Source: an optimization exercise on an open RTL-to-GDS flow (aim: small area and a short achievable clock period). Production flows keep margins and buffers that such runs may drop. Where RTL was checked, it was by simulation tests only, not by an equivalence proof against the original. Some runs may be left out. An edit can pass the tests and still lose a function that they never use. Only the layout flow was run in run 16; the RTL was not checked for function there. Power and IR drop assume default switching activity.

`flow/constraint.sdc`:
```
create_clock -name core_clock -period 130.0 [get_ports {CLK}]
set_input_delay 26.0000 -clock core_clock [delete_from_list [all_inputs] [get_ports {CLK}]]
set_output_delay 26.0000 -clock core_clock [all_outputs]
set_load 0.01 [all_outputs]
```
`flow/design.v`:
```
module Decoder_Unit (
    input [1 : 0] DEC_ALU_FUNC,
    output reg DEC_Arith_Enable, DEC_Logic_Enable, DEC_CMP_Enable, DEC_Shift_Enable
);
always @(*) begin
    DEC_Arith_Enable = 1'b0;
    DEC_Logic_Enable = 1'b0;
    DEC_CMP_Enable   = 1'b0;
    DEC_Shift_Enable = 1'b0;
    case (DEC_ALU_FUNC)
        2'b00: DEC_Arith_Enable = 1'b1;
        2'b01: DEC_Logic_Enable = 1'b1;
        2'b10: DEC_CMP_Enable   = 1'b1;
        2'b11: DEC_Shift_Enable = 1'b1;
        default: begin
            DEC_Arith_Enable = 1'b0;
            DEC_Logic_Enable = 1'b0;
            DEC_CMP_Enable   = 1'b0;
            DEC_Shift_Enable = 1'b0; 
    end
    endcase
end
endmodule
module Arithmetic_Unit (
    input clk,rst,
    input [15 : 0] A,
    input [15 : 0] B,
    input [1 : 0] Arith_ALU_FUNC,
    input Arith_Enable,
    input [16 : 0] Sum,           
    output reg [31 : 0] Arith_OUT,
    output reg Carry_OUT, Arith_Flag
);
wire [31 : 0] Prod;
Mul_Unit MUL (.A(A), .B(B), .P(Prod));
wire [15 : 0] Quot;
Div_Unit DIV (.A(A), .B(B), .Q(Quot));
reg [31 : 0] Result;
always @(*) begin
    case (Arith_ALU_FUNC)
        2'b00: Result = {15'b0, Sum};
        2'b01: Result = {{16{~Sum[16]}}, Sum[15 : 0]};
        2'b10: Result = Prod;
        default: Result = {16'b0, Quot};
    endcase
end
always @(posedge clk or negedge rst) begin
    if (!rst) begin
        Arith_OUT  <= 32'b0;
        Carry_OUT  <= 1'b0;
        Arith_Flag <= 1'b0;
    end
    else begin
        Arith_Flag <= Arith_Enable;
        if (Arith_Enable) begin
            Arith_OUT <= Result;
            if (Arith_ALU_FUNC == 2'b00)
                Carry_OUT <= Sum[16];
        end
    end
end
endmodule
module Mul_Unit (
    input  [15 : 0] A,
    input  [15 : 0] B,
    output [31 : 0] P
);
wire pp0_0 = ~(A[0] & B[0]);
wire pp0_1 = ~(A[1] & B[0]);
wire pp0_2 = ~(A[2] & B[0]);
wire pp0_3 = ~(A[3] & B[0]);
wire pp0_4 = ~(A[4] & B[0]);
wire pp0_5 = ~(A[5] & B[0]);
wire pp0_6 = ~(A[6] & B[0]);
wire pp0_7 = ~(A[7] & B[0]);
wire pp0_8 = ~(A[8] & B[0]);
wire pp0_9 = ~(A[9] & B[0]);
wire pp0_10 = ~(A[10] & B[0]);
wire pp0_11 = ~(A[11] & B[0]);
wire pp0_12 = ~(A[12] & B[0]);
wire pp0_13 = ~(A[13] & B[0]);
wire pp0_14 = ~(A[14] & B[0]);
wire pp0_15 = ~(A[15] & B[0]);
wire pp1_0 = ~(A[0] & B[1]);
wire pp1_1 = ~(A[1] & B[1]);
wire pp1_2 = ~(A[2] & B[1]);
wire pp1_3 = ~(A[3] & B[1]);
wire pp1_4 = ~(A[4] & B[1]);
wire pp1_5 = ~(A[5] & B[1]);
wire pp1_6 = ~(A[6] & B[1]);
wire pp1_7 = ~(A[7] & B[1]);
wire pp1_8 = ~(A[8] & B[1]);
wire pp1_9 = ~(A[9] & B[1]);
wire pp1_10 = ~(A[10] & B[1]);
wire pp1_11 = ~(A[11] & B[1]);
wire pp1_12 = ~(A[12] & B[1]);
wire pp1_13 = ~(A[13] & B[1]);
wire pp1_14 = ~(A[14] & B[1]);
wire pp1_15 = ~(A[15] & B[1]);
wire pp2_0 = ~(A[0] & B[2]);
wire pp2_1 = ~(A[1] & B[2]);
wire pp2_2 = ~(A[2] & B[2]);
wire pp2_3 = ~(A[3] & B[2]);
wire pp2_4 = ~(A[4] & B[2]);
wire pp2_5 = ~(A[5] & B[2]);
wire pp2_6 = ~(A[6] & B[2]);
wire pp2_7 = ~(A[7] & B[2]);
wire pp2_8 = ~(A[8] & B[2]);
wire pp2_9 = ~(A[9] & B[2]);
wire pp2_10 = ~(A[10] & B[2]);
wire pp2_11 = ~(A[11] & B[2]);
wire pp2_12 = ~(A[12] & B[2]);
wire pp2_13 = ~(A[13] & B[2]);
wire pp2_14 = ~(A[14] & B[2]);
wire pp2_15 = ~(A[15] & B[2]);
wire pp3_0 = ~(A[0] & B[3]);
wire pp3_1 = ~(A[1] & B[3]);
wire pp3_2 = ~(A[2] & B[3]);
wire pp3_3 = ~(A[3] & B[3]);
wire pp3_4 = ~(A[4] & B[3]);
wire pp3_5 = ~(A[5] & B[3]);
wire pp3_6 = ~(A[6] & B[3]);
wire pp3_7 = ~(A[7] & B[3]);
wire pp3_8 = ~(A[8] & B[3]);
wire pp3_9 = ~(A[9] & B[3]);
wire pp3_10 = ~(A[10] & B[3]);
wire pp3_11 = ~(A[11] & B[3]);
wire pp3_12 = ~(A[12] & B[3]);
wire pp3_13 = ~(A[13] & B[3]);
wire pp3_14 = ~(A[14] & B[3]);
wire pp3_15 = ~(A[15] & B[3]);
wire pp4_0 = ~(A[0] & B[4]);
wire pp4_1 = ~(A[1] & B[4]);
wire pp4_2 = ~(A[2] & B[4]);
wire pp4_3 = ~(A[3] & B[4]);
wire pp4_4 = ~(A[4] & B[4]);
wire pp4_5 = ~(A[5] & B[4]);
wire pp4_6 = ~(A[6] & B[4]);
wire pp4_7 = ~(A[7] & B[4]);
wire pp4_8 = ~(A[8] & B[4]);
wire pp4_9 = ~(A[9] & B[4]);
wire pp4_10 = ~(A[10] & B[4]);
wire pp4_11 = ~(A[11] & B[4]);
wire pp4_12 = ~(A[12] & B[4]);
wire pp4_13 = ~(A[13] & B[4]);
wire pp4_14 = ~(A[14] & B[4]);
wire pp4_15 = ~(A[15] & B[4]);
wire pp5_0 = ~(A[0] & B[5]);
wire pp5_1 = ~(A[1] & B[5]);
wire pp5_2 = ~(A[2] & B[5]);
wire pp5_3 = ~(A[3] & B[5]);
wire pp5_4 = ~(A[4] & B[5]);
wire pp5_5 = ~(A[5] & B[5]);
wire pp5_6 = ~(A[6] & B[5]);
wire pp5_7 = ~(A[7] & B[5]);
wire pp5_8 = ~(A[8] & B[5]);
wire pp5_9 = ~(A[9] & B[5]);
wire pp5_10 = ~(A[10] & B[5]);
wire pp5_11 = ~(A[11] & B[5]);
wire pp5_12 = ~(A[12] & B[5]);
wire pp5_13 = ~(A[13] & B[5]);
wire pp5_14 = ~(A[14] & B[5]);
wire pp5_15 = ~(A[15] & B[5]);
wire pp6_0 = ~(A[0] & B[6]);
wire pp6_1 = ~(A[1] & B[6]);
wire pp6_2 = ~(A[2] & B[6]);
wire pp6_3 = ~(A[3] & B[6]);
wire pp6_4 = ~(A[4] & B[6]);
wire pp6_5 = ~(A[5] & B[6]);
wire pp6_6 = ~(A[6] & B[6]);
wire pp6_7 = ~(A[7] & B[6]);
wire pp6_8 = ~(A[8] & B[6]);
wire pp6_9 = ~(A[9] & B[6]);
wire pp6_10 = ~(A[10] & B[6]);
wire pp6_11 = ~(A[11] & B[6]);
wire pp6_12 = ~(A[12] & B[6]);
wire pp6_13 = ~(A[13] & B[6]);
wire pp6_14 = ~(A[14] & B[6]);
wire pp6_15 = ~(A[15] & B[6]);
wire pp7_0 = ~(A[0] & B[7]);
wire pp7_1 = ~(A[1] & B[7]);
wire pp7_2 = ~(A[2] & B[7]);
wire pp7_3 = ~(A[3] & B[7]);
wire pp7_4 = ~(A[4] & B[7]);
wire pp7_5 = ~(A[5] & B[7]);
wire pp7_6 = ~(A[6] & B[7]);
wire pp7_7 = ~(A[7] & B[7]);
wire pp7_8 = ~(A[8] & B[7]);
wire pp7_9 = ~(A[9] & B[7]);
wire pp7_10 = ~(A[10] & B[7]);
wire pp7_11 = ~(A[11] & B[7]);
wire pp7_12 = ~(A[12] & B[7]);
wire pp7_13 = ~(A[13] & B[7]);
wire pp7_14 = ~(A[14] & B[7]);
wire pp7_15 = ~(A[15] & B[7]);
wire pp8_0 = ~(A[0] & B[8]);
wire pp8_1 = ~(A[1] & B[8]);
wire pp8_2 = ~(A[2] & B[8]);
wire pp8_3 = ~(A[3] & B[8]);
wire pp8_4 = ~(A[4] & B[8]);
wire pp8_5 = ~(A[5] & B[8]);
wire pp8_6 = ~(A[6] & B[8]);
wire pp8_7 = ~(A[7] & B[8]);
wire pp8_8 = ~(A[8] & B[8]);
wire pp8_9 = ~(A[9] & B[8]);
wire pp8_10 = ~(A[10] & B[8]);
wire pp8_11 = ~(A[11] & B[8]);
wire pp8_12 = ~(A[12] & B[8]);
wire pp8_13 = ~(A[13] & B[8]);
wire pp8_14 = ~(A[14] & B[8]);
wire pp8_15 = ~(A[15] & B[8]);
wire pp9_0 = ~(A[0] & B[9]);
wire pp9_1 = ~(A[1] & B[9]);
wire pp9_2 = ~(A[2] & B[9]);
wire pp9_3 = ~(A[3] & B[9]);
wire pp9_4 = ~(A[4] & B[9]);
wire pp9_5 = ~(A[5] & B[9]);
wire pp9_6 = ~(A[6] & B[9]);
wire pp9_7 = ~(A[7] & B[9]);
wire pp9_8 = ~(A[8] & B[9]);
wire pp9_9 = ~(A[9] & B[9]);
wire pp9_10 = ~(A[10] & B[9]);
wire pp9_11 = ~(A[11] & B[9]);
wire pp9_12 = ~(A[12] & B[9]);
wire pp9_13 = ~(A[13] & B[9]);
wire pp9_14 = ~(A[14] & B[9]);
wire pp9_15 = ~(A[15] & B[9]);
wire pp10_0 = ~(A[0] & B[10]);
wire pp10_1 = ~(A[1] & B[10]);
wire pp10_2 = ~(A[2] & B[10]);
wire pp10_3 = ~(A[3] & B[10]);
wire pp10_4 = ~(A[4] & B[10]);
wire pp10_5 = ~(A[5] & B[10]);
wire pp10_6 = ~(A[6] & B[10]);
wire pp10_7 = ~(A[7] & B[10]);
wire pp10_8 = ~(A[8] & B[10]);
wire pp10_9 = ~(A[9] & B[10]);
wire pp10_10 = ~(A[10] & B[10]);
wire pp10_11 = ~(A[11] & B[10]);
wire pp10_12 = ~(A[12] & B[10]);
wire pp10_13 = ~(A[13] & B[10]);
wire pp10_14 = ~(A[14] & B[10]);
wire pp10_15 = ~(A[15] & B[10]);
wire pp11_0 = ~(A[0] & B[11]);
wire pp11_1 = ~(A[1] & B[11]);
wire pp11_2 = ~(A[2] & B[11]);
wire pp11_3 = ~(A[3] & B[11]);
wire pp11_4 = ~(A[4] & B[11]);
wire pp11_5 = ~(A[5] & B[11]);
wire pp11_6 = ~(A[6] & B[11]);
wire pp11_7 = ~(A[7] & B[11]);
wire pp11_8 = ~(A[8] & B[11]);
wire pp11_9 = ~(A[9] & B[11]);
wire pp11_10 = ~(A[10] & B[11]);
wire pp11_11 = ~(A[11] & B[11]);
wire pp11_12 = ~(A[12] & B[11]);
wire pp11_13 = ~(A[13] & B[11]);
wire pp11_14 = ~(A[14] & B[11]);
wire pp11_15 = ~(A[15] & B[11]);
wire pp12_0 = ~(A[0] & B[12]);
wire pp12_1 = ~(A[1] & B[12]);
wire pp12_2 = ~(A[2] & B[12]);
wire pp12_3 = ~(A[3] & B[12]);
wire pp12_4 = ~(A[4] & B[12]);
wire pp12_5 = ~(A[5] & B[12]);
wire pp12_6 = ~(A[6] & B[12]);
wire pp12_7 = ~(A[7] & B[12]);
wire pp12_8 = ~(A[8] & B[12]);
wire pp12_9 = ~(A[9] & B[12]);
wire pp12_10 = ~(A[10] & B[12]);
wire pp12_11 = ~(A[11] & B[12]);
wire pp12_12 = ~(A[12] & B[12]);
wire pp12_13 = ~(A[13] & B[12]);
wire pp12_14 = ~(A[14] & B[12]);
wire pp12_15 = ~(A[15] & B[12]);
wire pp13_0 = ~(A[0] & B[13]);
wire pp13_1 = ~(A[1] & B[13]);
wire pp13_2 = ~(A[2] & B[13]);
wire pp13_3 = ~(A[3] & B[13]);
wire pp13_4 = ~(A[4] & B[13]);
wire pp13_5 = ~(A[5] & B[13]);
wire pp13_6 = ~(A[6] & B[13]);
wire pp13_7 = ~(A[7] & B[13]);
wire pp13_8 = ~(A[8] & B[13]);
wire pp13_9 = ~(A[9] & B[13]);
wire pp13_10 = ~(A[10] & B[13]);
wire pp13_11 = ~(A[11] & B[13]);
wire pp13_12 = ~(A[12] & B[13]);
wire pp13_13 = ~(A[13] & B[13]);
wire pp13_14 = ~(A[14] & B[13]);
wire pp13_15 = ~(A[15] & B[13]);
wire pp14_0 = ~(A[0] & B[14]);
wire pp14_1 = ~(A[1] & B[14]);
wire pp14_2 = ~(A[2] & B[14]);
wire pp14_3 = ~(A[3] & B[14]);
wire pp14_4 = ~(A[4] & B[14]);
wire pp14_5 = ~(A[5] & B[14]);
wire pp14_6 = ~(A[6] & B[14]);
wire pp14_7 = ~(A[7] & B[14]);
wire pp14_8 = ~(A[8] & B[14]);
wire pp14_9 = ~(A[9] & B[14]);
wire pp14_10 = ~(A[10] & B[14]);
wire pp14_11 = ~(A[11] & B[14]);
wire pp14_12 = ~(A[12] & B[14]);
wire pp14_13 = ~(A[13] & B[14]);
wire pp14_14 = ~(A[14] & B[14]);
wire pp14_15 = ~(A[15] & B[14]);
wire pp15_0 = ~(A[0] & B[15]);
wire pp15_1 = ~(A[1] & B[15]);
wire pp15_2 = ~(A[2] & B[15]);
wire pp15_3 = ~(A[3] & B[15]);
wire pp15_4 = ~(A[4] & B[15]);
wire pp15_5 = ~(A[5] & B[15]);
wire pp15_6 = ~(A[6] & B[15]);
wire pp15_7 = ~(A[7] & B[15]);
wire pp15_8 = ~(A[8] & B[15]);
wire pp15_9 = ~(A[9] & B[15]);
wire pp15_10 = ~(A[10] & B[15]);
wire pp15_11 = ~(A[11] & B[15]);
wire pp15_12 = ~(A[12] & B[15]);
wire pp15_13 = ~(A[13] & B[15]);
wire pp15_14 = ~(A[14] & B[15]);
wire pp15_15 = ~(A[15] & B[15]);
wire n1, n2;
FA_Cell un1 (.a(pp0_13), .b(pp1_12), .c(1'b1), .s(n1), .co(n2));
wire n3, n4;
FA_Cell un3 (.a(pp0_14), .b(pp1_13), .c(pp2_12), .s(n3), .co(n4));
wire n5, n6;
FA_Cell un5 (.a(pp3_11), .b(pp4_10), .c(1'b1), .s(n5), .co(n6));
wire n7, n8;
FA_Cell un7 (.a(pp0_15), .b(pp1_14), .c(pp2_13), .s(n7), .co(n8));
wire n9, n10;
FA_Cell un9 (.a(pp3_12), .b(pp4_11), .c(pp5_10), .s(n9), .co(n10));
wire n11, n12;
FA_Cell un11 (.a(pp6_9), .b(pp7_8), .c(1'b1), .s(n11), .co(n12));
wire n13, n14;
FA_Cell un13 (.a(pp1_15), .b(pp2_14), .c(pp3_13), .s(n13), .co(n14));
wire n15, n16;
FA_Cell un15 (.a(pp4_12), .b(pp5_11), .c(pp6_10), .s(n15), .co(n16));
wire n17, n18;
FA_Cell un17 (.a(pp7_9), .b(pp8_8), .c(1'b1), .s(n17), .co(n18));
wire n19, n20;
FA_Cell un19 (.a(pp2_15), .b(pp3_14), .c(pp4_13), .s(n19), .co(n20));
wire n21, n22;
FA_Cell un21 (.a(pp5_12), .b(pp6_11), .c(pp7_10), .s(n21), .co(n22));
wire n23, n24;
FA_Cell un23 (.a(pp3_15), .b(pp4_14), .c(pp5_13), .s(n23), .co(n24));
wire n25, n26;
FA_Cell un25 (.a(pp0_9), .b(pp1_8), .c(1'b1), .s(n25), .co(n26));
wire n27, n28;
FA_Cell un27 (.a(pp0_10), .b(pp1_9), .c(pp2_8), .s(n27), .co(n28));
wire n29, n30;
FA_Cell un29 (.a(pp3_7), .b(pp4_6), .c(1'b1), .s(n29), .co(n30));
wire n31, n32;
FA_Cell un31 (.a(pp0_11), .b(pp1_10), .c(pp2_9), .s(n31), .co(n32));
wire n33, n34;
FA_Cell un33 (.a(pp3_8), .b(pp4_7), .c(pp5_6), .s(n33), .co(n34));
wire n35, n36;
FA_Cell un35 (.a(pp6_5), .b(pp7_4), .c(1'b1), .s(n35), .co(n36));
wire n37, n38;
FA_Cell un37 (.a(pp0_12), .b(pp1_11), .c(pp2_10), .s(n37), .co(n38));
wire n39, n40;
FA_Cell un39 (.a(pp3_9), .b(pp4_8), .c(pp5_7), .s(n39), .co(n40));
wire n41, n42;
FA_Cell un41 (.a(pp6_6), .b(pp7_5), .c(pp8_4), .s(n41), .co(n42));
wire n43, n44;
FA_Cell un43 (.a(pp9_3), .b(pp10_2), .c(1'b1), .s(n43), .co(n44));
wire n45, n46;
FA_Cell un45 (.a(n1), .b(pp2_11), .c(pp3_10), .s(n45), .co(n46));
wire n47, n48;
FA_Cell un47 (.a(pp4_9), .b(pp5_8), .c(pp6_7), .s(n47), .co(n48));
wire n49, n50;
FA_Cell un49 (.a(pp7_6), .b(pp8_5), .c(pp9_4), .s(n49), .co(n50));
wire n51, n52;
FA_Cell un51 (.a(pp10_3), .b(pp11_2), .c(pp12_1), .s(n51), .co(n52));
wire n53, n54;
FA_Cell un53 (.a(n2), .b(n3), .c(n5), .s(n53), .co(n54));
wire n55, n56;
FA_Cell un55 (.a(pp5_9), .b(pp6_8), .c(pp7_7), .s(n55), .co(n56));
wire n57, n58;
FA_Cell un57 (.a(pp8_6), .b(pp9_5), .c(pp10_4), .s(n57), .co(n58));
wire n59, n60;
FA_Cell un59 (.a(pp11_3), .b(pp12_2), .c(pp13_1), .s(n59), .co(n60));
wire n61, n62;
FA_Cell un61 (.a(n4), .b(n6), .c(n7), .s(n61), .co(n62));
wire n63, n64;
FA_Cell un63 (.a(n9), .b(n11), .c(pp8_7), .s(n63), .co(n64));
wire n65, n66;
FA_Cell un65 (.a(pp9_6), .b(pp10_5), .c(pp11_4), .s(n65), .co(n66));
wire n67, n68;
FA_Cell un67 (.a(pp12_3), .b(pp13_2), .c(pp14_1), .s(n67), .co(n68));
wire n69, n70;
FA_Cell un69 (.a(n8), .b(n10), .c(n12), .s(n69), .co(n70));
wire n71, n72;
FA_Cell un71 (.a(n13), .b(n15), .c(n17), .s(n71), .co(n72));
wire n73, n74;
FA_Cell un73 (.a(pp9_7), .b(pp10_6), .c(pp11_5), .s(n73), .co(n74));
wire n75, n76;
FA_Cell un75 (.a(pp12_4), .b(pp13_3), .c(pp14_2), .s(n75), .co(n76));
wire n77, n78;
FA_Cell un77 (.a(n14), .b(n16), .c(n18), .s(n77), .co(n78));
wire n79, n80;
FA_Cell un79 (.a(n19), .b(n21), .c(pp8_9), .s(n79), .co(n80));
wire n81, n82;
FA_Cell un81 (.a(pp9_8), .b(pp10_7), .c(pp11_6), .s(n81), .co(n82));
wire n83, n84;
FA_Cell un83 (.a(pp12_5), .b(pp13_4), .c(pp14_3), .s(n83), .co(n84));
wire n85, n86;
FA_Cell un85 (.a(n20), .b(n22), .c(n23), .s(n85), .co(n86));
wire n87, n88;
FA_Cell un87 (.a(pp6_12), .b(pp7_11), .c(pp8_10), .s(n87), .co(n88));
wire n89, n90;
FA_Cell un89 (.a(pp9_9), .b(pp10_8), .c(pp11_7), .s(n89), .co(n90));
wire n91, n92;
FA_Cell un91 (.a(pp12_6), .b(pp13_5), .c(pp14_4), .s(n91), .co(n92));
wire n93, n94;
FA_Cell un93 (.a(n24), .b(pp4_15), .c(pp5_14), .s(n93), .co(n94));
wire n95, n96;
FA_Cell un95 (.a(pp6_13), .b(pp7_12), .c(pp8_11), .s(n95), .co(n96));
wire n97, n98;
FA_Cell un97 (.a(pp9_10), .b(pp10_9), .c(pp11_8), .s(n97), .co(n98));
wire n99, n100;
FA_Cell un99 (.a(pp12_7), .b(pp13_6), .c(pp14_5), .s(n99), .co(n100));
wire n101, n102;
FA_Cell un101 (.a(pp5_15), .b(pp6_14), .c(pp7_13), .s(n101), .co(n102));
wire n103, n104;
FA_Cell un103 (.a(pp8_12), .b(pp9_11), .c(pp10_10), .s(n103), .co(n104));
wire n105, n106;
FA_Cell un105 (.a(pp11_9), .b(pp12_8), .c(pp13_7), .s(n105), .co(n106));
wire n107, n108;
FA_Cell un107 (.a(pp6_15), .b(pp7_14), .c(pp8_13), .s(n107), .co(n108));
wire n109, n110;
FA_Cell un109 (.a(pp9_12), .b(pp10_11), .c(pp11_10), .s(n109), .co(n110));
wire n111, n112;
FA_Cell un111 (.a(pp7_15), .b(pp8_14), .c(pp9_13), .s(n111), .co(n112));
wire n113, n114;
FA_Cell un113 (.a(pp0_6), .b(pp1_5), .c(1'b1), .s(n113), .co(n114));
wire n115, n116;
FA_Cell un115 (.a(pp0_7), .b(pp1_6), .c(pp2_5), .s(n115), .co(n116));
wire n117, n118;
FA_Cell un117 (.a(pp3_4), .b(pp4_3), .c(1'b1), .s(n117), .co(n118));
wire n119, n120;
FA_Cell un119 (.a(pp0_8), .b(pp1_7), .c(pp2_6), .s(n119), .co(n120));
wire n121, n122;
FA_Cell un121 (.a(pp3_5), .b(pp4_4), .c(pp5_3), .s(n121), .co(n122));
wire n123, n124;
FA_Cell un123 (.a(pp6_2), .b(pp7_1), .c(1'b1), .s(n123), .co(n124));
wire n125, n126;
FA_Cell un125 (.a(n25), .b(pp2_7), .c(pp3_6), .s(n125), .co(n126));
wire n127, n128;
FA_Cell un127 (.a(pp4_5), .b(pp5_4), .c(pp6_3), .s(n127), .co(n128));
wire n129, n130;
FA_Cell un129 (.a(pp7_2), .b(pp8_1), .c(pp9_0), .s(n129), .co(n130));
wire n131, n132;
FA_Cell un131 (.a(n26), .b(n27), .c(n29), .s(n131), .co(n132));
wire n133, n134;
FA_Cell un133 (.a(pp5_5), .b(pp6_4), .c(pp7_3), .s(n133), .co(n134));
wire n135, n136;
FA_Cell un135 (.a(pp8_2), .b(pp9_1), .c(pp10_0), .s(n135), .co(n136));
wire n137, n138;
FA_Cell un137 (.a(n28), .b(n30), .c(n31), .s(n137), .co(n138));
wire n139, n140;
FA_Cell un139 (.a(n33), .b(n35), .c(pp8_3), .s(n139), .co(n140));
wire n141, n142;
FA_Cell un141 (.a(pp9_2), .b(pp10_1), .c(pp11_0), .s(n141), .co(n142));
wire n143, n144;
FA_Cell un143 (.a(n32), .b(n34), .c(n36), .s(n143), .co(n144));
wire n145, n146;
FA_Cell un145 (.a(n37), .b(n39), .c(n41), .s(n145), .co(n146));
wire n147, n148;
FA_Cell un147 (.a(n43), .b(pp11_1), .c(pp12_0), .s(n147), .co(n148));
wire n149, n150;
FA_Cell un149 (.a(n38), .b(n40), .c(n42), .s(n149), .co(n150));
wire n151, n152;
FA_Cell un151 (.a(n44), .b(n45), .c(n47), .s(n151), .co(n152));
wire n153, n154;
FA_Cell un153 (.a(n49), .b(n51), .c(pp13_0), .s(n153), .co(n154));
wire n155, n156;
FA_Cell un155 (.a(n46), .b(n48), .c(n50), .s(n155), .co(n156));
wire n157, n158;
FA_Cell un157 (.a(n52), .b(n53), .c(n55), .s(n157), .co(n158));
wire n159, n160;
FA_Cell un159 (.a(n57), .b(n59), .c(pp14_0), .s(n159), .co(n160));
wire n161, n162;
FA_Cell un161 (.a(n54), .b(n56), .c(n58), .s(n161), .co(n162));
wire n163, n164;
FA_Cell un163 (.a(n60), .b(n61), .c(n63), .s(n163), .co(n164));
wire n165, n166;
FA_Cell un165 (.a(n65), .b(n67), .c(pp15_0), .s(n165), .co(n166));
wire n167, n168;
FA_Cell un167 (.a(n62), .b(n64), .c(n66), .s(n167), .co(n168));
wire n169, n170;
FA_Cell un169 (.a(n68), .b(n69), .c(n71), .s(n169), .co(n170));
wire n171, n172;
FA_Cell un171 (.a(n73), .b(n75), .c(pp15_1), .s(n171), .co(n172));
wire n173, n174;
FA_Cell un173 (.a(n70), .b(n72), .c(n74), .s(n173), .co(n174));
wire n175, n176;
FA_Cell un175 (.a(n76), .b(n77), .c(n79), .s(n175), .co(n176));
wire n177, n178;
FA_Cell un177 (.a(n81), .b(n83), .c(pp15_2), .s(n177), .co(n178));
wire n179, n180;
FA_Cell un179 (.a(n78), .b(n80), .c(n82), .s(n179), .co(n180));
wire n181, n182;
FA_Cell un181 (.a(n84), .b(n85), .c(n87), .s(n181), .co(n182));
wire n183, n184;
FA_Cell un183 (.a(n89), .b(n91), .c(pp15_3), .s(n183), .co(n184));
wire n185, n186;
FA_Cell un185 (.a(n86), .b(n88), .c(n90), .s(n185), .co(n186));
wire n187, n188;
FA_Cell un187 (.a(n92), .b(n93), .c(n95), .s(n187), .co(n188));
wire n189, n190;
FA_Cell un189 (.a(n97), .b(n99), .c(pp15_4), .s(n189), .co(n190));
wire n191, n192;
FA_Cell un191 (.a(n94), .b(n96), .c(n98), .s(n191), .co(n192));
wire n193, n194;
FA_Cell un193 (.a(n100), .b(n101), .c(n103), .s(n193), .co(n194));
wire n195, n196;
FA_Cell un195 (.a(n105), .b(pp14_6), .c(pp15_5), .s(n195), .co(n196));
wire n197, n198;
FA_Cell un197 (.a(n102), .b(n104), .c(n106), .s(n197), .co(n198));
wire n199, n200;
FA_Cell un199 (.a(n107), .b(n109), .c(pp12_9), .s(n199), .co(n200));
wire n201, n202;
FA_Cell un201 (.a(pp13_8), .b(pp14_7), .c(pp15_6), .s(n201), .co(n202));
wire n203, n204;
FA_Cell un203 (.a(n108), .b(n110), .c(n111), .s(n203), .co(n204));
wire n205, n206;
FA_Cell un205 (.a(pp10_12), .b(pp11_11), .c(pp12_10), .s(n205), .co(n206));
wire n207, n208;
FA_Cell un207 (.a(pp13_9), .b(pp14_8), .c(pp15_7), .s(n207), .co(n208));
wire n209, n210;
FA_Cell un209 (.a(n112), .b(pp8_15), .c(pp9_14), .s(n209), .co(n210));
wire n211, n212;
FA_Cell un211 (.a(pp10_13), .b(pp11_12), .c(pp12_11), .s(n211), .co(n212));
wire n213, n214;
FA_Cell un213 (.a(pp13_10), .b(pp14_9), .c(pp15_8), .s(n213), .co(n214));
wire n215, n216;
FA_Cell un215 (.a(pp9_15), .b(pp10_14), .c(pp11_13), .s(n215), .co(n216));
wire n217, n218;
FA_Cell un217 (.a(pp12_12), .b(pp13_11), .c(pp14_10), .s(n217), .co(n218));
wire n219, n220;
FA_Cell un219 (.a(pp10_15), .b(pp11_14), .c(pp12_13), .s(n219), .co(n220));
wire n221, n222;
FA_Cell un221 (.a(pp0_4), .b(pp1_3), .c(1'b1), .s(n221), .co(n222));
wire n223, n224;
FA_Cell un223 (.a(pp0_5), .b(pp1_4), .c(pp2_3), .s(n223), .co(n224));
wire n225, n226;
FA_Cell un225 (.a(pp3_2), .b(pp4_1), .c(1'b1), .s(n225), .co(n226));
wire n227, n228;
FA_Cell un227 (.a(n113), .b(pp2_4), .c(pp3_3), .s(n227), .co(n228));
wire n229, n230;
FA_Cell un229 (.a(pp4_2), .b(pp5_1), .c(pp6_0), .s(n229), .co(n230));
wire n231, n232;
FA_Cell un231 (.a(n114), .b(n115), .c(n117), .s(n231), .co(n232));
wire n233, n234;
FA_Cell un233 (.a(pp5_2), .b(pp6_1), .c(pp7_0), .s(n233), .co(n234));
wire n235, n236;
FA_Cell un235 (.a(n116), .b(n118), .c(n119), .s(n235), .co(n236));
wire n237, n238;
FA_Cell un237 (.a(n121), .b(n123), .c(pp8_0), .s(n237), .co(n238));
wire n239, n240;
FA_Cell un239 (.a(n120), .b(n122), .c(n124), .s(n239), .co(n240));
wire n241, n242;
FA_Cell un241 (.a(n125), .b(n127), .c(n129), .s(n241), .co(n242));
wire n243, n244;
FA_Cell un243 (.a(n126), .b(n128), .c(n130), .s(n243), .co(n244));
wire n245, n246;
FA_Cell un245 (.a(n131), .b(n133), .c(n135), .s(n245), .co(n246));
wire n247, n248;
FA_Cell un247 (.a(n132), .b(n134), .c(n136), .s(n247), .co(n248));
wire n249, n250;
FA_Cell un249 (.a(n137), .b(n139), .c(n141), .s(n249), .co(n250));
wire n251, n252;
FA_Cell un251 (.a(n138), .b(n140), .c(n142), .s(n251), .co(n252));
wire n253, n254;
FA_Cell un253 (.a(n143), .b(n145), .c(n147), .s(n253), .co(n254));
wire n255, n256;
FA_Cell un255 (.a(n144), .b(n146), .c(n148), .s(n255), .co(n256));
wire n257, n258;
FA_Cell un257 (.a(n149), .b(n151), .c(n153), .s(n257), .co(n258));
wire n259, n260;
FA_Cell un259 (.a(n150), .b(n152), .c(n154), .s(n259), .co(n260));
wire n261, n262;
FA_Cell un261 (.a(n155), .b(n157), .c(n159), .s(n261), .co(n262));
wire n263, n264;
FA_Cell un263 (.a(n156), .b(n158), .c(n160), .s(n263), .co(n264));
wire n265, n266;
FA_Cell un265 (.a(n161), .b(n163), .c(n165), .s(n265), .co(n266));
wire n267, n268;
FA_Cell un267 (.a(n162), .b(n164), .c(n166), .s(n267), .co(n268));
wire n269, n270;
FA_Cell un269 (.a(n167), .b(n169), .c(n171), .s(n269), .co(n270));
wire n271, n272;
FA_Cell un271 (.a(n168), .b(n170), .c(n172), .s(n271), .co(n272));
wire n273, n274;
FA_Cell un273 (.a(n173), .b(n175), .c(n177), .s(n273), .co(n274));
wire n275, n276;
FA_Cell un275 (.a(n174), .b(n176), .c(n178), .s(n275), .co(n276));
wire n277, n278;
FA_Cell un277 (.a(n179), .b(n181), .c(n183), .s(n277), .co(n278));
wire n279, n280;
FA_Cell un279 (.a(n180), .b(n182), .c(n184), .s(n279), .co(n280));
wire n281, n282;
FA_Cell un281 (.a(n185), .b(n187), .c(n189), .s(n281), .co(n282));
wire n283, n284;
FA_Cell un283 (.a(n186), .b(n188), .c(n190), .s(n283), .co(n284));
wire n285, n286;
FA_Cell un285 (.a(n191), .b(n193), .c(n195), .s(n285), .co(n286));
wire n287, n288;
FA_Cell un287 (.a(n192), .b(n194), .c(n196), .s(n287), .co(n288));
wire n289, n290;
FA_Cell un289 (.a(n197), .b(n199), .c(n201), .s(n289), .co(n290));
wire n291, n292;
FA_Cell un291 (.a(n198), .b(n200), .c(n202), .s(n291), .co(n292));
wire n293, n294;
FA_Cell un293 (.a(n203), .b(n205), .c(n207), .s(n293), .co(n294));
wire n295, n296;
FA_Cell un295 (.a(n204), .b(n206), .c(n208), .s(n295), .co(n296));
wire n297, n298;
FA_Cell un297 (.a(n209), .b(n211), .c(n213), .s(n297), .co(n298));
wire n299, n300;
FA_Cell un299 (.a(n210), .b(n212), .c(n214), .s(n299), .co(n300));
wire n301, n302;
FA_Cell un301 (.a(n215), .b(n217), .c(pp15_9), .s(n301), .co(n302));
wire n303, n304;
FA_Cell un303 (.a(n216), .b(n218), .c(n219), .s(n303), .co(n304));
wire n305, n306;
FA_Cell un305 (.a(pp13_12), .b(pp14_11), .c(pp15_10), .s(n305), .co(n306));
wire n307, n308;
FA_Cell un307 (.a(n220), .b(pp11_15), .c(pp12_14), .s(n307), .co(n308));
wire n309, n310;
FA_Cell un309 (.a(pp13_13), .b(pp14_12), .c(pp15_11), .s(n309), .co(n310));
wire n311, n312;
FA_Cell un311 (.a(pp12_15), .b(pp13_14), .c(pp14_13), .s(n311), .co(n312));
wire n313, n314;
FA_Cell un313 (.a(pp0_3), .b(pp1_2), .c(1'b1), .s(n313), .co(n314));
wire n315, n316;
FA_Cell un315 (.a(n221), .b(pp2_2), .c(pp3_1), .s(n315), .co(n316));
wire n317, n318;
FA_Cell un317 (.a(n222), .b(n223), .c(n225), .s(n317), .co(n318));
wire n319, n320;
FA_Cell un319 (.a(n224), .b(n226), .c(n227), .s(n319), .co(n320));
wire n321, n322;
FA_Cell un321 (.a(n228), .b(n230), .c(n231), .s(n321), .co(n322));
wire n323, n324;
FA_Cell un323 (.a(n232), .b(n234), .c(n235), .s(n323), .co(n324));
wire n325, n326;
FA_Cell un325 (.a(n236), .b(n238), .c(n239), .s(n325), .co(n326));
wire n327, n328;
FA_Cell un327 (.a(n240), .b(n242), .c(n243), .s(n327), .co(n328));
wire n329, n330;
FA_Cell un329 (.a(n244), .b(n246), .c(n247), .s(n329), .co(n330));
wire n331, n332;
FA_Cell un331 (.a(n248), .b(n250), .c(n251), .s(n331), .co(n332));
wire n333, n334;
FA_Cell un333 (.a(n252), .b(n254), .c(n255), .s(n333), .co(n334));
wire n335, n336;
FA_Cell un335 (.a(n256), .b(n258), .c(n259), .s(n335), .co(n336));
wire n337, n338;
FA_Cell un337 (.a(n260), .b(n262), .c(n263), .s(n337), .co(n338));
wire n339, n340;
FA_Cell un339 (.a(n264), .b(n266), .c(n267), .s(n339), .co(n340));
wire n341, n342;
FA_Cell un341 (.a(n268), .b(n270), .c(n271), .s(n341), .co(n342));
wire n343, n344;
FA_Cell un343 (.a(n272), .b(n274), .c(n275), .s(n343), .co(n344));
wire n345, n346;
FA_Cell un345 (.a(n276), .b(n278), .c(n279), .s(n345), .co(n346));
wire n347, n348;
FA_Cell un347 (.a(n280), .b(n282), .c(n283), .s(n347), .co(n348));
wire n349, n350;
FA_Cell un349 (.a(n284), .b(n286), .c(n287), .s(n349), .co(n350));
wire n351, n352;
FA_Cell un351 (.a(n288), .b(n290), .c(n291), .s(n351), .co(n352));
wire n353, n354;
FA_Cell un353 (.a(n292), .b(n294), .c(n295), .s(n353), .co(n354));
wire n355, n356;
FA_Cell un355 (.a(n296), .b(n298), .c(n299), .s(n355), .co(n356));
wire n357, n358;
FA_Cell un357 (.a(n300), .b(n302), .c(n303), .s(n357), .co(n358));
wire n359, n360;
FA_Cell un359 (.a(n304), .b(n306), .c(n307), .s(n359), .co(n360));
wire n361, n362;
FA_Cell un361 (.a(n308), .b(n310), .c(n311), .s(n361), .co(n362));
wire n363, n364;
FA_Cell un363 (.a(n312), .b(pp13_15), .c(pp14_14), .s(n363), .co(n364));
wire n365, n366;
FA_Cell un365 (.a(pp0_2), .b(pp1_1), .c(1'b1), .s(n365), .co(n366));
wire n367, n368;
FA_Cell un367 (.a(n313), .b(pp2_1), .c(pp3_0), .s(n367), .co(n368));
wire n369, n370;
FA_Cell un369 (.a(n314), .b(n315), .c(pp4_0), .s(n369), .co(n370));
wire n371, n372;
FA_Cell un371 (.a(n316), .b(n317), .c(pp5_0), .s(n371), .co(n372));
wire n373, n374;
FA_Cell un373 (.a(n318), .b(n319), .c(n229), .s(n373), .co(n374));
wire n375, n376;
FA_Cell un375 (.a(n320), .b(n321), .c(n233), .s(n375), .co(n376));
wire n377, n378;
FA_Cell un377 (.a(n322), .b(n323), .c(n237), .s(n377), .co(n378));
wire n379, n380;
FA_Cell un379 (.a(n324), .b(n325), .c(n241), .s(n379), .co(n380));
wire n381, n382;
FA_Cell un381 (.a(n326), .b(n327), .c(n245), .s(n381), .co(n382));
wire n383, n384;
FA_Cell un383 (.a(n328), .b(n329), .c(n249), .s(n383), .co(n384));
wire n385, n386;
FA_Cell un385 (.a(n330), .b(n331), .c(n253), .s(n385), .co(n386));
wire n387, n388;
FA_Cell un387 (.a(n332), .b(n333), .c(n257), .s(n387), .co(n388));
wire n389, n390;
FA_Cell un389 (.a(n334), .b(n335), .c(n261), .s(n389), .co(n390));
wire n391, n392;
FA_Cell un391 (.a(n336), .b(n337), .c(n265), .s(n391), .co(n392));
wire n393, n394;
FA_Cell un393 (.a(n338), .b(n339), .c(n269), .s(n393), .co(n394));
wire n395, n396;
FA_Cell un395 (.a(n340), .b(n341), .c(n273), .s(n395), .co(n396));
wire n397, n398;
FA_Cell un397 (.a(n342), .b(n343), .c(n277), .s(n397), .co(n398));
wire n399, n400;
FA_Cell un399 (.a(n344), .b(n345), .c(n281), .s(n399), .co(n400));
wire n401, n402;
FA_Cell un401 (.a(n346), .b(n347), .c(n285), .s(n401), .co(n402));
wire n403, n404;
FA_Cell un403 (.a(n348), .b(n349), .c(n289), .s(n403), .co(n404));
wire n405, n406;
FA_Cell un405 (.a(n350), .b(n351), .c(n293), .s(n405), .co(n406));
wire n407, n408;
FA_Cell un407 (.a(n352), .b(n353), .c(n297), .s(n407), .co(n408));
wire n409, n410;
FA_Cell un409 (.a(n354), .b(n355), .c(n301), .s(n409), .co(n410));
wire n411, n412;
FA_Cell un411 (.a(n356), .b(n357), .c(n305), .s(n411), .co(n412));
wire n413, n414;
FA_Cell un413 (.a(n358), .b(n359), .c(n309), .s(n413), .co(n414));
wire n415, n416;
FA_Cell un415 (.a(n360), .b(n361), .c(pp15_12), .s(n415), .co(n416));
wire n417, n418;
FA_Cell un417 (.a(n362), .b(n363), .c(pp15_13), .s(n417), .co(n418));
wire n419, n420;
FA_Cell un419 (.a(n364), .b(pp14_15), .c(pp15_14), .s(n419), .co(n420));
wire n421, n422;
FA_Cell un421 (.a(pp0_1), .b(pp1_0), .c(1'b1), .s(n421), .co(n422));
wire n423, n424;
FA_Cell un423 (.a(n365), .b(pp2_0), .c(n422), .s(n423), .co(n424));
wire n425, n426;
FA_Cell un425 (.a(n366), .b(n367), .c(n424), .s(n425), .co(n426));
wire n427, n428;
FA_Cell un427 (.a(n368), .b(n369), .c(n426), .s(n427), .co(n428));
wire n429, n430;
FA_Cell un429 (.a(n370), .b(n371), .c(n428), .s(n429), .co(n430));
wire n431, n432;
FA_Cell un431 (.a(n372), .b(n373), .c(n430), .s(n431), .co(n432));
wire n433, n434;
FA_Cell un433 (.a(n374), .b(n375), .c(n432), .s(n433), .co(n434));
wire n435, n436;
FA_Cell un435 (.a(n376), .b(n377), .c(n434), .s(n435), .co(n436));
wire n437, n438;
FA_Cell un437 (.a(n378), .b(n379), .c(n436), .s(n437), .co(n438));
wire n439, n440;
FA_Cell un439 (.a(n380), .b(n381), .c(n438), .s(n439), .co(n440));
wire n441, n442;
FA_Cell un441 (.a(n382), .b(n383), .c(n440), .s(n441), .co(n442));
wire n443, n444;
FA_Cell un443 (.a(n384), .b(n385), .c(n442), .s(n443), .co(n444));
wire n445, n446;
FA_Cell un445 (.a(n386), .b(n387), .c(n444), .s(n445), .co(n446));
wire n447, n448;
FA_Cell un447 (.a(n388), .b(n389), .c(n446), .s(n447), .co(n448));
wire n449, n450;
FA_Cell un449 (.a(n390), .b(n391), .c(n448), .s(n449), .co(n450));
wire n451, n452;
FA_Cell un451 (.a(n392), .b(n393), .c(n450), .s(n451), .co(n452));
wire n453, n454;
FA_Cell un453 (.a(n394), .b(n395), .c(n452), .s(n453), .co(n454));
wire n455, n456;
FA_Cell un455 (.a(n396), .b(n397), .c(n454), .s(n455), .co(n456));
wire n457, n458;
FA_Cell un457 (.a(n398), .b(n399), .c(n456), .s(n457), .co(n458));
wire n459, n460;
FA_Cell un459 (.a(n400), .b(n401), .c(n458), .s(n459), .co(n460));
wire n461, n462;
FA_Cell un461 (.a(n402), .b(n403), .c(n460), .s(n461), .co(n462));
wire n463, n464;
FA_Cell un463 (.a(n404), .b(n405), .c(n462), .s(n463), .co(n464));
wire n465, n466;
FA_Cell un465 (.a(n406), .b(n407), .c(n464), .s(n465), .co(n466));
wire n467, n468;
FA_Cell un467 (.a(n408), .b(n409), .c(n466), .s(n467), .co(n468));
wire n469, n470;
FA_Cell un469 (.a(n410), .b(n411), .c(n468), .s(n469), .co(n470));
wire n471, n472;
FA_Cell un471 (.a(n412), .b(n413), .c(n470), .s(n471), .co(n472));
wire n473, n474;
FA_Cell un473 (.a(n414), .b(n415), .c(n472), .s(n473), .co(n474));
wire n475, n476;
FA_Cell un475 (.a(n416), .b(n417), .c(n474), .s(n475), .co(n476));
wire n477, n478;
FA_Cell un477 (.a(n418), .b(n419), .c(n476), .s(n477), .co(n478));
wire n479, n480;
FA_Cell un479 (.a(n420), .b(pp15_15), .c(n478), .s(n479), .co(n480));
assign P = ~{n480, n479, n477, n475, n473, n471, n469, n467, n465, n463, n461, n459, n457, n455, n453, n451, n449, n447, n445, n443, n441, n439, n437, n435, n433, n431, n429, n427, n425, n423, n421, pp0_0};
endmodule
module FA_Cell (input a, b, c, output s, co);
assign {co, s} = a + b + c;
endmodule
module Div_Unit (
    input  [15 : 0] A,
    input  [15 : 0] B,
    output [15 : 0] Q
);
wire bnz = |B;
wire [0 : 0] t15 = A[15];
wire [0 : 0] g15 = ~t15 & B[0 : 0];
wire [0 : 0] p15 = ~t15 | B[0 : 0];
wire [0 : 0] r15;
Div_Step_1 S15 (.G0(g15), .P0(p15), .T(t15), .fit(bnz & ~|B[15 : 1]), .q(Q[15]), .R(r15));
wire [1 : 0] t14 = {r15[0 : 0], A[14]};
wire [1 : 0] g14 = ~t14 & B[1 : 0];
wire [1 : 0] p14 = ~t14 | B[1 : 0];
wire [1 : 0] r14;
Div_Step_2 S14 (.G0(g14), .P0(p14), .T(t14), .fit(bnz & ~|B[15 : 2]), .q(Q[14]), .R(r14));
wire [2 : 0] t13 = {r14[1 : 0], A[13]};
wire [2 : 0] g13 = ~t13 & B[2 : 0];
wire [2 : 0] p13 = ~t13 | B[2 : 0];
wire [2 : 0] r13;
Div_Step_3 S13 (.G0(g13), .P0(p13), .T(t13), .fit(bnz & ~|B[15 : 3]), .q(Q[13]), .R(r13));
wire [3 : 0] t12 = {r13[2 : 0], A[12]};
wire [3 : 0] g12 = ~t12 & B[3 : 0];
wire [3 : 0] p12 = ~t12 | B[3 : 0];
wire [3 : 0] r12;
Div_Step_4 S12 (.G0(g12), .P0(p12), .T(t12), .fit(bnz & ~|B[15 : 4]), .q(Q[12]), .R(r12));
wire [4 : 0] t11 = {r12[3 : 0], A[11]};
wire [4 : 0] g11 = ~t11 & B[4 : 0];
wire [4 : 0] p11 = ~t11 | B[4 : 0];
wire [4 : 0] r11;
Div_Step_5 S11 (.G0(g11), .P0(p11), .T(t11), .fit(bnz & ~|B[15 : 5]), .q(Q[11]), .R(r11));
wire [5 : 0] t10 = {r11[4 : 0], A[10]};
wire [5 : 0] g10 = ~t10 & B[5 : 0];
wire [5 : 0] p10 = ~t10 | B[5 : 0];
wire [5 : 0] r10;
Div_Step_6 S10 (.G0(g10), .P0(p10), .T(t10), .fit(bnz & ~|B[15 : 6]), .q(Q[10]), .R(r10));
wire [6 : 0] t9 = {r10[5 : 0], A[9]};
wire [6 : 0] g9 = ~t9 & B[6 : 0];
wire [6 : 0] p9 = ~t9 | B[6 : 0];
wire [6 : 0] r9;
Div_Step_7 S9 (.G0(g9), .P0(p9), .T(t9), .fit(bnz & ~|B[15 : 7]), .q(Q[9]), .R(r9));
wire [7 : 0] t8 = {r9[6 : 0], A[8]};
wire [7 : 0] g8 = ~t8 & B[7 : 0];
wire [7 : 0] p8 = ~t8 | B[7 : 0];
wire [7 : 0] r8;
Div_Step_8 S8 (.G0(g8), .P0(p8), .T(t8), .fit(bnz & ~|B[15 : 8]), .q(Q[8]), .R(r8));
wire [8 : 0] t7 = {r8[7 : 0], A[7]};
wire [8 : 0] g7 = ~t7 & B[8 : 0];
wire [8 : 0] p7 = ~t7 | B[8 : 0];
wire [8 : 0] r7;
Div_Step_9 S7 (.G0(g7), .P0(p7), .T(t7), .fit(bnz & ~|B[15 : 9]), .q(Q[7]), .R(r7));
wire [9 : 0] t6 = {r7[8 : 0], A[6]};
wire [9 : 0] g6 = ~t6 & B[9 : 0];
wire [9 : 0] p6 = ~t6 | B[9 : 0];
wire [9 : 0] r6;
Div_Step_10 S6 (.G0(g6), .P0(p6), .T(t6), .fit(bnz & ~|B[15 : 10]), .q(Q[6]), .R(r6));
wire [10 : 0] t5 = {r6[9 : 0], A[5]};
wire [10 : 0] g5 = ~t5 & B[10 : 0];
wire [10 : 0] p5 = ~t5 | B[10 : 0];
wire [10 : 0] r5;
Div_Step_11 S5 (.G0(g5), .P0(p5), .T(t5), .fit(bnz & ~|B[15 : 11]), .q(Q[5]), .R(r5));
wire [11 : 0] t4 = {r5[10 : 0], A[4]};
wire [11 : 0] g4 = ~t4 & B[11 : 0];
wire [11 : 0] p4 = ~t4 | B[11 : 0];
wire [11 : 0] r4;
Div_Step_12 S4 (.G0(g4), .P0(p4), .T(t4), .fit(bnz & ~|B[15 : 12]), .q(Q[4]), .R(r4));
wire [12 : 0] t3 = {r4[11 : 0], A[3]};
wire [12 : 0] g3 = ~t3 & B[12 : 0];
wire [12 : 0] p3 = ~t3 | B[12 : 0];
wire [12 : 0] r3;
Div_Step_13 S3 (.G0(g3), .P0(p3), .T(t3), .fit(bnz & ~|B[15 : 13]), .q(Q[3]), .R(r3));
wire [13 : 0] t2 = {r3[12 : 0], A[2]};
wire [13 : 0] g2 = ~t2 & B[13 : 0];
wire [13 : 0] p2 = ~t2 | B[13 : 0];
wire [13 : 0] r2;
Div_Step_14 S2 (.G0(g2), .P0(p2), .T(t2), .fit(bnz & ~|B[15 : 14]), .q(Q[2]), .R(r2));
wire [14 : 0] t1 = {r2[13 : 0], A[1]};
wire [14 : 0] g1 = ~t1 & B[14 : 0];
wire [14 : 0] p1 = ~t1 | B[14 : 0];
wire [14 : 0] r1;
Div_Step_15 S1 (.G0(g1), .P0(p1), .T(t1), .fit(bnz & ~|B[15 : 15]), .q(Q[1]), .R(r1));
wire [15 : 0] t0 = {r1[14 : 0], A[0]};
wire [15 : 0] g0 = ~t0 & B[15 : 0];
wire [15 : 0] p0 = ~t0 | B[15 : 0];
Div_Step_16_L S0 (.G0(g0), .P0(p0), .T(t0), .fit(bnz), .q(Q[0]));
endmodule
module Div_Step_1 (
    input  [0 : 0] G0, P0, T,
    input  fit,
    output q,
    output [0 : 0] R
);
assign q = fit & ~G0[0];
assign R[0] = q ? ((G0[0] | ~P0[0])) : T[0];
endmodule
module Div_Step_2 (
    input  [1 : 0] G0, P0, T,
    input  fit,
    output q,
    output [1 : 0] R
);
wire g1_1 = G0[1] | (P0[1] & G0[0]);
wire p1_1 = P0[1] & P0[0];
assign q = fit & ~g1_1;
assign R[0] = q ? ((G0[0] | ~P0[0])) : T[0];
assign R[1] = q ? ((G0[1] | ~P0[1]) ^ G0[0]) : T[1];
endmodule
module Div_Step_3 (
    input  [2 : 0] G0, P0, T,
    input  fit,
    output q,
    output [2 : 0] R
);
wire g1_1 = G0[1] | (P0[1] & G0[0]);
wire p1_1 = P0[1] & P0[0];
wire g2_2 = G0[2] | (P0[2] & g1_1);
wire p2_2 = P0[2] & p1_1;
assign q = fit & ~g2_2;
assign R[0] = q ? ((G0[0] | ~P0[0])) : T[0];
assign R[1] = q ? ((G0[1] | ~P0[1]) ^ G0[0]) : T[1];
assign R[2] = q ? ((G0[2] | ~P0[2]) ^ g1_1) : T[2];
endmodule
module Div_Step_4 (
    input  [3 : 0] G0, P0, T,
    input  fit,
    output q,
    output [3 : 0] R
);
wire g1_1 = G0[1] | (P0[1] & G0[0]);
wire p1_1 = P0[1] & P0[0];
wire g3_1 = G0[3] | (P0[3] & G0[2]);
wire p3_1 = P0[3] & P0[2];
wire g2_2 = G0[2] | (P0[2] & g1_1);
wire p2_2 = P0[2] & p1_1;
wire g3_2 = g3_1 | (p3_1 & g1_1);
wire p3_2 = p3_1 & p1_1;
assign q = fit & ~g3_2;
assign R[0] = q ? ((G0[0] | ~P0[0])) : T[0];
assign R[1] = q ? ((G0[1] | ~P0[1]) ^ G0[0]) : T[1];
assign R[2] = q ? ((G0[2] | ~P0[2]) ^ g1_1) : T[2];
assign R[3] = q ? ((G0[3] | ~P0[3]) ^ g2_2) : T[3];
endmodule
module Div_Step_5 (
    input  [4 : 0] G0, P0, T,
    input  fit,
    output q,
    output [4 : 0] R
);
wire g1_1 = G0[1] | (P0[1] & G0[0]);
wire p1_1 = P0[1] & P0[0];
wire g3_1 = G0[3] | (P0[3] & G0[2]);
wire p3_1 = P0[3] & P0[2];
wire g2_2 = G0[2] | (P0[2] & g1_1);
wire p2_2 = P0[2] & p1_1;
wire g3_2 = g3_1 | (p3_1 & g1_1);
wire p3_2 = p3_1 & p1_1;
wire g4_3 = G0[4] | (P0[4] & g3_2);
wire p4_3 = P0[4] & p3_2;
assign q = fit & ~g4_3;
assign R[0] = q ? ((G0[0] | ~P0[0])) : T[0];
assign R[1] = q ? ((G0[1] | ~P0[1]) ^ G0[0]) : T[1];
assign R[2] = q ? ((G0[2] | ~P0[2]) ^ g1_1) : T[2];
assign R[3] = q ? ((G0[3] | ~P0[3]) ^ g2_2) : T[3];
assign R[4] = q ? ((G0[4] | ~P0[4]) ^ g3_2) : T[4];
endmodule
module Div_Step_6 (
    input  [5 : 0] G0, P0, T,
    input  fit,
    output q,
    output [5 : 0] R
);
wire g1_1 = G0[1] | (P0[1] & G0[0]);
wire p1_1 = P0[1] & P0[0];
wire g3_1 = G0[3] | (P0[3] & G0[2]);
wire p3_1 = P0[3] & P0[2];
wire g5_1 = G0[5] | (P0[5] & G0[4]);
wire p5_1 = P0[5] & P0[4];
wire g2_2 = G0[2] | (P0[2] & g1_1);
wire p2_2 = P0[2] & p1_1;
wire g3_2 = g3_1 | (p3_1 & g1_1);
wire p3_2 = p3_1 & p1_1;
wire g4_3 = G0[4] | (P0[4] & g3_2);
wire p4_3 = P0[4] & p3_2;
wire g5_3 = g5_1 | (p5_1 & g3_2);
wire p5_3 = p5_1 & p3_2;
assign q = fit & ~g5_3;
assign R[0] = q ? ((G0[0] | ~P0[0])) : T[0];
assign R[1] = q ? ((G0[1] | ~P0[1]) ^ G0[0]) : T[1];
assign R[2] = q ? ((G0[2] | ~P0[2]) ^ g1_1) : T[2];
assign R[3] = q ? ((G0[3] | ~P0[3]) ^ g2_2) : T[3];
assign R[4] = q ? ((G0[4] | ~P0[4]) ^ g3_2) : T[4];
assign R[5] = q ? ((G0[5] | ~P0[5]) ^ g4_3) : T[5];
endmodule
module Div_Step_7 (
    input  [6 : 0] G0, P0, T,
    input  fit,
    output q,
    output [6 : 0] R
);
wire g1_1 = G0[1] | (P0[1] & G0[0]);
wire p1_1 = P0[1] & P0[0];
wire g3_1 = G0[3] | (P0[3] & G0[2]);
wire p3_1 = P0[3] & P0[2];
wire g5_1 = G0[5] | (P0[5] & G0[4]);
wire p5_1 = P0[5] & P0[4];
wire g2_2 = G0[2] | (P0[2] & g1_1);
wire p2_2 = P0[2] & p1_1;
wire g3_2 = g3_1 | (p3_1 & g1_1);
wire p3_2 = p3_1 & p1_1;
wire g6_2 = G0[6] | (P0[6] & g5_1);
wire p6_2 = P0[6] & p5_1;
wire g4_3 = G0[4] | (P0[4] & g3_2);
wire p4_3 = P0[4] & p3_2;
wire g5_3 = g5_1 | (p5_1 & g3_2);
wire p5_3 = p5_1 & p3_2;
wire g6_3 = g6_2 | (p6_2 & g3_2);
wire p6_3 = p6_2 & p3_2;
assign q = fit & ~g6_3;
assign R[0] = q ? ((G0[0] | ~P0[0])) : T[0];
assign R[1] = q ? ((G0[1] | ~P0[1]) ^ G0[0]) : T[1];
assign R[2] = q ? ((G0[2] | ~P0[2]) ^ g1_1) : T[2];
assign R[3] = q ? ((G0[3] | ~P0[3]) ^ g2_2) : T[3];
assign R[4] = q ? ((G0[4] | ~P0[4]) ^ g3_2) : T[4];
assign R[5] = q ? ((G0[5] | ~P0[5]) ^ g4_3) : T[5];
assign R[6] = q ? ((G0[6] | ~P0[6]) ^ g5_3) : T[6];
endmodule
module Div_Step_8 (
    input  [7 : 0] G0, P0, T,
    input  fit,
    output q,
    output [7 : 0] R
);
wire g1_1 = G0[1] | (P0[1] & G0[0]);
wire p1_1 = P0[1] & P0[0];
wire g3_1 = G0[3] | (P0[3] & G0[2]);
wire p3_1 = P0[3] & P0[2];
wire g5_1 = G0[5] | (P0[5] & G0[4]);
wire p5_1 = P0[5] & P0[4];
wire g7_1 = G0[7] | (P0[7] & G0[6]);
wire p7_1 = P0[7] & P0[6];
wire g2_2 = G0[2] | (P0[2] & g1_1);
wire p2_2 = P0[2] & p1_1;
wire g3_2 = g3_1 | (p3_1 & g1_1);
wire p3_2 = p3_1 & p1_1;
wire g6_2 = G0[6] | (P0[6] & g5_1);
wire p6_2 = P0[6] & p5_1;
wire g7_2 = g7_1 | (p7_1 & g5_1);
wire p7_2 = p7_1 & p5_1;
wire g4_3 = G0[4] | (P0[4] & g3_2);
wire p4_3 = P0[4] & p3_2;
wire g5_3 = g5_1 | (p5_1 & g3_2);
wire p5_3 = p5_1 & p3_2;
wire g6_3 = g6_2 | (p6_2 & g3_2);
wire p6_3 = p6_2 & p3_2;
wire g7_3 = g7_2 | (p7_2 & g3_2);
wire p7_3 = p7_2 & p3_2;
assign q = fit & ~g7_3;
assign R[0] = q ? ((G0[0] | ~P0[0])) : T[0];
assign R[1] = q ? ((G0[1] | ~P0[1]) ^ G0[0]) : T[1];
assign R[2] = q ? ((G0[2] | ~P0[2]) ^ g1_1) : T[2];
assign R[3] = q ? ((G0[3] | ~P0[3]) ^ g2_2) : T[3];
assign R[4] = q ? ((G0[4] | ~P0[4]) ^ g3_2) : T[4];
assign R[5] = q ? ((G0[5] | ~P0[5]) ^ g4_3) : T[5];
assign R[6] = q ? ((G0[6] | ~P0[6]) ^ g5_3) : T[6];
assign R[7] = q ? ((G0[7] | ~P0[7]) ^ g6_3) : T[7];
endmodule
module Div_Step_9 (
    input  [8 : 0] G0, P0, T,
    input  fit,
    output q,
    output [8 : 0] R
);
wire g1_1 = G0[1] | (P0[1] & G0[0]);
wire p1_1 = P0[1] & P0[0];
wire g3_1 = G0[3] | (P0[3] & G0[2]);
wire p3_1 = P0[3] & P0[2];
wire g5_1 = G0[5] | (P0[5] & G0[4]);
wire p5_1 = P0[5] & P0[4];
wire g7_1 = G0[7] | (P0[7] & G0[6]);
wire p7_1 = P0[7] & P0[6];
wire g2_2 = G0[2] | (P0[2] & g1_1);
wire p2_2 = P0[2] & p1_1;
wire g3_2 = g3_1 | (p3_1 & g1_1);
wire p3_2 = p3_1 & p1_1;
wire g6_2 = G0[6] | (P0[6] & g5_1);
wire p6_2 = P0[6] & p5_1;
wire g7_2 = g7_1 | (p7_1 & g5_1);
wire p7_2 = p7_1 & p5_1;
wire g4_3 = G0[4] | (P0[4] & g3_2);
wire p4_3 = P0[4] & p3_2;
wire g5_3 = g5_1 | (p5_1 & g3_2);
wire p5_3 = p5_1 & p3_2;
wire g6_3 = g6_2 | (p6_2 & g3_2);
wire p6_3 = p6_2 & p3_2;
wire g7_3 = g7_2 | (p7_2 & g3_2);
wire p7_3 = p7_2 & p3_2;
wire g8_4 = G0[8] | (P0[8] & g7_3);
wire p8_4 = P0[8] & p7_3;
assign q = fit & ~g8_4;
assign R[0] = q ? ((G0[0] | ~P0[0])) : T[0];
assign R[1] = q ? ((G0[1] | ~P0[1]) ^ G0[0]) : T[1];
assign R[2] = q ? ((G0[2] | ~P0[2]) ^ g1_1) : T[2];
assign R[3] = q ? ((G0[3] | ~P0[3]) ^ g2_2) : T[3];
assign R[4] = q ? ((G0[4] | ~P0[4]) ^ g3_2) : T[4];
assign R[5] = q ? ((G0[5] | ~P0[5]) ^ g4_3) : T[5];
assign R[6] = q ? ((G0[6] | ~P0[6]) ^ g5_3) : T[6];
assign R[7] = q ? ((G0[7] | ~P0[7]) ^ g6_3) : T[7];
assign R[8] = q ? ((G0[8] | ~P0[8]) ^ g7_3) : T[8];
endmodule
module Div_Step_10 (
    input  [9 : 0] G0, P0, T,
    input  fit,
    output q,
    output [9 : 0] R
);
wire g1_1 = G0[1] | (P0[1] & G0[0]);
wire p1_1 = P0[1] & P0[0];
wire g3_1 = G0[3] | (P0[3] & G0[2]);
wire p3_1 = P0[3] & P0[2];
wire g5_1 = G0[5] | (P0[5] & G0[4]);
wire p5_1 = P0[5] & P0[4];
wire g7_1 = G0[7] | (P0[7] & G0[6]);
wire p7_1 = P0[7] & P0[6];
wire g9_1 = G0[9] | (P0[9] & G0[8]);
wire p9_1 = P0[9] & P0[8];
wire g2_2 = G0[2] | (P0[2] & g1_1);
wire p2_2 = P0[2] & p1_1;
wire g3_2 = g3_1 | (p3_1 & g1_1);
wire p3_2 = p3_1 & p1_1;
wire g6_2 = G0[6] | (P0[6] & g5_1);
wire p6_2 = P0[6] & p5_1;
wire g7_2 = g7_1 | (p7_1 & g5_1);
wire p7_2 = p7_1 & p5_1;
wire g4_3 = G0[4] | (P0[4] & g3_2);
wire p4_3 = P0[4] & p3_2;
wire g5_3 = g5_1 | (p5_1 & g3_2);
wire p5_3 = p5_1 & p3_2;
wire g6_3 = g6_2 | (p6_2 & g3_2);
wire p6_3 = p6_2 & p3_2;
wire g7_3 = g7_2 | (p7_2 & g3_2);
wire p7_3 = p7_2 & p3_2;
wire g8_4 = G0[8] | (P0[8] & g7_3);
wire p8_4 = P0[8] & p7_3;
wire g9_4 = g9_1 | (p9_1 & g7_3);
wire p9_4 = p9_1 & p7_3;
assign q = fit & ~g9_4;
assign R[0] = q ? ((G0[0] | ~P0[0])) : T[0];
assign R[1] = q ? ((G0[1] | ~P0[1]) ^ G0[0]) : T[1];
assign R[2] = q ? ((G0[2] | ~P0[2]) ^ g1_1) : T[2];
assign R[3] = q ? ((G0[3] | ~P0[3]) ^ g2_2) : T[3];
assign R[4] = q ? ((G0[4] | ~P0[4]) ^ g3_2) : T[4];
assign R[5] = q ? ((G0[5] | ~P0[5]) ^ g4_3) : T[5];
assign R[6] = q ? ((G0[6] | ~P0[6]) ^ g5_3) : T[6];
assign R[7] = q ? ((G0[7] | ~P0[7]) ^ g6_3) : T[7];
assign R[8] = q ? ((G0[8] | ~P0[8]) ^ g7_3) : T[8];
assign R[9] = q ? ((G0[9] | ~P0[9]) ^ g8_4) : T[9];
endmodule
module Div_Step_11 (
    input  [10 : 0] G0, P0, T,
    input  fit,
    output q,
    output [10 : 0] R
);
wire g1_1 = G0[1] | (P0[1] & G0[0]);
wire p1_1 = P0[1] & P0[0];
wire g3_1 = G0[3] | (P0[3] & G0[2]);
wire p3_1 = P0[3] & P0[2];
wire g5_1 = G0[5] | (P0[5] & G0[4]);
wire p5_1 = P0[5] & P0[4];
wire g7_1 = G0[7] | (P0[7] & G0[6]);
wire p7_1 = P0[7] & P0[6];
wire g9_1 = G0[9] | (P0[9] & G0[8]);
wire p9_1 = P0[9] & P0[8];
wire g2_2 = G0[2] | (P0[2] & g1_1);
wire p2_2 = P0[2] & p1_1;
wire g3_2 = g3_1 | (p3_1 & g1_1);
wire p3_2 = p3_1 & p1_1;
wire g6_2 = G0[6] | (P0[6] & g5_1);
wire p6_2 = P0[6] & p5_1;
wire g7_2 = g7_1 | (p7_1 & g5_1);
wire p7_2 = p7_1 & p5_1;
wire g10_2 = G0[10] | (P0[10] & g9_1);
wire p10_2 = P0[10] & p9_1;
wire g4_3 = G0[4] | (P0[4] & g3_2);
wire p4_3 = P0[4] & p3_2;
wire g5_3 = g5_1 | (p5_1 & g3_2);
wire p5_3 = p5_1 & p3_2;
wire g6_3 = g6_2 | (p6_2 & g3_2);
wire p6_3 = p6_2 & p3_2;
wire g7_3 = g7_2 | (p7_2 & g3_2);
wire p7_3 = p7_2 & p3_2;
wire g8_4 = G0[8] | (P0[8] & g7_3);
wire p8_4 = P0[8] & p7_3;
wire g9_4 = g9_1 | (p9_1 & g7_3);
wire p9_4 = p9_1 & p7_3;
wire g10_4 = g10_2 | (p10_2 & g7_3);
wire p10_4 = p10_2 & p7_3;
assign q = fit & ~g10_4;
assign R[0] = q ? ((G0[0] | ~P0[0])) : T[0];
assign R[1] = q ? ((G0[1] | ~P0[1]) ^ G0[0]) : T[1];
assign R[2] = q ? ((G0[2] | ~P0[2]) ^ g1_1) : T[2];
assign R[3] = q ? ((G0[3] | ~P0[3]) ^ g2_2) : T[3];
assign R[4] = q ? ((G0[4] | ~P0[4]) ^ g3_2) : T[4];
assign R[5] = q ? ((G0[5] | ~P0[5]) ^ g4_3) : T[5];
assign R[6] = q ? ((G0[6] | ~P0[6]) ^ g5_3) : T[6];
assign R[7] = q ? ((G0[7] | ~P0[7]) ^ g6_3) : T[7];
assign R[8] = q ? ((G0[8] | ~P0[8]) ^ g7_3) : T[8];
assign R[9] = q ? ((G0[9] | ~P0[9]) ^ g8_4) : T[9];
assign R[10] = q ? ((G0[10] | ~P0[10]) ^ g9_4) : T[10];
endmodule
module Div_Step_12 (
    input  [11 : 0] G0, P0, T,
    input  fit,
    output q,
    output [11 : 0] R
);
wire g1_1 = G0[1] | (P0[1] & G0[0]);
wire p1_1 = P0[1] & P0[0];
wire g3_1 = G0[3] | (P0[3] & G0[2]);
wire p3_1 = P0[3] & P0[2];
wire g5_1 = G0[5] | (P0[5] & G0[4]);
wire p5_1 = P0[5] & P0[4];
wire g7_1 = G0[7] | (P0[7] & G0[6]);
wire p7_1 = P0[7] & P0[6];
wire g9_1 = G0[9] | (P0[9] & G0[8]);
wire p9_1 = P0[9] & P0[8];
wire g11_1 = G0[11] | (P0[11] & G0[10]);
wire p11_1 = P0[11] & P0[10];
wire g2_2 = G0[2] | (P0[2] & g1_1);
wire p2_2 = P0[2] & p1_1;
wire g3_2 = g3_1 | (p3_1 & g1_1);
wire p3_2 = p3_1 & p1_1;
wire g6_2 = G0[6] | (P0[6] & g5_1);
wire p6_2 = P0[6] & p5_1;
wire g7_2 = g7_1 | (p7_1 & g5_1);
wire p7_2 = p7_1 & p5_1;
wire g10_2 = G0[10] | (P0[10] & g9_1);
wire p10_2 = P0[10] & p9_1;
wire g11_2 = g11_1 | (p11_1 & g9_1);
wire p11_2 = p11_1 & p9_1;
wire g4_3 = G0[4] | (P0[4] & g3_2);
wire p4_3 = P0[4] & p3_2;
wire g5_3 = g5_1 | (p5_1 & g3_2);
wire p5_3 = p5_1 & p3_2;
wire g6_3 = g6_2 | (p6_2 & g3_2);
wire p6_3 = p6_2 & p3_2;
wire g7_3 = g7_2 | (p7_2 & g3_2);
wire p7_3 = p7_2 & p3_2;
wire g8_4 = G0[8] | (P0[8] & g7_3);
wire p8_4 = P0[8] & p7_3;
wire g9_4 = g9_1 | (p9_1 & g7_3);
wire p9_4 = p9_1 & p7_3;
wire g10_4 = g10_2 | (p10_2 & g7_3);
wire p10_4 = p10_2 & p7_3;
wire g11_4 = g11_2 | (p11_2 & g7_3);
wire p11_4 = p11_2 & p7_3;
assign q = fit & ~g11_4;
assign R[0] = q ? ((G0[0] | ~P0[0])) : T[0];
assign R[1] = q ? ((G0[1] | ~P0[1]) ^ G0[0]) : T[1];
assign R[2] = q ? ((G0[2] | ~P0[2]) ^ g1_1) : T[2];
assign R[3] = q ? ((G0[3] | ~P0[3]) ^ g2_2) : T[3];
assign R[4] = q ? ((G0[4] | ~P0[4]) ^ g3_2) : T[4];
assign R[5] = q ? ((G0[5] | ~P0[5]) ^ g4_3) : T[5];
assign R[6] = q ? ((G0[6] | ~P0[6]) ^ g5_3) : T[6];
assign R[7] = q ? ((G0[7] | ~P0[7]) ^ g6_3) : T[7];
assign R[8] = q ? ((G0[8] | ~P0[8]) ^ g7_3) : T[8];
assign R[9] = q ? ((G0[9] | ~P0[9]) ^ g8_4) : T[9];
assign R[10] = q ? ((G0[10] | ~P0[10]) ^ g9_4) : T[10];
assign R[11] = q ? ((G0[11] | ~P0[11]) ^ g10_4) : T[11];
endmodule
module Div_Step_13 (
    input  [12 : 0] G0, P0, T,
    input  fit,
    output q,
    output [12 : 0] R
);
wire g1_1 = G0[1] | (P0[1] & G0[0]);
wire p1_1 = P0[1] & P0[0];
wire g3_1 = G0[3] | (P0[3] & G0[2]);
wire p3_1 = P0[3] & P0[2];
wire g5_1 = G0[5] | (P0[5] & G0[4]);
wire p5_1 = P0[5] & P0[4];
wire g7_1 = G0[7] | (P0[7] & G0[6]);
wire p7_1 = P0[7] & P0[6];
wire g9_1 = G0[9] | (P0[9] & G0[8]);
wire p9_1 = P0[9] & P0[8];
wire g11_1 = G0[11] | (P0[11] & G0[10]);
wire p11_1 = P0[11] & P0[10];
wire g2_2 = G0[2] | (P0[2] & g1_1);
wire p2_2 = P0[2] & p1_1;
wire g3_2 = g3_1 | (p3_1 & g1_1);
wire p3_2 = p3_1 & p1_1;
wire g6_2 = G0[6] | (P0[6] & g5_1);
wire p6_2 = P0[6] & p5_1;
wire g7_2 = g7_1 | (p7_1 & g5_1);
wire p7_2 = p7_1 & p5_1;
wire g10_2 = G0[10] | (P0[10] & g9_1);
wire p10_2 = P0[10] & p9_1;
wire g11_2 = g11_1 | (p11_1 & g9_1);
wire p11_2 = p11_1 & p9_1;
wire g4_3 = G0[4] | (P0[4] & g3_2);
wire p4_3 = P0[4] & p3_2;
wire g5_3 = g5_1 | (p5_1 & g3_2);
wire p5_3 = p5_1 & p3_2;
wire g6_3 = g6_2 | (p6_2 & g3_2);
wire p6_3 = p6_2 & p3_2;
wire g7_3 = g7_2 | (p7_2 & g3_2);
wire p7_3 = p7_2 & p3_2;
wire g12_3 = G0[12] | (P0[12] & g11_2);
wire p12_3 = P0[12] & p11_2;
wire g8_4 = G0[8] | (P0[8] & g7_3);
wire p8_4 = P0[8] & p7_3;
wire g9_4 = g9_1 | (p9_1 & g7_3);
wire p9_4 = p9_1 & p7_3;
wire g10_4 = g10_2 | (p10_2 & g7_3);
wire p10_4 = p10_2 & p7_3;
wire g11_4 = g11_2 | (p11_2 & g7_3);
wire p11_4 = p11_2 & p7_3;
wire g12_4 = g12_3 | (p12_3 & g7_3);
wire p12_4 = p12_3 & p7_3;
assign q = fit & ~g12_4;
assign R[0] = q ? ((G0[0] | ~P0[0])) : T[0];
assign R[1] = q ? ((G0[1] | ~P0[1]) ^ G0[0]) : T[1];
assign R[2] = q ? ((G0[2] | ~P0[2]) ^ g1_1) : T[2];
assign R[3] = q ? ((G0[3] | ~P0[3]) ^ g2_2) : T[3];
assign R[4] = q ? ((G0[4] | ~P0[4]) ^ g3_2) : T[4];
assign R[5] = q ? ((G0[5] | ~P0[5]) ^ g4_3) : T[5];
assign R[6] = q ? ((G0[6] | ~P0[6]) ^ g5_3) : T[6];
assign R[7] = q ? ((G0[7] | ~P0[7]) ^ g6_3) : T[7];
assign R[8] = q ? ((G0[8] | ~P0[8]) ^ g7_3) : T[8];
assign R[9] = q ? ((G0[9] | ~P0[9]) ^ g8_4) : T[9];
assign R[10] = q ? ((G0[10] | ~P0[10]) ^ g9_4) : T[10];
assign R[11] = q ? ((G0[11] | ~P0[11]) ^ g10_4) : T[11];
assign R[12] = q ? ((G0[12] | ~P0[12]) ^ g11_4) : T[12];
endmodule
module Div_Step_14 (
    input  [13 : 0] G0, P0, T,
    input  fit,
    output q,
    output [13 : 0] R
);
wire g1_1 = G0[1] | (P0[1] & G0[0]);
wire p1_1 = P0[1] & P0[0];
wire g3_1 = G0[3] | (P0[3] & G0[2]);
wire p3_1 = P0[3] & P0[2];
wire g5_1 = G0[5] | (P0[5] & G0[4]);
wire p5_1 = P0[5] & P0[4];
wire g7_1 = G0[7] | (P0[7] & G0[6]);
wire p7_1 = P0[7] & P0[6];
wire g9_1 = G0[9] | (P0[9] & G0[8]);
wire p9_1 = P0[9] & P0[8];
wire g11_1 = G0[11] | (P0[11] & G0[10]);
wire p11_1 = P0[11] & P0[10];
wire g13_1 = G0[13] | (P0[13] & G0[12]);
wire p13_1 = P0[13] & P0[12];
wire g2_2 = G0[2] | (P0[2] & g1_1);
wire p2_2 = P0[2] & p1_1;
wire g3_2 = g3_1 | (p3_1 & g1_1);
wire p3_2 = p3_1 & p1_1;
wire g6_2 = G0[6] | (P0[6] & g5_1);
wire p6_2 = P0[6] & p5_1;
wire g7_2 = g7_1 | (p7_1 & g5_1);
wire p7_2 = p7_1 & p5_1;
wire g10_2 = G0[10] | (P0[10] & g9_1);
wire p10_2 = P0[10] & p9_1;
wire g11_2 = g11_1 | (p11_1 & g9_1);
wire p11_2 = p11_1 & p9_1;
wire g4_3 = G0[4] | (P0[4] & g3_2);
wire p4_3 = P0[4] & p3_2;
wire g5_3 = g5_1 | (p5_1 & g3_2);
wire p5_3 = p5_1 & p3_2;
wire g6_3 = g6_2 | (p6_2 & g3_2);
wire p6_3 = p6_2 & p3_2;
wire g7_3 = g7_2 | (p7_2 & g3_2);
wire p7_3 = p7_2 & p3_2;
wire g12_3 = G0[12] | (P0[12] & g11_2);
wire p12_3 = P0[12] & p11_2;
wire g13_3 = g13_1 | (p13_1 & g11_2);
wire p13_3 = p13_1 & p11_2;
wire g8_4 = G0[8] | (P0[8] & g7_3);
wire p8_4 = P0[8] & p7_3;
wire g9_4 = g9_1 | (p9_1 & g7_3);
wire p9_4 = p9_1 & p7_3;
wire g10_4 = g10_2 | (p10_2 & g7_3);
wire p10_4 = p10_2 & p7_3;
wire g11_4 = g11_2 | (p11_2 & g7_3);
wire p11_4 = p11_2 & p7_3;
wire g12_4 = g12_3 | (p12_3 & g7_3);
wire p12_4 = p12_3 & p7_3;
wire g13_4 = g13_3 | (p13_3 & g7_3);
wire p13_4 = p13_3 & p7_3;
assign q = fit & ~g13_4;
assign R[0] = q ? ((G0[0] | ~P0[0])) : T[0];
assign R[1] = q ? ((G0[1] | ~P0[1]) ^ G0[0]) : T[1];
assign R[2] = q ? ((G0[2] | ~P0[2]) ^ g1_1) : T[2];
assign R[3] = q ? ((G0[3] | ~P0[3]) ^ g2_2) : T[3];
assign R[4] = q ? ((G0[4] | ~P0[4]) ^ g3_2) : T[4];
assign R[5] = q ? ((G0[5] | ~P0[5]) ^ g4_3) : T[5];
assign R[6] = q ? ((G0[6] | ~P0[6]) ^ g5_3) : T[6];
assign R[7] = q ? ((G0[7] | ~P0[7]) ^ g6_3) : T[7];
assign R[8] = q ? ((G0[8] | ~P0[8]) ^ g7_3) : T[8];
assign R[9] = q ? ((G0[9] | ~P0[9]) ^ g8_4) : T[9];
assign R[10] = q ? ((G0[10] | ~P0[10]) ^ g9_4) : T[10];
assign R[11] = q ? ((G0[11] | ~P0[11]) ^ g10_4) : T[11];
assign R[12] = q ? ((G0[12] | ~P0[12]) ^ g11_4) : T[12];
assign R[13] = q ? ((G0[13] | ~P0[13]) ^ g12_4) : T[13];
endmodule
module Div_Step_15 (
    input  [14 : 0] G0, P0, T,
    input  fit,
    output q,
    output [14 : 0] R
);
wire g1_1 = G0[1] | (P0[1] & G0[0]);
wire p1_1 = P0[1] & P0[0];
wire g3_1 = G0[3] | (P0[3] & G0[2]);
wire p3_1 = P0[3] & P0[2];
wire g5_1 = G0[5] | (P0[5] & G0[4]);
wire p5_1 = P0[5] & P0[4];
wire g7_1 = G0[7] | (P0[7] & G0[6]);
wire p7_1 = P0[7] & P0[6];
wire g9_1 = G0[9] | (P0[9] & G0[8]);
wire p9_1 = P0[9] & P0[8];
wire g11_1 = G0[11] | (P0[11] & G0[10]);
wire p11_1 = P0[11] & P0[10];
wire g13_1 = G0[13] | (P0[13] & G0[12]);
wire p13_1 = P0[13] & P0[12];
wire g2_2 = G0[2] | (P0[2] & g1_1);
wire p2_2 = P0[2] & p1_1;
wire g3_2 = g3_1 | (p3_1 & g1_1);
wire p3_2 = p3_1 & p1_1;
wire g6_2 = G0[6] | (P0[6] & g5_1);
wire p6_2 = P0[6] & p5_1;
wire g7_2 = g7_1 | (p7_1 & g5_1);
wire p7_2 = p7_1 & p5_1;
wire g10_2 = G0[10] | (P0[10] & g9_1);
wire p10_2 = P0[10] & p9_1;
wire g11_2 = g11_1 | (p11_1 & g9_1);
wire p11_2 = p11_1 & p9_1;
wire g14_2 = G0[14] | (P0[14] & g13_1);
wire p14_2 = P0[14] & p13_1;
wire g4_3 = G0[4] | (P0[4] & g3_2);
wire p4_3 = P0[4] & p3_2;
wire g5_3 = g5_1 | (p5_1 & g3_2);
wire p5_3 = p5_1 & p3_2;
wire g6_3 = g6_2 | (p6_2 & g3_2);
wire p6_3 = p6_2 & p3_2;
wire g7_3 = g7_2 | (p7_2 & g3_2);
wire p7_3 = p7_2 & p3_2;
wire g12_3 = G0[12] | (P0[12] & g11_2);
wire p12_3 = P0[12] & p11_2;
wire g13_3 = g13_1 | (p13_1 & g11_2);
wire p13_3 = p13_1 & p11_2;
wire g14_3 = g14_2 | (p14_2 & g11_2);
wire p14_3 = p14_2 & p11_2;
wire g8_4 = G0[8] | (P0[8] & g7_3);
wire p8_4 = P0[8] & p7_3;
wire g9_4 = g9_1 | (p9_1 & g7_3);
wire p9_4 = p9_1 & p7_3;
wire g10_4 = g10_2 | (p10_2 & g7_3);
wire p10_4 = p10_2 & p7_3;
wire g11_4 = g11_2 | (p11_2 & g7_3);
wire p11_4 = p11_2 & p7_3;
wire g12_4 = g12_3 | (p12_3 & g7_3);
wire p12_4 = p12_3 & p7_3;
wire g13_4 = g13_3 | (p13_3 & g7_3);
wire p13_4 = p13_3 & p7_3;
wire g14_4 = g14_3 | (p14_3 & g7_3);
wire p14_4 = p14_3 & p7_3;
assign q = fit & ~g14_4;
assign R[0] = q ? ((G0[0] | ~P0[0])) : T[0];
assign R[1] = q ? ((G0[1] | ~P0[1]) ^ G0[0]) : T[1];
assign R[2] = q ? ((G0[2] | ~P0[2]) ^ g1_1) : T[2];
assign R[3] = q ? ((G0[3] | ~P0[3]) ^ g2_2) : T[3];
assign R[4] = q ? ((G0[4] | ~P0[4]) ^ g3_2) : T[4];
assign R[5] = q ? ((G0[5] | ~P0[5]) ^ g4_3) : T[5];
assign R[6] = q ? ((G0[6] | ~P0[6]) ^ g5_3) : T[6];
assign R[7] = q ? ((G0[7] | ~P0[7]) ^ g6_3) : T[7];
assign R[8] = q ? ((G0[8] | ~P0[8]) ^ g7_3) : T[8];
assign R[9] = q ? ((G0[9] | ~P0[9]) ^ g8_4) : T[9];
assign R[10] = q ? ((G0[10] | ~P0[10]) ^ g9_4) : T[10];
assign R[11] = q ? ((G0[11] | ~P0[11]) ^ g10_4) : T[11];
assign R[12] = q ? ((G0[12] | ~P0[12]) ^ g11_4) : T[12];
assign R[13] = q ? ((G0[13] | ~P0[13]) ^ g12_4) : T[13];
assign R[14] = q ? ((G0[14] | ~P0[14]) ^ g13_4) : T[14];
endmodule
module Div_Step_16_L (
    input  [15 : 0] G0, P0, T,
    input  fit,
    output q
);
wire g1_1 = G0[1] | (P0[1] & G0[0]);
wire p1_1 = P0[1] & P0[0];
wire g3_1 = G0[3] | (P0[3] & G0[2]);
wire p3_1 = P0[3] & P0[2];
wire g5_1 = G0[5] | (P0[5] & G0[4]);
wire p5_1 = P0[5] & P0[4];
wire g7_1 = G0[7] | (P0[7] & G0[6]);
wire p7_1 = P0[7] & P0[6];
wire g9_1 = G0[9] | (P0[9] & G0[8]);
wire p9_1 = P0[9] & P0[8];
wire g11_1 = G0[11] | (P0[11] & G0[10]);
wire p11_1 = P0[11] & P0[10];
wire g13_1 = G0[13] | (P0[13] & G0[12]);
wire p13_1 = P0[13] & P0[12];
wire g15_1 = G0[15] | (P0[15] & G0[14]);
wire p15_1 = P0[15] & P0[14];
wire g2_2 = G0[2] | (P0[2] & g1_1);
wire p2_2 = P0[2] & p1_1;
wire g3_2 = g3_1 | (p3_1 & g1_1);
wire p3_2 = p3_1 & p1_1;
wire g6_2 = G0[6] | (P0[6] & g5_1);
wire p6_2 = P0[6] & p5_1;
wire g7_2 = g7_1 | (p7_1 & g5_1);
wire p7_2 = p7_1 & p5_1;
wire g10_2 = G0[10] | (P0[10] & g9_1);
wire p10_2 = P0[10] & p9_1;
wire g11_2 = g11_1 | (p11_1 & g9_1);
wire p11_2 = p11_1 & p9_1;
wire g14_2 = G0[14] | (P0[14] & g13_1);
wire p14_2 = P0[14] & p13_1;
wire g15_2 = g15_1 | (p15_1 & g13_1);
wire p15_2 = p15_1 & p13_1;
wire g4_3 = G0[4] | (P0[4] & g3_2);
wire p4_3 = P0[4] & p3_2;
wire g5_3 = g5_1 | (p5_1 & g3_2);
wire p5_3 = p5_1 & p3_2;
wire g6_3 = g6_2 | (p6_2 & g3_2);
wire p6_3 = p6_2 & p3_2;
wire g7_3 = g7_2 | (p7_2 & g3_2);
wire p7_3 = p7_2 & p3_2;
wire g12_3 = G0[12] | (P0[12] & g11_2);
wire p12_3 = P0[12] & p11_2;
wire g13_3 = g13_1 | (p13_1 & g11_2);
wire p13_3 = p13_1 & p11_2;
wire g14_3 = g14_2 | (p14_2 & g11_2);
wire p14_3 = p14_2 & p11_2;
wire g15_3 = g15_2 | (p15_2 & g11_2);
wire p15_3 = p15_2 & p11_2;
wire g8_4 = G0[8] | (P0[8] & g7_3);
wire p8_4 = P0[8] & p7_3;
wire g9_4 = g9_1 | (p9_1 & g7_3);
wire p9_4 = p9_1 & p7_3;
wire g10_4 = g10_2 | (p10_2 & g7_3);
wire p10_4 = p10_2 & p7_3;
wire g11_4 = g11_2 | (p11_2 & g7_3);
wire p11_4 = p11_2 & p7_3;
wire g12_4 = g12_3 | (p12_3 & g7_3);
wire p12_4 = p12_3 & p7_3;
wire g13_4 = g13_3 | (p13_3 & g7_3);
wire p13_4 = p13_3 & p7_3;
wire g14_4 = g14_3 | (p14_3 & g7_3);
wire p14_4 = p14_3 & p7_3;
wire g15_4 = g15_3 | (p15_3 & g7_3);
wire p15_4 = p15_3 & p7_3;
assign q = fit & ~g15_4;
endmodule
module Logic_Unit (
    input clk,rst,
    input [15 : 0] A,
    input [15 : 0] B,
    input [1 : 0] Logic_ALU_FUNC,
    input Logic_Enable,
    output [31 : 0] Logic_OUT,
    output reg Logic_Flag
);
reg [15 : 0] Low;
reg High;
assign Logic_OUT = {{16{High}}, Low};
always @(posedge clk or negedge rst) begin
    if (!rst) begin
        Low        <= 16'b0;
        High       <= 1'b0;
        Logic_Flag <= 1'b0;
    end
    else begin
        Logic_Flag <= Logic_Enable;
        if (Logic_Enable) begin
            High <= Logic_ALU_FUNC[1];
            case (Logic_ALU_FUNC)
                2'b00: Low <=   A & B;
                2'b01: Low <=   A | B;
                2'b10: Low <= ~(A & B);
                default: Low <= ~(A | B);
            endcase
        end
    end
end
endmodule
module CMP_Unit (
    input clk,rst,
    input [16 : 0] Sum,
    input [1 : 0] CMP_ALU_FUNC,
    input CMP_Enable,
    output [31 : 0] CMP_OUT,
    output reg CMP_Flag
);
reg [1 : 0] CMP_Val;
wire eq = ~|Sum[15 : 0];
wire lt = ~Sum[16];
wire gt = Sum[16] & ~eq;
assign CMP_OUT = {30'b0, CMP_Val};
always @(posedge clk or negedge rst) begin
    if (!rst) begin
        CMP_Val  <= 2'b0;
        CMP_Flag <= 1'b0;
    end
    else begin
        CMP_Flag <= CMP_Enable;
        if (CMP_Enable) begin
            case (CMP_ALU_FUNC)
                2'b00: CMP_Val <= 2'b00;
                2'b01: CMP_Val <= {1'b0, eq};
                2'b10: CMP_Val <= {gt, 1'b0};
                default: CMP_Val <= {lt, lt};
            endcase
        end
    end
end
endmodule
module Shift_Unit (
    input clk,rst,
    input [15 : 0] A,
    input [15 : 0] B,
    input [1 : 0] Shift_ALU_FUNC,
    input Shift_Enable,
    output [31 : 0] Shift_OUT,
    output reg Shift_Flag
);
reg [16 : 0] Val;
assign Shift_OUT = {15'b0, Val};
wire [15 : 0] X = Shift_ALU_FUNC[1] ? B : A;
always @(posedge clk or negedge rst) begin
    if (!rst) begin
        Val        <= 17'b0;
        Shift_Flag <= 1'b0;
    end
    else begin
        Shift_Flag <= Shift_Enable;
        if (Shift_Enable) begin
            if (Shift_ALU_FUNC[0])
                Val <= {X, 1'b0};
            else
                Val <= {2'b0, X[15 : 1]};
        end
    end
end
endmodule
module alu_top (
    input   CLK,rst,
    input   [3 : 0] ALU_FUNC,
    input   [15 : 0] A,
    input   [15 : 0] B,
    output  [31 : 0] Arith_OUT, Logic_OUT, CMP_OUT,Shift_OUT,
    output  Carry_OUT, Arith_Flag, Logic_Flag, CMP_Flag, Shift_Flag
);
wire Arith_EN, Logic_EN, CMP_EN, Shift_EN;
Decoder_Unit U0 (
    .DEC_ALU_FUNC(ALU_FUNC[3 : 2]),
    .DEC_Arith_Enable(Arith_EN),
    .DEC_Logic_Enable(Logic_EN),
    .DEC_CMP_Enable  (CMP_EN),
    .DEC_Shift_Enable(Shift_EN)
);
wire Sub = |ALU_FUNC;
wire [16 : 0] Sum;
wire [16 : 0] Carry;
assign Carry[0] = Sub;
genvar i;
generate
    for (i = 0; i < 16; i = i + 1) begin : add
        FA_Cell FA (.a(A[i]), .b(B[i] ^ Sub), .c(Carry[i]), .s(Sum[i]), .co(Carry[i + 1]));
    end
endgenerate
assign Sum[16] = Carry[16];
Arithmetic_Unit U1 (
    .clk(CLK), .rst(rst), .A(A), .B(B),
    .Arith_ALU_FUNC(ALU_FUNC[1 : 0]), .Arith_Enable(Arith_EN), .Sum(Sum),
    .Arith_OUT(Arith_OUT), .Carry_OUT(Carry_OUT), .Arith_Flag(Arith_Flag)
);
Logic_Unit U2 (
    .clk(CLK), .rst(rst), .A(A), .B(B),
    .Logic_ALU_FUNC(ALU_FUNC[1 : 0]), .Logic_Enable(Logic_EN),
    .Logic_OUT(Logic_OUT), .Logic_Flag(Logic_Flag)
);
CMP_Unit U3 (
    .clk(CLK), .rst(rst), .Sum(Sum),
    .CMP_ALU_FUNC(ALU_FUNC[1 : 0]), .CMP_Enable(CMP_EN),
    .CMP_OUT(CMP_OUT), .CMP_Flag(CMP_Flag)
);
Shift_Unit U4 (
    .clk(CLK), .rst(rst), .A(A), .B(B),
    .Shift_ALU_FUNC(ALU_FUNC[1 : 0]), .Shift_Enable(Shift_EN),
    .Shift_OUT(Shift_OUT), .Shift_Flag(Shift_Flag)
);
endmodule
```
`flow/config.mk`:
```
export PLATFORM = sky130hd
export DESIGN_NAME = alu_top
export DESIGN_NICKNAME = alu_top
export VERILOG_FILES = /design/flow/design.v
export SDC_FILE = /design/flow/constraint.sdc
export NUM_CORES = 4
export LEC_CHECK = 0
export ABC_AREA = 1
export CAP_MARGIN = 20
export CORE_MARGIN = 2
export CORE_UTILIZATION = 40
export SLEW_MARGIN = 20
export SYNTH_HIERARCHICAL = 1
export SYNTH_MINIMUM_KEEP_SIZE = 0
```
`flow/flow/run.sh`:
```
#!/bin/bash
# The standard layout, with the port buffers made of the smallest buffer
# cell (sky130_fd_sc_hd__buf_1) instead of the one buffer_ports picks itself.
set -euo pipefail
export BUFFER_PORTS_ARGS="-buffer_cell sky130_fd_sc_hd__buf_1"
bash standard.sh > standard.log 2>&1
```
`flow/standard.sh`:
```
#!/bin/bash
# synth_recipe.tcl (not shown) runs the flow's synth.tcl, then flattens the netlist and writes it again
# the make line also repeats each setting of config.mk as NAME=value (left out here)
make -C /OpenROAD-flow-scripts/flow DESIGN_CONFIG=/design/flow/config.mk WORK_HOME=/design/flow/orfs CLKGATE_MAP_FILE= SYNTH_SCRIPT=/design/flow/synth_recipe.tcl "${@:-finish}"
```
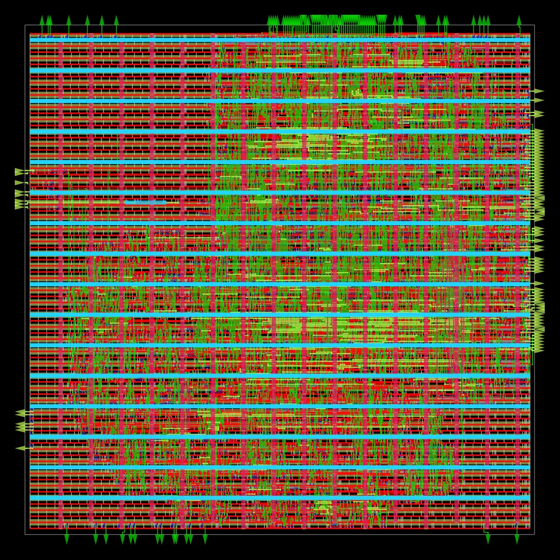
run_1/chip.png
Layout Cells excl Fill: 3,674
Final Core Density: 41.35%
Die Height: 227.0 um
die area: 0.05153 mm2
Finished Cell Area: 0.02028 mm2

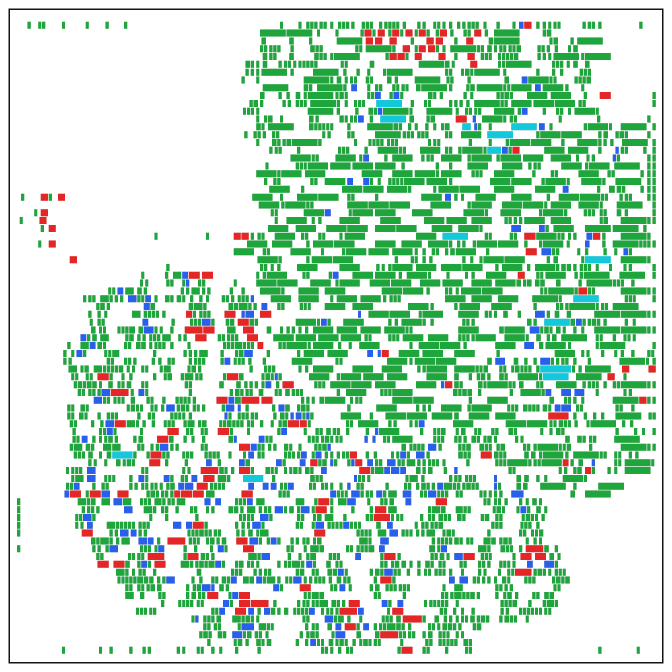
run_1/sizes.png
- cyan: _6 and larger (cells 14; share 0.47%)
- blue: _2 cells (cells 203; share 6.7%)
- red: _3 and _4 cells (cells 129; share 4.3%)
- green: _0 and _1 cells (cells 2,663; share 89%)
Final WS setup: 87.23 ns
area grow syn2layout: 1.962%
Non-CTS buffers: 168

==> qor.csv, run 1 <==
stage,metric,value,unit
floorplanning,io pins,171,
worst_setup_path,critical path launch point type,input port,
yosys,Post-Syn Area,0.01989,mm2
worst_setup_path,WP data arrival,43.06,ns
clock_network,clk root buf,clkbuf_16,
routing,Post-Route WL,58990,um
worst_setup_path,CP top delay family,simple AND/OR/NAND/NOR gates,
sta,relative slew slack,46.56,%
worst_setup_path,Worst EP required,130.29,ns
yosys,"Avg Cell Area, Syn",6.721,um2
layout,share of layout cells above drive strength 1,11.50,%
power_and_ir_drop,maximum VDD drop,0.01707,mV
worst_setup_path,"Max stage delay cell, worst path",inv_2,
placement,number of I/O port buffers,125,
sta,Fin Hold WS,0.4764,ns
placement,post-place setup slack,87.11,ns
clock_network,cts bufs inserted,9,
sta,worst slew pin tran,0.8017,ns
floorplanning,Starting Density,40.55,%
routing,Antenna Violating Nets Remaining,0,
clock_network,CTS resizes,0,
global_routing,initial antenna violation count,2,
routing,vias after detailed routing,18010,
worst_setup_path,crit-path max cell delay,0.50,ns
power_and_ir_drop,Leak,0.01030,uW
worst_setup_path,critical path capture point type,register,
routing,Post-route DRC,0,
outcome,status,finished clean,
placement,Final GP Congestion,0.8907,
placement,cell area after placement,0.01999,mm2
routing,drt via density,4.902,
yosys,yosys warns,11,
clock_network,CTS sink cnt,73,
placement,hpwl dp,43190,um
sta,setup violators final,0,
sta,min cycle time layout,42.77,ns
clock_network,maximum buffer depth of the clock tree,2,
layout,Filler cells,5240,
sta,Setup TNS,0,ns
sta,Clock Skew,0,ns
layout,most frequent cells in the layout,"nand2_1 (1,243), inv_1 (304), fa_1 (256)",
layout,final-stage net count,3299,
global_routing,vias in the first global route,17000,
flow_run,Max-Cap Viols,0,
clock_network,Worst-Skew Late Latency,0.35,ns
layout,"most common cell after layout, fill and taps aside",nand2_1,
clock_network,clock-pin transition on the worst setup and hold timing paths,0.07,ns
sta,final hold vios,0,
clock_network,# hold bufs at CTS,0,
routing,First DRT Iteration DRCs,1382,
sta,crit share post-route,32.90,%
sta,Max Fclk,23.38,MHz
yosys,Cells after Synth,2960,
worst_setup_path,most used cell along the critical path,nand2_1,
worst_setup_path,CP bufs+invs,9,
placement,dpl cells,3658,
routing,Wirelength per Cell,16.05,um
global_routing,largest net degree at the start of global routing,61,
sta,Max Slew Vio Count,0,
sta,RSZ-0062 raised after global routing,false,
min_path,class of the worst hold path,reg -> reg,
clock_network,Post-CTS Setup Inserts,0,
floorplanning,die width,227.0,um
global_routing,first-pass GRT wire length,93290,um
clock_network,CTS HTree Levels,3,
clock_network,CTS tree,yes,
global_routing,GRT overflow,0,
worst_setup_path,WS Path Type,in -> reg,
global_routing,Tot GR Track Use,23.20,%
worst_setup_path,CP max FO,27,
routing,1st-pass router iterations,7,
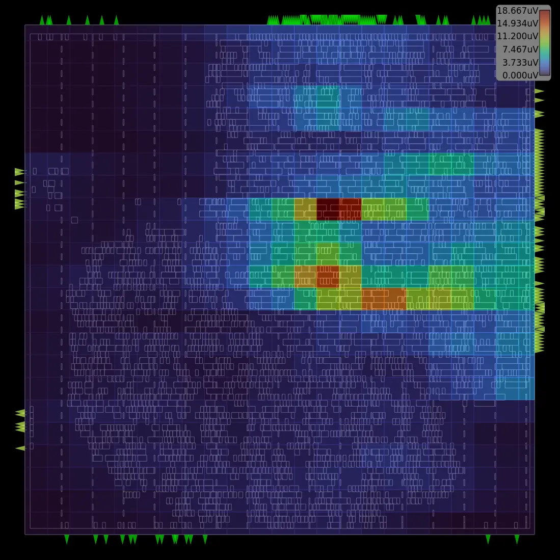
run_1/ir_drop.png
Tot Pwr: 283.1 uW
P per Cell Area: 13.96 mW/mm2
total net switching power: 156.0 uW
Cell Int Power: 127.1 uW

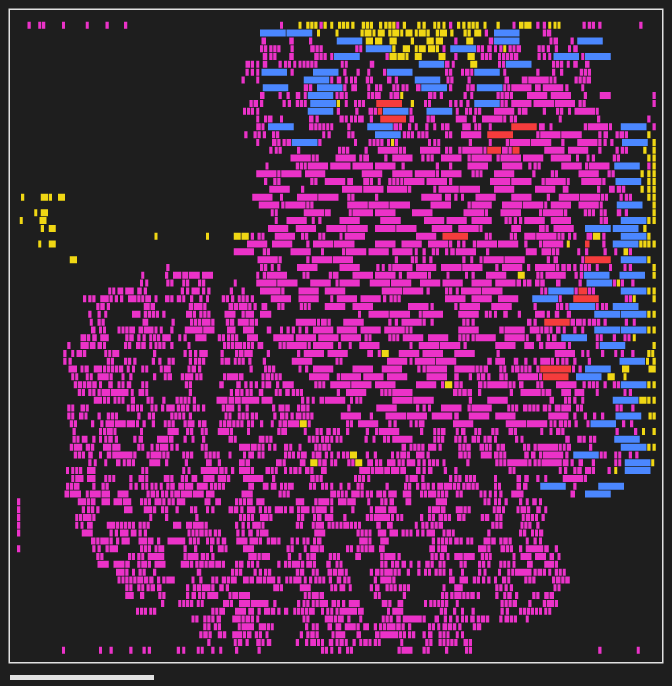
run_1/placement_by_type.png
The bar under the picture is 50 um long.
- red: clock drivers and dummy loads (cells 15; share of their area 1.5%)
- blue: sequential cells (cells 73; share of their area 9.4%)
- magenta: combinational and other logic (cells 2,753; share of their area 85%)
- yellow: remaining buffers and delay cells (cells 168; share of their area 4.1%)
# rows: 81
sequential share of cell area: 9.006%
core area: 0.04905 mm2

run 1: area by class of cell:
type / instances / area (um2) / share of cell area, %
diodes: 1 / 2.502 / 0.01234
inverters: 341 / 1299 / 6.403
clock buffers: 10 / 239.0 / 1.178
flip-flops and latches: 73 / 1827 / 9.006
clock inverters: 5 / 56.30 / 0.2776
well taps: 664 / 830.8 / 4.096
repair buffers: 168 / 798.3 / 3.936
multi-input cells: 2412 / 15230 / 75.09
run 1: through the flow:
step / power (uW) / util (%)
floorplan: 189.9 / -
global placement: 253.2 / 40.74
detailed placement: 254.8 / 40.74
CTS: 281.9 / 41.35
global route: 311.6 / 41.35
finish: 283.1 / 41.35
run 1: worst reg2reg max path, cell delays in order, from the launching register on:
cell	delay (ns)
dfrtp_1	0.57
nand2_1	0.09
nand2_1	0.07
run 1: metal layers:
metal  up-vias  GRT usage, %  wire length (um)
met1      8437         32.20             26050
li1       8849             -                 -
met2       634         38.01             27400
met4         2         5.355              1266
met3        89         3.691              4248
met5         -             0                16
run 1: worst paths after layout:
| check | startpoint | end | slack, ns | depth (start not counted) |
|---|---|---|---|---|
| worst max-delay path | B[3] | U1.Arith_OUT[0] | 87.23 | 121 |
| worst min-delay path | U1.Arith_OUT[2] | U1.Arith_OUT[2] | 0.48 | 2 |
| worst max register to register | U2.High | U2.High | 129.21 | 2 |
| worst min register to register | U1.Arith_OUT[2] | U1.Arith_OUT[2] | 0.48 | 2 |
| max in group asynchronous | rst | U4.Val[16] | 103.43 | 2 |
| min in group asynchronous | rst | U1.Arith_OUT[8] | 25.52 | 1 |
run 1: flip-flops by register name, summed over array words and instances, names as in the netlist:
signal and flops:
U2.Logic_Flag 1, U3.CMP_Val 2, U4.Shift_Flag 1, U2.High 1, U2.Low 16, U1.Arith_OUT 32, U4.Val 17, U3.CMP_Flag 1
U1.Arith_Flag 1, U1.Carry_OUT 1
run 1: where the power goes:
part           switching, uW  leakage, uW  total [uW]  internal, uW
sequential              3.42     0.000929        31.4          28.0
clock                   10.9     0.000144        26.2          15.3
combinational            142      0.00922         225          83.8
==> run 2, diff against run 1 <==
--- a/flow/config.mk
+++ b/flow/config.mk
@@ -10,4 +10,5 @@
 export CORE_MARGIN = 2
 export CORE_UTILIZATION = 40
+export CTS_BUF_LIST = sky130_fd_sc_hd__clkbuf_4 sky130_fd_sc_hd__clkbuf_8
 export SLEW_MARGIN = 20
 export SYNTH_HIERARCHICAL = 1
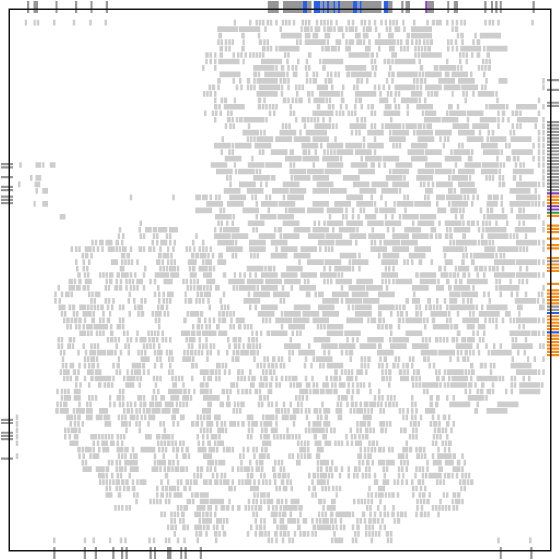
run_2/io_placement.png
Pins as bars across the die edge, other pins in grey.
- purple: ALU_FUNC (pins 4; direction input; edge 3 right, 1 top)
- green: Arith_Flag (pins 1; direction output; edge right)
- blue: B (pins 16; direction input; edge 14 top, 2 right)
- orange: Arith_OUT (pins 32; direction output; edge right)
number of I/O port buffers: 125
die width: 227.0 um

==> run 2 against run 1 <==
- still clean
- critical path depth did not move
- first-iteration DRC count is 7.7% higher
- total power fell by 3.1%
- design area down 0.50%
- worst hold slack gained 0.0046 ns
- final cell count did not move
- sequential power hardly changed
- utilization fell by 0.21 points
- clock power fell by 26%
- die area unchanged
- worst setup slack better by 0.018 ns
- combinational power about the same
- critical path type unchanged
- critical endpoint unchanged
==> qor.csv, run 2 <==
stage,metric,value,unit
outcome,status,finished clean,
routing,drt via density,4.925,
clock_network,CTS HTree Levels,3,
floorplanning,core area,0.04905,mm2
layout,max reg flops,32,
power_and_ir_drop,Leak,0.01025,uW
power_and_ir_drop,maximum VDD drop,0.01637,mV
worst_setup_path,Critical R2R Capture,U2.High,
flow_run,Max-Cap Viols,0,
placement,hpwl dp,43190,um
layout,"most common cell after layout, fill and taps aside",nand2_1,
clock_network,clock-pin transition on the worst setup and hold timing paths,0.09,ns
placement,Final GP Congestion,0.8907,
clock_network,Post-CTS Setup Inserts,0,
min_path,hold_sp,U1.Arith_OUT[2],
clock_network,maximum buffer depth of the clock tree,2,
sta,crit share post-route,32.89,%
sta,Max Slew Vio Count,0,
clock_network,CTS resizes,0,
worst_setup_path,worst reg-to-reg setup slack,129.21,ns
power_and_ir_drop,P per Cell Area,13.59,mW/mm2
min_path,class of the worst hold path,reg -> reg,
worst_setup_path,Worst EP required,130.32,ns
worst_setup_path,WP data arrival,43.08,ns
worst_setup_path,critical path launch point type,input port,
floorplanning,Starting Density,40.55,%
routing,First DRT Iteration DRCs,1489,
floorplanning,die area,0.05153,mm2
yosys,Cells after Synth,2960,
sta,relative slew slack,46.95,%
routing,Antenna Violating Nets Remaining,0,
clock_network,CTS sink cnt,73,
layout,largest reg by FF count,U1.Arith_OUT,
sta,final hold vios,0,
sta,RSZ-0062 raised after global routing,false,
sta,Max Fclk,23.39,MHz
worst_setup_path,CP max FO,27,
worst_setup_path,most used cell along the critical path,nand2_1,
min_path,Hold Path Sink,U1.Arith_OUT[2],
worst_setup_path,FF-to-FF path depth,2,
yosys,Post-Syn Area,0.01989,mm2
worst_setup_path,critical path capture point type,register,
clock_network,cts bufs inserted,9,
clock_network,CTS tree,yes,
layout,most frequent cells in the layout,"nand2_1 (1,243), inv_1 (304), fa_1 (256)",
floorplanning,# rows,81,
worst_setup_path,WS Path Type,in -> reg,
power_and_ir_drop,Tot Pwr,274.3,uW
global_routing,Tot GR Track Use,23.26,%
routing,1st-pass router iterations,5,
worst_setup_path,RR Startpoint,U2.High,
floorplanning,io pins,171,
global_routing,first-pass GRT wire length,93610,um
worst_setup_path,"Max stage delay cell, worst path",inv_2,
clock_network,# hold bufs at CTS,0,
sta,worst slew pin tran,0.7958,ns
routing,Post-route DRC,0,
routing,Post-Route WL,59000,um
routing,vias after detailed routing,18100,
worst_setup_path,crit-path max cell delay,0.50,ns
clock_network,Worst-Skew Late Latency,0.38,ns
layout,share of layout cells above drive strength 1,11.50,%
clock_network,clk root buf,clkbuf_8,
global_routing,largest net degree at the start of global routing,61,
layout,area grow syn2layout,1.453,%
sta,min cycle time layout,42.75,ns
min_path,worst hold path depth,2,
layout,largest registers,"U1.Arith_OUT x32, U4.Val x17, U2.Low x16",
yosys,yosys warns,11,
global_routing,GRT overflow,0,
routing,Wirelength per Cell,16.06,um
layout,final-stage net count,3299,
sta,setup violators final,0,
sta,Clock Skew,0,ns
yosys,"Avg Cell Area, Syn",6.721,um2
global_routing,initial antenna violation count,2,
sta,Setup TNS,0,ns
layout,Filler cells,5263,
global_routing,vias in the first global route,17030,
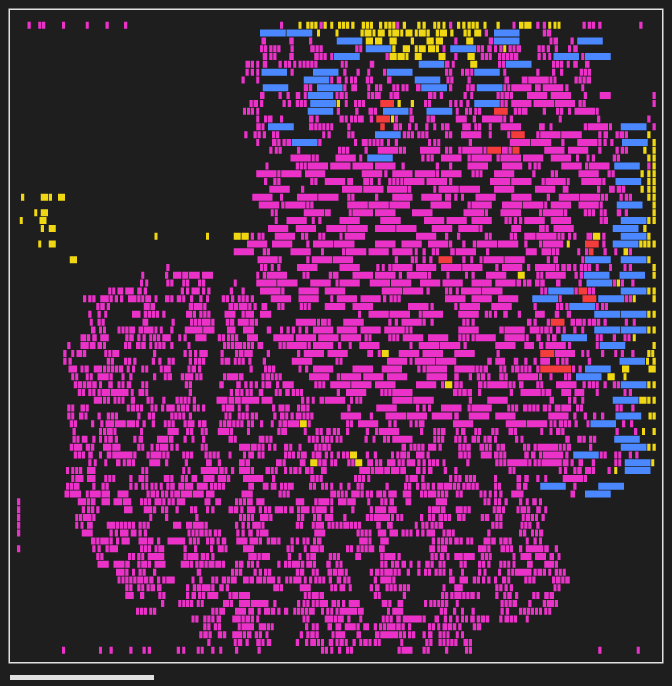
run_2/placement_by_type.png
The bar under the picture is 50 um long.
- magenta: combinational and other logic (cells 2,753; share of their area 85%)
- yellow: remaining buffers and delay cells (cells 168; share of their area 4.1%)
- red: clock drivers and dummy loads (cells 15; share of their area 1.0%)
- blue: sequential cells (cells 73; share of their area 9.4%)
Final Core Density: 41.14%
Finished Cell Area: 0.02018 mm2
sequential share of cell area: 9.051%

[run 2: cell count changes in the layout (fill, tap and decap cells not counted)]
cell / change
clkbuf_8: +9
clkbuf_16: -9
[run 2: worst max path at each step]
stage               slack (ns)         endpoint   from
finish                   87.25  U1.Arith_OUT[0]   B[3]
global route             84.97  U1.Arith_OUT[0]  B[11]
CTS                      87.45  U1.Arith_OUT[0]  B[11]
detailed placement       87.11  U1.Arith_OUT[0]  B[11]
global placement         87.41  U1.Arith_OUT[0]  B[11]
floorplan                90.77  U1.Arith_OUT[0]   B[7]
[run 2: through the flow]
stage          hold WS [ns]  instance area [um2]  setup slack, ns  instances  utilization, %
2_1_floorplan        0.5130                20110            90.77       3018               -
3_3_place_gp         0.4606                19990            87.41       3658           40.74
3_5_place_dp         0.4672                19990            87.11       3658           40.74
4_1_cts              0.4857                20180            87.45       3673           41.14
5_1_grt              0.5047                20180            84.97       3673           41.14
6_report             0.4810                20180            87.25       3674           41.14
[run 2: report_power, final]
group | switching [uW] | internal, uW
clock | 10.1 | 9.27
combinational | 140 | 83.4
sequential | 3.38 | 28.0
total | 154 | 121
[run 2: final cells by class]
cell class                      instances  area (um2)  area share [%]
Inverter                              341        1299           6.435
Timing Repair Buffer                  168       798.3           3.955
Tap cell                              664       830.8           4.117
Clock inverter                          5       56.30          0.2790
Sequential cell                        73        1827           9.051
Clock buffer                           10       137.6          0.6820
Antenna cell                            1       2.502         0.01240
Multi-Input combinational cell       2412       15230           75.47
[run 2: worst max-delay path, delay by kind of cell]
kind                   cells  cell delay, ns
AND/OR/NAND/NOR           89           10.00
buffers and inverters      9            1.31
AO/OA/AOI/OAI             23            5.66
[run 2: metal layers]
layer / vias to the layer above / track usage, % / share of wire, %
li1: 8847 / - / -
met1: 8488 / 32.46 / 44
met4: 2 / 5.292 / 2.2
met2: 663 / 38.04 / 46
met5: - / 0 / 0.027
met3: 95 / 3.575 / 7.5
==> run 3, diff against run 2 <==
==> flow/flow/run.sh (replaced) <==
#!/bin/bash
# The standard layout with two changes:
# * synthesis maps the divider modules (Div_Unit, Div_Step_*) with ORFS's ABC area
#   script, which gives the faster divider here, and every other module with ORFS's
#   ABC speed script (ABC_AREA 0 in config.mk), which gives the smaller netlist there.
#   Everything else in synthesis is the standard synthesis (synth_recipe.tcl).
# * the port buffers are the smallest buffer cell (sky130_fd_sc_hd__buf_1).
set -euo pipefail
HERE=$(pwd)
# ORFS's synth.tcl with its one abc call split in two
sed 's|^  log_cmd abc {\*}\$abc_args$|  set abc_args_area [lreplace $abc_args 1 1 $::env(SCRIPTS_DIR)/abc_area.script]\n  log_cmd abc {*}$abc_args_area Div_Unit Div_Step_*\n  log_cmd abc {*}$abc_args|' \
    "$FLOW_HOME/scripts/synth.tcl" > "$HERE/synth_mixed.tcl"
grep -q 'abc_args_area Div_Unit' "$HERE/synth_mixed.tcl"
# The standard flow's synthesis script, sourcing that synth.tcl
sed "s|source \$::env(SCRIPTS_DIR)/synth.tcl|source $HERE/synth_mixed.tcl|" synth_recipe.tcl > "$HERE/mixed_synth.tcl"
grep -q "source $HERE/synth_mixed.tcl" "$HERE/mixed_synth.tcl"
# The standard layout command, with that synthesis script
sed "s|SYNTH_SCRIPT=[^ ]*|SYNTH_SCRIPT=$HERE/mixed_synth.tcl|" standard.sh > "$HERE/mixed_standard.sh"
grep -q "SYNTH_SCRIPT=$HERE/mixed_synth.tcl" "$HERE/mixed_standard.sh"
export BUFFER_PORTS_ARGS="-buffer_cell sky130_fd_sc_hd__buf_1"
bash "$HERE/mixed_standard.sh" > standard.log 2>&1
--- a/flow/config.mk
+++ b/flow/config.mk
@@ -6,9 +6,8 @@
 export NUM_CORES = 4
 export LEC_CHECK = 0
-export ABC_AREA = 1
+export ABC_AREA = 0
 export CAP_MARGIN = 20
 export CORE_MARGIN = 2
 export CORE_UTILIZATION = 40
-export CTS_BUF_LIST = sky130_fd_sc_hd__clkbuf_4 sky130_fd_sc_hd__clkbuf_8
 export SLEW_MARGIN = 20
 export SYNTH_HIERARCHICAL = 1
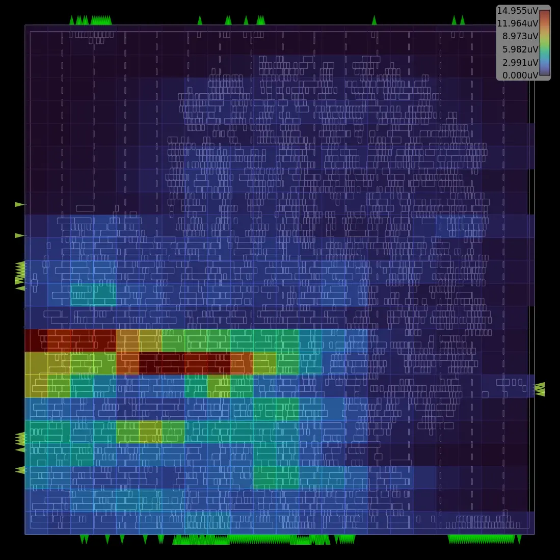
run_3/ir_drop.png
Tot Pwr: 268.2 uW
total net switching power: 138.9 uW
Cell Int Power: 129.3 uW

==> run 3 against run 2 <==
- clock power up 42%
- critical path depth is 2 higher
- maximum frequency fell by 0.69%
- design area is 2.3% lower
- worst hold slack improved by 0.028 ns
- via count down 6.8%
- non-clock buffer count is 3 lower
- clock-buffer cell count fell by 1
- largest cell class unchanged
==> qor.csv, run 3 <==
stage,metric,value,unit
worst_setup_path,crit-path max cell delay,0.48,ns
layout,area grow syn2layout,2.619,%
floorplanning,io pins,171,
global_routing,first-pass GRT wire length,90280,um
yosys,Post-Syn Area,0.01920,mm2
floorplanning,die area,0.04978,mm2
layout,n_diodes,0,
flow_run,Max-Cap Viols,0,
sta,Max Slew Vio Count,0,
worst_setup_path,critical path launch point type,input port,
routing,Post-Route WL,56220,um
power_and_ir_drop,Leak,0.009253,uW
floorplanning,die width,223.1,um
layout,share of layout cells above drive strength 1,12.65,%
global_routing,largest net degree at the start of global routing,59,
power_and_ir_drop,P per Cell Area,13.61,mW/mm2
yosys,"Avg Cell Area, Syn",7.327,um2
worst_setup_path,WP data arrival,43.31,ns
global_routing,GRT overflow,0,
routing,vias after detailed routing,16860,
yosys,yosys warns,11,
floorplanning,Starting Density,40.39,%
sta,min cycle time layout,43.05,ns
layout,most frequent cells in the layout,"nand2_1 (894), fa_1 (256), inv_1 (252)",
power_and_ir_drop,maximum VDD drop,0.02809,mV
global_routing,Tot GR Track Use,22.91,%
layout,largest reg by FF count,U1.Arith_OUT,
sta,final hold vios,0,
layout,final-stage net count,2961,
yosys,Cells after Synth,2621,
worst_setup_path,critical path capture point type,register,
floorplanning,Die Height,223.1,um
placement,Final GP Congestion,0.8766,
clock_network,clk root buf,clkbuf_16,
sta,Fin Hold WS,0.5092,ns
routing,1st-pass router iterations,5,
routing,Antenna Violating Nets Remaining,0,
clock_network,cts bufs inserted,9,
clock_network,clock-pin transition on the worst setup and hold timing paths,0.07,ns
global_routing,vias in the first global route,16910,
sta,worst slew pin tran,0.8156,ns
worst_setup_path,CP bufs+invs,11,
clock_network,CTS resizes,0,
worst_setup_path,most used cell along the critical path,nand2_1,
layout,Finished Cell Area,0.01971,mm2
worst_setup_path,"Max stage delay cell, worst path",o21ai_0,
layout,Filler cells,4855,
layout,max reg flops,32,
clock_network,CTS sink cnt,73,
clock_network,Post-CTS Setup Inserts,0,
clock_network,# hold bufs at CTS,0,
sta,setup violators final,0,
sta,crit share post-route,33.12,%
sta,RSZ-0062 raised after global routing,false,
min_path,class of the worst hold path,reg -> reg,
global_routing,initial antenna violation count,0,
sta,Max Fclk,23.23,MHz
clock_network,CTS HTree Levels,3,
worst_setup_path,Worst EP required,130.25,ns
routing,drt via density,5.129,
placement,hpwl dp,40490,um
worst_setup_path,CP top delay family,simple AND/OR/NAND/NOR gates,
floorplanning,core area,0.04755,mm2
routing,Wirelength per Cell,17.10,um
clock_network,CTS tree,yes,
sta,relative slew slack,45.63,%
routing,Post-route DRC,0,
outcome,status,finished clean,
layout,largest registers,"U1.Arith_OUT x32, U4.Val x17, U2.Low x16",
worst_setup_path,CP max FO,22,
floorplanning,# rows,80,
worst_setup_path,WS Path Type,in -> reg,
placement,cell area after placement,0.01940,mm2
routing,First DRT Iteration DRCs,1008,
placement,number of I/O port buffers,125,
sta,Setup TNS,0,ns
layout,"most common cell after layout, fill and taps aside",nand2_1,
clock_network,maximum buffer depth of the clock tree,2,
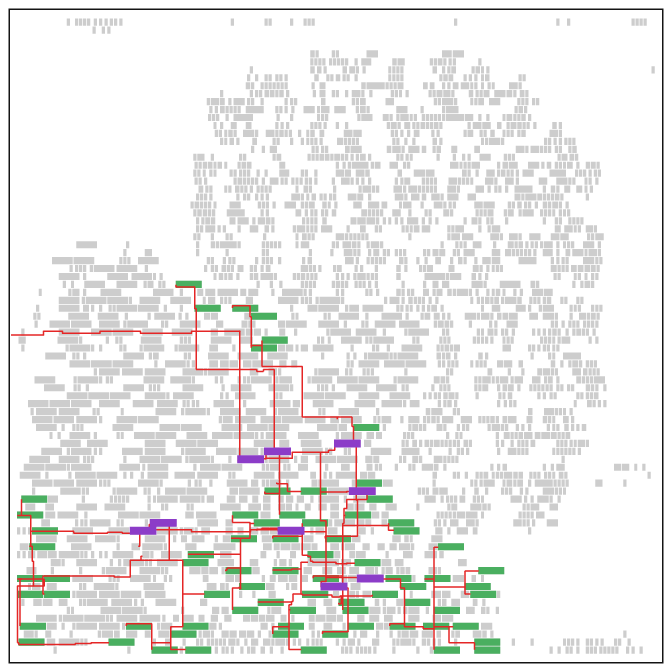
run_3/clk_routes.png
- red: clock wires (length 1,360 um)
- purple: clock drivers (count 9)
- green: flip-flops (count 73)
- flops lie: a horizontal strip, bottom
- routed clock nets: 10
clk pwr: 27.5 uW
Clock Skew: 0 ns
Worst-Skew Late Latency: 0.34 ns
clock share of power: 10.2%

-- run 3: path summary, 6_finish.rpt --
check                                       from               end  slack, ns  depth (start not counted)
min in group asynchronous                    rst   U1.Arith_OUT[3]      25.58                          1
worst min-delay path                   U4.Val[2]         U4.Val[2]       0.51                          2
worst max register to register  U1.Arith_OUT[24]  U1.Arith_OUT[24]     129.04                          2
worst min register to register         U4.Val[2]         U4.Val[2]       0.51                          2
worst max-delay path                       B[11]   U1.Arith_OUT[0]      86.95                        123
max in group asynchronous                    rst         U2.Low[1]     103.35                          2
-- run 3: worst register-to-register path, stage by stage, from the launching register on --
cell	delay [ns]
dfrtp_1	0.40
and2b_2	0.19
a311o_1	0.26
-- run 3: power by group --
group	leakage, uW	internal, uW	switching, uW	total [uW]
combinational	0.00820	85.8	123	209
clock	0.000145	15.3	12.2	27.5
sequential	0.000904	28.3	3.89	32.2
total	0.00925	129	139	268
-- run 3: cell type report --
class                   count  area, um2  area share [%]
flip-flops and latches     73       1827           9.269
repair buffers            165      775.7           3.936
well taps                 615      769.5           3.905
multi-input cells        2137      14960           75.93
inverters                 281       1064           5.396
clock buffers               9      225.2           1.143
clock inverters             7      82.58          0.4190
-- run 3: routing by layer --
layer,track usage [%],wire length [um]
met2,40.13,27440
met3,3.609,3643
met4,5.586,1459
met1,29.58,23680
met5,0,0
-- run 3: per-stage QoR --
step | total power [uW] | setup WS, ns | std cells | util, %
detailed placement | 242.7 | 86.68 | 3271 | 40.80
global route | 297.9 | 84.69 | 3287 | 41.45
global placement | 241.9 | 87.15 | 3271 | 40.80
CTS | 272.3 | 86.95 | 3287 | 41.45
finish | 268.2 | 86.95 | 3287 | 41.45
floorplan | 182.9 | 90.78 | 2679 | -
==> run 4, diff against run 3 <==
--- a/flow/config.mk
+++ b/flow/config.mk
@@ -10,4 +10,5 @@
 export CORE_MARGIN = 2
 export CORE_UTILIZATION = 40
+export CTS_BUF_LIST = sky130_fd_sc_hd__clkbuf_4 sky130_fd_sc_hd__clkbuf_8
 export SLEW_MARGIN = 20
 export SYNTH_HIERARCHICAL = 1
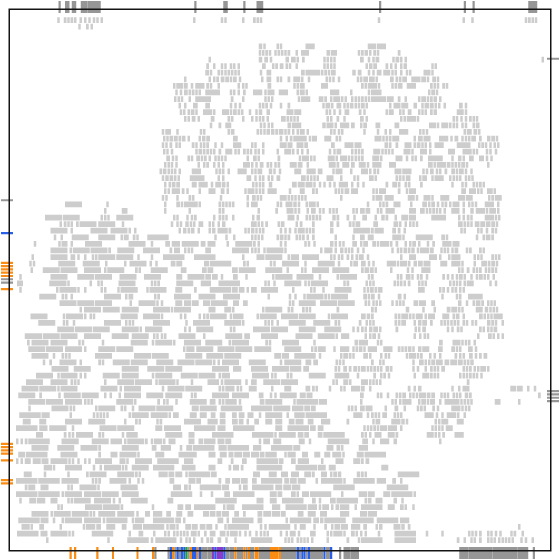
run_4/io_placement.png
Pins as bars across the die edge, other pins in grey.
- purple: ALU_FUNC (pins 4; direction input; edge bottom)
- orange: Arith_OUT (pins 32; direction output; edge 19 bottom, 13 left)
- green: Arith_Flag (pins 1; direction output; edge bottom)
- blue: B (pins 16; direction input; edge 15 bottom, 1 left)
- all pins by edge: 121 bottom, 28 top, 17 left, 5 right
die width: 223.1 um
Die Height: 223.1 um

==> run 4 against run 3 <==
- critical path depth unchanged
- die area did not move
- non-clock buffer count did not move
- utilization down 0.21 points
- worst hold slack better by 0.0031 ns
- area after synthesis is the same
- register-to-register slack hardly changed
- wire length hardly changed
- clock skew unchanged
- final cell count stayed put
- design area decreased by 0.51%
- combinational power about the same
==> qor.csv, run 4 <==
stage,metric,value,unit
clock_network,Post-CTS Setup Inserts,0,
floorplanning,die area,0.04978,mm2
layout,Layout Cells excl Fill,3287,
clock_network,CTS HTree Levels,3,
layout,share of layout cells above drive strength 1,12.65,%
yosys,yosys warns,11,
sta,Clock Skew,0,ns
routing,Post-route DRC,0,
yosys,Post-Syn Area,0.01920,mm2
floorplanning,Starting Density,40.39,%
clock_network,clk root buf,clkbuf_8,
floorplanning,io pins,171,
layout,final-stage net count,2961,
global_routing,vias in the first global route,16910,
floorplanning,core area,0.04755,mm2
worst_setup_path,"Max stage delay cell, worst path",o21ai_0,
sta,Setup TNS,0,ns
routing,1st-pass router iterations,7,
placement,hpwl dp,40490,um
sta,Max Fclk,23.21,MHz
layout,largest registers,"U1.Arith_OUT x32, U4.Val x17, U2.Low x16",
outcome,status,finished clean,
sta,Final WS setup,86.91,ns
placement,dpl cells,3271,
worst_setup_path,critical path launch point type,input port,
power_and_ir_drop,total net switching power,138.0,uW
global_routing,GRT overflow,0,
worst_setup_path,most used cell along the critical path,nand2_1,
routing,Post-Route WL,56170,um
layout,Reg area,0.001827,mm2
worst_setup_path,FF-to-FF path depth,2,
worst_setup_path,Critical R2R Capture,U1.Arith_OUT[24],
sta,worst slew pin tran,0.8178,ns
layout,Multi-input gate area,0.01496,mm2
worst_setup_path,Worst EP required,130.29,ns
clock_network,maximum buffer depth of the clock tree,2,
sta,crit share post-route,33.14,%
power_and_ir_drop,combinational group share of total power,79.9,%
power_and_ir_drop,Tot Pwr,261.3,uW
layout,Filler cells,4863,
placement,post-place setup slack,86.68,ns
sta,final hold vios,0,
worst_setup_path,CP max FO,22,
clock_network,cts bufs inserted,9,
routing,First DRT Iteration DRCs,1224,
global_routing,initial antenna violation count,0,
sta,min cycle time layout,43.09,ns
routing,Antenna Violating Nets Remaining,0,
min_path,hold_sp,U4.Val[2],
sta,Max Slew Vio Count,0,
global_routing,Tot GR Track Use,22.87,%
clock_network,# hold bufs at CTS,0,
clock_network,CTS tree,yes,
power_and_ir_drop,P per Cell Area,13.33,mW/mm2
power_and_ir_drop,Leak,0.009207,uW
placement,number of I/O port buffers,125,
layout,area grow syn2layout,2.091,%
clock_network,CTS resizes,0,
layout,most frequent cells in the layout,"nand2_1 (894), fa_1 (256), inv_1 (252)",
worst_setup_path,crit-path max cell delay,0.48,ns
power_and_ir_drop,Cell Int Power,123.4,uW
global_routing,largest net degree at the start of global routing,59,
clock_network,CTS sink cnt,73,
flow_run,Max-Cap Viols,0,
worst_setup_path,critical path capture point type,register,
layout,n_diodes,0,
floorplanning,# rows,80,
clock_network,clock-pin transition on the worst setup and hold timing paths,0.10,ns
yosys,Cells after Synth,2621,
sta,RSZ-0062 raised after global routing,false,
sta,setup violators final,0,
layout,largest reg by FF count,U1.Arith_OUT,
min_path,worst hold path depth,2,
power_and_ir_drop,maximum VDD drop,0.02798,mV
worst_setup_path,WP data arrival,43.37,ns
sta,relative slew slack,45.48,%
routing,drt via density,5.118,
min_path,Hold Path Sink,U4.Val[2],
power_and_ir_drop,Reg power frac,12.3,%
layout,"most common cell after layout, fill and taps aside",nand2_1,
power_and_ir_drop,Sw Share,52.79,%
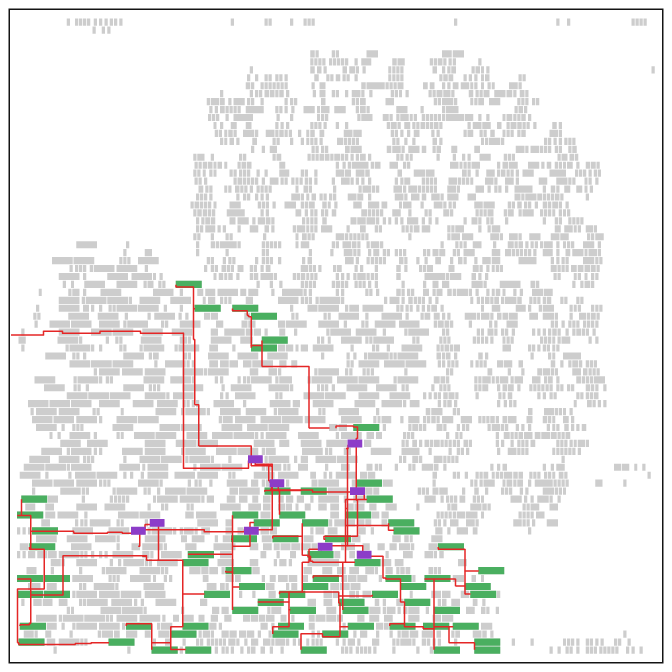
run_4/clk_routes.png
- red: clock wires (length 1,360 um)
- green: flip-flops (count 73)
- purple: clock drivers (count 9)
- routed clock nets: 10
- flops lie: a horizontal strip, bottom
clock share of power: 7.9%
Worst-Skew Late Latency: 0.37 ns

==> run 4: area by class of cell <==
cell class | instances | area share [%]
clock buffers | 9 | 0.6318
multi-input cells | 2137 | 76.32
repair buffers | 165 | 3.957
inverters | 281 | 5.424
well taps | 615 | 3.925
clock inverters | 7 | 0.4212
flip-flops and latches | 73 | 9.317
==> run 4: per-stage QoR <==
stage | hold slack (ns) | util [%] | cell area [um2]
finish | 0.5124 | 41.24 | 19610
global route | 0.5367 | 41.24 | 19610
CTS | 0.5156 | 41.24 | 19610
detailed placement | 0.4929 | 40.80 | 19400
global placement | 0.4842 | 40.80 | 19400
floorplan | 0.5283 | - | 19420
==> run 4: worst max-delay path: cells and delay by family <==
family / cells / cell delay (ns)
AOI/OAI and AO/OA: 21 / 5.26
buffers and inverters: 11 / 1.40
muxes: 1 / 0.08
and+or+nand+nor: 90 / 10.50
==> run 4: routing by layer <==
layer	vias up	track usage (%)	routed length [um]
li1	7994	-	-
met2	533	40.19	27480
met5	-	0	0
met1	8193	29.82	23590
met3	102	3.095	3725
met4	0	5.326	1374
==> run 4: how the worst max path moves through the flow <==
stage | endpoint | slack [ns] | cells past startpoint
5_1_grt | U1.Arith_OUT[0] | 84.72 | 121
4_1_cts | U1.Arith_OUT[0] | 86.98 | 123
2_1_floorplan | U1.Arith_OUT[0] | 90.78 | 126
3_3_place_gp | U1.Arith_OUT[0] | 87.15 | 125
3_5_place_dp | U1.Arith_OUT[0] | 86.68 | 123
6_report | U1.Arith_OUT[0] | 86.91 | 123
==> run 4: power groups by stage <==
stage	Combinational, uW	Sequential (uW)	Clock, uW
finish	209	32.1	20.6
detailed placement	210	32.3	0
floorplan	149	34.1	0
global placement	210	32.2	0
global route	236	32.7	21.5
CTS	212	32.0	20.9
==> run 5, diff against run 4 <==
==> flow/flow/run.sh (replaced) <==
#!/bin/bash
# The standard layout with two changes:
# * synthesis maps the divider modules (Div_Unit, Div_Step_*) with flow/abc_div.script
#   and every other module with flow/abc_other.script (ORFS's area and speed ABC
#   scripts without their "buffer -c" step, whose buffers placement removes anyway).
#   Everything else in synthesis is the standard synthesis (synth_recipe.tcl).
# * the port buffers are the smallest buffer cell (sky130_fd_sc_hd__buf_1).
set -euo pipefail
HERE=$(pwd)
DIV="$HERE/flow/abc_div.script"
OTHER="$HERE/flow/abc_other.script"
# ORFS's synth.tcl with its one abc call split in two
sed "s|^  log_cmd abc {\*}\$abc_args\$|  log_cmd abc {*}[lreplace \$abc_args 1 1 $DIV] Div_Unit Div_Step_*\n  log_cmd abc {*}[lreplace \$abc_args 1 1 $OTHER]|" \
    "$FLOW_HOME/scripts/synth.tcl" > "$HERE/synth_mixed.tcl"
grep -q "abc_div.script\] Div_Unit" "$HERE/synth_mixed.tcl"
# The standard flow's synthesis script, sourcing that synth.tcl
sed "s|source \$::env(SCRIPTS_DIR)/synth.tcl|source $HERE/synth_mixed.tcl|" synth_recipe.tcl > "$HERE/mixed_synth.tcl"
grep -q "source $HERE/synth_mixed.tcl" "$HERE/mixed_synth.tcl"
# The standard layout command, with that synthesis script
sed "s|SYNTH_SCRIPT=[^ ]*|SYNTH_SCRIPT=$HERE/mixed_synth.tcl|" standard.sh > "$HERE/mixed_standard.sh"
grep -q "SYNTH_SCRIPT=$HERE/mixed_synth.tcl" "$HERE/mixed_standard.sh"
export BUFFER_PORTS_ARGS="-buffer_cell sky130_fd_sc_hd__buf_1"
bash "$HERE/mixed_standard.sh" > standard.log 2>&1
==> flow/flow/abc_div.script (new file) <==
strash
dch
map -B 0.9
topo
stime -c
upsize -c
dnsize -c
==> flow/flow/abc_other.script (new file) <==
&get -n
&st
&dch
&nf
&st
&syn2
&if -g -K 6
&synch2
&nf
&st
&syn2
&if -g -K 6
&synch2
&nf
&st
&syn2
&if -g -K 6
&synch2
&nf
&st
&syn2
&if -g -K 6
&synch2
&nf
&st
&syn2
&if -g -K 6
&synch2
&nf
&put
topo
stime -c
upsize -c
dnsize -c
--- a/flow/config.mk
+++ b/flow/config.mk
@@ -9,6 +9,7 @@
 export CAP_MARGIN = 20
 export CORE_MARGIN = 2
-export CORE_UTILIZATION = 40
+export CORE_UTILIZATION = 65
 export CTS_BUF_LIST = sky130_fd_sc_hd__clkbuf_4 sky130_fd_sc_hd__clkbuf_8
+export PLACE_DENSITY = 0.75
 export SLEW_MARGIN = 20
 export SYNTH_HIERARCHICAL = 1
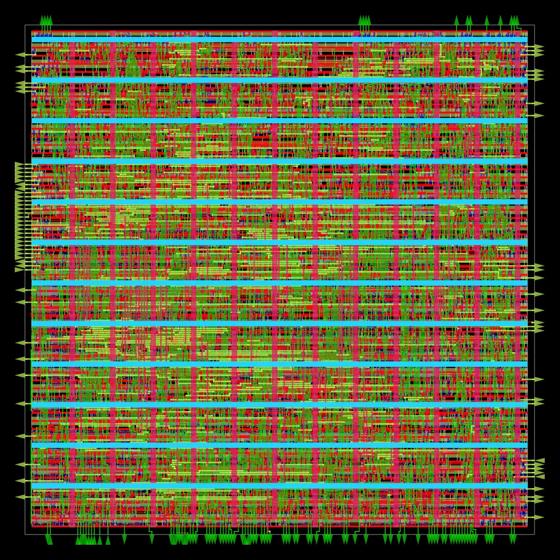
run_5/chip.png
Final Core Density: 70.19%
Post-Route WL: 52,900 um
die area: 0.02917 mm2
die width: 170.8 um
Finished Cell Area: 0.01934 mm2

==> run 5 against run 4 <==
- sequential share of layout area up 0.13 points
- utilization increased by 29 points
- wire length decreased by 5.8%
- final cell count down 7.3%
- largest power group unchanged
- via count rose by 2.8%
- die area is 41% lower
- synthesized cell count fell by 4.8%
- largest cell class unchanged
- worst hold slack got worse by 0.0011 ns
- worst setup slack improved by 1.0 ns
- register-to-register slack gained 0.03 ns
- flip-flop and latch count did not move
==> qor.csv, run 5 <==
stage,metric,value,unit
outcome,status,finished clean,
min_path,class of the worst hold path,reg -> reg,
layout,largest reg by FF count,U1.Arith_OUT,
global_routing,largest net degree at the start of global routing,74,
clock_network,clock-pin transition on the worst setup and hold timing paths,0.09,ns
power_and_ir_drop,P per Cell Area,13.87,mW/mm2
global_routing,Tot GR Track Use,37.48,%
clock_network,# hold bufs at CTS,0,
layout,max reg flops,32,
worst_setup_path,WP data arrival,42.39,ns
worst_setup_path,critical path launch point type,input port,
sta,Max Slew Vio Count,0,
clock_network,cts bufs inserted,9,
worst_setup_path,critical path capture point type,register,
routing,drt via density,5.675,
worst_setup_path,most used cell along the critical path,nand2_1,
sta,Setup TNS,0,ns
clock_network,CTS sink cnt,73,
floorplanning,# rows,61,
layout,Filler cells,2429,
worst_setup_path,CP bufs+invs,7,
clock_network,CTS HTree Levels,3,
worst_setup_path,Worst EP required,130.30,ns
sta,crit share post-route,32.38,%
worst_setup_path,CP top delay family,simple AND/OR/NAND/NOR gates,
routing,Post-route DRC,0,
sta,min cycle time layout,42.09,ns
clock_network,CTS resizes,0,
yosys,yosys warns,11,
flow_run,Max-Cap Viols,0,
worst_setup_path,WS Path Type,in -> reg,
worst_setup_path,CP max FO,22,
layout,final-stage net count,2959,
sta,relative slew slack,33.96,%
layout,area grow syn2layout,6.947,%
clock_network,CTS tree,yes,
global_routing,initial antenna violation count,1,
global_routing,first-pass GRT wire length,84660,um
yosys,Post-Syn Area,0.01808,mm2
routing,Wirelength per Cell,17.35,um
floorplanning,io pins,171,
routing,First DRT Iteration DRCs,1387,
sta,worst slew pin tran,0.9906,ns
layout,"most common cell after layout, fill and taps aside",nand2_1,
power_and_ir_drop,Leak,0.008589,uW
power_and_ir_drop,maximum VDD drop,0.01864,mV
floorplanning,Starting Density,65.63,%
worst_setup_path,crit-path max cell delay,0.39,ns
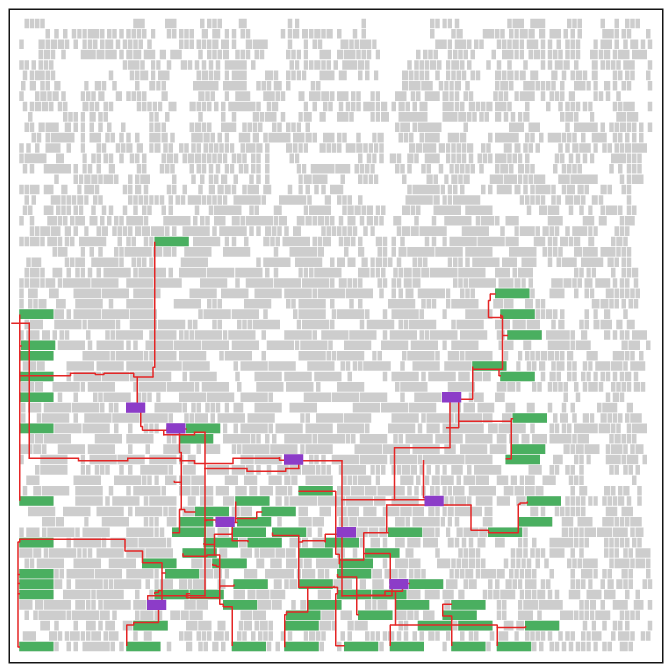
run_5/clk_routes.png
- purple: clock drivers (count 9)
- green: flip-flops (count 73)
- red: clock wires (length 1,160 um)
- routed clock nets: 10
Worst-Skew Late Latency: 0.38 ns
clock share of power: 8.7%

==> run 5: power breakdown <==
part	internal, uW	switching [uW]	total, uW
Clock	13.8	9.62	23.4
Sequential	28.3	3.73	32.0
Combinational	87.5	125	213
Total	130	139	268
==> run 5: final timing paths <==
kind	from	endpoint	slack, ns	depth (start not counted)
max in group asynchronous	rst	U1.Arith_OUT[1]	103.58	1
worst max register to register	U2.High	U2.High	129.06	1
worst min-delay path	U4.Val[12]	U4.Val[12]	0.51	2
worst max-delay path	B[8]	U1.Arith_OUT[0]	87.91	118
worst min register to register	U4.Val[12]	U4.Val[12]	0.51	2
min in group asynchronous	rst	U1.Arith_OUT[30]	25.77	1
==> run 5: routing by layer <==
layer | up-vias | wire (um) | global-route usage (%)
met2 | 876 | 25040 | 61.36
met4 | 0 | 1989 | 15.05
met3 | 166 | 5817 | 9.577
li1 | 8010 | - | -
met1 | 8244 | 20050 | 47.69
met5 | - | 0 | 0
==> run 5: cell type report <==
cell class	count	area, um2	share of cell area, %
inverter	281	1090	5.635
clock buffer	11	151.4	0.7828
tap	378	473.0	2.445
multi-input combinational	2137	14940	77.23
sequential	73	1827	9.446
antenna	1	2.502	0.01294
clock inverter	4	98.84	0.5111
timing repair buffer	163	760.7	3.933
==> run 5: per-stage QoR <==
| step | instance area (um2) | util (%) | setup WS, ns | total power, uW | cells |
|---|---|---|---|---|---|
| CTS | 19340 | 70.18 | 88.14 | 269.0 | 3047 |
| global placement | 19090 | 69.27 | 88.08 | 239.3 | 3032 |
| global route | 19340 | 70.18 | 86.41 | 298.7 | 3047 |
| detailed placement | 19090 | 69.27 | 87.84 | 243.1 | 3032 |
| floorplan | 18300 | - | 91.15 | 183.9 | 2552 |
| finish | 19340 | 70.19 | 87.91 | 268.2 | 3048 |
==> run 6, diff against run 5 <==
--- a/flow/config.mk
+++ b/flow/config.mk
@@ -9,7 +9,6 @@
 export CAP_MARGIN = 20
 export CORE_MARGIN = 2
-export CORE_UTILIZATION = 65
+export CORE_UTILIZATION = 40
 export CTS_BUF_LIST = sky130_fd_sc_hd__clkbuf_4 sky130_fd_sc_hd__clkbuf_8
-export PLACE_DENSITY = 0.75
 export SLEW_MARGIN = 20
 export SYNTH_HIERARCHICAL = 1
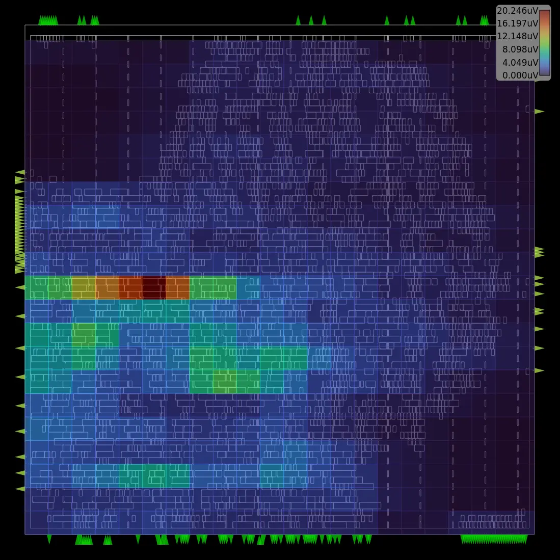
run_6/ir_drop.png
P per Cell Area: 13.71 mW/mm2
total net switching power: 141.5 uW

==> run 6 against run 5 <==
- combinational power is essentially flat
- largest power group unchanged
- global-route usage fell by 13 points
- clock-buffer cell count is 2 lower
- worst hold slack about the same
- clock power shrank 12%
- area after synthesis stayed put
- wire length is 4.3% higher
- non-clock buffer count unchanged
- total power about the same
- critical endpoint unchanged
- sequential power about the same
==> qor.csv, run 6 <==
stage,metric,value,unit
worst_setup_path,CP top delay family,simple AND/OR/NAND/NOR gates,
clock_network,CTS tree,yes,
sta,crit share post-route,32.32,%
min_path,worst hold path depth,2,
clock_network,Worst-Skew Late Latency,0.39,ns
global_routing,first-pass GRT wire length,89560,um
layout,largest reg by FF count,U1.Arith_OUT,
worst_setup_path,WP data arrival,42.33,ns
layout,share of layout cells above drive strength 1,11.01,%
sta,RSZ-0062 raised after global routing,false,
routing,First DRT Iteration DRCs,1103,
routing,Wirelength per Cell,16.92,um
clock_network,CTS HTree Levels,3,
floorplanning,io pins,171,
routing,met3 wire length,3439,um
sta,relative slew slack,44.06,%
placement,hpwl dp,40170,um
power_and_ir_drop,Cell Int Power,126.7,uW
layout,final-stage net count,2959,
power_and_ir_drop,Sw Share,52.77,%
placement,number of I/O port buffers,125,
clock_network,# hold bufs at CTS,0,
global_routing,GRT overflow,0,
layout,area grow syn2layout,8.185,%
yosys,Cells after Synth,2494,
layout,max reg flops,32,
floorplanning,# rows,77,
clock_network,cts bufs inserted,9,
power_and_ir_drop,maximum VDD drop,0.01697,mV
flow_run,Max-Cap Viols,0,
floorplanning,Starting Density,40.72,%
placement,Final GP Congestion,0.8717,
floorplanning,die width,216.6,um
yosys,Post-Syn Area,0.01808,mm2
sta,worst slew pin tran,0.8390,ns
routing,Antenna Violating Nets Remaining,0,
routing,top routing layer in use,met4,
clock_network,Post-CTS Setup Inserts,0,
global_routing,Tot GR Track Use,23.99,%
sta,final hold vios,0,
sta,Clock Skew,0,ns
layout,n_diodes,0,
sta,Max Slew Vio Count,0,
clock_network,CTS sink cnt,73,
power_and_ir_drop,Reg power frac,12.0,%
global_routing,vias in the first global route,17090,
layout,most frequent cells in the layout,"nand2_1 (916), fa_1 (256), nor2_1 (241)",
worst_setup_path,critical path launch point type,input port,
worst_setup_path,FF-to-FF path depth,1,
layout,Filler cells,4555,
sta,Fin Hold WS,0.5117,ns
sta,Setup TNS,0,ns
layout,largest registers,"U1.Arith_OUT x32, U4.Val x17, U2.Low x16",
routing,Met2 Wirelength,27100,um
worst_setup_path,"Max stage delay cell, worst path",clkinv_2,
power_and_ir_drop,combinational group share of total power,80.2,%
worst_setup_path,critical path capture point type,register,
floorplanning,Die Height,216.6,um
clock_network,clk root buf,clkbuf_8,
floorplanning,core area,0.04441,mm2
global_routing,initial antenna violation count,0,
clock_network,clock-pin transition on the worst setup and hold timing paths,0.10,ns
clock_network,CTS resizes,0,
routing,drt via density,5.162,
worst_setup_path,CP bufs+invs,6,
yosys,"Avg Cell Area, Syn",7.251,um2
routing,1st-pass router iterations,5,
worst_setup_path,Worst EP required,130.31,ns
worst_setup_path,CP Depth,118,
outcome,status,finished clean,
sta,Max Fclk,23.80,MHz
routing,vias after detailed routing,16840,
worst_setup_path,worst reg-to-reg setup slack,129.04,ns
worst_setup_path,most used cell along the critical path,nand2_1,
power_and_ir_drop,Leak,0.008562,uW
worst_setup_path,CP max FO,22,
sta,setup violators final,0,
worst_setup_path,WS Path Type,in -> reg,
yosys,yosys warns,11,
routing,Post-route DRC,0,
power_and_ir_drop,Tot Pwr,268.2,uW
min_path,class of the worst hold path,reg -> reg,
floorplanning,die area,0.04693,mm2
clock_network,maximum buffer depth of the clock tree,2,
power_and_ir_drop,clock share of power,7.7,%
routing,Post-Route WL,55190,um
sta,min cycle time layout,42.02,ns
routing,wire length on met1,23700,um
worst_setup_path,crit-path max cell delay,0.40,ns
layout,"most common cell after layout, fill and taps aside",nand2_1,
global_routing,largest net degree at the start of global routing,59,
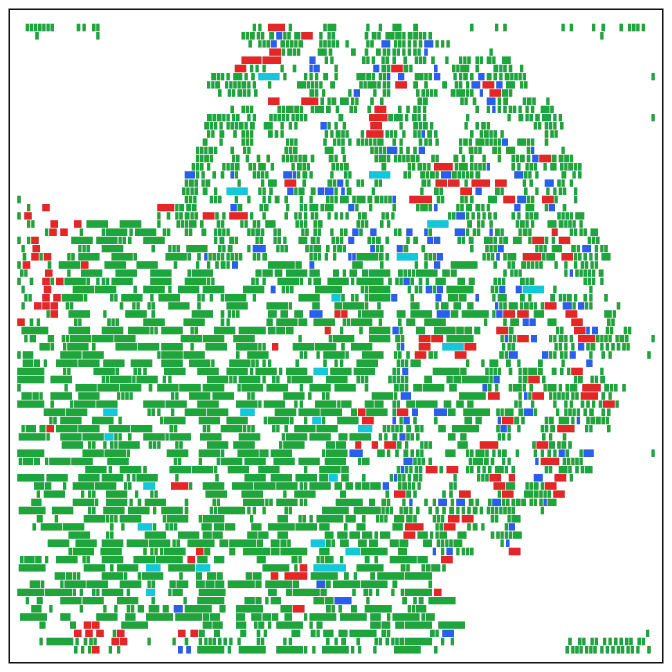
run_6/sizes.png
- green: _0 and _1 cells (cells 2,376; share 89%)
- red: _3 and _4 cells (cells 133; share 5.0%)
- blue: _2 cells (cells 138; share 5.2%)
- cyan: _6 and larger (cells 23; share 0.86%)
Non-CTS buffers: 163
Finished Cell Area: 0.01956 mm2
Final WS setup: 87.98 ns

==> run 6: metrics by stage <==
stage               cells  utilization, %  worst slack, ns  cell area [um2]
floorplan            2552               -            91.15            18300
global placement     3246           43.58            88.09            19350
detailed placement   3246           43.58            87.67            19350
CTS                  3262           44.04            88.04            19560
global route         3262           44.05            86.20            19560
finish               3262           44.05            87.98            19560
==> run 6: worst min-delay path, delay by kind of cell, from the launching register on <==
family          cells  cell delay, ns
compound gates      1            0.06
flops               1            0.36
simple gates        1            0.06
==> run 6: power by group through the flow <==
stage / sequential (uW) / combinational, uW / clock, uW
4_1_cts: 32.3 / 217 / 21.0
3_3_place_gp: 32.6 / 213 / 0
2_1_floorplan: 34.1 / 150 / 0
6_report: 32.3 / 215 / 20.7
3_5_place_dp: 32.7 / 215 / 0
5_1_grt: 32.8 / 244 / 21.7
==> run 6: layout make-up <==
| class | instances | area [um2] | area share, % |
|---|---|---|---|
| clock buffer | 9 | 123.9 | 0.6332 |
| inverter | 281 | 1090 | 5.570 |
| clock inverter | 7 | 82.58 | 0.4221 |
| multi-input combinational | 2137 | 14940 | 76.36 |
| tap | 592 | 740.7 | 3.786 |
| timing repair buffer | 163 | 760.7 | 3.888 |
| sequential | 73 | 1827 | 9.337 |
==> run 6: final timing paths <==
path                       startpoint               to
min in group asynchronous         rst  U1.Arith_OUT[3]
max in group asynchronous         rst        U2.Low[3]
setup / recovery                 B[8]  U1.Arith_OUT[0]
hold reg to reg            U4.Val[13]       U4.Val[13]
setup reg to reg              U2.High          U2.High
hold / removal             U4.Val[13]       U4.Val[13]
==> run 6: per-layer routing <==
layer,global-route usage [%],up-vias
li1,-,7989
met1,31.62,8245
met2,42.20,534
met3,2.989,71
met4,4.977,0
met5,0,-
==> run 7, diff against run 6 <==
--- a/flow/flow/run.sh
+++ b/flow/flow/run.sh
@@ -6,4 +6,6 @@
 #   Everything else in synthesis is the standard synthesis (synth_recipe.tcl).
 # * the port buffers are the smallest buffer cell (sky130_fd_sc_hd__buf_1).
+# * tie cells are not split per load (SKIP_REPAIR_TIE_FANOUT), so the constant
+#   outputs share their tie cells.
 set -euo pipefail
 HERE=$(pwd)
@@ -21,3 +23,4 @@
 grep -q "SYNTH_SCRIPT=$HERE/mixed_synth.tcl" "$HERE/mixed_standard.sh"
 export BUFFER_PORTS_ARGS="-buffer_cell sky130_fd_sc_hd__buf_1"
+export SKIP_REPAIR_TIE_FANOUT=1
 bash "$HERE/mixed_standard.sh" > standard.log 2>&1
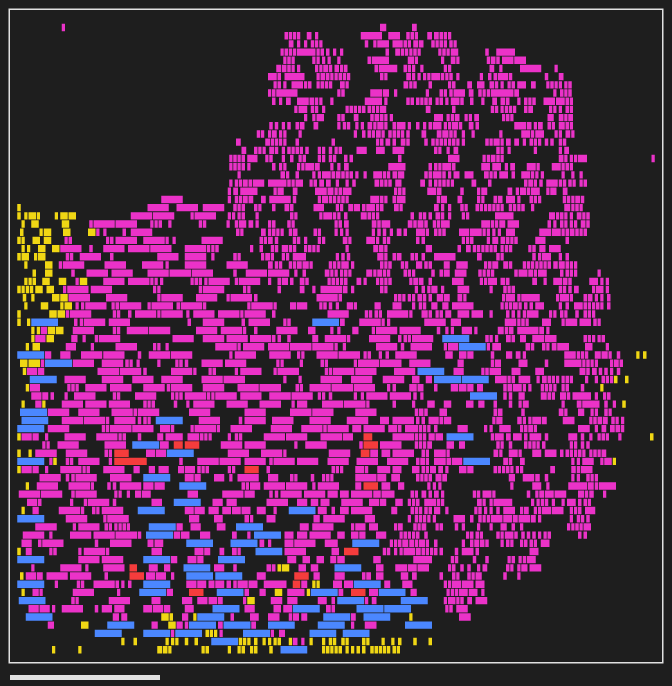
run_7/placement_by_type.png
The bar under the picture is 50 um long.
- blue: sequential cells (cells 73; share of their area 9.8%)
- red: clock drivers and dummy loads (cells 16; share of their area 1.1%)
- magenta: combinational and other logic (cells 2,360; share of their area 85%)
- yellow: remaining buffers and delay cells (cells 163; share of their area 4.1%)
Final Core Density: 43.57%
Finished Cell Area: 0.01935 mm2
core area: 0.04441 mm2

==> run 7 against run 6 <==
- still clean
- non-clock buffer count is the same
- die area is the same
- via count shrank 0.80%
- first-iteration DRC count grew 7.2%
- combinational power shrank 2%
- wire length shrank 2.2%
- worst setup slack gained 0.24 ns
- synthesized cell count is the same
- final cell count shrank 1.8%
- design area shrank 1.1%
- critical endpoint unchanged
==> qor.csv, run 7 <==
stage,metric,value,unit
yosys,Post-Syn Area,0.01808,mm2
worst_setup_path,WP data arrival,42.08,ns
sta,worst slew pin tran,0.7927,ns
layout,area grow syn2layout,7.016,%
sta,Final WS setup,88.22,ns
clock_network,# hold bufs at CTS,0,
routing,1st-pass router iterations,7,
layout,n_diodes,0,
clock_network,CTS HTree Levels,3,
layout,Filler cells,4509,
layout,largest reg by FF count,U1.Arith_OUT,
min_path,hold_sp,U1.Carry_OUT,
routing,Antenna Violating Nets Remaining,0,
clock_network,maximum buffer depth of the clock tree,2,
worst_setup_path,critical path launch point type,input port,
placement,hpwl dp,39620,um
global_routing,largest net degree at the start of global routing,74,
layout,share of layout cells above drive strength 1,11.26,%
worst_setup_path,CP top delay family,simple AND/OR/NAND/NOR gates,
clock_network,CTS tree,yes,
clock_network,clk root buf,clkbuf_8,
sta,relative slew slack,47.15,%
floorplanning,die area,0.04693,mm2
worst_setup_path,Worst EP required,130.29,ns
layout,final-stage net count,2901,
floorplanning,die width,216.6,um
routing,Post-Route WL,53970,um
global_routing,Tot GR Track Use,23.68,%
sta,Fin Hold WS,0.5020,ns
placement,Final GP Congestion,0.8914,
global_routing,GRT overflow,0,
worst_setup_path,"Max stage delay cell, worst path",clkinv_2,
min_path,class of the worst hold path,reg -> reg,
placement,post-place setup slack,87.97,ns
floorplanning,io pins,171,
yosys,"Avg Cell Area, Syn",7.251,um2
worst_setup_path,most used cell along the critical path,nand2_1,
worst_setup_path,CP bufs+invs,10,
power_and_ir_drop,Leak,0.008380,uW
routing,First DRT Iteration DRCs,1182,
clock_network,Post-CTS Setup Inserts,0,
sta,crit share post-route,32.14,%
sta,Clock Skew,0,ns
routing,Wirelength per Cell,16.84,um
sta,RSZ-0062 raised after global routing,false,
sta,final hold vios,0,
layout,max reg flops,32,
yosys,yosys warns,11,
floorplanning,# rows,77,
global_routing,vias in the first global route,17180,
floorplanning,Die Height,216.6,um
placement,number of I/O port buffers,125,
power_and_ir_drop,P per Cell Area,13.62,mW/mm2
clock_network,clock-pin transition on the worst setup and hold timing paths,0.09,ns
clock_network,cts bufs inserted,9,
sta,setup violators final,0,
layout,largest registers,"U1.Arith_OUT x32, U4.Val x17, U2.Low x16",
flow_run,Max-Cap Viols,0,
worst_setup_path,critical path capture point type,register,
global_routing,first-pass GRT wire length,89140,um
worst_setup_path,CP max FO,22,
clock_network,CTS resizes,0,
worst_setup_path,RR Startpoint,U1.Arith_OUT[17],
global_routing,initial antenna violation count,0,
floorplanning,Starting Density,40.72,%
sta,Max Fclk,23.93,MHz
routing,Post-route DRC,0,
outcome,status,finished clean,
sta,Max Slew Vio Count,0,
layout,"most common cell after layout, fill and taps aside",nand2_1,
sta,Setup TNS,0,ns
worst_setup_path,crit-path max cell delay,0.38,ns
layout,most frequent cells in the layout,"nand2_1 (916), fa_1 (256), nor2_1 (241)",
power_and_ir_drop,maximum VDD drop,0.01508,mV
worst_setup_path,Crit. Startpoint,B[8],
clock_network,CTS sink cnt,73,
yosys,Cells after Synth,2494,
sta,min cycle time layout,41.78,ns
routing,vias after detailed routing,16710,
routing,drt via density,5.214,
worst_setup_path,WS Path Type,in -> reg,
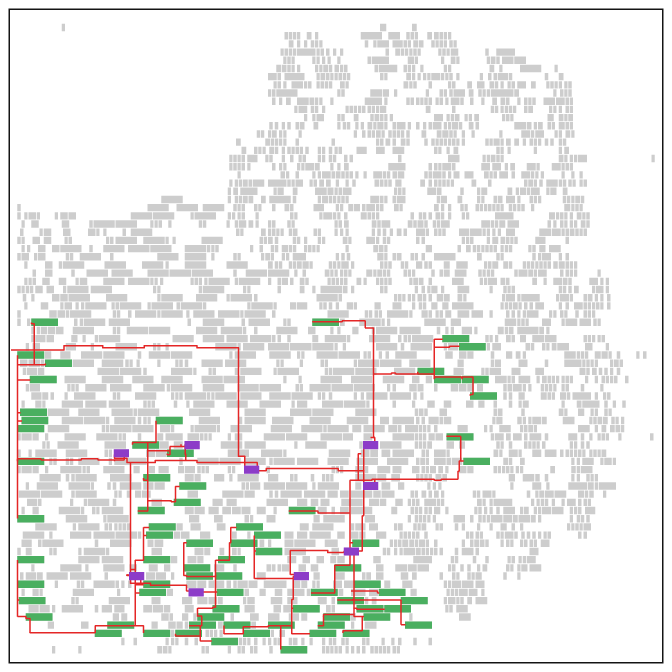
run_7/clk_routes.png
- purple: clock drivers (count 9)
- red: clock wires (length 1,240 um)
- green: flip-flops (count 73)
- routed clock nets: 10
clock share of power: 7.5%
Worst-Skew Late Latency: 0.37 ns
clk pwr: 19.7 uW

## run 7: per-layer routing
layer | GRT usage (%) | wire length (um)
met2 | 41.62 | 26380
met3 | 2.779 | 3526
met4 | 5.616 | 1136
met1 | 31.08 | 22930
met5 | 0 | 0
## run 7: report_power, final
| group | total [uW] | internal (uW) | switching (uW) |
|---|---|---|---|
| combinational | 211 | 88.3 | 123 |
| clock | 19.7 | 9.75 | 9.94 |
| sequential | 32.5 | 28.3 | 4.22 |
| total | 264 | 126 | 137 |
## run 7: cell type report
type / count / area [um2] / share of cell area, %
flip-flops and latches: 73 / 1827 / 9.439
clock inverters: 5 / 63.81 / 0.3297
multi-input cells: 2079 / 14720 / 76.07
repair buffers: 163 / 764.5 / 3.950
well taps: 592 / 740.7 / 3.828
inverters: 281 / 1090 / 5.631
clock buffers: 11 / 145.1 / 0.7500
## run 7: stage by stage
| step | cells | instance area, um2 | utilization [%] | total power [uW] |
|---|---|---|---|---|
| after floorplan | 2494 | 18080 | - | 183.9 |
| after global placement | 3188 | 19140 | 43.09 | 241.7 |
| after detailed placement | 3188 | 19140 | 43.09 | 244.8 |
| after CTS | 3204 | 19350 | 43.56 | 266.8 |
| after global routing | 3204 | 19350 | 43.57 | 293.2 |
| final | 3204 | 19350 | 43.57 | 263.6 |
## run 7: final timing paths
kind | endpoint | slack, ns | cells past startpoint
worst max-delay path | U1.Arith_OUT[0] | 88.22 | 122
worst min-delay path | U1.Carry_OUT | 0.50 | 1
worst max register to register | U1.Arith_OUT[17] | 129.05 | 2
worst min register to register | U1.Carry_OUT | 0.50 | 1
max in group asynchronous | U2.Low[3] | 103.71 | 2
min in group asynchronous | U1.Arith_OUT[17] | 25.77 | 2
--- run 8: outline of the changes from run 7 ---
flow/design.v: 1704 -> 1601 lines; modules unchanged: 12
  Div_Step_4: edited, 20 -> 19 lines
  Div_Step_5: edited, 23 -> 21 lines
  Div_Step_6: edited, 28 -> 26 lines
  Div_Step_7: edited, 33 -> 28 lines
  Div_Step_8: edited, 40 -> 35 lines
  Div_Step_9: edited, 43 -> 37 lines
  Div_Step_10: edited, 48 -> 42 lines
  Div_Step_11: edited, 53 -> 44 lines
  Div_Step_12: edited, 60 -> 51 lines
  Div_Step_13: edited, 65 -> 53 lines
  Div_Step_14: edited, 72 -> 60 lines
  Div_Step_15: edited, 79 -> 62 lines
  Div_Step_16_L: edited, 71 -> 54 lines
==> module Div_Step_6 as of run 8 <==
module Div_Step_6 (
    input  [5 : 0] G0, P0, T,
    input  fit,
    output q,
    output [5 : 0] R
);
wire h1_g = G0[1] | (P0[1] & G0[0]);
wire h1_p = P0[1] & P0[0];
wire h3_g = G0[3] | (P0[3] & G0[2]);
wire h3_p = P0[3] & P0[2];
wire h5_g = G0[5] | (P0[5] & G0[4]);
wire h5_p = P0[5] & P0[4];
wire s3_0g = h3_g | (h3_p & h1_g);
wire s3_0p = h3_p & h1_p;
wire s5_1g = h5_g | (h5_p & s3_0g);
wire s5_1p = h5_p & s3_0p;
wire e2_g = G0[2] | (P0[2] & h1_g);
wire e4_g = G0[4] | (P0[4] & s3_0g);
assign q = fit & ~s5_1g;
assign R[0] = q ? ((G0[0] | ~P0[0])) : T[0];
assign R[1] = q ? ((G0[1] | ~P0[1]) ^ G0[0]) : T[1];
assign R[2] = q ? ((G0[2] | ~P0[2]) ^ h1_g) : T[2];
assign R[3] = q ? ((G0[3] | ~P0[3]) ^ e2_g) : T[3];
assign R[4] = q ? ((G0[4] | ~P0[4]) ^ s3_0g) : T[4];
assign R[5] = q ? ((G0[5] | ~P0[5]) ^ e4_g) : T[5];
endmodule
==> module Div_Step_15 as of run 8 <==
module Div_Step_15 (
    input  [14 : 0] G0, P0, T,
    input  fit,
    output q,
    output [14 : 0] R
);
wire h1_g = G0[1] | (P0[1] & G0[0]);
wire h1_p = P0[1] & P0[0];
wire h3_g = G0[3] | (P0[3] & G0[2]);
wire h3_p = P0[3] & P0[2];
wire h5_g = G0[5] | (P0[5] & G0[4]);
wire h5_p = P0[5] & P0[4];
wire h7_g = G0[7] | (P0[7] & G0[6]);
wire h7_p = P0[7] & P0[6];
wire h9_g = G0[9] | (P0[9] & G0[8]);
wire h9_p = P0[9] & P0[8];
wire h11_g = G0[11] | (P0[11] & G0[10]);
wire h11_p = P0[11] & P0[10];
wire h13_g = G0[13] | (P0[13] & G0[12]);
wire h13_p = P0[13] & P0[12];
wire s3_0g = h3_g | (h3_p & h1_g);
wire s3_0p = h3_p & h1_p;
wire s7_0g = h7_g | (h7_p & h5_g);
wire s7_0p = h7_p & h5_p;
wire s11_0g = h11_g | (h11_p & h9_g);
wire s11_0p = h11_p & h9_p;
wire s5_1g = h5_g | (h5_p & s3_0g);
wire s5_1p = h5_p & s3_0p;
wire s7_1g = s7_0g | (s7_0p & s3_0g);
wire s7_1p = s7_0p & s3_0p;
wire s13_1g = h13_g | (h13_p & s11_0g);
wire s13_1p = h13_p & s11_0p;
wire s9_2g = h9_g | (h9_p & s7_1g);
wire s9_2p = h9_p & s7_1p;
wire s11_2g = s11_0g | (s11_0p & s7_1g);
wire s11_2p = s11_0p & s7_1p;
wire s13_2g = s13_1g | (s13_1p & s7_1g);
wire s13_2p = s13_1p & s7_1p;
wire e2_g = G0[2] | (P0[2] & h1_g);
wire e4_g = G0[4] | (P0[4] & s3_0g);
wire e6_g = G0[6] | (P0[6] & s5_1g);
wire e8_g = G0[8] | (P0[8] & s7_1g);
wire e10_g = G0[10] | (P0[10] & s9_2g);
wire e12_g = G0[12] | (P0[12] & s11_2g);
wire e14_g = G0[14] | (P0[14] & s13_2g);
assign q = fit & ~e14_g;
assign R[0] = q ? ((G0[0] | ~P0[0])) : T[0];
assign R[1] = q ? ((G0[1] | ~P0[1]) ^ G0[0]) : T[1];
assign R[2] = q ? ((G0[2] | ~P0[2]) ^ h1_g) : T[2];
assign R[3] = q ? ((G0[3] | ~P0[3]) ^ e2_g) : T[3];
assign R[4] = q ? ((G0[4] | ~P0[4]) ^ s3_0g) : T[4];
assign R[5] = q ? ((G0[5] | ~P0[5]) ^ e4_g) : T[5];
assign R[6] = q ? ((G0[6] | ~P0[6]) ^ s5_1g) : T[6];
assign R[7] = q ? ((G0[7] | ~P0[7]) ^ e6_g) : T[7];
assign R[8] = q ? ((G0[8] | ~P0[8]) ^ s7_1g) : T[8];
assign R[9] = q ? ((G0[9] | ~P0[9]) ^ e8_g) : T[9];
assign R[10] = q ? ((G0[10] | ~P0[10]) ^ s9_2g) : T[10];
assign R[11] = q ? ((G0[11] | ~P0[11]) ^ e10_g) : T[11];
assign R[12] = q ? ((G0[12] | ~P0[12]) ^ s11_2g) : T[12];
assign R[13] = q ? ((G0[13] | ~P0[13]) ^ e12_g) : T[13];
assign R[14] = q ? ((G0[14] | ~P0[14]) ^ s13_2g) : T[14];
endmodule
==> module Div_Step_12 as of run 8 <==
module Div_Step_12 (
    input  [11 : 0] G0, P0, T,
    input  fit,
    output q,
    output [11 : 0] R
);
wire h1_g = G0[1] | (P0[1] & G0[0]);
wire h1_p = P0[1] & P0[0];
wire h3_g = G0[3] | (P0[3] & G0[2]);
wire h3_p = P0[3] & P0[2];
wire h5_g = G0[5] | (P0[5] & G0[4]);
wire h5_p = P0[5] & P0[4];
wire h7_g = G0[7] | (P0[7] & G0[6]);
wire h7_p = P0[7] & P0[6];
wire h9_g = G0[9] | (P0[9] & G0[8]);
wire h9_p = P0[9] & P0[8];
wire h11_g = G0[11] | (P0[11] & G0[10]);
wire h11_p = P0[11] & P0[10];
wire s3_0g = h3_g | (h3_p & h1_g);
wire s3_0p = h3_p & h1_p;
wire s7_0g = h7_g | (h7_p & h5_g);
wire s7_0p = h7_p & h5_p;
wire s11_0g = h11_g | (h11_p & h9_g);
wire s11_0p = h11_p & h9_p;
wire s5_1g = h5_g | (h5_p & s3_0g);
wire s5_1p = h5_p & s3_0p;
wire s7_1g = s7_0g | (s7_0p & s3_0g);
wire s7_1p = s7_0p & s3_0p;
wire s9_2g = h9_g | (h9_p & s7_1g);
wire s9_2p = h9_p & s7_1p;
wire s11_2g = s11_0g | (s11_0p & s7_1g);
wire s11_2p = s11_0p & s7_1p;
wire e2_g = G0[2] | (P0[2] & h1_g);
wire e4_g = G0[4] | (P0[4] & s3_0g);
wire e6_g = G0[6] | (P0[6] & s5_1g);
wire e8_g = G0[8] | (P0[8] & s7_1g);
wire e10_g = G0[10] | (P0[10] & s9_2g);
assign q = fit & ~s11_2g;
assign R[0] = q ? ((G0[0] | ~P0[0])) : T[0];
assign R[1] = q ? ((G0[1] | ~P0[1]) ^ G0[0]) : T[1];
assign R[2] = q ? ((G0[2] | ~P0[2]) ^ h1_g) : T[2];
assign R[3] = q ? ((G0[3] | ~P0[3]) ^ e2_g) : T[3];
assign R[4] = q ? ((G0[4] | ~P0[4]) ^ s3_0g) : T[4];
assign R[5] = q ? ((G0[5] | ~P0[5]) ^ e4_g) : T[5];
assign R[6] = q ? ((G0[6] | ~P0[6]) ^ s5_1g) : T[6];
assign R[7] = q ? ((G0[7] | ~P0[7]) ^ e6_g) : T[7];
assign R[8] = q ? ((G0[8] | ~P0[8]) ^ s7_1g) : T[8];
assign R[9] = q ? ((G0[9] | ~P0[9]) ^ e8_g) : T[9];
assign R[10] = q ? ((G0[10] | ~P0[10]) ^ s9_2g) : T[10];
assign R[11] = q ? ((G0[11] | ~P0[11]) ^ e10_g) : T[11];
endmodule
==> module Div_Step_16_L as of run 8 <==
module Div_Step_16_L (
    input  [15 : 0] G0, P0, T,
    input  fit,
    output q
);
wire h1_g = G0[1] | (P0[1] & G0[0]);
wire h1_p = P0[1] & P0[0];
wire h3_g = G0[3] | (P0[3] & G0[2]);
wire h3_p = P0[3] & P0[2];
wire h5_g = G0[5] | (P0[5] & G0[4]);
wire h5_p = P0[5] & P0[4];
wire h7_g = G0[7] | (P0[7] & G0[6]);
wire h7_p = P0[7] & P0[6];
wire h9_g = G0[9] | (P0[9] & G0[8]);
wire h9_p = P0[9] & P0[8];
wire h11_g = G0[11] | (P0[11] & G0[10]);
wire h11_p = P0[11] & P0[10];
wire h13_g = G0[13] | (P0[13] & G0[12]);
wire h13_p = P0[13] & P0[12];
wire h15_g = G0[15] | (P0[15] & G0[14]);
wire h15_p = P0[15] & P0[14];
wire s3_0g = h3_g | (h3_p & h1_g);
wire s3_0p = h3_p & h1_p;
wire s7_0g = h7_g | (h7_p & h5_g);
wire s7_0p = h7_p & h5_p;
wire s11_0g = h11_g | (h11_p & h9_g);
wire s11_0p = h11_p & h9_p;
wire s15_0g = h15_g | (h15_p & h13_g);
wire s15_0p = h15_p & h13_p;
wire s5_1g = h5_g | (h5_p & s3_0g);
wire s5_1p = h5_p & s3_0p;
wire s7_1g = s7_0g | (s7_0p & s3_0g);
wire s7_1p = s7_0p & s3_0p;
wire s13_1g = h13_g | (h13_p & s11_0g);
wire s13_1p = h13_p & s11_0p;
wire s15_1g = s15_0g | (s15_0p & s11_0g);
wire s15_1p = s15_0p & s11_0p;
wire s9_2g = h9_g | (h9_p & s7_1g);
wire s9_2p = h9_p & s7_1p;
wire s11_2g = s11_0g | (s11_0p & s7_1g);
wire s11_2p = s11_0p & s7_1p;
wire s13_2g = s13_1g | (s13_1p & s7_1g);
wire s13_2p = s13_1p & s7_1p;
wire s15_2g = s15_1g | (s15_1p & s7_1g);
wire s15_2p = s15_1p & s7_1p;
wire e2_g = G0[2] | (P0[2] & h1_g);
wire e4_g = G0[4] | (P0[4] & s3_0g);
wire e6_g = G0[6] | (P0[6] & s5_1g);
wire e8_g = G0[8] | (P0[8] & s7_1g);
wire e10_g = G0[10] | (P0[10] & s9_2g);
wire e12_g = G0[12] | (P0[12] & s11_2g);
wire e14_g = G0[14] | (P0[14] & s13_2g);
assign q = fit & ~s15_2g;
endmodule
==> module Div_Step_5 as of run 8 <==
module Div_Step_5 (
    input  [4 : 0] G0, P0, T,
    input  fit,
    output q,
    output [4 : 0] R
);
wire h1_g = G0[1] | (P0[1] & G0[0]);
wire h1_p = P0[1] & P0[0];
wire h3_g = G0[3] | (P0[3] & G0[2]);
wire h3_p = P0[3] & P0[2];
wire s3_0g = h3_g | (h3_p & h1_g);
wire s3_0p = h3_p & h1_p;
wire e2_g = G0[2] | (P0[2] & h1_g);
wire e4_g = G0[4] | (P0[4] & s3_0g);
assign q = fit & ~e4_g;
assign R[0] = q ? ((G0[0] | ~P0[0])) : T[0];
assign R[1] = q ? ((G0[1] | ~P0[1]) ^ G0[0]) : T[1];
assign R[2] = q ? ((G0[2] | ~P0[2]) ^ h1_g) : T[2];
assign R[3] = q ? ((G0[3] | ~P0[3]) ^ e2_g) : T[3];
assign R[4] = q ? ((G0[4] | ~P0[4]) ^ s3_0g) : T[4];
endmodule
==> module Div_Step_8 as of run 8 <==
module Div_Step_8 (
    input  [7 : 0] G0, P0, T,
    input  fit,
    output q,
    output [7 : 0] R
);
wire h1_g = G0[1] | (P0[1] & G0[0]);
wire h1_p = P0[1] & P0[0];
wire h3_g = G0[3] | (P0[3] & G0[2]);
wire h3_p = P0[3] & P0[2];
wire h5_g = G0[5] | (P0[5] & G0[4]);
wire h5_p = P0[5] & P0[4];
wire h7_g = G0[7] | (P0[7] & G0[6]);
wire h7_p = P0[7] & P0[6];
wire s3_0g = h3_g | (h3_p & h1_g);
wire s3_0p = h3_p & h1_p;
wire s7_0g = h7_g | (h7_p & h5_g);
wire s7_0p = h7_p & h5_p;
wire s5_1g = h5_g | (h5_p & s3_0g);
wire s5_1p = h5_p & s3_0p;
wire s7_1g = s7_0g | (s7_0p & s3_0g);
wire s7_1p = s7_0p & s3_0p;
wire e2_g = G0[2] | (P0[2] & h1_g);
wire e4_g = G0[4] | (P0[4] & s3_0g);
wire e6_g = G0[6] | (P0[6] & s5_1g);
assign q = fit & ~s7_1g;
assign R[0] = q ? ((G0[0] | ~P0[0])) : T[0];
assign R[1] = q ? ((G0[1] | ~P0[1]) ^ G0[0]) : T[1];
assign R[2] = q ? ((G0[2] | ~P0[2]) ^ h1_g) : T[2];
assign R[3] = q ? ((G0[3] | ~P0[3]) ^ e2_g) : T[3];
assign R[4] = q ? ((G0[4] | ~P0[4]) ^ s3_0g) : T[4];
assign R[5] = q ? ((G0[5] | ~P0[5]) ^ e4_g) : T[5];
assign R[6] = q ? ((G0[6] | ~P0[6]) ^ s5_1g) : T[6];
assign R[7] = q ? ((G0[7] | ~P0[7]) ^ e6_g) : T[7];
endmodule
==> module Div_Step_4 as of run 8 <==
module Div_Step_4 (
    input  [3 : 0] G0, P0, T,
    input  fit,
    output q,
    output [3 : 0] R
);
wire h1_g = G0[1] | (P0[1] & G0[0]);
wire h1_p = P0[1] & P0[0];
wire h3_g = G0[3] | (P0[3] & G0[2]);
wire h3_p = P0[3] & P0[2];
wire s3_0g = h3_g | (h3_p & h1_g);
wire s3_0p = h3_p & h1_p;
wire e2_g = G0[2] | (P0[2] & h1_g);
assign q = fit & ~s3_0g;
assign R[0] = q ? ((G0[0] | ~P0[0])) : T[0];
assign R[1] = q ? ((G0[1] | ~P0[1]) ^ G0[0]) : T[1];
assign R[2] = q ? ((G0[2] | ~P0[2]) ^ h1_g) : T[2];
assign R[3] = q ? ((G0[3] | ~P0[3]) ^ e2_g) : T[3];
endmodule
==> module Div_Step_9 as of run 8 <==
module Div_Step_9 (
    input  [8 : 0] G0, P0, T,
    input  fit,
    output q,
    output [8 : 0] R
);
wire h1_g = G0[1] | (P0[1] & G0[0]);
wire h1_p = P0[1] & P0[0];
wire h3_g = G0[3] | (P0[3] & G0[2]);
wire h3_p = P0[3] & P0[2];
wire h5_g = G0[5] | (P0[5] & G0[4]);
wire h5_p = P0[5] & P0[4];
wire h7_g = G0[7] | (P0[7] & G0[6]);
wire h7_p = P0[7] & P0[6];
wire s3_0g = h3_g | (h3_p & h1_g);
wire s3_0p = h3_p & h1_p;
wire s7_0g = h7_g | (h7_p & h5_g);
wire s7_0p = h7_p & h5_p;
wire s5_1g = h5_g | (h5_p & s3_0g);
wire s5_1p = h5_p & s3_0p;
wire s7_1g = s7_0g | (s7_0p & s3_0g);
wire s7_1p = s7_0p & s3_0p;
wire e2_g = G0[2] | (P0[2] & h1_g);
wire e4_g = G0[4] | (P0[4] & s3_0g);
wire e6_g = G0[6] | (P0[6] & s5_1g);
wire e8_g = G0[8] | (P0[8] & s7_1g);
assign q = fit & ~e8_g;
assign R[0] = q ? ((G0[0] | ~P0[0])) : T[0];
assign R[1] = q ? ((G0[1] | ~P0[1]) ^ G0[0]) : T[1];
assign R[2] = q ? ((G0[2] | ~P0[2]) ^ h1_g) : T[2];
assign R[3] = q ? ((G0[3] | ~P0[3]) ^ e2_g) : T[3];
assign R[4] = q ? ((G0[4] | ~P0[4]) ^ s3_0g) : T[4];
assign R[5] = q ? ((G0[5] | ~P0[5]) ^ e4_g) : T[5];
assign R[6] = q ? ((G0[6] | ~P0[6]) ^ s5_1g) : T[6];
assign R[7] = q ? ((G0[7] | ~P0[7]) ^ e6_g) : T[7];
assign R[8] = q ? ((G0[8] | ~P0[8]) ^ s7_1g) : T[8];
endmodule
==> module Div_Step_7 as of run 8 <==
module Div_Step_7 (
    input  [6 : 0] G0, P0, T,
    input  fit,
    output q,
    output [6 : 0] R
);
wire h1_g = G0[1] | (P0[1] & G0[0]);
wire h1_p = P0[1] & P0[0];
wire h3_g = G0[3] | (P0[3] & G0[2]);
wire h3_p = P0[3] & P0[2];
wire h5_g = G0[5] | (P0[5] & G0[4]);
wire h5_p = P0[5] & P0[4];
wire s3_0g = h3_g | (h3_p & h1_g);
wire s3_0p = h3_p & h1_p;
wire s5_1g = h5_g | (h5_p & s3_0g);
wire s5_1p = h5_p & s3_0p;
wire e2_g = G0[2] | (P0[2] & h1_g);
wire e4_g = G0[4] | (P0[4] & s3_0g);
wire e6_g = G0[6] | (P0[6] & s5_1g);
assign q = fit & ~e6_g;
assign R[0] = q ? ((G0[0] | ~P0[0])) : T[0];
assign R[1] = q ? ((G0[1] | ~P0[1]) ^ G0[0]) : T[1];
assign R[2] = q ? ((G0[2] | ~P0[2]) ^ h1_g) : T[2];
assign R[3] = q ? ((G0[3] | ~P0[3]) ^ e2_g) : T[3];
assign R[4] = q ? ((G0[4] | ~P0[4]) ^ s3_0g) : T[4];
assign R[5] = q ? ((G0[5] | ~P0[5]) ^ e4_g) : T[5];
assign R[6] = q ? ((G0[6] | ~P0[6]) ^ s5_1g) : T[6];
endmodule
--- a/flow/flow/run.sh
+++ b/flow/flow/run.sh
@@ -6,6 +6,4 @@
 #   Everything else in synthesis is the standard synthesis (synth_recipe.tcl).
 # * the port buffers are the smallest buffer cell (sky130_fd_sc_hd__buf_1).
-# * tie cells are not split per load (SKIP_REPAIR_TIE_FANOUT), so the constant
-#   outputs share their tie cells.
 set -euo pipefail
 HERE=$(pwd)
@@ -23,4 +21,3 @@
 grep -q "SYNTH_SCRIPT=$HERE/mixed_synth.tcl" "$HERE/mixed_standard.sh"
 export BUFFER_PORTS_ARGS="-buffer_cell sky130_fd_sc_hd__buf_1"
-export SKIP_REPAIR_TIE_FANOUT=1
 bash "$HERE/mixed_standard.sh" > standard.log 2>&1
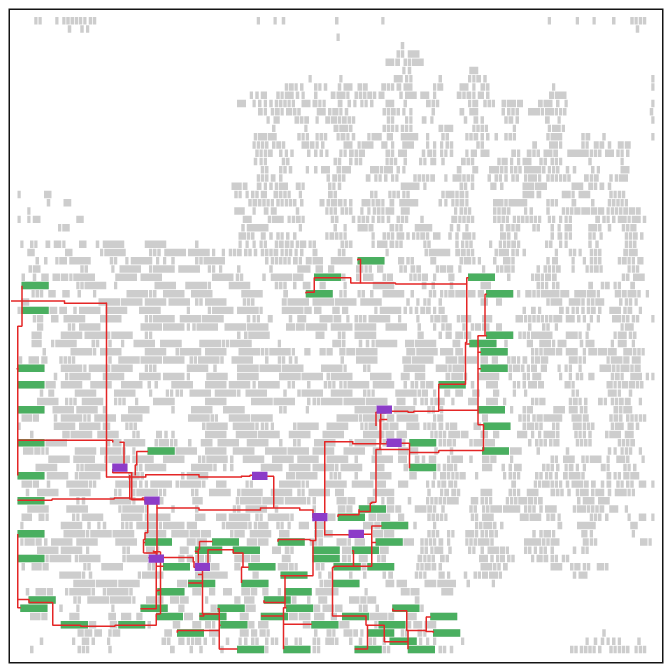
run_8/clk_routes.png
- purple: clock drivers (count 9)
- red: clock wires (length 1,340 um)
- green: flip-flops (count 73)
- routed clock nets: 10
clk pwr: 20.3 uW
clock share of power: 7.7%

==> run 8 against run 7 <==
- still clean on timing, DRC and antenna
- first-iteration DRC count fell by 14%
- clock-buffer cell count is 2 lower
- area after synthesis decreased by 2.1%
- register-to-register slack got worse by 0.02 ns
- via count decreased by 2.2%
- utilization rose by 0.071 points
- sequential power is essentially flat
- worst setup slack got worse by 0.35 ns
- combinational power about the same
- critical path depth up 5
- global-route usage down 0.063 points
- sequential share of layout area grew 0.088 points
- critical endpoint unchanged
- largest cell class unchanged
- highest routed layer unchanged
==> qor.csv, run 8 <==
stage,metric,value,unit
worst_setup_path,"Max stage delay cell, worst path",o21ai_0,
worst_setup_path,WP data arrival,42.45,ns
sta,crit share post-route,32.41,%
routing,Antenna Violating Nets Remaining,0,
clock_network,CTS HTree Levels,3,
routing,1st-pass router iterations,8,
worst_setup_path,critical path capture point type,register,
global_routing,first-pass GRT wire length,86950,um
routing,Wirelength per Cell,16.95,um
sta,final hold vios,0,
placement,Final GP Congestion,0.8701,
global_routing,GRT overflow,0,
routing,vias after detailed routing,16340,
clock_network,# hold bufs at CTS,0,
worst_setup_path,most used cell along the critical path,nand2_1,
global_routing,initial antenna violation count,0,
sta,Fin Hold WS,0.5055,ns
power_and_ir_drop,maximum VDD drop,0.01600,mV
layout,share of layout cells above drive strength 1,11.38,%
power_and_ir_drop,Leak,0.008237,uW
flow_run,Max-Cap Viols,0,
min_path,class of the worst hold path,reg -> reg,
sta,RSZ-0062 raised after global routing,false,
global_routing,vias in the first global route,16780,
floorplanning,die area,0.04595,mm2
sta,Setup TNS,0,ns
layout,Filler cells,4524,
worst_setup_path,crit-path max cell delay,0.44,ns
routing,drt via density,5.160,
floorplanning,Die Height,214.4,um
clock_network,Worst-Skew Late Latency,0.39,ns
placement,number of I/O port buffers,125,
power_and_ir_drop,P per Cell Area,13.65,mW/mm2
sta,worst slew pin tran,0.8383,ns
routing,Post-route DRC,0,
layout,largest registers,"U1.Arith_OUT x32, U4.Val x17, U2.Low x16",
sta,relative slew slack,44.11,%
layout,final-stage net count,2864,
sta,Clock Skew,0,ns
layout,most frequent cells in the layout,"nand2_1 (851), fa_1 (256), nor2_1 (228)",
clock_network,maximum buffer depth of the clock tree,2,
worst_setup_path,WS Path Type,in -> reg,
global_routing,largest net degree at the start of global routing,69,
clock_network,cts bufs inserted,9,
layout,area grow syn2layout,8.328,%
floorplanning,io pins,171,
layout,largest reg by FF count,U1.Arith_OUT,
sta,setup violators final,0,
clock_network,CTS tree,yes,
layout,max reg flops,32,
worst_setup_path,Worst EP required,130.31,ns
outcome,status,finished clean,
sta,Max Fclk,23.73,MHz
yosys,yosys warns,11,
clock_network,Post-CTS Setup Inserts,0,
sta,Max Slew Vio Count,0,
sta,min cycle time layout,42.13,ns
worst_setup_path,CP bufs+invs,11,
placement,hpwl dp,38630,um
power_and_ir_drop,Tot Pwr,261.7,uW
worst_setup_path,worst reg-to-reg setup slack,129.03,ns
clock_network,clk root buf,clkbuf_8,
worst_setup_path,RR Startpoint,U2.High,
yosys,Cells after Synth,2400,
yosys,Post-Syn Area,0.01770,mm2
worst_setup_path,CP top delay family,simple AND/OR/NAND/NOR gates,
global_routing,Tot GR Track Use,23.62,%
worst_setup_path,critical path launch point type,input port,
routing,Post-Route WL,53690,um
layout,"most common cell after layout, fill and taps aside",nand2_1,
floorplanning,die width,214.4,um
worst_setup_path,Crit. Startpoint,B[8],
clock_network,CTS resizes,0,
min_path,hold_sp,U4.Val[13],
clock_network,clock-pin transition on the worst setup and hold timing paths,0.11,ns
worst_setup_path,CP max FO,27,
floorplanning,Starting Density,40.29,%
clock_network,CTS sink cnt,73,
yosys,"Avg Cell Area, Syn",7.375,um2
routing,First DRT Iteration DRCs,1014,
layout,n_diodes,0,
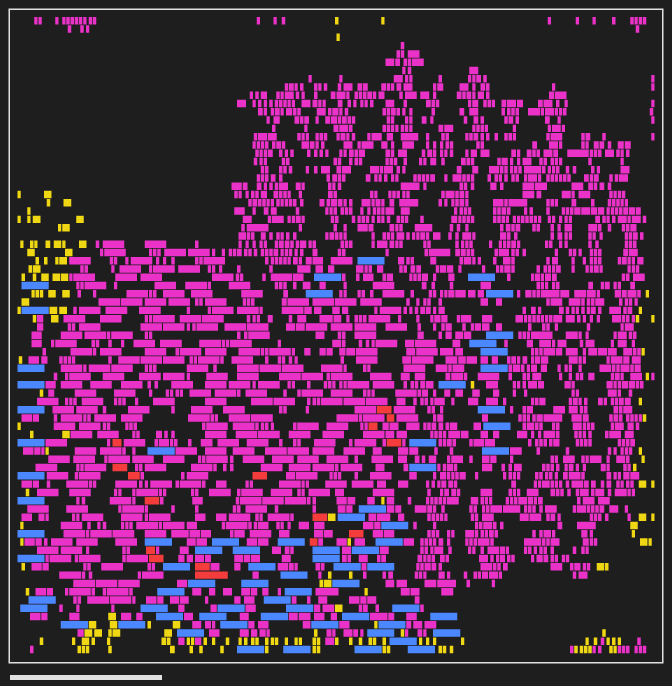
run_8/placement_by_type.png
The bar under the picture is 50 um long.
- red: clock drivers and dummy loads (cells 16; share of their area 1.1%)
- yellow: remaining buffers and delay cells (cells 162; share of their area 4.1%)
- blue: sequential cells (cells 73; share of their area 9.9%)
- magenta: combinational and other logic (cells 2,324; share of their area 85%)
sequential share of cell area: 9.528%
Finished Cell Area: 0.01917 mm2
# rows: 77
core area: 0.04393 mm2
Final Core Density: 43.64%

run 8: cell count changes in the layout (fill, tap and decap cells not counted), moves of 7 or more:
cell | previous run | this run
conb_1 | 3 | 61
clkinv_1 | 183 | 200
inv_1 | 47 | 18
nand3_2 | 3 | 11
nand3_1 | 73 | 65
o21ai_1 | 51 | 37
nand2_1 | 916 | 851
nor2_1 | 241 | 228
o21ai_2 | 0 | 7
xor2_1 | 16 | 29
run 8: report_power, final:
part,switching (uW),internal (uW)
Clock,11.0,9.22
Sequential,4.11,28.2
Combinational,122,87.5
run 8: final timing paths:
kind | end | cells after the start
hold reg to reg | U4.Val[13] | 2
setup reg to reg | U2.High | 1
min in group asynchronous | U1.Arith_OUT[1] | 1
max in group asynchronous | U2.Low[2] | 2
setup / recovery | U1.Arith_OUT[0] | 127
hold / removal | U4.Val[13] | 2
run 8: cell type report:
type	count	area (um2)	share of cell area, %
clock inverter	7	82.58	0.4307
inverter	266	1046	5.455
sequential	73	1827	9.528
clock buffer	9	123.9	0.6460
multi-input combinational	2058	14600	76.14
timing repair buffer	162	754.5	3.935
tap	592	740.7	3.863
run 8: worst min-delay path: cells and delay by family, from the launching register on:
kind	cells	cell delay, ns
flip-flops	1	0.35
AND/OR/NAND/NOR	1	0.06
AO/OA/AOI/OAI	1	0.06
run 8: per-layer routing:
layer	wire, um	part of all wire [%]	vias to the layer above	GRT usage [%]
met5	0	0	-	0
met4	1506	2.8	0	7.245
met3	3456	6.4	99	3.291
met2	25610	48	510	40.14
met1	23120	43	8017	31.24
li1	-	-	7715	-
run 8: through the flow:
step	cell area, um2	util [%]	worst slack, ns	cells
floorplan	17920	-	90.86	2458
global placement	18960	43.17	87.94	3151
detailed placement	18960	43.17	87.57	3151
CTS	19170	43.64	87.91	3167
global route	19170	43.64	85.89	3167
finish	19170	43.64	87.87	3167
==> run 9, diff against run 8 <==
--- a/flow/flow/run.sh
+++ b/flow/flow/run.sh
@@ -6,4 +6,6 @@
 #   Everything else in synthesis is the standard synthesis (synth_recipe.tcl).
 # * the port buffers are the smallest buffer cell (sky130_fd_sc_hd__buf_1).
+# * tie cells are not split per load (SKIP_REPAIR_TIE_FANOUT), so the constant
+#   outputs share their tie cells.
 set -euo pipefail
 HERE=$(pwd)
@@ -21,3 +23,4 @@
 grep -q "SYNTH_SCRIPT=$HERE/mixed_synth.tcl" "$HERE/mixed_standard.sh"
 export BUFFER_PORTS_ARGS="-buffer_cell sky130_fd_sc_hd__buf_1"
+export SKIP_REPAIR_TIE_FANOUT=1
 bash "$HERE/mixed_standard.sh" > standard.log 2>&1
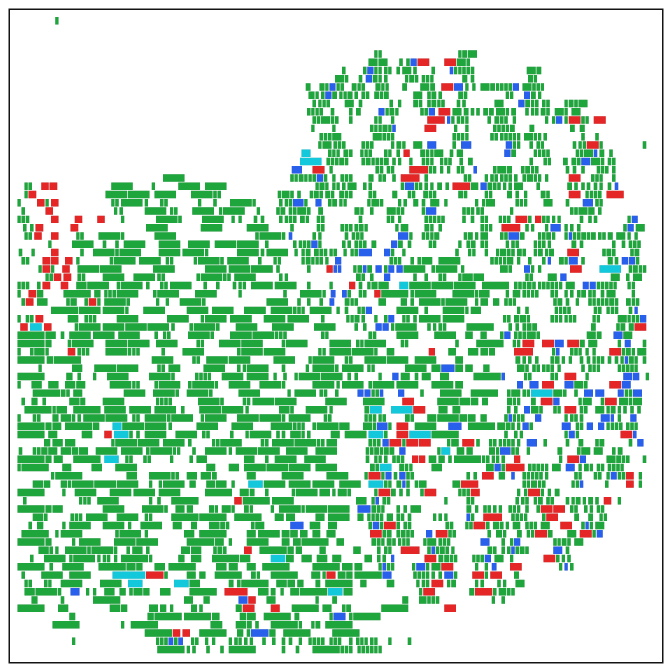
run_9/sizes.png
- cyan: _6 and larger (cells 22; share 0.87%)
- red: _3 and _4 cells (cells 125; share 5.0%)
- green: _0 and _1 cells (cells 2,225; share 88%)
- blue: _2 cells (cells 146; share 5.8%)
area grow syn2layout: 7.175%
Final WS setup: 87.71 ns
Finished Cell Area: 0.01897 mm2

==> run 9 against run 8 <==
- largest power group unchanged
- worst hold slack worse by 0.0081 ns
- synthesized cell count did not move
- utilization down 0.46 points
- highest routed layer unchanged
- first-iteration DRC count grew 18%
- clock-buffer cell count did not move
- register-to-register slack better by 0.02 ns
- area after synthesis unchanged
- largest cell class unchanged
==> qor.csv, run 9 <==
stage,metric,value,unit
outcome,status,finished clean,
global_routing,largest net degree at the start of global routing,74,
clock_network,CTS sink cnt,73,
global_routing,vias in the first global route,16870,
clock_network,CTS resizes,0,
sta,min cycle time layout,42.29,ns
sta,Max Fclk,23.65,MHz
worst_setup_path,Crit. Startpoint,B[8],
sta,worst slew pin tran,0.8460,ns
layout,max reg flops,32,
floorplanning,Die Height,214.4,um
floorplanning,io pins,171,
worst_setup_path,most used cell along the critical path,nand2_1,
floorplanning,die width,214.4,um
worst_setup_path,Critical R2R Capture,U2.High,
sta,Max Slew Vio Count,0,
sta,crit share post-route,32.53,%
routing,wire length on met1,22390,um
routing,drt via density,5.252,
clock_network,CTS HTree Levels,3,
worst_setup_path,critical path capture point type,register,
power_and_ir_drop,P per Cell Area,13.78,mW/mm2
routing,met3 wire length,3294,um
worst_setup_path,critical path launch point type,input port,
sta,setup violators final,0,
worst_setup_path,worst reg-to-reg setup slack,129.05,ns
routing,vias after detailed routing,16330,
routing,Antenna Violating Nets Remaining,0,
yosys,Cells after Synth,2400,
worst_setup_path,WP data arrival,42.59,ns
layout,n_diodes,0,
sta,RSZ-0062 raised after global routing,false,
global_routing,initial antenna violation count,0,
sta,Fin Hold WS,0.4974,ns
clock_network,cts bufs inserted,9,
global_routing,GRT overflow,0,
placement,cell area after placement,0.01876,mm2
layout,Final Core Density,43.18,%
layout,Filler cells,4511,
routing,1st-pass router iterations,5,
floorplanning,# rows,77,
floorplanning,die area,0.04595,mm2
floorplanning,Starting Density,40.29,%
layout,final-stage net count,2807,
worst_setup_path,crit-path max cell delay,0.48,ns
worst_setup_path,CP max FO,27,
clock_network,clk root buf,clkbuf_8,
power_and_ir_drop,maximum VDD drop,0.01456,mV
min_path,class of the worst hold path,reg -> reg,
routing,Post-route DRC,0,
routing,Post-Route WL,53110,um
sta,relative slew slack,43.60,%
global_routing,Tot GR Track Use,23.52,%
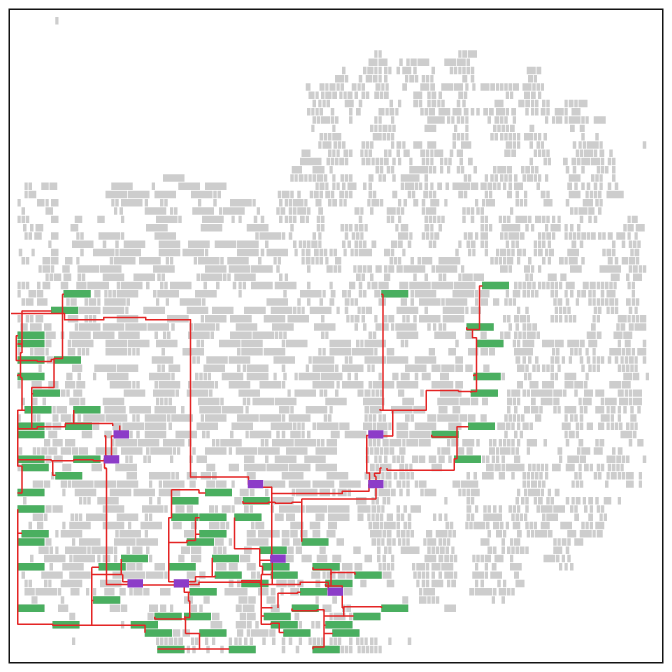
run_9/clk_routes.png
- red: clock wires (length 1,330 um)
- green: flip-flops (count 73)
- purple: clock drivers (count 9)
- routed clock nets: 10
clk pwr: 20.2 uW
Worst-Skew Late Latency: 0.38 ns

[run 9: cell types whose count changed in the layout (fill, tap and decap cells not counted)]
cell / previous run / this run
buf_6: 0 / 1
inv_6: 6 / 4
clkinvlp_4: 2 / 1
inv_8: 1 / 2
conb_1: 61 / 3
clkinv_4: 1 / 3
buf_1: 121 / 122
clkbuf_2: 3 / 2
[run 9: where the power goes]
| group | total (uW) | leakage [uW] | switching, uW | internal [uW] |
|---|---|---|---|---|
| Combinational | 209 | 0.00705 | 121 | 88.0 |
| Clock | 20.2 | 0.000104 | 11.0 | 9.28 |
| Sequential | 32.1 | 0.000904 | 3.86 | 28.2 |
| Total | 261 | 0.00806 | 136 | 125 |
[run 9: critical path, delay by kind of cell]
family	cells	cell delay, ns
muxes	1	0.09
buffers and inverters	11	1.35
AOI/OAI and AO/OA	23	5.77
and+or+nand+nor	91	9.29
[run 9: metal layers]
metal | global-route usage (%) | up-vias
met5 | 0 | -
met4 | 6.505 | 0
met3 | 2.879 | 90
met2 | 41.09 | 570
met1 | 30.71 | 8004
li1 | - | 7670
[run 9: per-stage QoR]
stage                     std cells  power, uW  worst slack, ns
after global placement         3094      239.4            87.80
after CTS                      3110      265.0            87.87
final                          3110      261.4            87.71
after detailed placement       3094      241.1            87.52
after global routing           3110      291.1            85.73
after floorplan                2400      181.4            90.86
[run 9: final cells by class]
class                      count  area, um2  area share [%]
clock inverter                 7      86.33          0.4551
clock buffer                   9      123.9          0.6530
tap                          592      740.7           3.905
timing repair buffer         163      764.5           4.030
multi-input combinational   2000      14380           75.81
inverter                     266       1046           5.514
sequential                    73       1827           9.630
[run 9: how the worst min path moves through the flow]
stage | start | to | slack [ns] | cells after the start
floorplan | U4.Val[10] | U4.Val[10] | 0.53 | 2
finish | U1.Carry_OUT | U1.Carry_OUT | 0.50 | 1
detailed placement | U1.Carry_OUT | U1.Carry_OUT | 0.48 | 1
global route | U1.Carry_OUT | U1.Carry_OUT | 0.52 | 1
global placement | U1.Carry_OUT | U1.Carry_OUT | 0.47 | 1
CTS | U1.Carry_OUT | U1.Carry_OUT | 0.50 | 1
==> run 10, diff against run 9 <==
--- a/flow/config.mk
+++ b/flow/config.mk
@@ -9,6 +9,7 @@
 export CAP_MARGIN = 20
 export CORE_MARGIN = 2
-export CORE_UTILIZATION = 40
+export CORE_UTILIZATION = 55
 export CTS_BUF_LIST = sky130_fd_sc_hd__clkbuf_4 sky130_fd_sc_hd__clkbuf_8
+export GPL_ROUTABILITY_DRIVEN = 0
 export SLEW_MARGIN = 20
 export SYNTH_HIERARCHICAL = 1
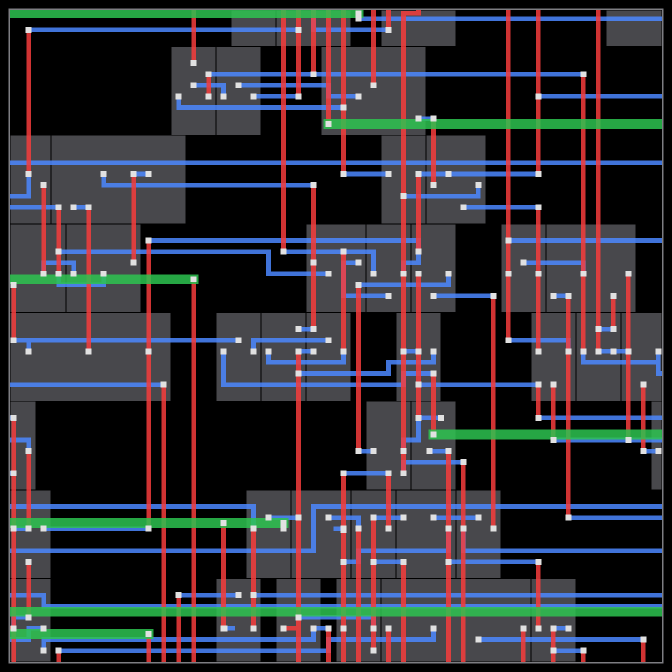
run_10/detail.png
Region (36, 128) to (56, 148) um. Cells in grey, sequential cells in the stronger grey; small squares are vias.
- blue: metal 1
- green: metal 3
- red: metal 2
- most frequent: nand2_1 (14), nor2_1 (10), nand3_1 (3)
- cells with their middle in the window: 37
- sequential cells in the window: 0

==> run 10 against run 9 <==
- still clean on timing, DRC and antenna
- worst setup slack got worse by 0.044 ns
- worst hold slack improved by 0.0060 ns
- maximum frequency decreased by 0.10%
- die area decreased by 27%
- clock power decreased by 3%
- sequential power decreased by 1%
- clock skew unchanged
- combinational power about the same
- total power decreased by 1.2%
- final cell count decreased by 6.1%
==> qor.csv, run 10 <==
stage,metric,value,unit
routing,Antenna Violating Nets Remaining,0,
worst_setup_path,RR Startpoint,U2.High,
yosys,Cells after Synth,2400,
sta,Max Fclk,23.62,MHz
layout,final-stage net count,2808,
global_routing,first-pass GRT wire length,86580,um
placement,post-place setup slack,87.49,ns
routing,drt via density,5.599,
clock_network,CTS HTree Levels,3,
sta,Max Slew Vio Count,0,
worst_setup_path,Critical R2R Capture,U2.High,
routing,vias after detailed routing,16350,
worst_setup_path,most used cell along the critical path,nand2_1,
clock_network,clock-pin transition on the worst setup and hold timing paths,0.09,ns
layout,share of layout cells above drive strength 1,11.67,%
clock_network,CTS tree,yes,
worst_setup_path,critical path launch point type,input port,
sta,Clock Skew,0,ns
placement,hpwl dp,38990,um
power_and_ir_drop,Leak,0.008064,uW
worst_setup_path,WS Path Type,in -> reg,
power_and_ir_drop,Reg power frac,12.3,%
layout,largest reg by FF count,U1.Arith_OUT,
sta,RSZ-0062 raised after global routing,false,
floorplanning,die area,0.03363,mm2
sta,final hold vios,0,
floorplanning,core area,0.03164,mm2
routing,Wirelength per Cell,18.29,um
layout,area grow syn2layout,5.910,%
global_routing,largest net degree at the start of global routing,74,
worst_setup_path,Crit. Startpoint,B[8],
global_routing,vias in the first global route,16490,
sta,Final WS setup,87.67,ns
global_routing,initial antenna violation count,0,
placement,number of I/O port buffers,125,
sta,setup violators final,0,
floorplanning,Die Height,183.4,um
worst_setup_path,WP data arrival,42.64,ns
global_routing,Tot GR Track Use,33.23,%
power_and_ir_drop,combinational group share of total power,80.2,%
worst_setup_path,Worst EP required,130.31,ns
floorplanning,Starting Density,55.95,%
layout,"most common cell after layout, fill and taps aside",nand2_1,
yosys,Post-Syn Area,0.01770,mm2
clock_network,CTS resizes,0,
worst_setup_path,"Max stage delay cell, worst path",o21ai_0,
routing,Post-route DRC,0,
worst_setup_path,crit-path max cell delay,0.56,ns
clock_network,CTS sink cnt,73,
floorplanning,die width,183.4,um
clock_network,# hold bufs at CTS,0,
yosys,yosys warns,11,
sta,relative slew slack,45.45,%
floorplanning,io pins,171,
flow_run,Max-Cap Viols,0,
layout,most frequent cells in the layout,"nand2_1 (851), fa_1 (256), nor2_1 (228)",
worst_setup_path,crit path capture,U1.Arith_OUT[0],
sta,worst slew pin tran,0.8182,ns
clock_network,Worst-Skew Late Latency,0.38,ns
clock_network,Post-CTS Setup Inserts,0,
worst_setup_path,FF-to-FF path depth,1,
worst_setup_path,CP max FO,27,
global_routing,GRT overflow,0,
outcome,status,finished clean,
layout,largest registers,"U1.Arith_OUT x32, U4.Val x17, U2.Low x16",
clock_network,maximum buffer depth of the clock tree,2,
layout,max reg flops,32,
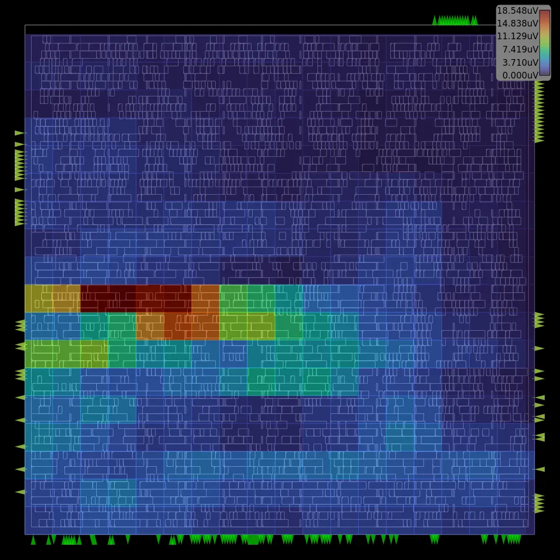
run_10/ir_drop.png
Tot Pwr: 258.3 uW
total net switching power: 135.3 uW
Cell Int Power: 122.9 uW
P per Cell Area: 13.78 mW/mm2

[run 10: changes by cell type in the layout (fill, tap and decap cells not counted), sizes merged]
| cell | previous run | this run |
|---|---|---|
| inv | 64 | 61 |
| clkinv | 207 | 209 |
| clkbuf | 12 | 13 |
| buf | 160 | 161 |
[run 10: worst min path at each step]
stage                       from           end  cells after the start  slack (ns)
finish              U1.Carry_OUT  U1.Carry_OUT                      1        0.50
global route        U1.Carry_OUT  U1.Carry_OUT                      1        0.52
CTS                 U1.Carry_OUT  U1.Carry_OUT                      1        0.51
detailed placement  U1.Carry_OUT  U1.Carry_OUT                      1        0.48
global placement    U1.Carry_OUT  U1.Carry_OUT                      1        0.47
floorplan             U4.Val[10]    U4.Val[10]                      2        0.53
[run 10: routing by layer]
layer | global-route usage (%) | vias to the layer above | routed length (um)
met2 | 54.14 | 644 | 24780
li1 | - | 7676 | -
met3 | 4.885 | 102 | 4149
met1 | 46.04 | 7932 | 23010
met5 | 0 | - | 0
met4 | 10.08 | 0 | 1488
[run 10: per-stage QoR]
step	power, uW	cells	cell area [um2]	util, %	hold WS, ns
after floorplan	181.4	2400	17700	-	0.5286
after global placement	237.8	2904	18520	58.52	0.4712
after detailed placement	239.6	2904	18520	58.53	0.4839
after CTS	260.3	2920	18720	59.17	0.5077
after global routing	288.6	2921	18750	59.25	0.5223
final	258.3	2921	18750	59.25	0.5035
[run 10: power by group through the flow]
stage / Sequential [uW] / Combinational [uW] / Clock (uW)
global route: 32.2 / 236 / 20.3
CTS: 31.7 / 209 / 19.8
floorplan: 34.1 / 147 / 0
detailed placement: 32.0 / 208 / 0
global placement: 31.9 / 206 / 0
finish: 31.7 / 207 / 19.5
[run 10: cell type report]
cell class / instances / area [um2] / area share (%)
Clock buffer: 10 / 131.4 / 0.7008
Timing Repair Buffer: 164 / 788.3 / 4.205
Sequential cell: 73 / 1827 / 9.745
Tap cell: 402 / 503.0 / 2.683
Multi-Input combinational cell: 2000 / 14380 / 76.72
Clock inverter: 6 / 68.82 / 0.3671
Inverter: 266 / 1046 / 5.580
[run 10: worst max-delay path, delay by kind of cell]
kind            cells  cell delay [ns]
mux                 1             0.08
compound gates     25             5.82
buf+inv             9             1.31
simple gates       93             9.29
==> run 11, diff against run 10 <==
--- a/flow/flow/run.sh
+++ b/flow/flow/run.sh
@@ -1,7 +1,8 @@
 #!/bin/bash
-# The standard layout with two changes:
+# The standard layout with three changes:
 # * synthesis maps the divider modules (Div_Unit, Div_Step_*) with flow/abc_div.script
 #   and every other module with flow/abc_other.script (ORFS's area and speed ABC
-#   scripts without their "buffer -c" step, whose buffers placement removes anyway).
+#   scripts without their "buffer -c" step, whose buffers placement removes anyway;
+#   the other modules are not resized either).
 #   Everything else in synthesis is the standard synthesis (synth_recipe.tcl).
 # * the port buffers are the smallest buffer cell (sky130_fd_sc_hd__buf_1).
--- a/flow/flow/abc_other.script
+++ b/flow/flow/abc_other.script
@@ -29,6 +29,2 @@
 &nf
 &put
-topo
-stime -c
-upsize -c
-dnsize -c
--- a/flow/config.mk
+++ b/flow/config.mk
@@ -9,7 +9,6 @@
 export CAP_MARGIN = 20
 export CORE_MARGIN = 2
-export CORE_UTILIZATION = 55
+export CORE_UTILIZATION = 40
 export CTS_BUF_LIST = sky130_fd_sc_hd__clkbuf_4 sky130_fd_sc_hd__clkbuf_8
-export GPL_ROUTABILITY_DRIVEN = 0
 export SLEW_MARGIN = 20
 export SYNTH_HIERARCHICAL = 1
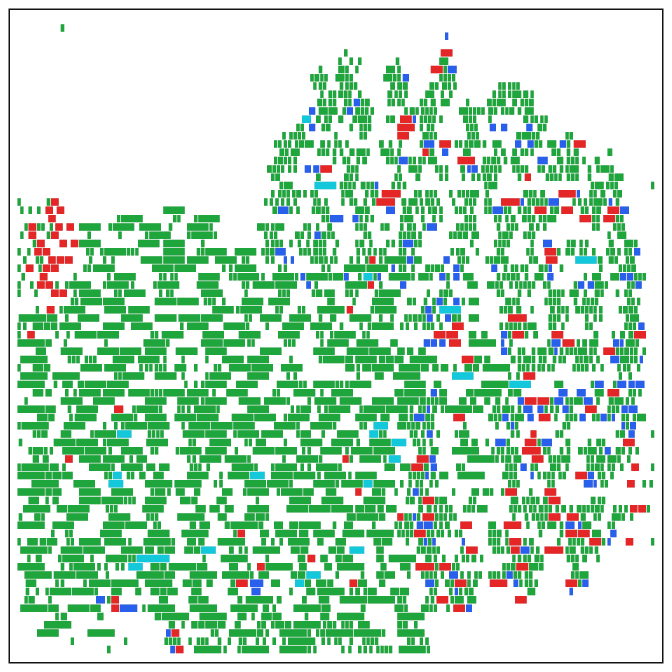
run_11/sizes.png
- cyan: _6 and larger (cells 22; share 0.87%)
- red: _3 and _4 cells (cells 123; share 4.9%)
- blue: _2 cells (cells 142; share 5.6%)
- green: _0 and _1 cells (cells 2,232; share 89%)
area grow syn2layout: 7.228%
Final WS setup: 87.80 ns

==> run 11 against run 10 <==
- via count shrank 0.67%
- non-clock buffer count is the same
- flip-flop and latch count is the same
- area after synthesis shrank 0.35%
- clock power grew 3%
- worst hold slack lost 0.00075 ns
- critical endpoint unchanged
- wire length shrank 1.1%
==> qor.csv, run 11 <==
stage,metric,value,unit
routing,1st-pass router iterations,5,
clock_network,CTS sink cnt,73,
sta,worst slew pin tran,0.9340,ns
layout,share of layout cells above drive strength 1,11.39,%
sta,Clock Skew,0,ns
sta,setup violators final,0,
floorplanning,Starting Density,40.77,%
placement,post-place setup slack,87.47,ns
layout,max reg flops,32,
clock_network,# hold bufs at CTS,0,
worst_setup_path,Worst EP required,130.31,ns
global_routing,largest net degree at the start of global routing,60,
placement,Final GP Congestion,0.8690,
worst_setup_path,critical path launch point type,input port,
global_routing,initial antenna violation count,0,
floorplanning,# rows,76,
routing,Met2 Wirelength,25890,um
clock_network,CTS tree,yes,
clock_network,clk root buf,clkbuf_8,
sta,min cycle time layout,42.20,ns
worst_setup_path,"Max stage delay cell, worst path",o21ai_0,
layout,"most common cell after layout, fill and taps aside",nand2_1,
worst_setup_path,CP max FO,27,
sta,Max Slew Vio Count,0,
flow_run,Max-Cap Viols,0,
sta,final hold vios,0,
power_and_ir_drop,maximum VDD drop,0.01888,mV
floorplanning,die width,214.0,um
power_and_ir_drop,clock share of power,7.8,%
clock_network,Worst-Skew Late Latency,0.39,ns
layout,Final Core Density,43.71,%
sta,relative slew slack,37.70,%
clock_network,cts bufs inserted,9,
yosys,yosys warns,11,
clock_network,CTS HTree Levels,3,
clock_network,clock-pin transition on the worst setup and hold timing paths,0.11,ns
outcome,status,finished clean,
placement,number of I/O port buffers,125,
yosys,Post-Syn Area,0.01764,mm2
placement,hpwl dp,38580,um
sta,RSZ-0062 raised after global routing,false,
floorplanning,die area,0.04579,mm2
yosys,"Avg Cell Area, Syn",7.349,um2
clock_network,maximum buffer depth of the clock tree,2,
routing,Antenna Violating Nets Remaining,0,
layout,final-stage net count,2808,
sta,crit share post-route,32.46,%
floorplanning,Die Height,214.0,um
yosys,Cells after Synth,2400,
routing,wire length on met1,22300,um
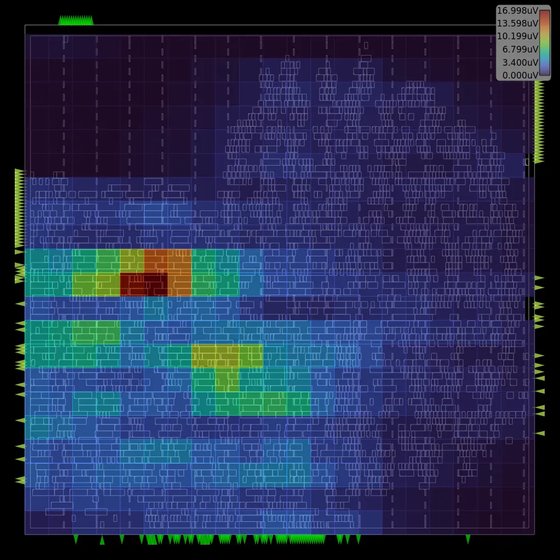
run_11/ir_drop.png
Cell Int Power: 123.9 uW
P per Cell Area: 13.64 mW/mm2
Tot Pwr: 257.9 uW
total net switching power: 133.9 uW

-- run 11: layout make-up --
cell class | count | area (um2)
clock buffers | 9 | 123.9
clock inverters | 7 | 83.83
fillers | 4413 | 24350
inverters | 266 | 1046
multi-input cells | 2000 | 14330
flip-flops and latches | 73 | 1827
well taps | 585 | 732.0
repair buffers | 164 | 768.2
-- run 11: power by group through the flow --
stage	registers, uW	clock network, uW	logic, uW
2_1_floorplan	34.1	0	147
3_3_place_gp	32.4	0	204
3_5_place_dp	32.6	0	206
4_1_cts	32.2	20.5	209
5_1_grt	32.6	21.3	236
6_report	32.1	20.1	206
-- run 11: routing by layer --
layer | GRT usage (%) | vias up
li1 | - | 7669
met1 | 30.82 | 7926
met2 | 40.62 | 561
met3 | 3.110 | 88
met4 | 5.897 | 0
met5 | 0 | -
-- run 11: worst paths after layout --
kind                               from               to  slack [ns]
hold reg to reg            U1.Carry_OUT     U1.Carry_OUT        0.50
setup / recovery                   B[8]  U1.Arith_OUT[0]       87.80
min in group asynchronous           rst  U1.Arith_OUT[0]       25.50
setup reg to reg                U2.High          U2.High      129.03
max in group asynchronous           rst        U2.Low[6]      103.41
hold / removal             U1.Carry_OUT     U1.Carry_OUT        0.50
-- run 11: through the flow --
step	area (um2)	hold WS [ns]
2_1_floorplan	17640	0.5286
3_5_place_dp	18700	0.4824
3_3_place_gp	18700	0.4727
6_report	18910	0.5027
5_1_grt	18910	0.5388
4_1_cts	18910	0.5051
-- run 11: worst max-delay path, delay by kind of cell --
kind                   cells  cell delay [ns]
and+or+nand+nor           85             9.17
AOI/OAI and AO/OA         24             5.96
buffers and inverters      9             1.20
muxes                      1             0.09
==> run 12, diff against run 11 <==
--- a/flow/config.mk
+++ b/flow/config.mk
@@ -10,5 +10,7 @@
 export CORE_MARGIN = 2
 export CORE_UTILIZATION = 40
-export CTS_BUF_LIST = sky130_fd_sc_hd__clkbuf_4 sky130_fd_sc_hd__clkbuf_8
+export CTS_BUF_LIST = sky130_fd_sc_hd__clkbuf_8
+export CTS_CLUSTER_DIAMETER = 150
+export CTS_CLUSTER_SIZE = 30
 export SLEW_MARGIN = 20
 export SYNTH_HIERARCHICAL = 1
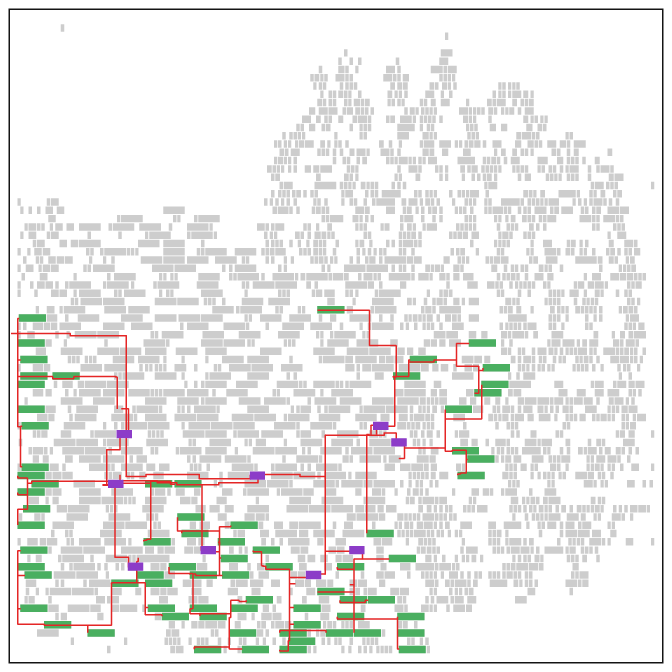
run_12/clk_routes.png
- purple: clock drivers (count 9)
- green: flip-flops (count 73)
- red: clock wires (length 1,250 um)
- routed clock nets: 10
clock share of power: 7.8%
Worst-Skew Late Latency: 0.39 ns

==> run 12 against run 11 <==
- global-route usage is the same
- largest power group unchanged
- still clean on timing, DRC and antenna
- synthesized cell count stayed put
- flip-flop and latch count unchanged
- utilization did not move
- maximum frequency is the same
==> qor.csv, run 12 <==
stage,metric,value,unit
outcome,status,finished clean,
clock_network,Post-CTS Setup Inserts,0,
worst_setup_path,Worst EP required,130.31,ns
global_routing,Tot GR Track Use,23.41,%
power_and_ir_drop,Tot Pwr,257.9,uW
placement,dpl cells,3088,
layout,area grow syn2layout,7.228,%
sta,Max Slew Vio Count,0,
worst_setup_path,worst reg-to-reg setup slack,129.03,ns
clock_network,CTS tree,yes,
yosys,Post-Syn Area,0.01764,mm2
floorplanning,Starting Density,40.77,%
global_routing,initial antenna violation count,0,
sta,Clock Skew,0,ns
power_and_ir_drop,Reg power frac,12.4,%
sta,min cycle time layout,42.20,ns
global_routing,largest net degree at the start of global routing,60,
clock_network,CTS sink cnt,73,
global_routing,GRT overflow,0,
worst_setup_path,crit-path max cell delay,0.51,ns
floorplanning,Die Height,214.0,um
routing,Met2 Wirelength,25890,um
min_path,class of the worst hold path,reg -> reg,
layout,"most common cell after layout, fill and taps aside",nand2_1,
sta,Setup TNS,0,ns
layout,most frequent cells in the layout,"nand2_1 (852), fa_1 (256), nor2_1 (228)",
worst_setup_path,WS Path Type,in -> reg,
clock_network,CTS resizes,0,
sta,relative slew slack,37.70,%
clock_network,maximum buffer depth of the clock tree,2,
power_and_ir_drop,Cell Int Power,123.9,uW
routing,1st-pass router iterations,5,
clock_network,cts bufs inserted,9,
sta,RSZ-0062 raised after global routing,false,
floorplanning,# rows,76,
worst_setup_path,critical path launch point type,input port,
placement,hpwl dp,38580,um
power_and_ir_drop,combinational group share of total power,79.8,%
clock_network,clk root buf,clkbuf_8,
layout,Layout Cells excl Fill,3104,
layout,Filler cells,4413,
sta,Final WS setup,87.80,ns
sta,final hold vios,0,
worst_setup_path,"Max stage delay cell, worst path",o21ai_0,
power_and_ir_drop,P per Cell Area,13.64,mW/mm2
routing,top routing layer in use,met4,
placement,cell area after placement,0.01870,mm2
floorplanning,die width,214.0,um
power_and_ir_drop,maximum VDD drop,0.01888,mV
layout,largest registers,"U1.Arith_OUT x32, U4.Val x17, U2.Low x16",
yosys,Cells after Synth,2400,
power_and_ir_drop,Leak,0.008044,uW
worst_setup_path,CP max FO,27,
layout,share of layout cells above drive strength 1,11.39,%
routing,First DRT Iteration DRCs,1020,
layout,final-stage net count,2808,
routing,Post-route DRC,0,
layout,n_diodes,0,
routing,drt via density,5.233,
global_routing,vias in the first global route,16710,
placement,Final GP Congestion,0.8690,
floorplanning,core area,0.04327,mm2
placement,number of I/O port buffers,125,
worst_setup_path,CP bufs+invs,9,
clock_network,# hold bufs at CTS,0,
routing,Wirelength per Cell,17.02,um
power_and_ir_drop,total net switching power,133.9,uW
sta,Max Fclk,23.69,MHz
routing,vias after detailed routing,16240,
sta,setup violators final,0,
flow_run,Max-Cap Viols,0,
yosys,yosys warns,11,
routing,wire length on met1,22300,um
routing,Post-Route WL,52820,um
floorplanning,io pins,171,
worst_setup_path,WP data arrival,42.51,ns
layout,max reg flops,32,
clock_network,clock-pin transition on the worst setup and hold timing paths,0.11,ns
power_and_ir_drop,Sw Share,51.94,%
placement,post-place setup slack,87.47,ns
clock_network,CTS HTree Levels,3,
layout,largest reg by FF count,U1.Arith_OUT,
worst_setup_path,critical path capture point type,register,
floorplanning,die area,0.04579,mm2
worst_setup_path,most used cell along the critical path,nand2_1,
global_routing,first-pass GRT wire length,86320,um
yosys,"Avg Cell Area, Syn",7.349,um2
worst_setup_path,CP top delay family,simple AND/OR/NAND/NOR gates,
sta,worst slew pin tran,0.9340,ns
routing,met3 wire length,3546,um
sta,crit share post-route,32.46,%
routing,Antenna Violating Nets Remaining,0,
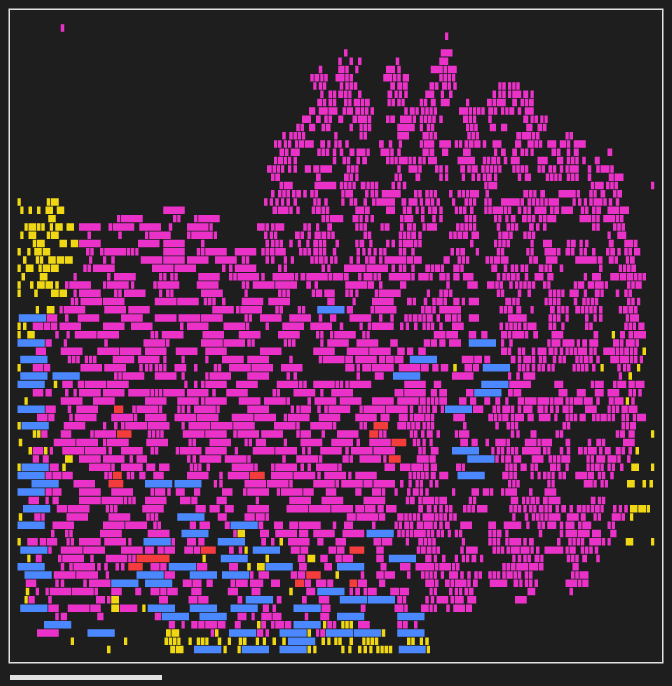
run_12/placement_by_type.png
The bar under the picture is 50 um long.
- yellow: remaining buffers and delay cells (cells 164; share of their area 4.2%)
- magenta: combinational and other logic (cells 2,266; share of their area 85%)
- red: clock drivers and dummy loads (cells 16; share of their area 1.1%)
- blue: sequential cells (cells 73; share of their area 10%)
Final Core Density: 43.71%
Finished Cell Area: 0.01891 mm2
sequential share of cell area: 9.659%

## run 12: final timing paths
kind	end	startpoint	cells after the start
max	U1.Arith_OUT[0]	B[8]	119
min	U1.Carry_OUT	U1.Carry_OUT	1
max reg2reg	U2.High	U2.High	1
min reg2reg	U1.Carry_OUT	U1.Carry_OUT	1
max in group asynchronous	U2.Low[6]	rst	2
min in group asynchronous	U1.Arith_OUT[0]	rst	1
## run 12: final cells by class
cell class / count / area [um2] / area share (%)
Sequential cell: 73 / 1827 / 9.659
Multi-Input combinational cell: 2000 / 14330 / 75.78
Clock buffer: 9 / 123.9 / 0.6549
Clock inverter: 7 / 83.83 / 0.4432
Inverter: 266 / 1046 / 5.531
Timing Repair Buffer: 164 / 768.2 / 4.062
Tap cell: 585 / 732.0 / 3.870
## run 12: stage by stage
step                      hold WS, ns  utilization, %
after floorplan                0.5286               -
after global placement         0.4727           43.23
after detailed placement       0.4824           43.23
after CTS                      0.5051           43.71
after global routing           0.5388           43.71
final                          0.5027           43.71
## run 12: routing by layer
metal  up-vias  global-route usage, %
met3        88                  3.110
met4         0                  5.897
met1      7926                  30.82
met2       561                  40.62
met5         -                      0
li1       7669                      -
## run 12: power by group through the flow
stage	combinational [uW]	clock (uW)	sequential [uW]
global route	236	21.3	32.6
CTS	209	20.5	32.2
global placement	204	0	32.4
floorplan	147	0	34.1
finish	206	20.1	32.1
detailed placement	206	0	32.6
==> run 13: too many edits to list; what changed since run 12 <==
flow/design.v: 1601 -> 1633 lines; modules unchanged: 8
  Div_Unit: edited, 86 -> 86 lines
  Div_Step_1: edited, 9 -> 11 lines
  Div_Step_2: edited, 12 -> 14 lines
  Div_Step_3: edited, 15 -> 17 lines
  Div_Step_4: edited, 19 -> 21 lines
  Div_Step_5: edited, 21 -> 23 lines
  Div_Step_6: edited, 26 -> 28 lines
  Div_Step_7: edited, 28 -> 30 lines
  Div_Step_8: edited, 35 -> 37 lines
  Div_Step_9: edited, 37 -> 39 lines
  Div_Step_10: edited, 42 -> 44 lines
  Div_Step_11: edited, 44 -> 46 lines
  Div_Step_12: edited, 51 -> 53 lines
  Div_Step_13: edited, 53 -> 55 lines
  Div_Step_14: edited, 60 -> 62 lines
  Div_Step_15: edited, 62 -> 64 lines
  Div_Step_16_L: edited, 54 -> 56 lines
==> module Div_Step_4 as of run 13 <==
module Div_Step_4 (
    input  [3 : 0] GN0, PN0, NT,
    input  fit,
    output q,
    output [3 : 0] NR
);
wire [3 : 0] G0 = ~GN0;
wire [3 : 0] P0 = ~PN0;
wire h1_g = G0[1] | (P0[1] & G0[0]);
wire h1_p = P0[1] & P0[0];
wire h3_g = G0[3] | (P0[3] & G0[2]);
wire h3_p = P0[3] & P0[2];
wire s3_0g = h3_g | (h3_p & h1_g);
wire s3_0p = h3_p & h1_p;
wire e2_g = G0[2] | (P0[2] & h1_g);
assign q = fit & ~s3_0g;
assign NR[0] = q ? ~((G0[0] | ~P0[0])) : NT[0];
assign NR[1] = q ? ~((G0[1] | ~P0[1]) ^ G0[0]) : NT[1];
assign NR[2] = q ? ~((G0[2] | ~P0[2]) ^ h1_g) : NT[2];
assign NR[3] = q ? ~((G0[3] | ~P0[3]) ^ e2_g) : NT[3];
endmodule
==> module Div_Step_16_L as of run 13 <==
module Div_Step_16_L (
    input  [15 : 0] GN0, PN0, NT,
    input  fit,
    output q
);
wire [15 : 0] G0 = ~GN0;
wire [15 : 0] P0 = ~PN0;
wire h1_g = G0[1] | (P0[1] & G0[0]);
wire h1_p = P0[1] & P0[0];
wire h3_g = G0[3] | (P0[3] & G0[2]);
wire h3_p = P0[3] & P0[2];
wire h5_g = G0[5] | (P0[5] & G0[4]);
wire h5_p = P0[5] & P0[4];
wire h7_g = G0[7] | (P0[7] & G0[6]);
wire h7_p = P0[7] & P0[6];
wire h9_g = G0[9] | (P0[9] & G0[8]);
wire h9_p = P0[9] & P0[8];
wire h11_g = G0[11] | (P0[11] & G0[10]);
wire h11_p = P0[11] & P0[10];
wire h13_g = G0[13] | (P0[13] & G0[12]);
wire h13_p = P0[13] & P0[12];
wire h15_g = G0[15] | (P0[15] & G0[14]);
wire h15_p = P0[15] & P0[14];
wire s3_0g = h3_g | (h3_p & h1_g);
wire s3_0p = h3_p & h1_p;
wire s7_0g = h7_g | (h7_p & h5_g);
wire s7_0p = h7_p & h5_p;
wire s11_0g = h11_g | (h11_p & h9_g);
wire s11_0p = h11_p & h9_p;
wire s15_0g = h15_g | (h15_p & h13_g);
wire s15_0p = h15_p & h13_p;
wire s5_1g = h5_g | (h5_p & s3_0g);
wire s5_1p = h5_p & s3_0p;
wire s7_1g = s7_0g | (s7_0p & s3_0g);
wire s7_1p = s7_0p & s3_0p;
wire s13_1g = h13_g | (h13_p & s11_0g);
wire s13_1p = h13_p & s11_0p;
wire s15_1g = s15_0g | (s15_0p & s11_0g);
wire s15_1p = s15_0p & s11_0p;
wire s9_2g = h9_g | (h9_p & s7_1g);
wire s9_2p = h9_p & s7_1p;
wire s11_2g = s11_0g | (s11_0p & s7_1g);
wire s11_2p = s11_0p & s7_1p;
wire s13_2g = s13_1g | (s13_1p & s7_1g);
wire s13_2p = s13_1p & s7_1p;
wire s15_2g = s15_1g | (s15_1p & s7_1g);
wire s15_2p = s15_1p & s7_1p;
wire e2_g = G0[2] | (P0[2] & h1_g);
wire e4_g = G0[4] | (P0[4] & s3_0g);
wire e6_g = G0[6] | (P0[6] & s5_1g);
wire e8_g = G0[8] | (P0[8] & s7_1g);
wire e10_g = G0[10] | (P0[10] & s9_2g);
wire e12_g = G0[12] | (P0[12] & s11_2g);
wire e14_g = G0[14] | (P0[14] & s13_2g);
assign q = fit & ~s15_2g;
endmodule
==> module Div_Step_12 as of run 13 <==
module Div_Step_12 (
    input  [11 : 0] GN0, PN0, NT,
    input  fit,
    output q,
    output [11 : 0] NR
);
wire [11 : 0] G0 = ~GN0;
wire [11 : 0] P0 = ~PN0;
wire h1_g = G0[1] | (P0[1] & G0[0]);
wire h1_p = P0[1] & P0[0];
wire h3_g = G0[3] | (P0[3] & G0[2]);
wire h3_p = P0[3] & P0[2];
wire h5_g = G0[5] | (P0[5] & G0[4]);
wire h5_p = P0[5] & P0[4];
wire h7_g = G0[7] | (P0[7] & G0[6]);
wire h7_p = P0[7] & P0[6];
wire h9_g = G0[9] | (P0[9] & G0[8]);
wire h9_p = P0[9] & P0[8];
wire h11_g = G0[11] | (P0[11] & G0[10]);
wire h11_p = P0[11] & P0[10];
wire s3_0g = h3_g | (h3_p & h1_g);
wire s3_0p = h3_p & h1_p;
wire s7_0g = h7_g | (h7_p & h5_g);
wire s7_0p = h7_p & h5_p;
wire s11_0g = h11_g | (h11_p & h9_g);
wire s11_0p = h11_p & h9_p;
wire s5_1g = h5_g | (h5_p & s3_0g);
wire s5_1p = h5_p & s3_0p;
wire s7_1g = s7_0g | (s7_0p & s3_0g);
wire s7_1p = s7_0p & s3_0p;
wire s9_2g = h9_g | (h9_p & s7_1g);
wire s9_2p = h9_p & s7_1p;
wire s11_2g = s11_0g | (s11_0p & s7_1g);
wire s11_2p = s11_0p & s7_1p;
wire e2_g = G0[2] | (P0[2] & h1_g);
wire e4_g = G0[4] | (P0[4] & s3_0g);
wire e6_g = G0[6] | (P0[6] & s5_1g);
wire e8_g = G0[8] | (P0[8] & s7_1g);
wire e10_g = G0[10] | (P0[10] & s9_2g);
assign q = fit & ~s11_2g;
assign NR[0] = q ? ~((G0[0] | ~P0[0])) : NT[0];
assign NR[1] = q ? ~((G0[1] | ~P0[1]) ^ G0[0]) : NT[1];
assign NR[2] = q ? ~((G0[2] | ~P0[2]) ^ h1_g) : NT[2];
assign NR[3] = q ? ~((G0[3] | ~P0[3]) ^ e2_g) : NT[3];
assign NR[4] = q ? ~((G0[4] | ~P0[4]) ^ s3_0g) : NT[4];
assign NR[5] = q ? ~((G0[5] | ~P0[5]) ^ e4_g) : NT[5];
assign NR[6] = q ? ~((G0[6] | ~P0[6]) ^ s5_1g) : NT[6];
assign NR[7] = q ? ~((G0[7] | ~P0[7]) ^ e6_g) : NT[7];
assign NR[8] = q ? ~((G0[8] | ~P0[8]) ^ s7_1g) : NT[8];
assign NR[9] = q ? ~((G0[9] | ~P0[9]) ^ e8_g) : NT[9];
assign NR[10] = q ? ~((G0[10] | ~P0[10]) ^ s9_2g) : NT[10];
assign NR[11] = q ? ~((G0[11] | ~P0[11]) ^ e10_g) : NT[11];
endmodule
==> module Div_Step_13 as of run 13 <==
module Div_Step_13 (
    input  [12 : 0] GN0, PN0, NT,
    input  fit,
    output q,
    output [12 : 0] NR
);
wire [12 : 0] G0 = ~GN0;
wire [12 : 0] P0 = ~PN0;
wire h1_g = G0[1] | (P0[1] & G0[0]);
wire h1_p = P0[1] & P0[0];
wire h3_g = G0[3] | (P0[3] & G0[2]);
wire h3_p = P0[3] & P0[2];
wire h5_g = G0[5] | (P0[5] & G0[4]);
wire h5_p = P0[5] & P0[4];
wire h7_g = G0[7] | (P0[7] & G0[6]);
wire h7_p = P0[7] & P0[6];
wire h9_g = G0[9] | (P0[9] & G0[8]);
wire h9_p = P0[9] & P0[8];
wire h11_g = G0[11] | (P0[11] & G0[10]);
wire h11_p = P0[11] & P0[10];
wire s3_0g = h3_g | (h3_p & h1_g);
wire s3_0p = h3_p & h1_p;
wire s7_0g = h7_g | (h7_p & h5_g);
wire s7_0p = h7_p & h5_p;
wire s11_0g = h11_g | (h11_p & h9_g);
wire s11_0p = h11_p & h9_p;
wire s5_1g = h5_g | (h5_p & s3_0g);
wire s5_1p = h5_p & s3_0p;
wire s7_1g = s7_0g | (s7_0p & s3_0g);
wire s7_1p = s7_0p & s3_0p;
wire s9_2g = h9_g | (h9_p & s7_1g);
wire s9_2p = h9_p & s7_1p;
wire s11_2g = s11_0g | (s11_0p & s7_1g);
wire s11_2p = s11_0p & s7_1p;
wire e2_g = G0[2] | (P0[2] & h1_g);
wire e4_g = G0[4] | (P0[4] & s3_0g);
wire e6_g = G0[6] | (P0[6] & s5_1g);
wire e8_g = G0[8] | (P0[8] & s7_1g);
wire e10_g = G0[10] | (P0[10] & s9_2g);
wire e12_g = G0[12] | (P0[12] & s11_2g);
assign q = fit & ~e12_g;
assign NR[0] = q ? ~((G0[0] | ~P0[0])) : NT[0];
assign NR[1] = q ? ~((G0[1] | ~P0[1]) ^ G0[0]) : NT[1];
assign NR[2] = q ? ~((G0[2] | ~P0[2]) ^ h1_g) : NT[2];
assign NR[3] = q ? ~((G0[3] | ~P0[3]) ^ e2_g) : NT[3];
assign NR[4] = q ? ~((G0[4] | ~P0[4]) ^ s3_0g) : NT[4];
assign NR[5] = q ? ~((G0[5] | ~P0[5]) ^ e4_g) : NT[5];
assign NR[6] = q ? ~((G0[6] | ~P0[6]) ^ s5_1g) : NT[6];
assign NR[7] = q ? ~((G0[7] | ~P0[7]) ^ e6_g) : NT[7];
assign NR[8] = q ? ~((G0[8] | ~P0[8]) ^ s7_1g) : NT[8];
assign NR[9] = q ? ~((G0[9] | ~P0[9]) ^ e8_g) : NT[9];
assign NR[10] = q ? ~((G0[10] | ~P0[10]) ^ s9_2g) : NT[10];
assign NR[11] = q ? ~((G0[11] | ~P0[11]) ^ e10_g) : NT[11];
assign NR[12] = q ? ~((G0[12] | ~P0[12]) ^ s11_2g) : NT[12];
endmodule
==> module Div_Step_15 as of run 13 <==
module Div_Step_15 (
    input  [14 : 0] GN0, PN0, NT,
    input  fit,
    output q,
    output [14 : 0] NR
);
wire [14 : 0] G0 = ~GN0;
wire [14 : 0] P0 = ~PN0;
wire h1_g = G0[1] | (P0[1] & G0[0]);
wire h1_p = P0[1] & P0[0];
wire h3_g = G0[3] | (P0[3] & G0[2]);
wire h3_p = P0[3] & P0[2];
wire h5_g = G0[5] | (P0[5] & G0[4]);
wire h5_p = P0[5] & P0[4];
wire h7_g = G0[7] | (P0[7] & G0[6]);
wire h7_p = P0[7] & P0[6];
wire h9_g = G0[9] | (P0[9] & G0[8]);
wire h9_p = P0[9] & P0[8];
wire h11_g = G0[11] | (P0[11] & G0[10]);
wire h11_p = P0[11] & P0[10];
wire h13_g = G0[13] | (P0[13] & G0[12]);
wire h13_p = P0[13] & P0[12];
wire s3_0g = h3_g | (h3_p & h1_g);
wire s3_0p = h3_p & h1_p;
wire s7_0g = h7_g | (h7_p & h5_g);
wire s7_0p = h7_p & h5_p;
wire s11_0g = h11_g | (h11_p & h9_g);
wire s11_0p = h11_p & h9_p;
wire s5_1g = h5_g | (h5_p & s3_0g);
wire s5_1p = h5_p & s3_0p;
wire s7_1g = s7_0g | (s7_0p & s3_0g);
wire s7_1p = s7_0p & s3_0p;
wire s13_1g = h13_g | (h13_p & s11_0g);
wire s13_1p = h13_p & s11_0p;
wire s9_2g = h9_g | (h9_p & s7_1g);
wire s9_2p = h9_p & s7_1p;
wire s11_2g = s11_0g | (s11_0p & s7_1g);
wire s11_2p = s11_0p & s7_1p;
wire s13_2g = s13_1g | (s13_1p & s7_1g);
wire s13_2p = s13_1p & s7_1p;
wire e2_g = G0[2] | (P0[2] & h1_g);
wire e4_g = G0[4] | (P0[4] & s3_0g);
wire e6_g = G0[6] | (P0[6] & s5_1g);
wire e8_g = G0[8] | (P0[8] & s7_1g);
wire e10_g = G0[10] | (P0[10] & s9_2g);
wire e12_g = G0[12] | (P0[12] & s11_2g);
wire e14_g = G0[14] | (P0[14] & s13_2g);
assign q = fit & ~e14_g;
assign NR[0] = q ? ~((G0[0] | ~P0[0])) : NT[0];
assign NR[1] = q ? ~((G0[1] | ~P0[1]) ^ G0[0]) : NT[1];
assign NR[2] = q ? ~((G0[2] | ~P0[2]) ^ h1_g) : NT[2];
assign NR[3] = q ? ~((G0[3] | ~P0[3]) ^ e2_g) : NT[3];
assign NR[4] = q ? ~((G0[4] | ~P0[4]) ^ s3_0g) : NT[4];
assign NR[5] = q ? ~((G0[5] | ~P0[5]) ^ e4_g) : NT[5];
assign NR[6] = q ? ~((G0[6] | ~P0[6]) ^ s5_1g) : NT[6];
assign NR[7] = q ? ~((G0[7] | ~P0[7]) ^ e6_g) : NT[7];
assign NR[8] = q ? ~((G0[8] | ~P0[8]) ^ s7_1g) : NT[8];
assign NR[9] = q ? ~((G0[9] | ~P0[9]) ^ e8_g) : NT[9];
assign NR[10] = q ? ~((G0[10] | ~P0[10]) ^ s9_2g) : NT[10];
assign NR[11] = q ? ~((G0[11] | ~P0[11]) ^ e10_g) : NT[11];
assign NR[12] = q ? ~((G0[12] | ~P0[12]) ^ s11_2g) : NT[12];
assign NR[13] = q ? ~((G0[13] | ~P0[13]) ^ e12_g) : NT[13];
assign NR[14] = q ? ~((G0[14] | ~P0[14]) ^ s13_2g) : NT[14];
endmodule
==> module Div_Step_7 as of run 13 <==
module Div_Step_7 (
    input  [6 : 0] GN0, PN0, NT,
    input  fit,
    output q,
    output [6 : 0] NR
);
wire [6 : 0] G0 = ~GN0;
wire [6 : 0] P0 = ~PN0;
wire h1_g = G0[1] | (P0[1] & G0[0]);
wire h1_p = P0[1] & P0[0];
wire h3_g = G0[3] | (P0[3] & G0[2]);
wire h3_p = P0[3] & P0[2];
wire h5_g = G0[5] | (P0[5] & G0[4]);
wire h5_p = P0[5] & P0[4];
wire s3_0g = h3_g | (h3_p & h1_g);
wire s3_0p = h3_p & h1_p;
wire s5_1g = h5_g | (h5_p & s3_0g);
wire s5_1p = h5_p & s3_0p;
wire e2_g = G0[2] | (P0[2] & h1_g);
wire e4_g = G0[4] | (P0[4] & s3_0g);
wire e6_g = G0[6] | (P0[6] & s5_1g);
assign q = fit & ~e6_g;
assign NR[0] = q ? ~((G0[0] | ~P0[0])) : NT[0];
assign NR[1] = q ? ~((G0[1] | ~P0[1]) ^ G0[0]) : NT[1];
assign NR[2] = q ? ~((G0[2] | ~P0[2]) ^ h1_g) : NT[2];
assign NR[3] = q ? ~((G0[3] | ~P0[3]) ^ e2_g) : NT[3];
assign NR[4] = q ? ~((G0[4] | ~P0[4]) ^ s3_0g) : NT[4];
assign NR[5] = q ? ~((G0[5] | ~P0[5]) ^ e4_g) : NT[5];
assign NR[6] = q ? ~((G0[6] | ~P0[6]) ^ s5_1g) : NT[6];
endmodule
--- a/flow/flow/run.sh
+++ b/flow/flow/run.sh
@@ -1,4 +1,4 @@
 #!/bin/bash
-# The standard layout with three changes:
+# The standard layout with four changes:
 # * synthesis maps the divider modules (Div_Unit, Div_Step_*) with flow/abc_div.script
 #   and every other module with flow/abc_other.script (ORFS's area and speed ABC
@@ -9,4 +9,5 @@
 # * tie cells are not split per load (SKIP_REPAIR_TIE_FANOUT), so the constant
 #   outputs share their tie cells.
+# * floorplan's resize-only timing repair aims at more setup slack (see below).
 set -euo pipefail
 HERE=$(pwd)
@@ -25,3 +26,7 @@
 export BUFFER_PORTS_ARGS="-buffer_cell sky130_fd_sc_hd__buf_1"
 export SKIP_REPAIR_TIE_FANOUT=1
+# Floorplan's timing repair only resizes gates and swaps pins (no buffering); ask it
+# for more setup slack than the design has, so it sizes up the slowest paths.  The
+# later steps run with the default margin.
+SETUP_SLACK_MARGIN=${FLOORPLAN_SETUP_MARGIN:-90} bash "$HERE/mixed_standard.sh" synth floorplan > standard_floorplan.log 2>&1
 bash "$HERE/mixed_standard.sh" > standard.log 2>&1
--- a/flow/config.mk
+++ b/flow/config.mk
@@ -10,7 +10,5 @@
 export CORE_MARGIN = 2
 export CORE_UTILIZATION = 40
-export CTS_BUF_LIST = sky130_fd_sc_hd__clkbuf_8
-export CTS_CLUSTER_DIAMETER = 150
-export CTS_CLUSTER_SIZE = 30
+export CTS_BUF_LIST = sky130_fd_sc_hd__clkbuf_4 sky130_fd_sc_hd__clkbuf_8
 export SLEW_MARGIN = 20
 export SYNTH_HIERARCHICAL = 1
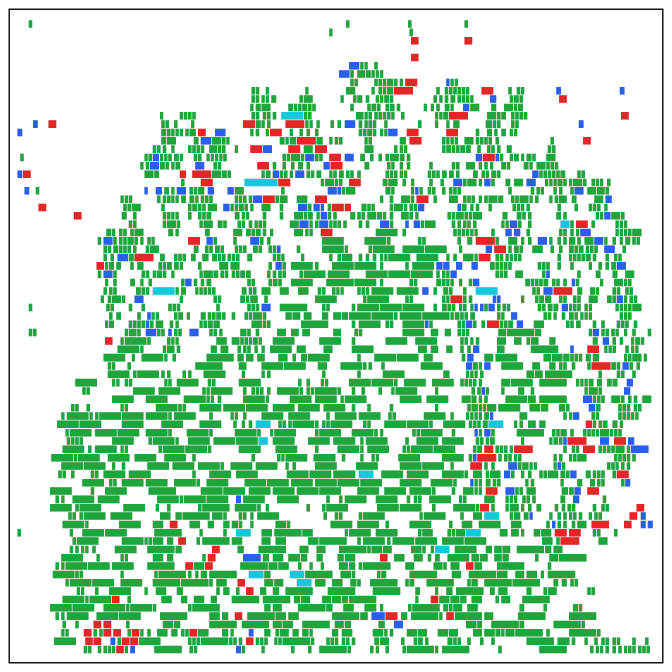
run_13/sizes.png
- green: _0 and _1 cells (cells 2,232; share 90%)
- red: _3 and _4 cells (cells 100; share 4.0%)
- blue: _2 cells (cells 144; share 5.8%)
- cyan: _6 and larger (cells 16; share 0.64%)
Non-CTS buffers: 165
Final WS setup: 87.51 ns
Finished Cell Area: 0.01869 mm2
area grow syn2layout: 7.300%

==> run 13 against run 12 <==
- total power down 3.1%
- sequential share of layout area up 0.12 points
- clock-buffer cell count up 2
- worst hold slack better by 0.0091 ns
- wire length up 2.7%
- flip-flop and latch count unchanged
- largest power group unchanged
- combinational power down 3%
- non-clock buffer count up 1
- clock skew unchanged
- first-iteration DRC count up 27%
==> qor.csv, run 13 <==
stage,metric,value,unit
outcome,status,finished clean,
sta,Clock Skew,0,ns
yosys,"Avg Cell Area, Syn",7.342,um2
layout,Filler cells,4412,
routing,Wirelength per Cell,17.64,um
placement,hpwl dp,38050,um
min_path,class of the worst hold path,reg -> reg,
yosys,Cells after Synth,2372,
sta,Setup TNS,0,ns
power_and_ir_drop,Tot Pwr,249.9,uW
routing,vias after detailed routing,16180,
sta,worst slew pin tran,1.010,ns
routing,Post-Route WL,54270,um
power_and_ir_drop,P per Cell Area,13.37,mW/mm2
placement,number of I/O port buffers,125,
worst_setup_path,"Max stage delay cell, worst path",o21ai_0,
global_routing,Tot GR Track Use,24.69,%
routing,Antenna Violating Nets Remaining,0,
worst_setup_path,worst reg-to-reg setup slack,129.03,ns
global_routing,GRT overflow,0,
clock_network,Worst-Skew Late Latency,0.37,ns
clock_network,CTS HTree Levels,3,
global_routing,initial antenna violation count,0,
sta,Max Fclk,23.53,MHz
floorplanning,Die Height,212.7,um
clock_network,cts bufs inserted,9,
clock_network,CTS resizes,0,
sta,setup violators final,0,
routing,Post-route DRC,0,
clock_network,CTS sink cnt,73,
layout,final-stage net count,2781,
clock_network,clock-pin transition on the worst setup and hold timing paths,0.09,ns
routing,First DRT Iteration DRCs,1291,
layout,largest reg by FF count,U1.Arith_OUT,
worst_setup_path,Worst EP required,130.23,ns
clock_network,CTS tree,yes,
layout,"most common cell after layout, fill and taps aside",nand2_1,
global_routing,first-pass GRT wire length,87590,um
global_routing,vias in the first global route,16690,
sta,final hold vios,0,
worst_setup_path,CP bufs+invs,7,
layout,share of layout cells above drive strength 1,10.43,%
layout,most frequent cells in the layout,"nand2_1 (789), nor2_1 (281), fa_1 (256)",
flow_run,Max-Cap Viols,0,
sta,Fin Hold WS,0.5119,ns
worst_setup_path,CP max FO,33,
placement,Final GP Congestion,0.8844,
layout,largest registers,"U1.Arith_OUT x32, U4.Val x17, U2.Low x16",
yosys,yosys warns,11,
layout,max reg flops,32,
worst_setup_path,critical path capture point type,register,
clock_network,maximum buffer depth of the clock tree,2,
power_and_ir_drop,maximum VDD drop,0.01466,mV
worst_setup_path,critical path launch point type,input port,
clock_network,clk root buf,clkbuf_8,
floorplanning,die width,212.7,um
worst_setup_path,crit-path max cell delay,0.43,ns
sta,relative slew slack,32.64,%
layout,n_diodes,0,
yosys,Post-Syn Area,0.01742,mm2
sta,min cycle time layout,42.49,ns
sta,Max Slew Vio Count,0,
floorplanning,# rows,76,
floorplanning,core area,0.04298,mm2
worst_setup_path,CP top delay family,simple AND/OR/NAND/NOR gates,
clock_network,# hold bufs at CTS,0,
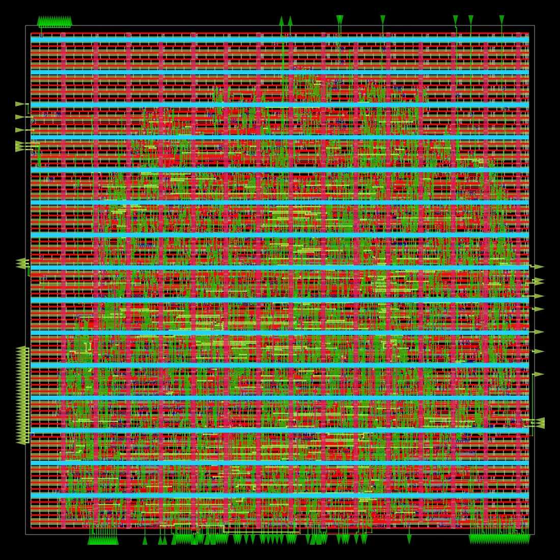
run_13/chip.png
die area: 0.04522 mm2
io pins: 171
Layout Cells excl Fill: 3,077

## run 13: cell count changes in the layout (fill, tap and decap cells not counted), sizes merged, moves of 5 or more
cell	previous run	this run
clkbuf	12	25
o21a	0	5
nand2	955	858
o21bai	6	0
nand3	83	100
clkinv	206	190
xor2	29	46
or2	0	7
nor2	256	303
o21ai	63	97
xnor2	71	59
inv	65	74
buf	161	151
a21oi	72	32
## run 13: worst min-delay path, delay by kind of cell, from the launching register on
family,cells,cell delay (ns)
AOI/OAI and AO/OA,1,0.06
DFF,1,0.36
and+or+nand+nor,1,0.06
## run 13: metrics by stage
step                      utilization (%)  setup slack, ns  instances  instance area (um2)
after CTS                           43.46            87.61       3076                18680
after global routing                43.48            85.49       3077                18690
after floorplan                         -            90.52       2372                17420
final                               43.48            87.51       3077                18690
after global placement              43.03            87.89       3060                18500
after detailed placement            43.03            87.27       3060                18500
## run 13: worst paths after layout
path,start,cells past startpoint,endpoint
max in group asynchronous,rst,1,U1.Arith_OUT[13]
worst max-delay path,B[10],130,U1.Arith_OUT[0]
worst min-delay path,U4.Val[11],2,U4.Val[11]
worst max register to register,U2.High,1,U2.High
worst min register to register,U4.Val[11],2,U4.Val[11]
min in group asynchronous,rst,1,U1.Arith_OUT[27]
## run 13: area by class of cell
cell class | count | area, um2 | share of cell area, %
multi-input cells | 1978 | 14140 | 75.65
flip-flops and latches | 73 | 1827 | 9.776
inverters | 260 | 1016 | 5.437
repair buffers | 165 | 790.8 | 4.232
well taps | 585 | 732.0 | 3.917
clock buffers | 11 | 145.1 | 0.7767
clock inverters | 5 | 38.79 | 0.2076
## run 13: report_power, final
group	leakage (uW)	internal (uW)	switching [uW]
Combinational	0.00689	84.6	115
Clock	0.0000933	7.78	10.1
Sequential	0.000904	28.3	3.80
## run 13: per-layer routing
metal	GRT usage, %	vias up	part of all wire (%)
met5	0	-	0
met2	42.80	501	48
met1	33.23	7991	44
met3	2.383	99	5.4
li1	-	7592	-
met4	6.077	0	2.2
==> run 14, diff against run 13 <==
--- a/flow/flow/run.sh
+++ b/flow/flow/run.sh
@@ -29,4 +29,4 @@
 # for more setup slack than the design has, so it sizes up the slowest paths.  The
 # later steps run with the default margin.
-SETUP_SLACK_MARGIN=${FLOORPLAN_SETUP_MARGIN:-90} bash "$HERE/mixed_standard.sh" synth floorplan > standard_floorplan.log 2>&1
+SETUP_SLACK_MARGIN=${FLOORPLAN_SETUP_MARGIN:-93} bash "$HERE/mixed_standard.sh" synth floorplan > standard_floorplan.log 2>&1
 bash "$HERE/mixed_standard.sh" > standard.log 2>&1
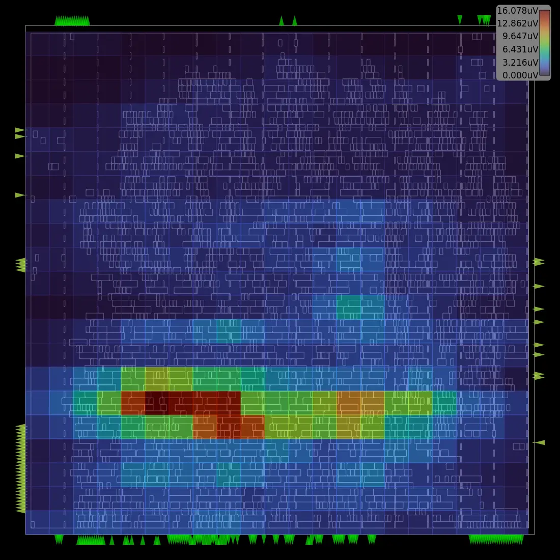
run_14/ir_drop.png
total net switching power: 131.2 uW
Tot Pwr: 257.7 uW

==> run 14 against run 13 <==
- global-route usage up 0.40 points
- clock skew unchanged
- critical endpoint unchanged
- worst setup slack better by 0.65 ns
- critical path type unchanged
- via count down 0.92%
==> qor.csv, run 14 <==
stage,metric,value,unit
power_and_ir_drop,Sw Share,50.91,%
yosys,"Avg Cell Area, Syn",7.342,um2
worst_setup_path,"Max stage delay cell, worst path",buf_4,
worst_setup_path,crit-path max cell delay,0.51,ns
routing,1st-pass router iterations,5,
routing,Wirelength per Cell,17.76,um
routing,vias after detailed routing,16030,
global_routing,GRT overflow,0,
floorplanning,die area,0.04522,mm2
floorplanning,Starting Density,40.52,%
global_routing,vias in the first global route,16510,
worst_setup_path,WP data arrival,42.15,ns
sta,min cycle time layout,41.84,ns
outcome,status,finished clean,
worst_setup_path,CP max FO,39,
worst_setup_path,Worst EP required,130.30,ns
yosys,Post-Syn Area,0.01742,mm2
clock_network,Post-CTS Setup Inserts,0,
routing,drt via density,5.213,
sta,setup violators final,0,
clock_network,CTS tree,yes,
placement,Final GP Congestion,0.8805,
clock_network,cts bufs inserted,9,
clock_network,# hold bufs at CTS,0,
worst_setup_path,FF-to-FF path depth,2,
worst_setup_path,crit path capture,U1.Arith_OUT[0],
layout,area grow syn2layout,9.182,%
sta,Fin Hold WS,0.5073,ns
floorplanning,io pins,171,
power_and_ir_drop,Leak,0.007928,uW
sta,Max Fclk,23.90,MHz
worst_setup_path,Critical R2R Capture,U1.Arith_OUT[17],
worst_setup_path,WS Path Type,in -> reg,
power_and_ir_drop,combinational group share of total power,79.9,%
sta,Clock Skew,0,ns
floorplanning,core area,0.04298,mm2
layout,"most common cell after layout, fill and taps aside",nand2_1,
clock_network,maximum buffer depth of the clock tree,2,
flow_run,Max-Cap Viols,0,
worst_setup_path,critical path launch point type,input port,
sta,worst slew pin tran,1.120,ns
global_routing,largest net degree at the start of global routing,74,
power_and_ir_drop,maximum VDD drop,0.01403,mV
yosys,yosys warns,11,
routing,Post-Route WL,54640,um
layout,Final Core Density,44.24,%
global_routing,initial antenna violation count,0,
clock_network,CTS HTree Levels,3,
power_and_ir_drop,Cell Int Power,126.5,uW
layout,max reg flops,32,
sta,relative slew slack,25.15,%
layout,largest registers,"U1.Arith_OUT x32, U4.Val x17, U2.Low x16",
routing,Post-route DRC,0,
layout,largest reg by FF count,U1.Arith_OUT,
global_routing,first-pass GRT wire length,88130,um
floorplanning,# rows,76,
sta,Max Slew Vio Count,0,
layout,n_diodes,0,
power_and_ir_drop,Reg power frac,12.5,%
placement,cell area after placement,0.01882,mm2
worst_setup_path,critical path capture point type,register,
clock_network,clk root buf,clkbuf_8,
placement,number of I/O port buffers,125,
clock_network,CTS sink cnt,73,
clock_network,CTS resizes,0,
sta,final hold vios,0,
layout,final-stage net count,2780,
layout,Filler cells,4390,
placement,post-place setup slack,87.87,ns
sta,RSZ-0062 raised after global routing,false,
layout,most frequent cells in the layout,"nand2_1 (772), nor2_1 (251), fa_1 (229)",
layout,Finished Cell Area,0.01901,mm2
clock_network,Worst-Skew Late Latency,0.39,ns
yosys,Cells after Synth,2372,
min_path,class of the worst hold path,reg -> reg,
sta,crit share post-route,32.19,%
worst_setup_path,most used cell along the critical path,nand2_1,
power_and_ir_drop,P per Cell Area,13.55,mW/mm2
power_and_ir_drop,clock share of power,7.6,%
clock_network,clock-pin transition on the worst setup and hold timing paths,0.11,ns
global_routing,Tot GR Track Use,25.09,%
sta,Setup TNS,0,ns
routing,Antenna Violating Nets Remaining,0,
layout,share of layout cells above drive strength 1,14.37,%
sta,Final WS setup,88.16,ns
placement,hpwl dp,38260,um
worst_setup_path,RR Startpoint,U1.Arith_OUT[17],
worst_setup_path,worst reg-to-reg setup slack,129.02,ns
worst_setup_path,Crit. Startpoint,B[7],
routing,First DRT Iteration DRCs,1092,
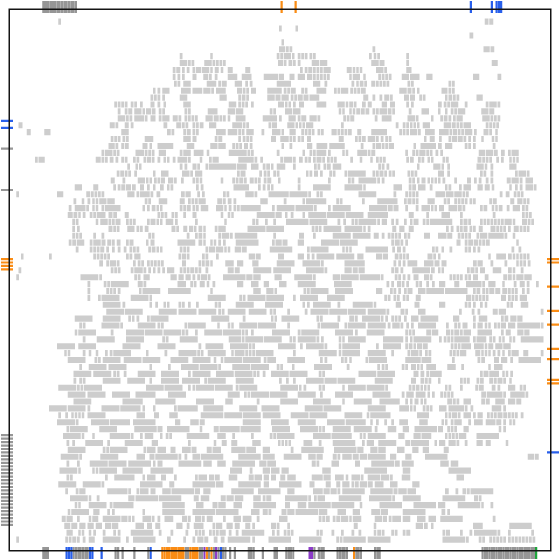
run_14/io_placement.png
Pins as bars across the die edge, other pins in grey.
- purple: ALU_FUNC (pins 4; direction input; edge bottom)
- green: Arith_Flag (pins 1; direction output; edge bottom)
- orange: Arith_OUT (pins 32; direction output; edge 17 bottom, 9 right, 4 left, 2 top)
- blue: B (pins 16; direction input; edge 8 bottom, 5 top, 2 left, 1 right)
- all pins by edge: 104 bottom, 35 left, 22 top, 10 right
Die Height: 212.7 um
die width: 212.7 um

==> run 14: worst min-delay path by stage <==
stage	slack, ns	endpoint	start	depth (start not counted)
2_1_floorplan	0.53	U4.Val[10]	U4.Val[10]	2
3_3_place_gp	0.47	U1.Carry_OUT	U1.Carry_OUT	1
3_5_place_dp	0.49	U1.Carry_OUT	U1.Carry_OUT	1
4_1_cts	0.51	U1.Carry_OUT	U1.Carry_OUT	1
5_1_grt	0.52	U1.Carry_OUT	U1.Carry_OUT	1
6_report	0.51	U1.Carry_OUT	U1.Carry_OUT	1
==> run 14: through the flow <==
stage          std cells  total power (uW)
4_1_cts             3076             261.8
6_report            3076             257.7
3_5_place_dp        3060             241.3
5_1_grt             3076             290.7
2_1_floorplan       2372             188.0
3_3_place_gp        3060             238.2
==> run 14: routing by layer <==
layer / up-vias / share of wire, % / GRT usage (%)
li1: 7592 / - / -
met1: 7850 / 42 / 33.00
met2: 485 / 49 / 42.60
met3: 107 / 6.1 / 3.545
met4: 0 / 2.9 / 8.223
met5: - / 0 / 0
==> run 14: cell type report <==
class,instances,area (um2),share of cell area [%]
Inverter,260,1016,5.343
Clock inverter,7,68.82,0.3619
Sequential cell,73,1827,9.607
Clock buffer,9,123.9,0.6514
Multi-Input combinational cell,1978,14460,76.05
Tap cell,585,732.0,3.849
Timing Repair Buffer,164,787.0,4.139
==> run 14: power by group through the flow <==
stage	sequential [uW]	combinational, uW	clock [uW]
after floorplan	34.1	154	0
after global placement	32.6	206	0
after detailed placement	32.6	209	0
after CTS	32.2	210	19.7
after global routing	32.8	237	20.6
final	32.2	206	19.5
==> run 14: worst max-delay path, delay by kind of cell <==
kind,cells,cell delay [ns]
muxes,1,0.08
AOI/OAI and AO/OA,17,2.94
buffers and inverters,10,1.31
and+or+nand+nor,107,11.68
==> run 15, diff against run 14 <==
--- a/flow/flow/run.sh
+++ b/flow/flow/run.sh
@@ -1,4 +1,4 @@
 #!/bin/bash
-# The standard layout with four changes:
+# The standard layout with three changes:
 # * synthesis maps the divider modules (Div_Unit, Div_Step_*) with flow/abc_div.script
 #   and every other module with flow/abc_other.script (ORFS's area and speed ABC
@@ -9,5 +9,4 @@
 # * tie cells are not split per load (SKIP_REPAIR_TIE_FANOUT), so the constant
 #   outputs share their tie cells.
-# * floorplan's resize-only timing repair aims at more setup slack (see below).
 set -euo pipefail
 HERE=$(pwd)
@@ -26,7 +25,3 @@
 export BUFFER_PORTS_ARGS="-buffer_cell sky130_fd_sc_hd__buf_1"
 export SKIP_REPAIR_TIE_FANOUT=1
-# Floorplan's timing repair only resizes gates and swaps pins (no buffering); ask it
-# for more setup slack than the design has, so it sizes up the slowest paths.  The
-# later steps run with the default margin.
-SETUP_SLACK_MARGIN=${FLOORPLAN_SETUP_MARGIN:-93} bash "$HERE/mixed_standard.sh" synth floorplan > standard_floorplan.log 2>&1
 bash "$HERE/mixed_standard.sh" > standard.log 2>&1
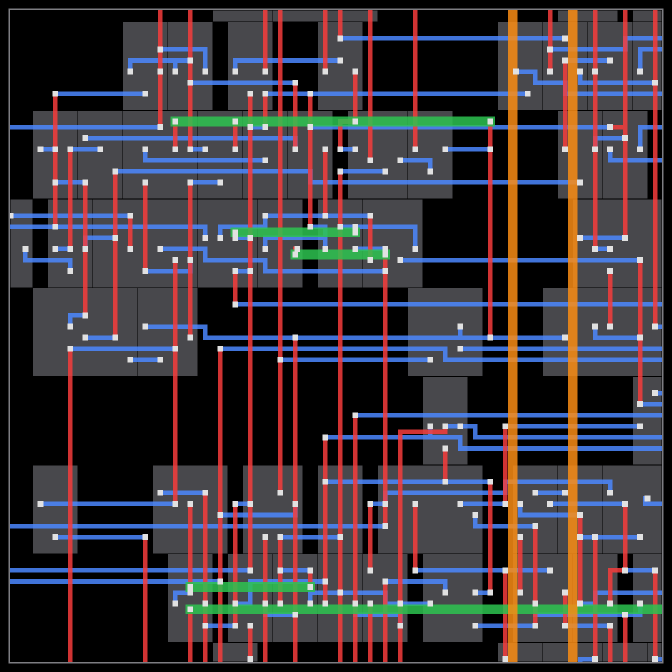
run_15/detail.png
Region (43, 149) to (63, 169) um. Cells in grey, sequential cells in the stronger grey; small squares are vias.
- blue: metal 1
- red: metal 2
- orange: metal 4
- green: metal 3
- cells with their middle in the window: 48
- sequential cells in the window: 0
- most frequent: nand2_1 (18), nor2_1 (7), clkinv_1 (5)

==> run 15 against run 14 <==
- final cell count is essentially flat
- critical endpoint unchanged
- via count grew 0.93%
- global-route usage shrank 0.40 points
- sequential share of layout area grew 0.17 points
- first-iteration DRC count grew 18%
- total power shrank 3.0%
- still clean on timing, DRC and antenna
- largest cell class unchanged
==> qor.csv, run 15 <==
stage,metric,value,unit
outcome,status,finished clean,
routing,1st-pass router iterations,7,
clock_network,CTS HTree Levels,3,
layout,"most common cell after layout, fill and taps aside",nand2_1,
worst_setup_path,critical path launch point type,input port,
floorplanning,Starting Density,40.52,%
floorplanning,die area,0.04522,mm2
yosys,yosys warns,11,
clock_network,CTS sink cnt,73,
worst_setup_path,CP max FO,33,
power_and_ir_drop,Sw Share,51.71,%
placement,Final GP Congestion,0.8844,
layout,most frequent cells in the layout,"nand2_1 (789), nor2_1 (281), fa_1 (256)",
clock_network,Post-CTS Setup Inserts,0,
power_and_ir_drop,maximum VDD drop,0.01466,mV
clock_network,clock-pin transition on the worst setup and hold timing paths,0.09,ns
layout,final-stage net count,2781,
sta,setup violators final,0,
clock_network,maximum buffer depth of the clock tree,2,
global_routing,vias in the first global route,16690,
global_routing,first-pass GRT wire length,87590,um
clock_network,CTS resizes,0,
worst_setup_path,crit-path max cell delay,0.43,ns
global_routing,Tot GR Track Use,24.69,%
clock_network,CTS tree,yes,
power_and_ir_drop,Leak,0.007891,uW
layout,Finished Cell Area,0.01869,mm2
floorplanning,# rows,76,
sta,Setup TNS,0,ns
clock_network,# hold bufs at CTS,0,
power_and_ir_drop,Cell Int Power,120.7,uW
yosys,Post-Syn Area,0.01742,mm2
worst_setup_path,critical path capture point type,register,
layout,share of layout cells above drive strength 1,10.43,%
routing,drt via density,5.259,
clock_network,clk root buf,clkbuf_8,
sta,final hold vios,0,
power_and_ir_drop,total net switching power,129.2,uW
sta,RSZ-0062 raised after global routing,false,
routing,Post-Route WL,54270,um
power_and_ir_drop,P per Cell Area,13.37,mW/mm2
worst_setup_path,Worst EP required,130.23,ns
power_and_ir_drop,Reg power frac,12.8,%
worst_setup_path,most used cell along the critical path,nand2_1,
clock_network,cts bufs inserted,9,
routing,Wirelength per Cell,17.64,um
sta,Clock Skew,0,ns
sta,Fin Hold WS,0.5119,ns
routing,vias after detailed routing,16180,
sta,min cycle time layout,42.49,ns
placement,hpwl dp,38050,um
sta,Max Fclk,23.53,MHz
sta,relative slew slack,32.64,%
min_path,class of the worst hold path,reg -> reg,
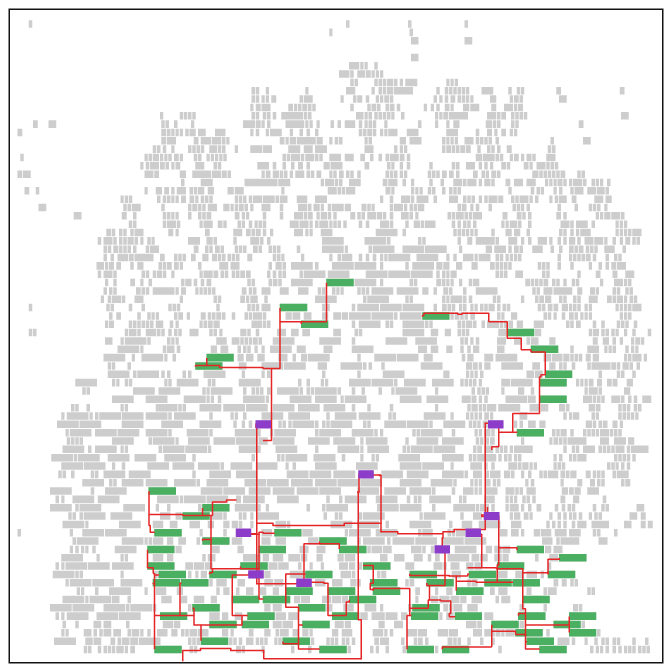
run_15/clk_routes.png
- purple: clock drivers (count 9)
- green: flip-flops (count 73)
- red: clock wires (length 1,230 um)
- routed clock nets: 10
Worst-Skew Late Latency: 0.37 ns
clock share of power: 7.1%
clk pwr: 17.8 uW

==> run 15: worst max-delay path, delay by kind of cell <==
| kind | cells | cell delay, ns |
|---|---|---|
| and+or+nand+nor | 98 | 10.85 |
| AOI/OAI and AO/OA | 24 | 4.77 |
| buffers and inverters | 7 | 0.82 |
| muxes | 1 | 0.13 |
==> run 15: layout make-up <==
| type | instances | area [um2] | share of cell area [%] |
|---|---|---|---|
| Multi-Input combinational cell | 1978 | 14140 | 75.65 |
| Sequential cell | 73 | 1827 | 9.776 |
| Inverter | 260 | 1016 | 5.437 |
| Timing Repair Buffer | 165 | 790.8 | 4.232 |
| Tap cell | 585 | 732.0 | 3.917 |
| Clock buffer | 11 | 145.1 | 0.7767 |
| Clock inverter | 5 | 38.79 | 0.2076 |
==> run 15: power by group through the flow <==
stage | clock, uW | sequential, uW | combinational (uW)
finish | 17.8 | 32.1 | 200
global route | 19.3 | 32.7 | 230
CTS | 18.3 | 32.1 | 203
detailed placement | 0 | 32.5 | 203
global placement | 0 | 32.4 | 200
floorplan | 0 | 34.1 | 146
==> run 15: routing by layer <==
| metal | wire length (um) | GRT usage, % | vias up |
|---|---|---|---|
| li1 | - | - | 7592 |
| met1 | 23960 | 33.23 | 7991 |
| met2 | 26180 | 42.80 | 501 |
| met3 | 2933 | 2.383 | 99 |
| met4 | 1197 | 6.077 | 0 |
| met5 | 0 | 0 | - |
==> run 15: per-stage QoR <==
stage / worst slack (ns) / cells / utilization, %
after floorplan: 90.52 / 2372 / -
after global placement: 87.89 / 3060 / 43.03
after detailed placement: 87.27 / 3060 / 43.03
after CTS: 87.61 / 3076 / 43.46
after global routing: 85.49 / 3077 / 43.48
final: 87.51 / 3077 / 43.48
==> run 15: worst paths after layout <==
path                             from                to  slack, ns  cells past startpoint
max                             B[10]   U1.Arith_OUT[0]      87.51                    130
min                        U4.Val[11]        U4.Val[11]       0.51                      2
max reg2reg                   U2.High           U2.High     129.03                      1
min reg2reg                U4.Val[11]        U4.Val[11]       0.51                      2
max in group asynchronous         rst  U1.Arith_OUT[13]     103.56                      1
min in group asynchronous         rst  U1.Arith_OUT[27]      25.79                      1
==> run 16, diff against run 15 <==
--- a/flow/design.v
+++ b/flow/design.v
@@ -812,84 +812,98 @@
     output [15 : 0] Q
 );
-wire bnz = |B;
+wire [16 : 1] fit;
+Div_Fit FIT (.B(B), .fit(fit));
 wire [0 : 0] t15 = ~A[15];
 wire [0 : 0] g15 = ~(t15 & B[0 : 0]);
 wire [0 : 0] p15 = ~(t15 | B[0 : 0]);
 wire [0 : 0] r15;
-Div_Step_1 S15 (.GN0(g15), .PN0(p15), .NT(t15), .fit(bnz & ~|B[15 : 1]), .q(Q[15]), .NR(r15));
+Div_Step_1 S15 (.GN0(g15), .PN0(p15), .NT(t15), .fit(fit[1]), .q(Q[15]), .NR(r15));
 wire [1 : 0] t14 = {r15[0 : 0], ~A[14]};
 wire [1 : 0] g14 = ~(t14 & B[1 : 0]);
 wire [1 : 0] p14 = ~(t14 | B[1 : 0]);
 wire [1 : 0] r14;
-Div_Step_2 S14 (.GN0(g14), .PN0(p14), .NT(t14), .fit(bnz & ~|B[15 : 2]), .q(Q[14]), .NR(r14));
+Div_Step_2 S14 (.GN0(g14), .PN0(p14), .NT(t14), .fit(fit[2]), .q(Q[14]), .NR(r14));
 wire [2 : 0] t13 = {r14[1 : 0], ~A[13]};
 wire [2 : 0] g13 = ~(t13 & B[2 : 0]);
 wire [2 : 0] p13 = ~(t13 | B[2 : 0]);
 wire [2 : 0] r13;
-Div_Step_3 S13 (.GN0(g13), .PN0(p13), .NT(t13), .fit(bnz & ~|B[15 : 3]), .q(Q[13]), .NR(r13));
+Div_Step_3 S13 (.GN0(g13), .PN0(p13), .NT(t13), .fit(fit[3]), .q(Q[13]), .NR(r13));
 wire [3 : 0] t12 = {r13[2 : 0], ~A[12]};
 wire [3 : 0] g12 = ~(t12 & B[3 : 0]);
 wire [3 : 0] p12 = ~(t12 | B[3 : 0]);
 wire [3 : 0] r12;
-Div_Step_4 S12 (.GN0(g12), .PN0(p12), .NT(t12), .fit(bnz & ~|B[15 : 4]), .q(Q[12]), .NR(r12));
+Div_Step_4 S12 (.GN0(g12), .PN0(p12), .NT(t12), .fit(fit[4]), .q(Q[12]), .NR(r12));
 wire [4 : 0] t11 = {r12[3 : 0], ~A[11]};
 wire [4 : 0] g11 = ~(t11 & B[4 : 0]);
 wire [4 : 0] p11 = ~(t11 | B[4 : 0]);
 wire [4 : 0] r11;
-Div_Step_5 S11 (.GN0(g11), .PN0(p11), .NT(t11), .fit(bnz & ~|B[15 : 5]), .q(Q[11]), .NR(r11));
+Div_Step_5 S11 (.GN0(g11), .PN0(p11), .NT(t11), .fit(fit[5]), .q(Q[11]), .NR(r11));
 wire [5 : 0] t10 = {r11[4 : 0], ~A[10]};
 wire [5 : 0] g10 = ~(t10 & B[5 : 0]);
 wire [5 : 0] p10 = ~(t10 | B[5 : 0]);
 wire [5 : 0] r10;
-Div_Step_6 S10 (.GN0(g10), .PN0(p10), .NT(t10), .fit(bnz & ~|B[15 : 6]), .q(Q[10]), .NR(r10));
+Div_Step_6 S10 (.GN0(g10), .PN0(p10), .NT(t10), .fit(fit[6]), .q(Q[10]), .NR(r10));
 wire [6 : 0] t9 = {r10[5 : 0], ~A[9]};
 wire [6 : 0] g9 = ~(t9 & B[6 : 0]);
 wire [6 : 0] p9 = ~(t9 | B[6 : 0]);
 wire [6 : 0] r9;
-Div_Step_7 S9 (.GN0(g9), .PN0(p9), .NT(t9), .fit(bnz & ~|B[15 : 7]), .q(Q[9]), .NR(r9));
+Div_Step_7 S9 (.GN0(g9), .PN0(p9), .NT(t9), .fit(fit[7]), .q(Q[9]), .NR(r9));
 wire [7 : 0] t8 = {r9[6 : 0], ~A[8]};
 wire [7 : 0] g8 = ~(t8 & B[7 : 0]);
 wire [7 : 0] p8 = ~(t8 | B[7 : 0]);
 wire [7 : 0] r8;
-Div_Step_8 S8 (.GN0(g8), .PN0(p8), .NT(t8), .fit(bnz & ~|B[15 : 8]), .q(Q[8]), .NR(r8));
+Div_Step_8 S8 (.GN0(g8), .PN0(p8), .NT(t8), .fit(fit[8]), .q(Q[8]), .NR(r8));
 wire [8 : 0] t7 = {r8[7 : 0], ~A[7]};
 wire [8 : 0] g7 = ~(t7 & B[8 : 0]);
 wire [8 : 0] p7 = ~(t7 | B[8 : 0]);
 wire [8 : 0] r7;
-Div_Step_9 S7 (.GN0(g7), .PN0(p7), .NT(t7), .fit(bnz & ~|B[15 : 9]), .q(Q[7]), .NR(r7));
+Div_Step_9 S7 (.GN0(g7), .PN0(p7), .NT(t7), .fit(fit[9]), .q(Q[7]), .NR(r7));
 wire [9 : 0] t6 = {r7[8 : 0], ~A[6]};
 wire [9 : 0] g6 = ~(t6 & B[9 : 0]);
 wire [9 : 0] p6 = ~(t6 | B[9 : 0]);
 wire [9 : 0] r6;
-Div_Step_10 S6 (.GN0(g6), .PN0(p6), .NT(t6), .fit(bnz & ~|B[15 : 10]), .q(Q[6]), .NR(r6));
+Div_Step_10 S6 (.GN0(g6), .PN0(p6), .NT(t6), .fit(fit[10]), .q(Q[6]), .NR(r6));
 wire [10 : 0] t5 = {r6[9 : 0], ~A[5]};
 wire [10 : 0] g5 = ~(t5 & B[10 : 0]);
 wire [10 : 0] p5 = ~(t5 | B[10 : 0]);
 wire [10 : 0] r5;
-Div_Step_11 S5 (.GN0(g5), .PN0(p5), .NT(t5), .fit(bnz & ~|B[15 : 11]), .q(Q[5]), .NR(r5));
+Div_Step_11 S5 (.GN0(g5), .PN0(p5), .NT(t5), .fit(fit[11]), .q(Q[5]), .NR(r5));
 wire [11 : 0] t4 = {r5[10 : 0], ~A[4]};
 wire [11 : 0] g4 = ~(t4 & B[11 : 0]);
 wire [11 : 0] p4 = ~(t4 | B[11 : 0]);
 wire [11 : 0] r4;
-Div_Step_12 S4 (.GN0(g4), .PN0(p4), .NT(t4), .fit(bnz & ~|B[15 : 12]), .q(Q[4]), .NR(r4));
+Div_Step_12 S4 (.GN0(g4), .PN0(p4), .NT(t4), .fit(fit[12]), .q(Q[4]), .NR(r4));
 wire [12 : 0] t3 = {r4[11 : 0], ~A[3]};
 wire [12 : 0] g3 = ~(t3 & B[12 : 0]);
 wire [12 : 0] p3 = ~(t3 | B[12 : 0]);
 wire [12 : 0] r3;
-Div_Step_13 S3 (.GN0(g3), .PN0(p3), .NT(t3), .fit(bnz & ~|B[15 : 13]), .q(Q[3]), .NR(r3));
+Div_Step_13 S3 (.GN0(g3), .PN0(p3), .NT(t3), .fit(fit[13]), .q(Q[3]), .NR(r3));
 wire [13 : 0] t2 = {r3[12 : 0], ~A[2]};
 wire [13 : 0] g2 = ~(t2 & B[13 : 0]);
 wire [13 : 0] p2 = ~(t2 | B[13 : 0]);
 wire [13 : 0] r2;
-Div_Step_14 S2 (.GN0(g2), .PN0(p2), .NT(t2), .fit(bnz & ~|B[15 : 14]), .q(Q[2]), .NR(r2));
+Div_Step_14 S2 (.GN0(g2), .PN0(p2), .NT(t2), .fit(fit[14]), .q(Q[2]), .NR(r2));
 wire [14 : 0] t1 = {r2[13 : 0], ~A[1]};
 wire [14 : 0] g1 = ~(t1 & B[14 : 0]);
 wire [14 : 0] p1 = ~(t1 | B[14 : 0]);
 wire [14 : 0] r1;
-Div_Step_15 S1 (.GN0(g1), .PN0(p1), .NT(t1), .fit(bnz & ~|B[15 : 15]), .q(Q[1]), .NR(r1));
+Div_Step_15 S1 (.GN0(g1), .PN0(p1), .NT(t1), .fit(fit[15]), .q(Q[1]), .NR(r1));
 wire [15 : 0] t0 = {r1[14 : 0], ~A[0]};
 wire [15 : 0] g0 = ~(t0 & B[15 : 0]);
 wire [15 : 0] p0 = ~(t0 | B[15 : 0]);
-Div_Step_16_L S0 (.GN0(g0), .PN0(p0), .NT(t0), .fit(bnz), .q(Q[0]));
+Div_Step_16_L S0 (.GN0(g0), .PN0(p0), .NT(t0), .fit(fit[16]), .q(Q[0]));
+endmodule
+module Div_Fit (
+    input  [15 : 0] B,
+    output [16 : 1] fit
+);
+wire bnz = |B;
+genvar w;
+generate
+    for (w = 1; w < 16; w = w + 1) begin : f
+        assign fit[w] = bnz & ~|B[15 : w];
+    end
+endgenerate
+assign fit[16] = bnz;
 endmodule
 module Div_Step_1 (
--- a/flow/flow/run.sh
+++ b/flow/flow/run.sh
@@ -1,5 +1,5 @@
 #!/bin/bash
 # The standard layout with three changes:
-# * synthesis maps the divider modules (Div_Unit, Div_Step_*) with flow/abc_div.script
+# * synthesis maps the divider modules (Div_Unit, Div_Step_*, Div_Fit) with flow/abc_div.script
 #   and every other module with flow/abc_other.script (ORFS's area and speed ABC
 #   scripts without their "buffer -c" step, whose buffers placement removes anyway;
@@ -14,7 +14,7 @@
 OTHER="$HERE/flow/abc_other.script"
 # ORFS's synth.tcl with its one abc call split in two
-sed "s|^  log_cmd abc {\*}\$abc_args\$|  log_cmd abc {*}[lreplace \$abc_args 1 1 $DIV] Div_Unit Div_Step_*\n  log_cmd abc {*}[lreplace \$abc_args 1 1 $OTHER]|" \
+sed "s|^  log_cmd abc {\*}\$abc_args\$|  log_cmd abc {*}[lreplace \$abc_args 1 1 $DIV] Div_*\n  log_cmd abc {*}[lreplace \$abc_args 1 1 $OTHER]|" \
     "$FLOW_HOME/scripts/synth.tcl" > "$HERE/synth_mixed.tcl"
-grep -q "abc_div.script\] Div_Unit" "$HERE/synth_mixed.tcl"
+grep -q "abc_div.script\] Div_\*" "$HERE/synth_mixed.tcl"
 # The standard flow's synthesis script, sourcing that synth.tcl
 sed "s|source \$::env(SCRIPTS_DIR)/synth.tcl|source $HERE/synth_mixed.tcl|" synth_recipe.tcl > "$HERE/mixed_synth.tcl"
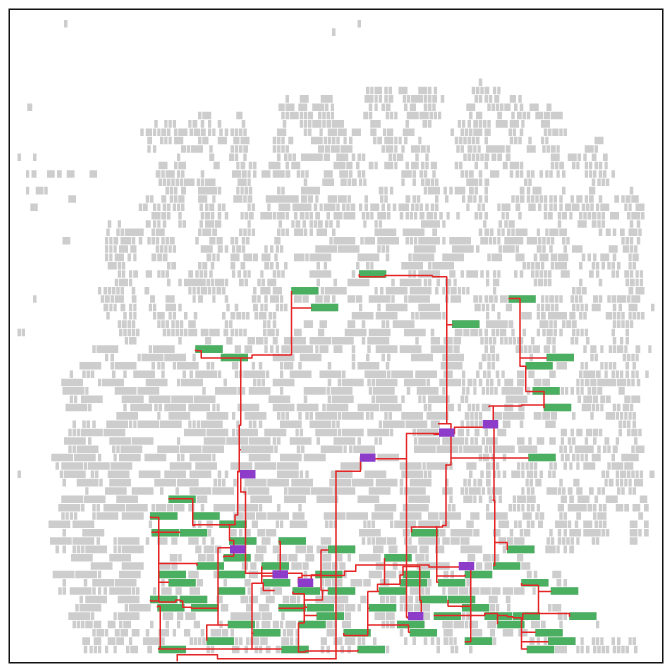
run_16/clk_routes.png
- purple: clock drivers (count 9)
- green: flip-flops (count 73)
- red: clock wires (length 1,400 um)
- routed clock nets: 10
Worst-Skew Late Latency: 0.38 ns
clock share of power: 9.3%

==> run 16 against run 15 <==
- largest cell class unchanged
- clock-buffer cell count decreased by 2
- first-iteration DRC count is 8.1% lower
- area after synthesis about the same
==> qor.csv, run 16 <==
stage,metric,value,unit
outcome,status,finished clean,
layout,share of layout cells above drive strength 1,10.00,%
clock_network,clk root buf,clkbuf_8,
routing,met3 wire length,3870,um
power_and_ir_drop,Cell Int Power,125.4,uW
sta,worst slew pin tran,1.154,ns
floorplanning,# rows,76,
sta,min cycle time layout,42.44,ns
clock_network,clock-pin transition on the worst setup and hold timing paths,0.10,ns
placement,hpwl dp,38020,um
routing,Post-route DRC,0,
clock_network,CTS tree,yes,
sta,Setup TNS,0,ns
routing,drt via density,5.248,
power_and_ir_drop,Leak,0.007872,uW
yosys,"Avg Cell Area, Syn",7.333,um2
floorplanning,io pins,171,
layout,most frequent cells in the layout,"nand2_1 (790), nor2_1 (289), fa_1 (256)",
worst_setup_path,CP bufs+invs,7,
power_and_ir_drop,combinational group share of total power,78.0,%
power_and_ir_drop,Reg power frac,12.7,%
sta,setup violators final,0,
floorplanning,die area,0.04519,mm2
floorplanning,Starting Density,40.48,%
sta,Clock Skew,0,ns
global_routing,vias in the first global route,16620,
worst_setup_path,most used cell along the critical path,nand2_1,
global_routing,Tot GR Track Use,24.78,%
global_routing,largest net degree at the start of global routing,74,
placement,post-place setup slack,87.24,ns
routing,Met2 Wirelength,26170,um
sta,Max Slew Vio Count,0,
floorplanning,core area,0.04298,mm2
layout,area grow syn2layout,7.673,%
worst_setup_path,crit-path max cell delay,0.53,ns
routing,vias after detailed routing,16140,
routing,top routing layer in use,met4,
sta,Max Fclk,23.57,MHz
routing,First DRT Iteration DRCs,1186,
sta,final hold vios,0,
power_and_ir_drop,Sw Share,50.52,%
worst_setup_path,CP max FO,49,
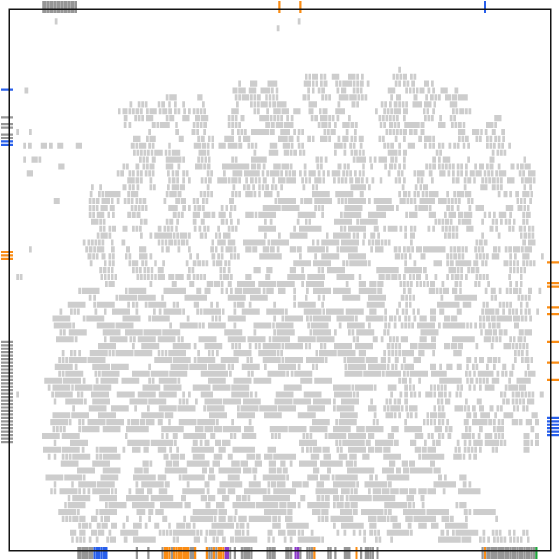
run_16/io_placement.png
Pins as bars across the die edge, other pins in grey.
- blue: B (pins 16; direction input; edge 6 right, 6 bottom, 3 left, 1 top)
- orange: Arith_OUT (pins 32; direction output; edge 19 bottom, 8 right, 3 left, 2 top)
- purple: ALU_FUNC (pins 4; direction input; edge bottom)
- green: Arith_Flag (pins 1; direction output; edge bottom)
Die Height: 212.6 um
die width: 212.6 um

## run 16: cell type report
| type | instances | area (um2) |
|---|---|---|
| Antenna cell | 1 | 2.502 |
| Clock buffer | 9 | 123.9 |
| Timing Repair Buffer | 164 | 803.3 |
| Fill cell | 4405 | 24250 |
| Clock inverter | 6 | 116.4 |
| Multi-Input combinational cell | 1978 | 14110 |
| Sequential cell | 73 | 1827 |
| Inverter | 260 | 1016 |
| Tap cell | 585 | 732.0 |
## run 16: path summary, 6_finish.rpt
check | start | slack [ns] | cells after the start | to
max in group asynchronous | rst | 103.88 | 2 | U2.Low[4]
worst min register to register | U1.Carry_OUT | 0.50 | 1 | U1.Carry_OUT
worst max-delay path | B[2] | 87.56 | 129 | U1.Arith_OUT[0]
worst max register to register | U2.High | 129.04 | 1 | U2.High
min in group asynchronous | rst | 25.52 | 1 | U1.Arith_OUT[4]
worst min-delay path | U1.Carry_OUT | 0.50 | 1 | U1.Carry_OUT
## run 16: routing by layer
layer | vias up | track usage [%]
met5 | - | 0
met4 | 0 | 6.897
met3 | 104 | 4.771
met2 | 529 | 42.45
met1 | 7922 | 31.88
li1 | 7589 | -
## run 16: power by group through the flow
stage          sequential (uW)  combinational (uW)  clock [uW]
6_report                  32.3                 198        23.5
5_1_grt                   32.8                 228        24.6
4_1_cts                   32.3                 201        23.9
3_5_place_dp              32.7                 201           0
3_3_place_gp              32.6                 198           0
2_1_floorplan             34.1                 146           0

-- port drivers added, routing unchanged --
The results above use ideal ports. As a check the final layouts listed here were re-extracted and re-timed, cells and wires unchanged. Step 1: set_driving_cell puts a clkbuf_16 on CLK and a buf_2 on each other input, an assumption about the parent block. Step 2, shift: input delay + t, output delay - t, t = (earliest + latest rising clock arrival at the registers) / 2. This alone moves slack from input paths to output paths. a / b / c = no drivers / after step 1 / after step 2; a / b = the first two.
| run | t (ns) | slack for setup (ns) |
|---|---|---|
| run 1 | 0.390 | 87.227 / 87.254 / 86.864 |
| run 2 | 0.408 | 87.246 / 87.267 / 86.859 |
| run 3 | 0.387 | 86.948 / 86.969 / 86.582 |
| run 4 | 0.409 | 86.913 / 86.932 / 86.523 |
| run 5 | 0.415 | 87.911 / 87.925 / 87.509 |
| run 6 | 0.426 | 87.981 / 87.994 / 87.568 |
| run 7 | 0.409 | 88.217 / 88.234 / 87.825 |
| run 8 | 0.422 | 87.865 / 87.882 / 87.460 |
| run 9 | 0.418 | 87.711 / 87.729 / 87.311 |
| run 10 | 0.423 | 87.666 / 87.682 / 87.259 |
| run 11 | 0.426 | 87.796 / 87.811 / 87.385 |
| run 12 | 0.426 | 87.796 / 87.811 / 87.385 |
| run 13 | 0.413 | 87.506 / 87.522 / 87.109 |
| run 14 | 0.422 | 88.157 / 88.172 / 87.750 |
| run 15 | 0.413 | 87.506 / 87.522 / 87.109 |
| run 16 | 0.415 | 87.564 / 87.572 / 87.157 |
After both steps setup and hold are still met in every run listed.
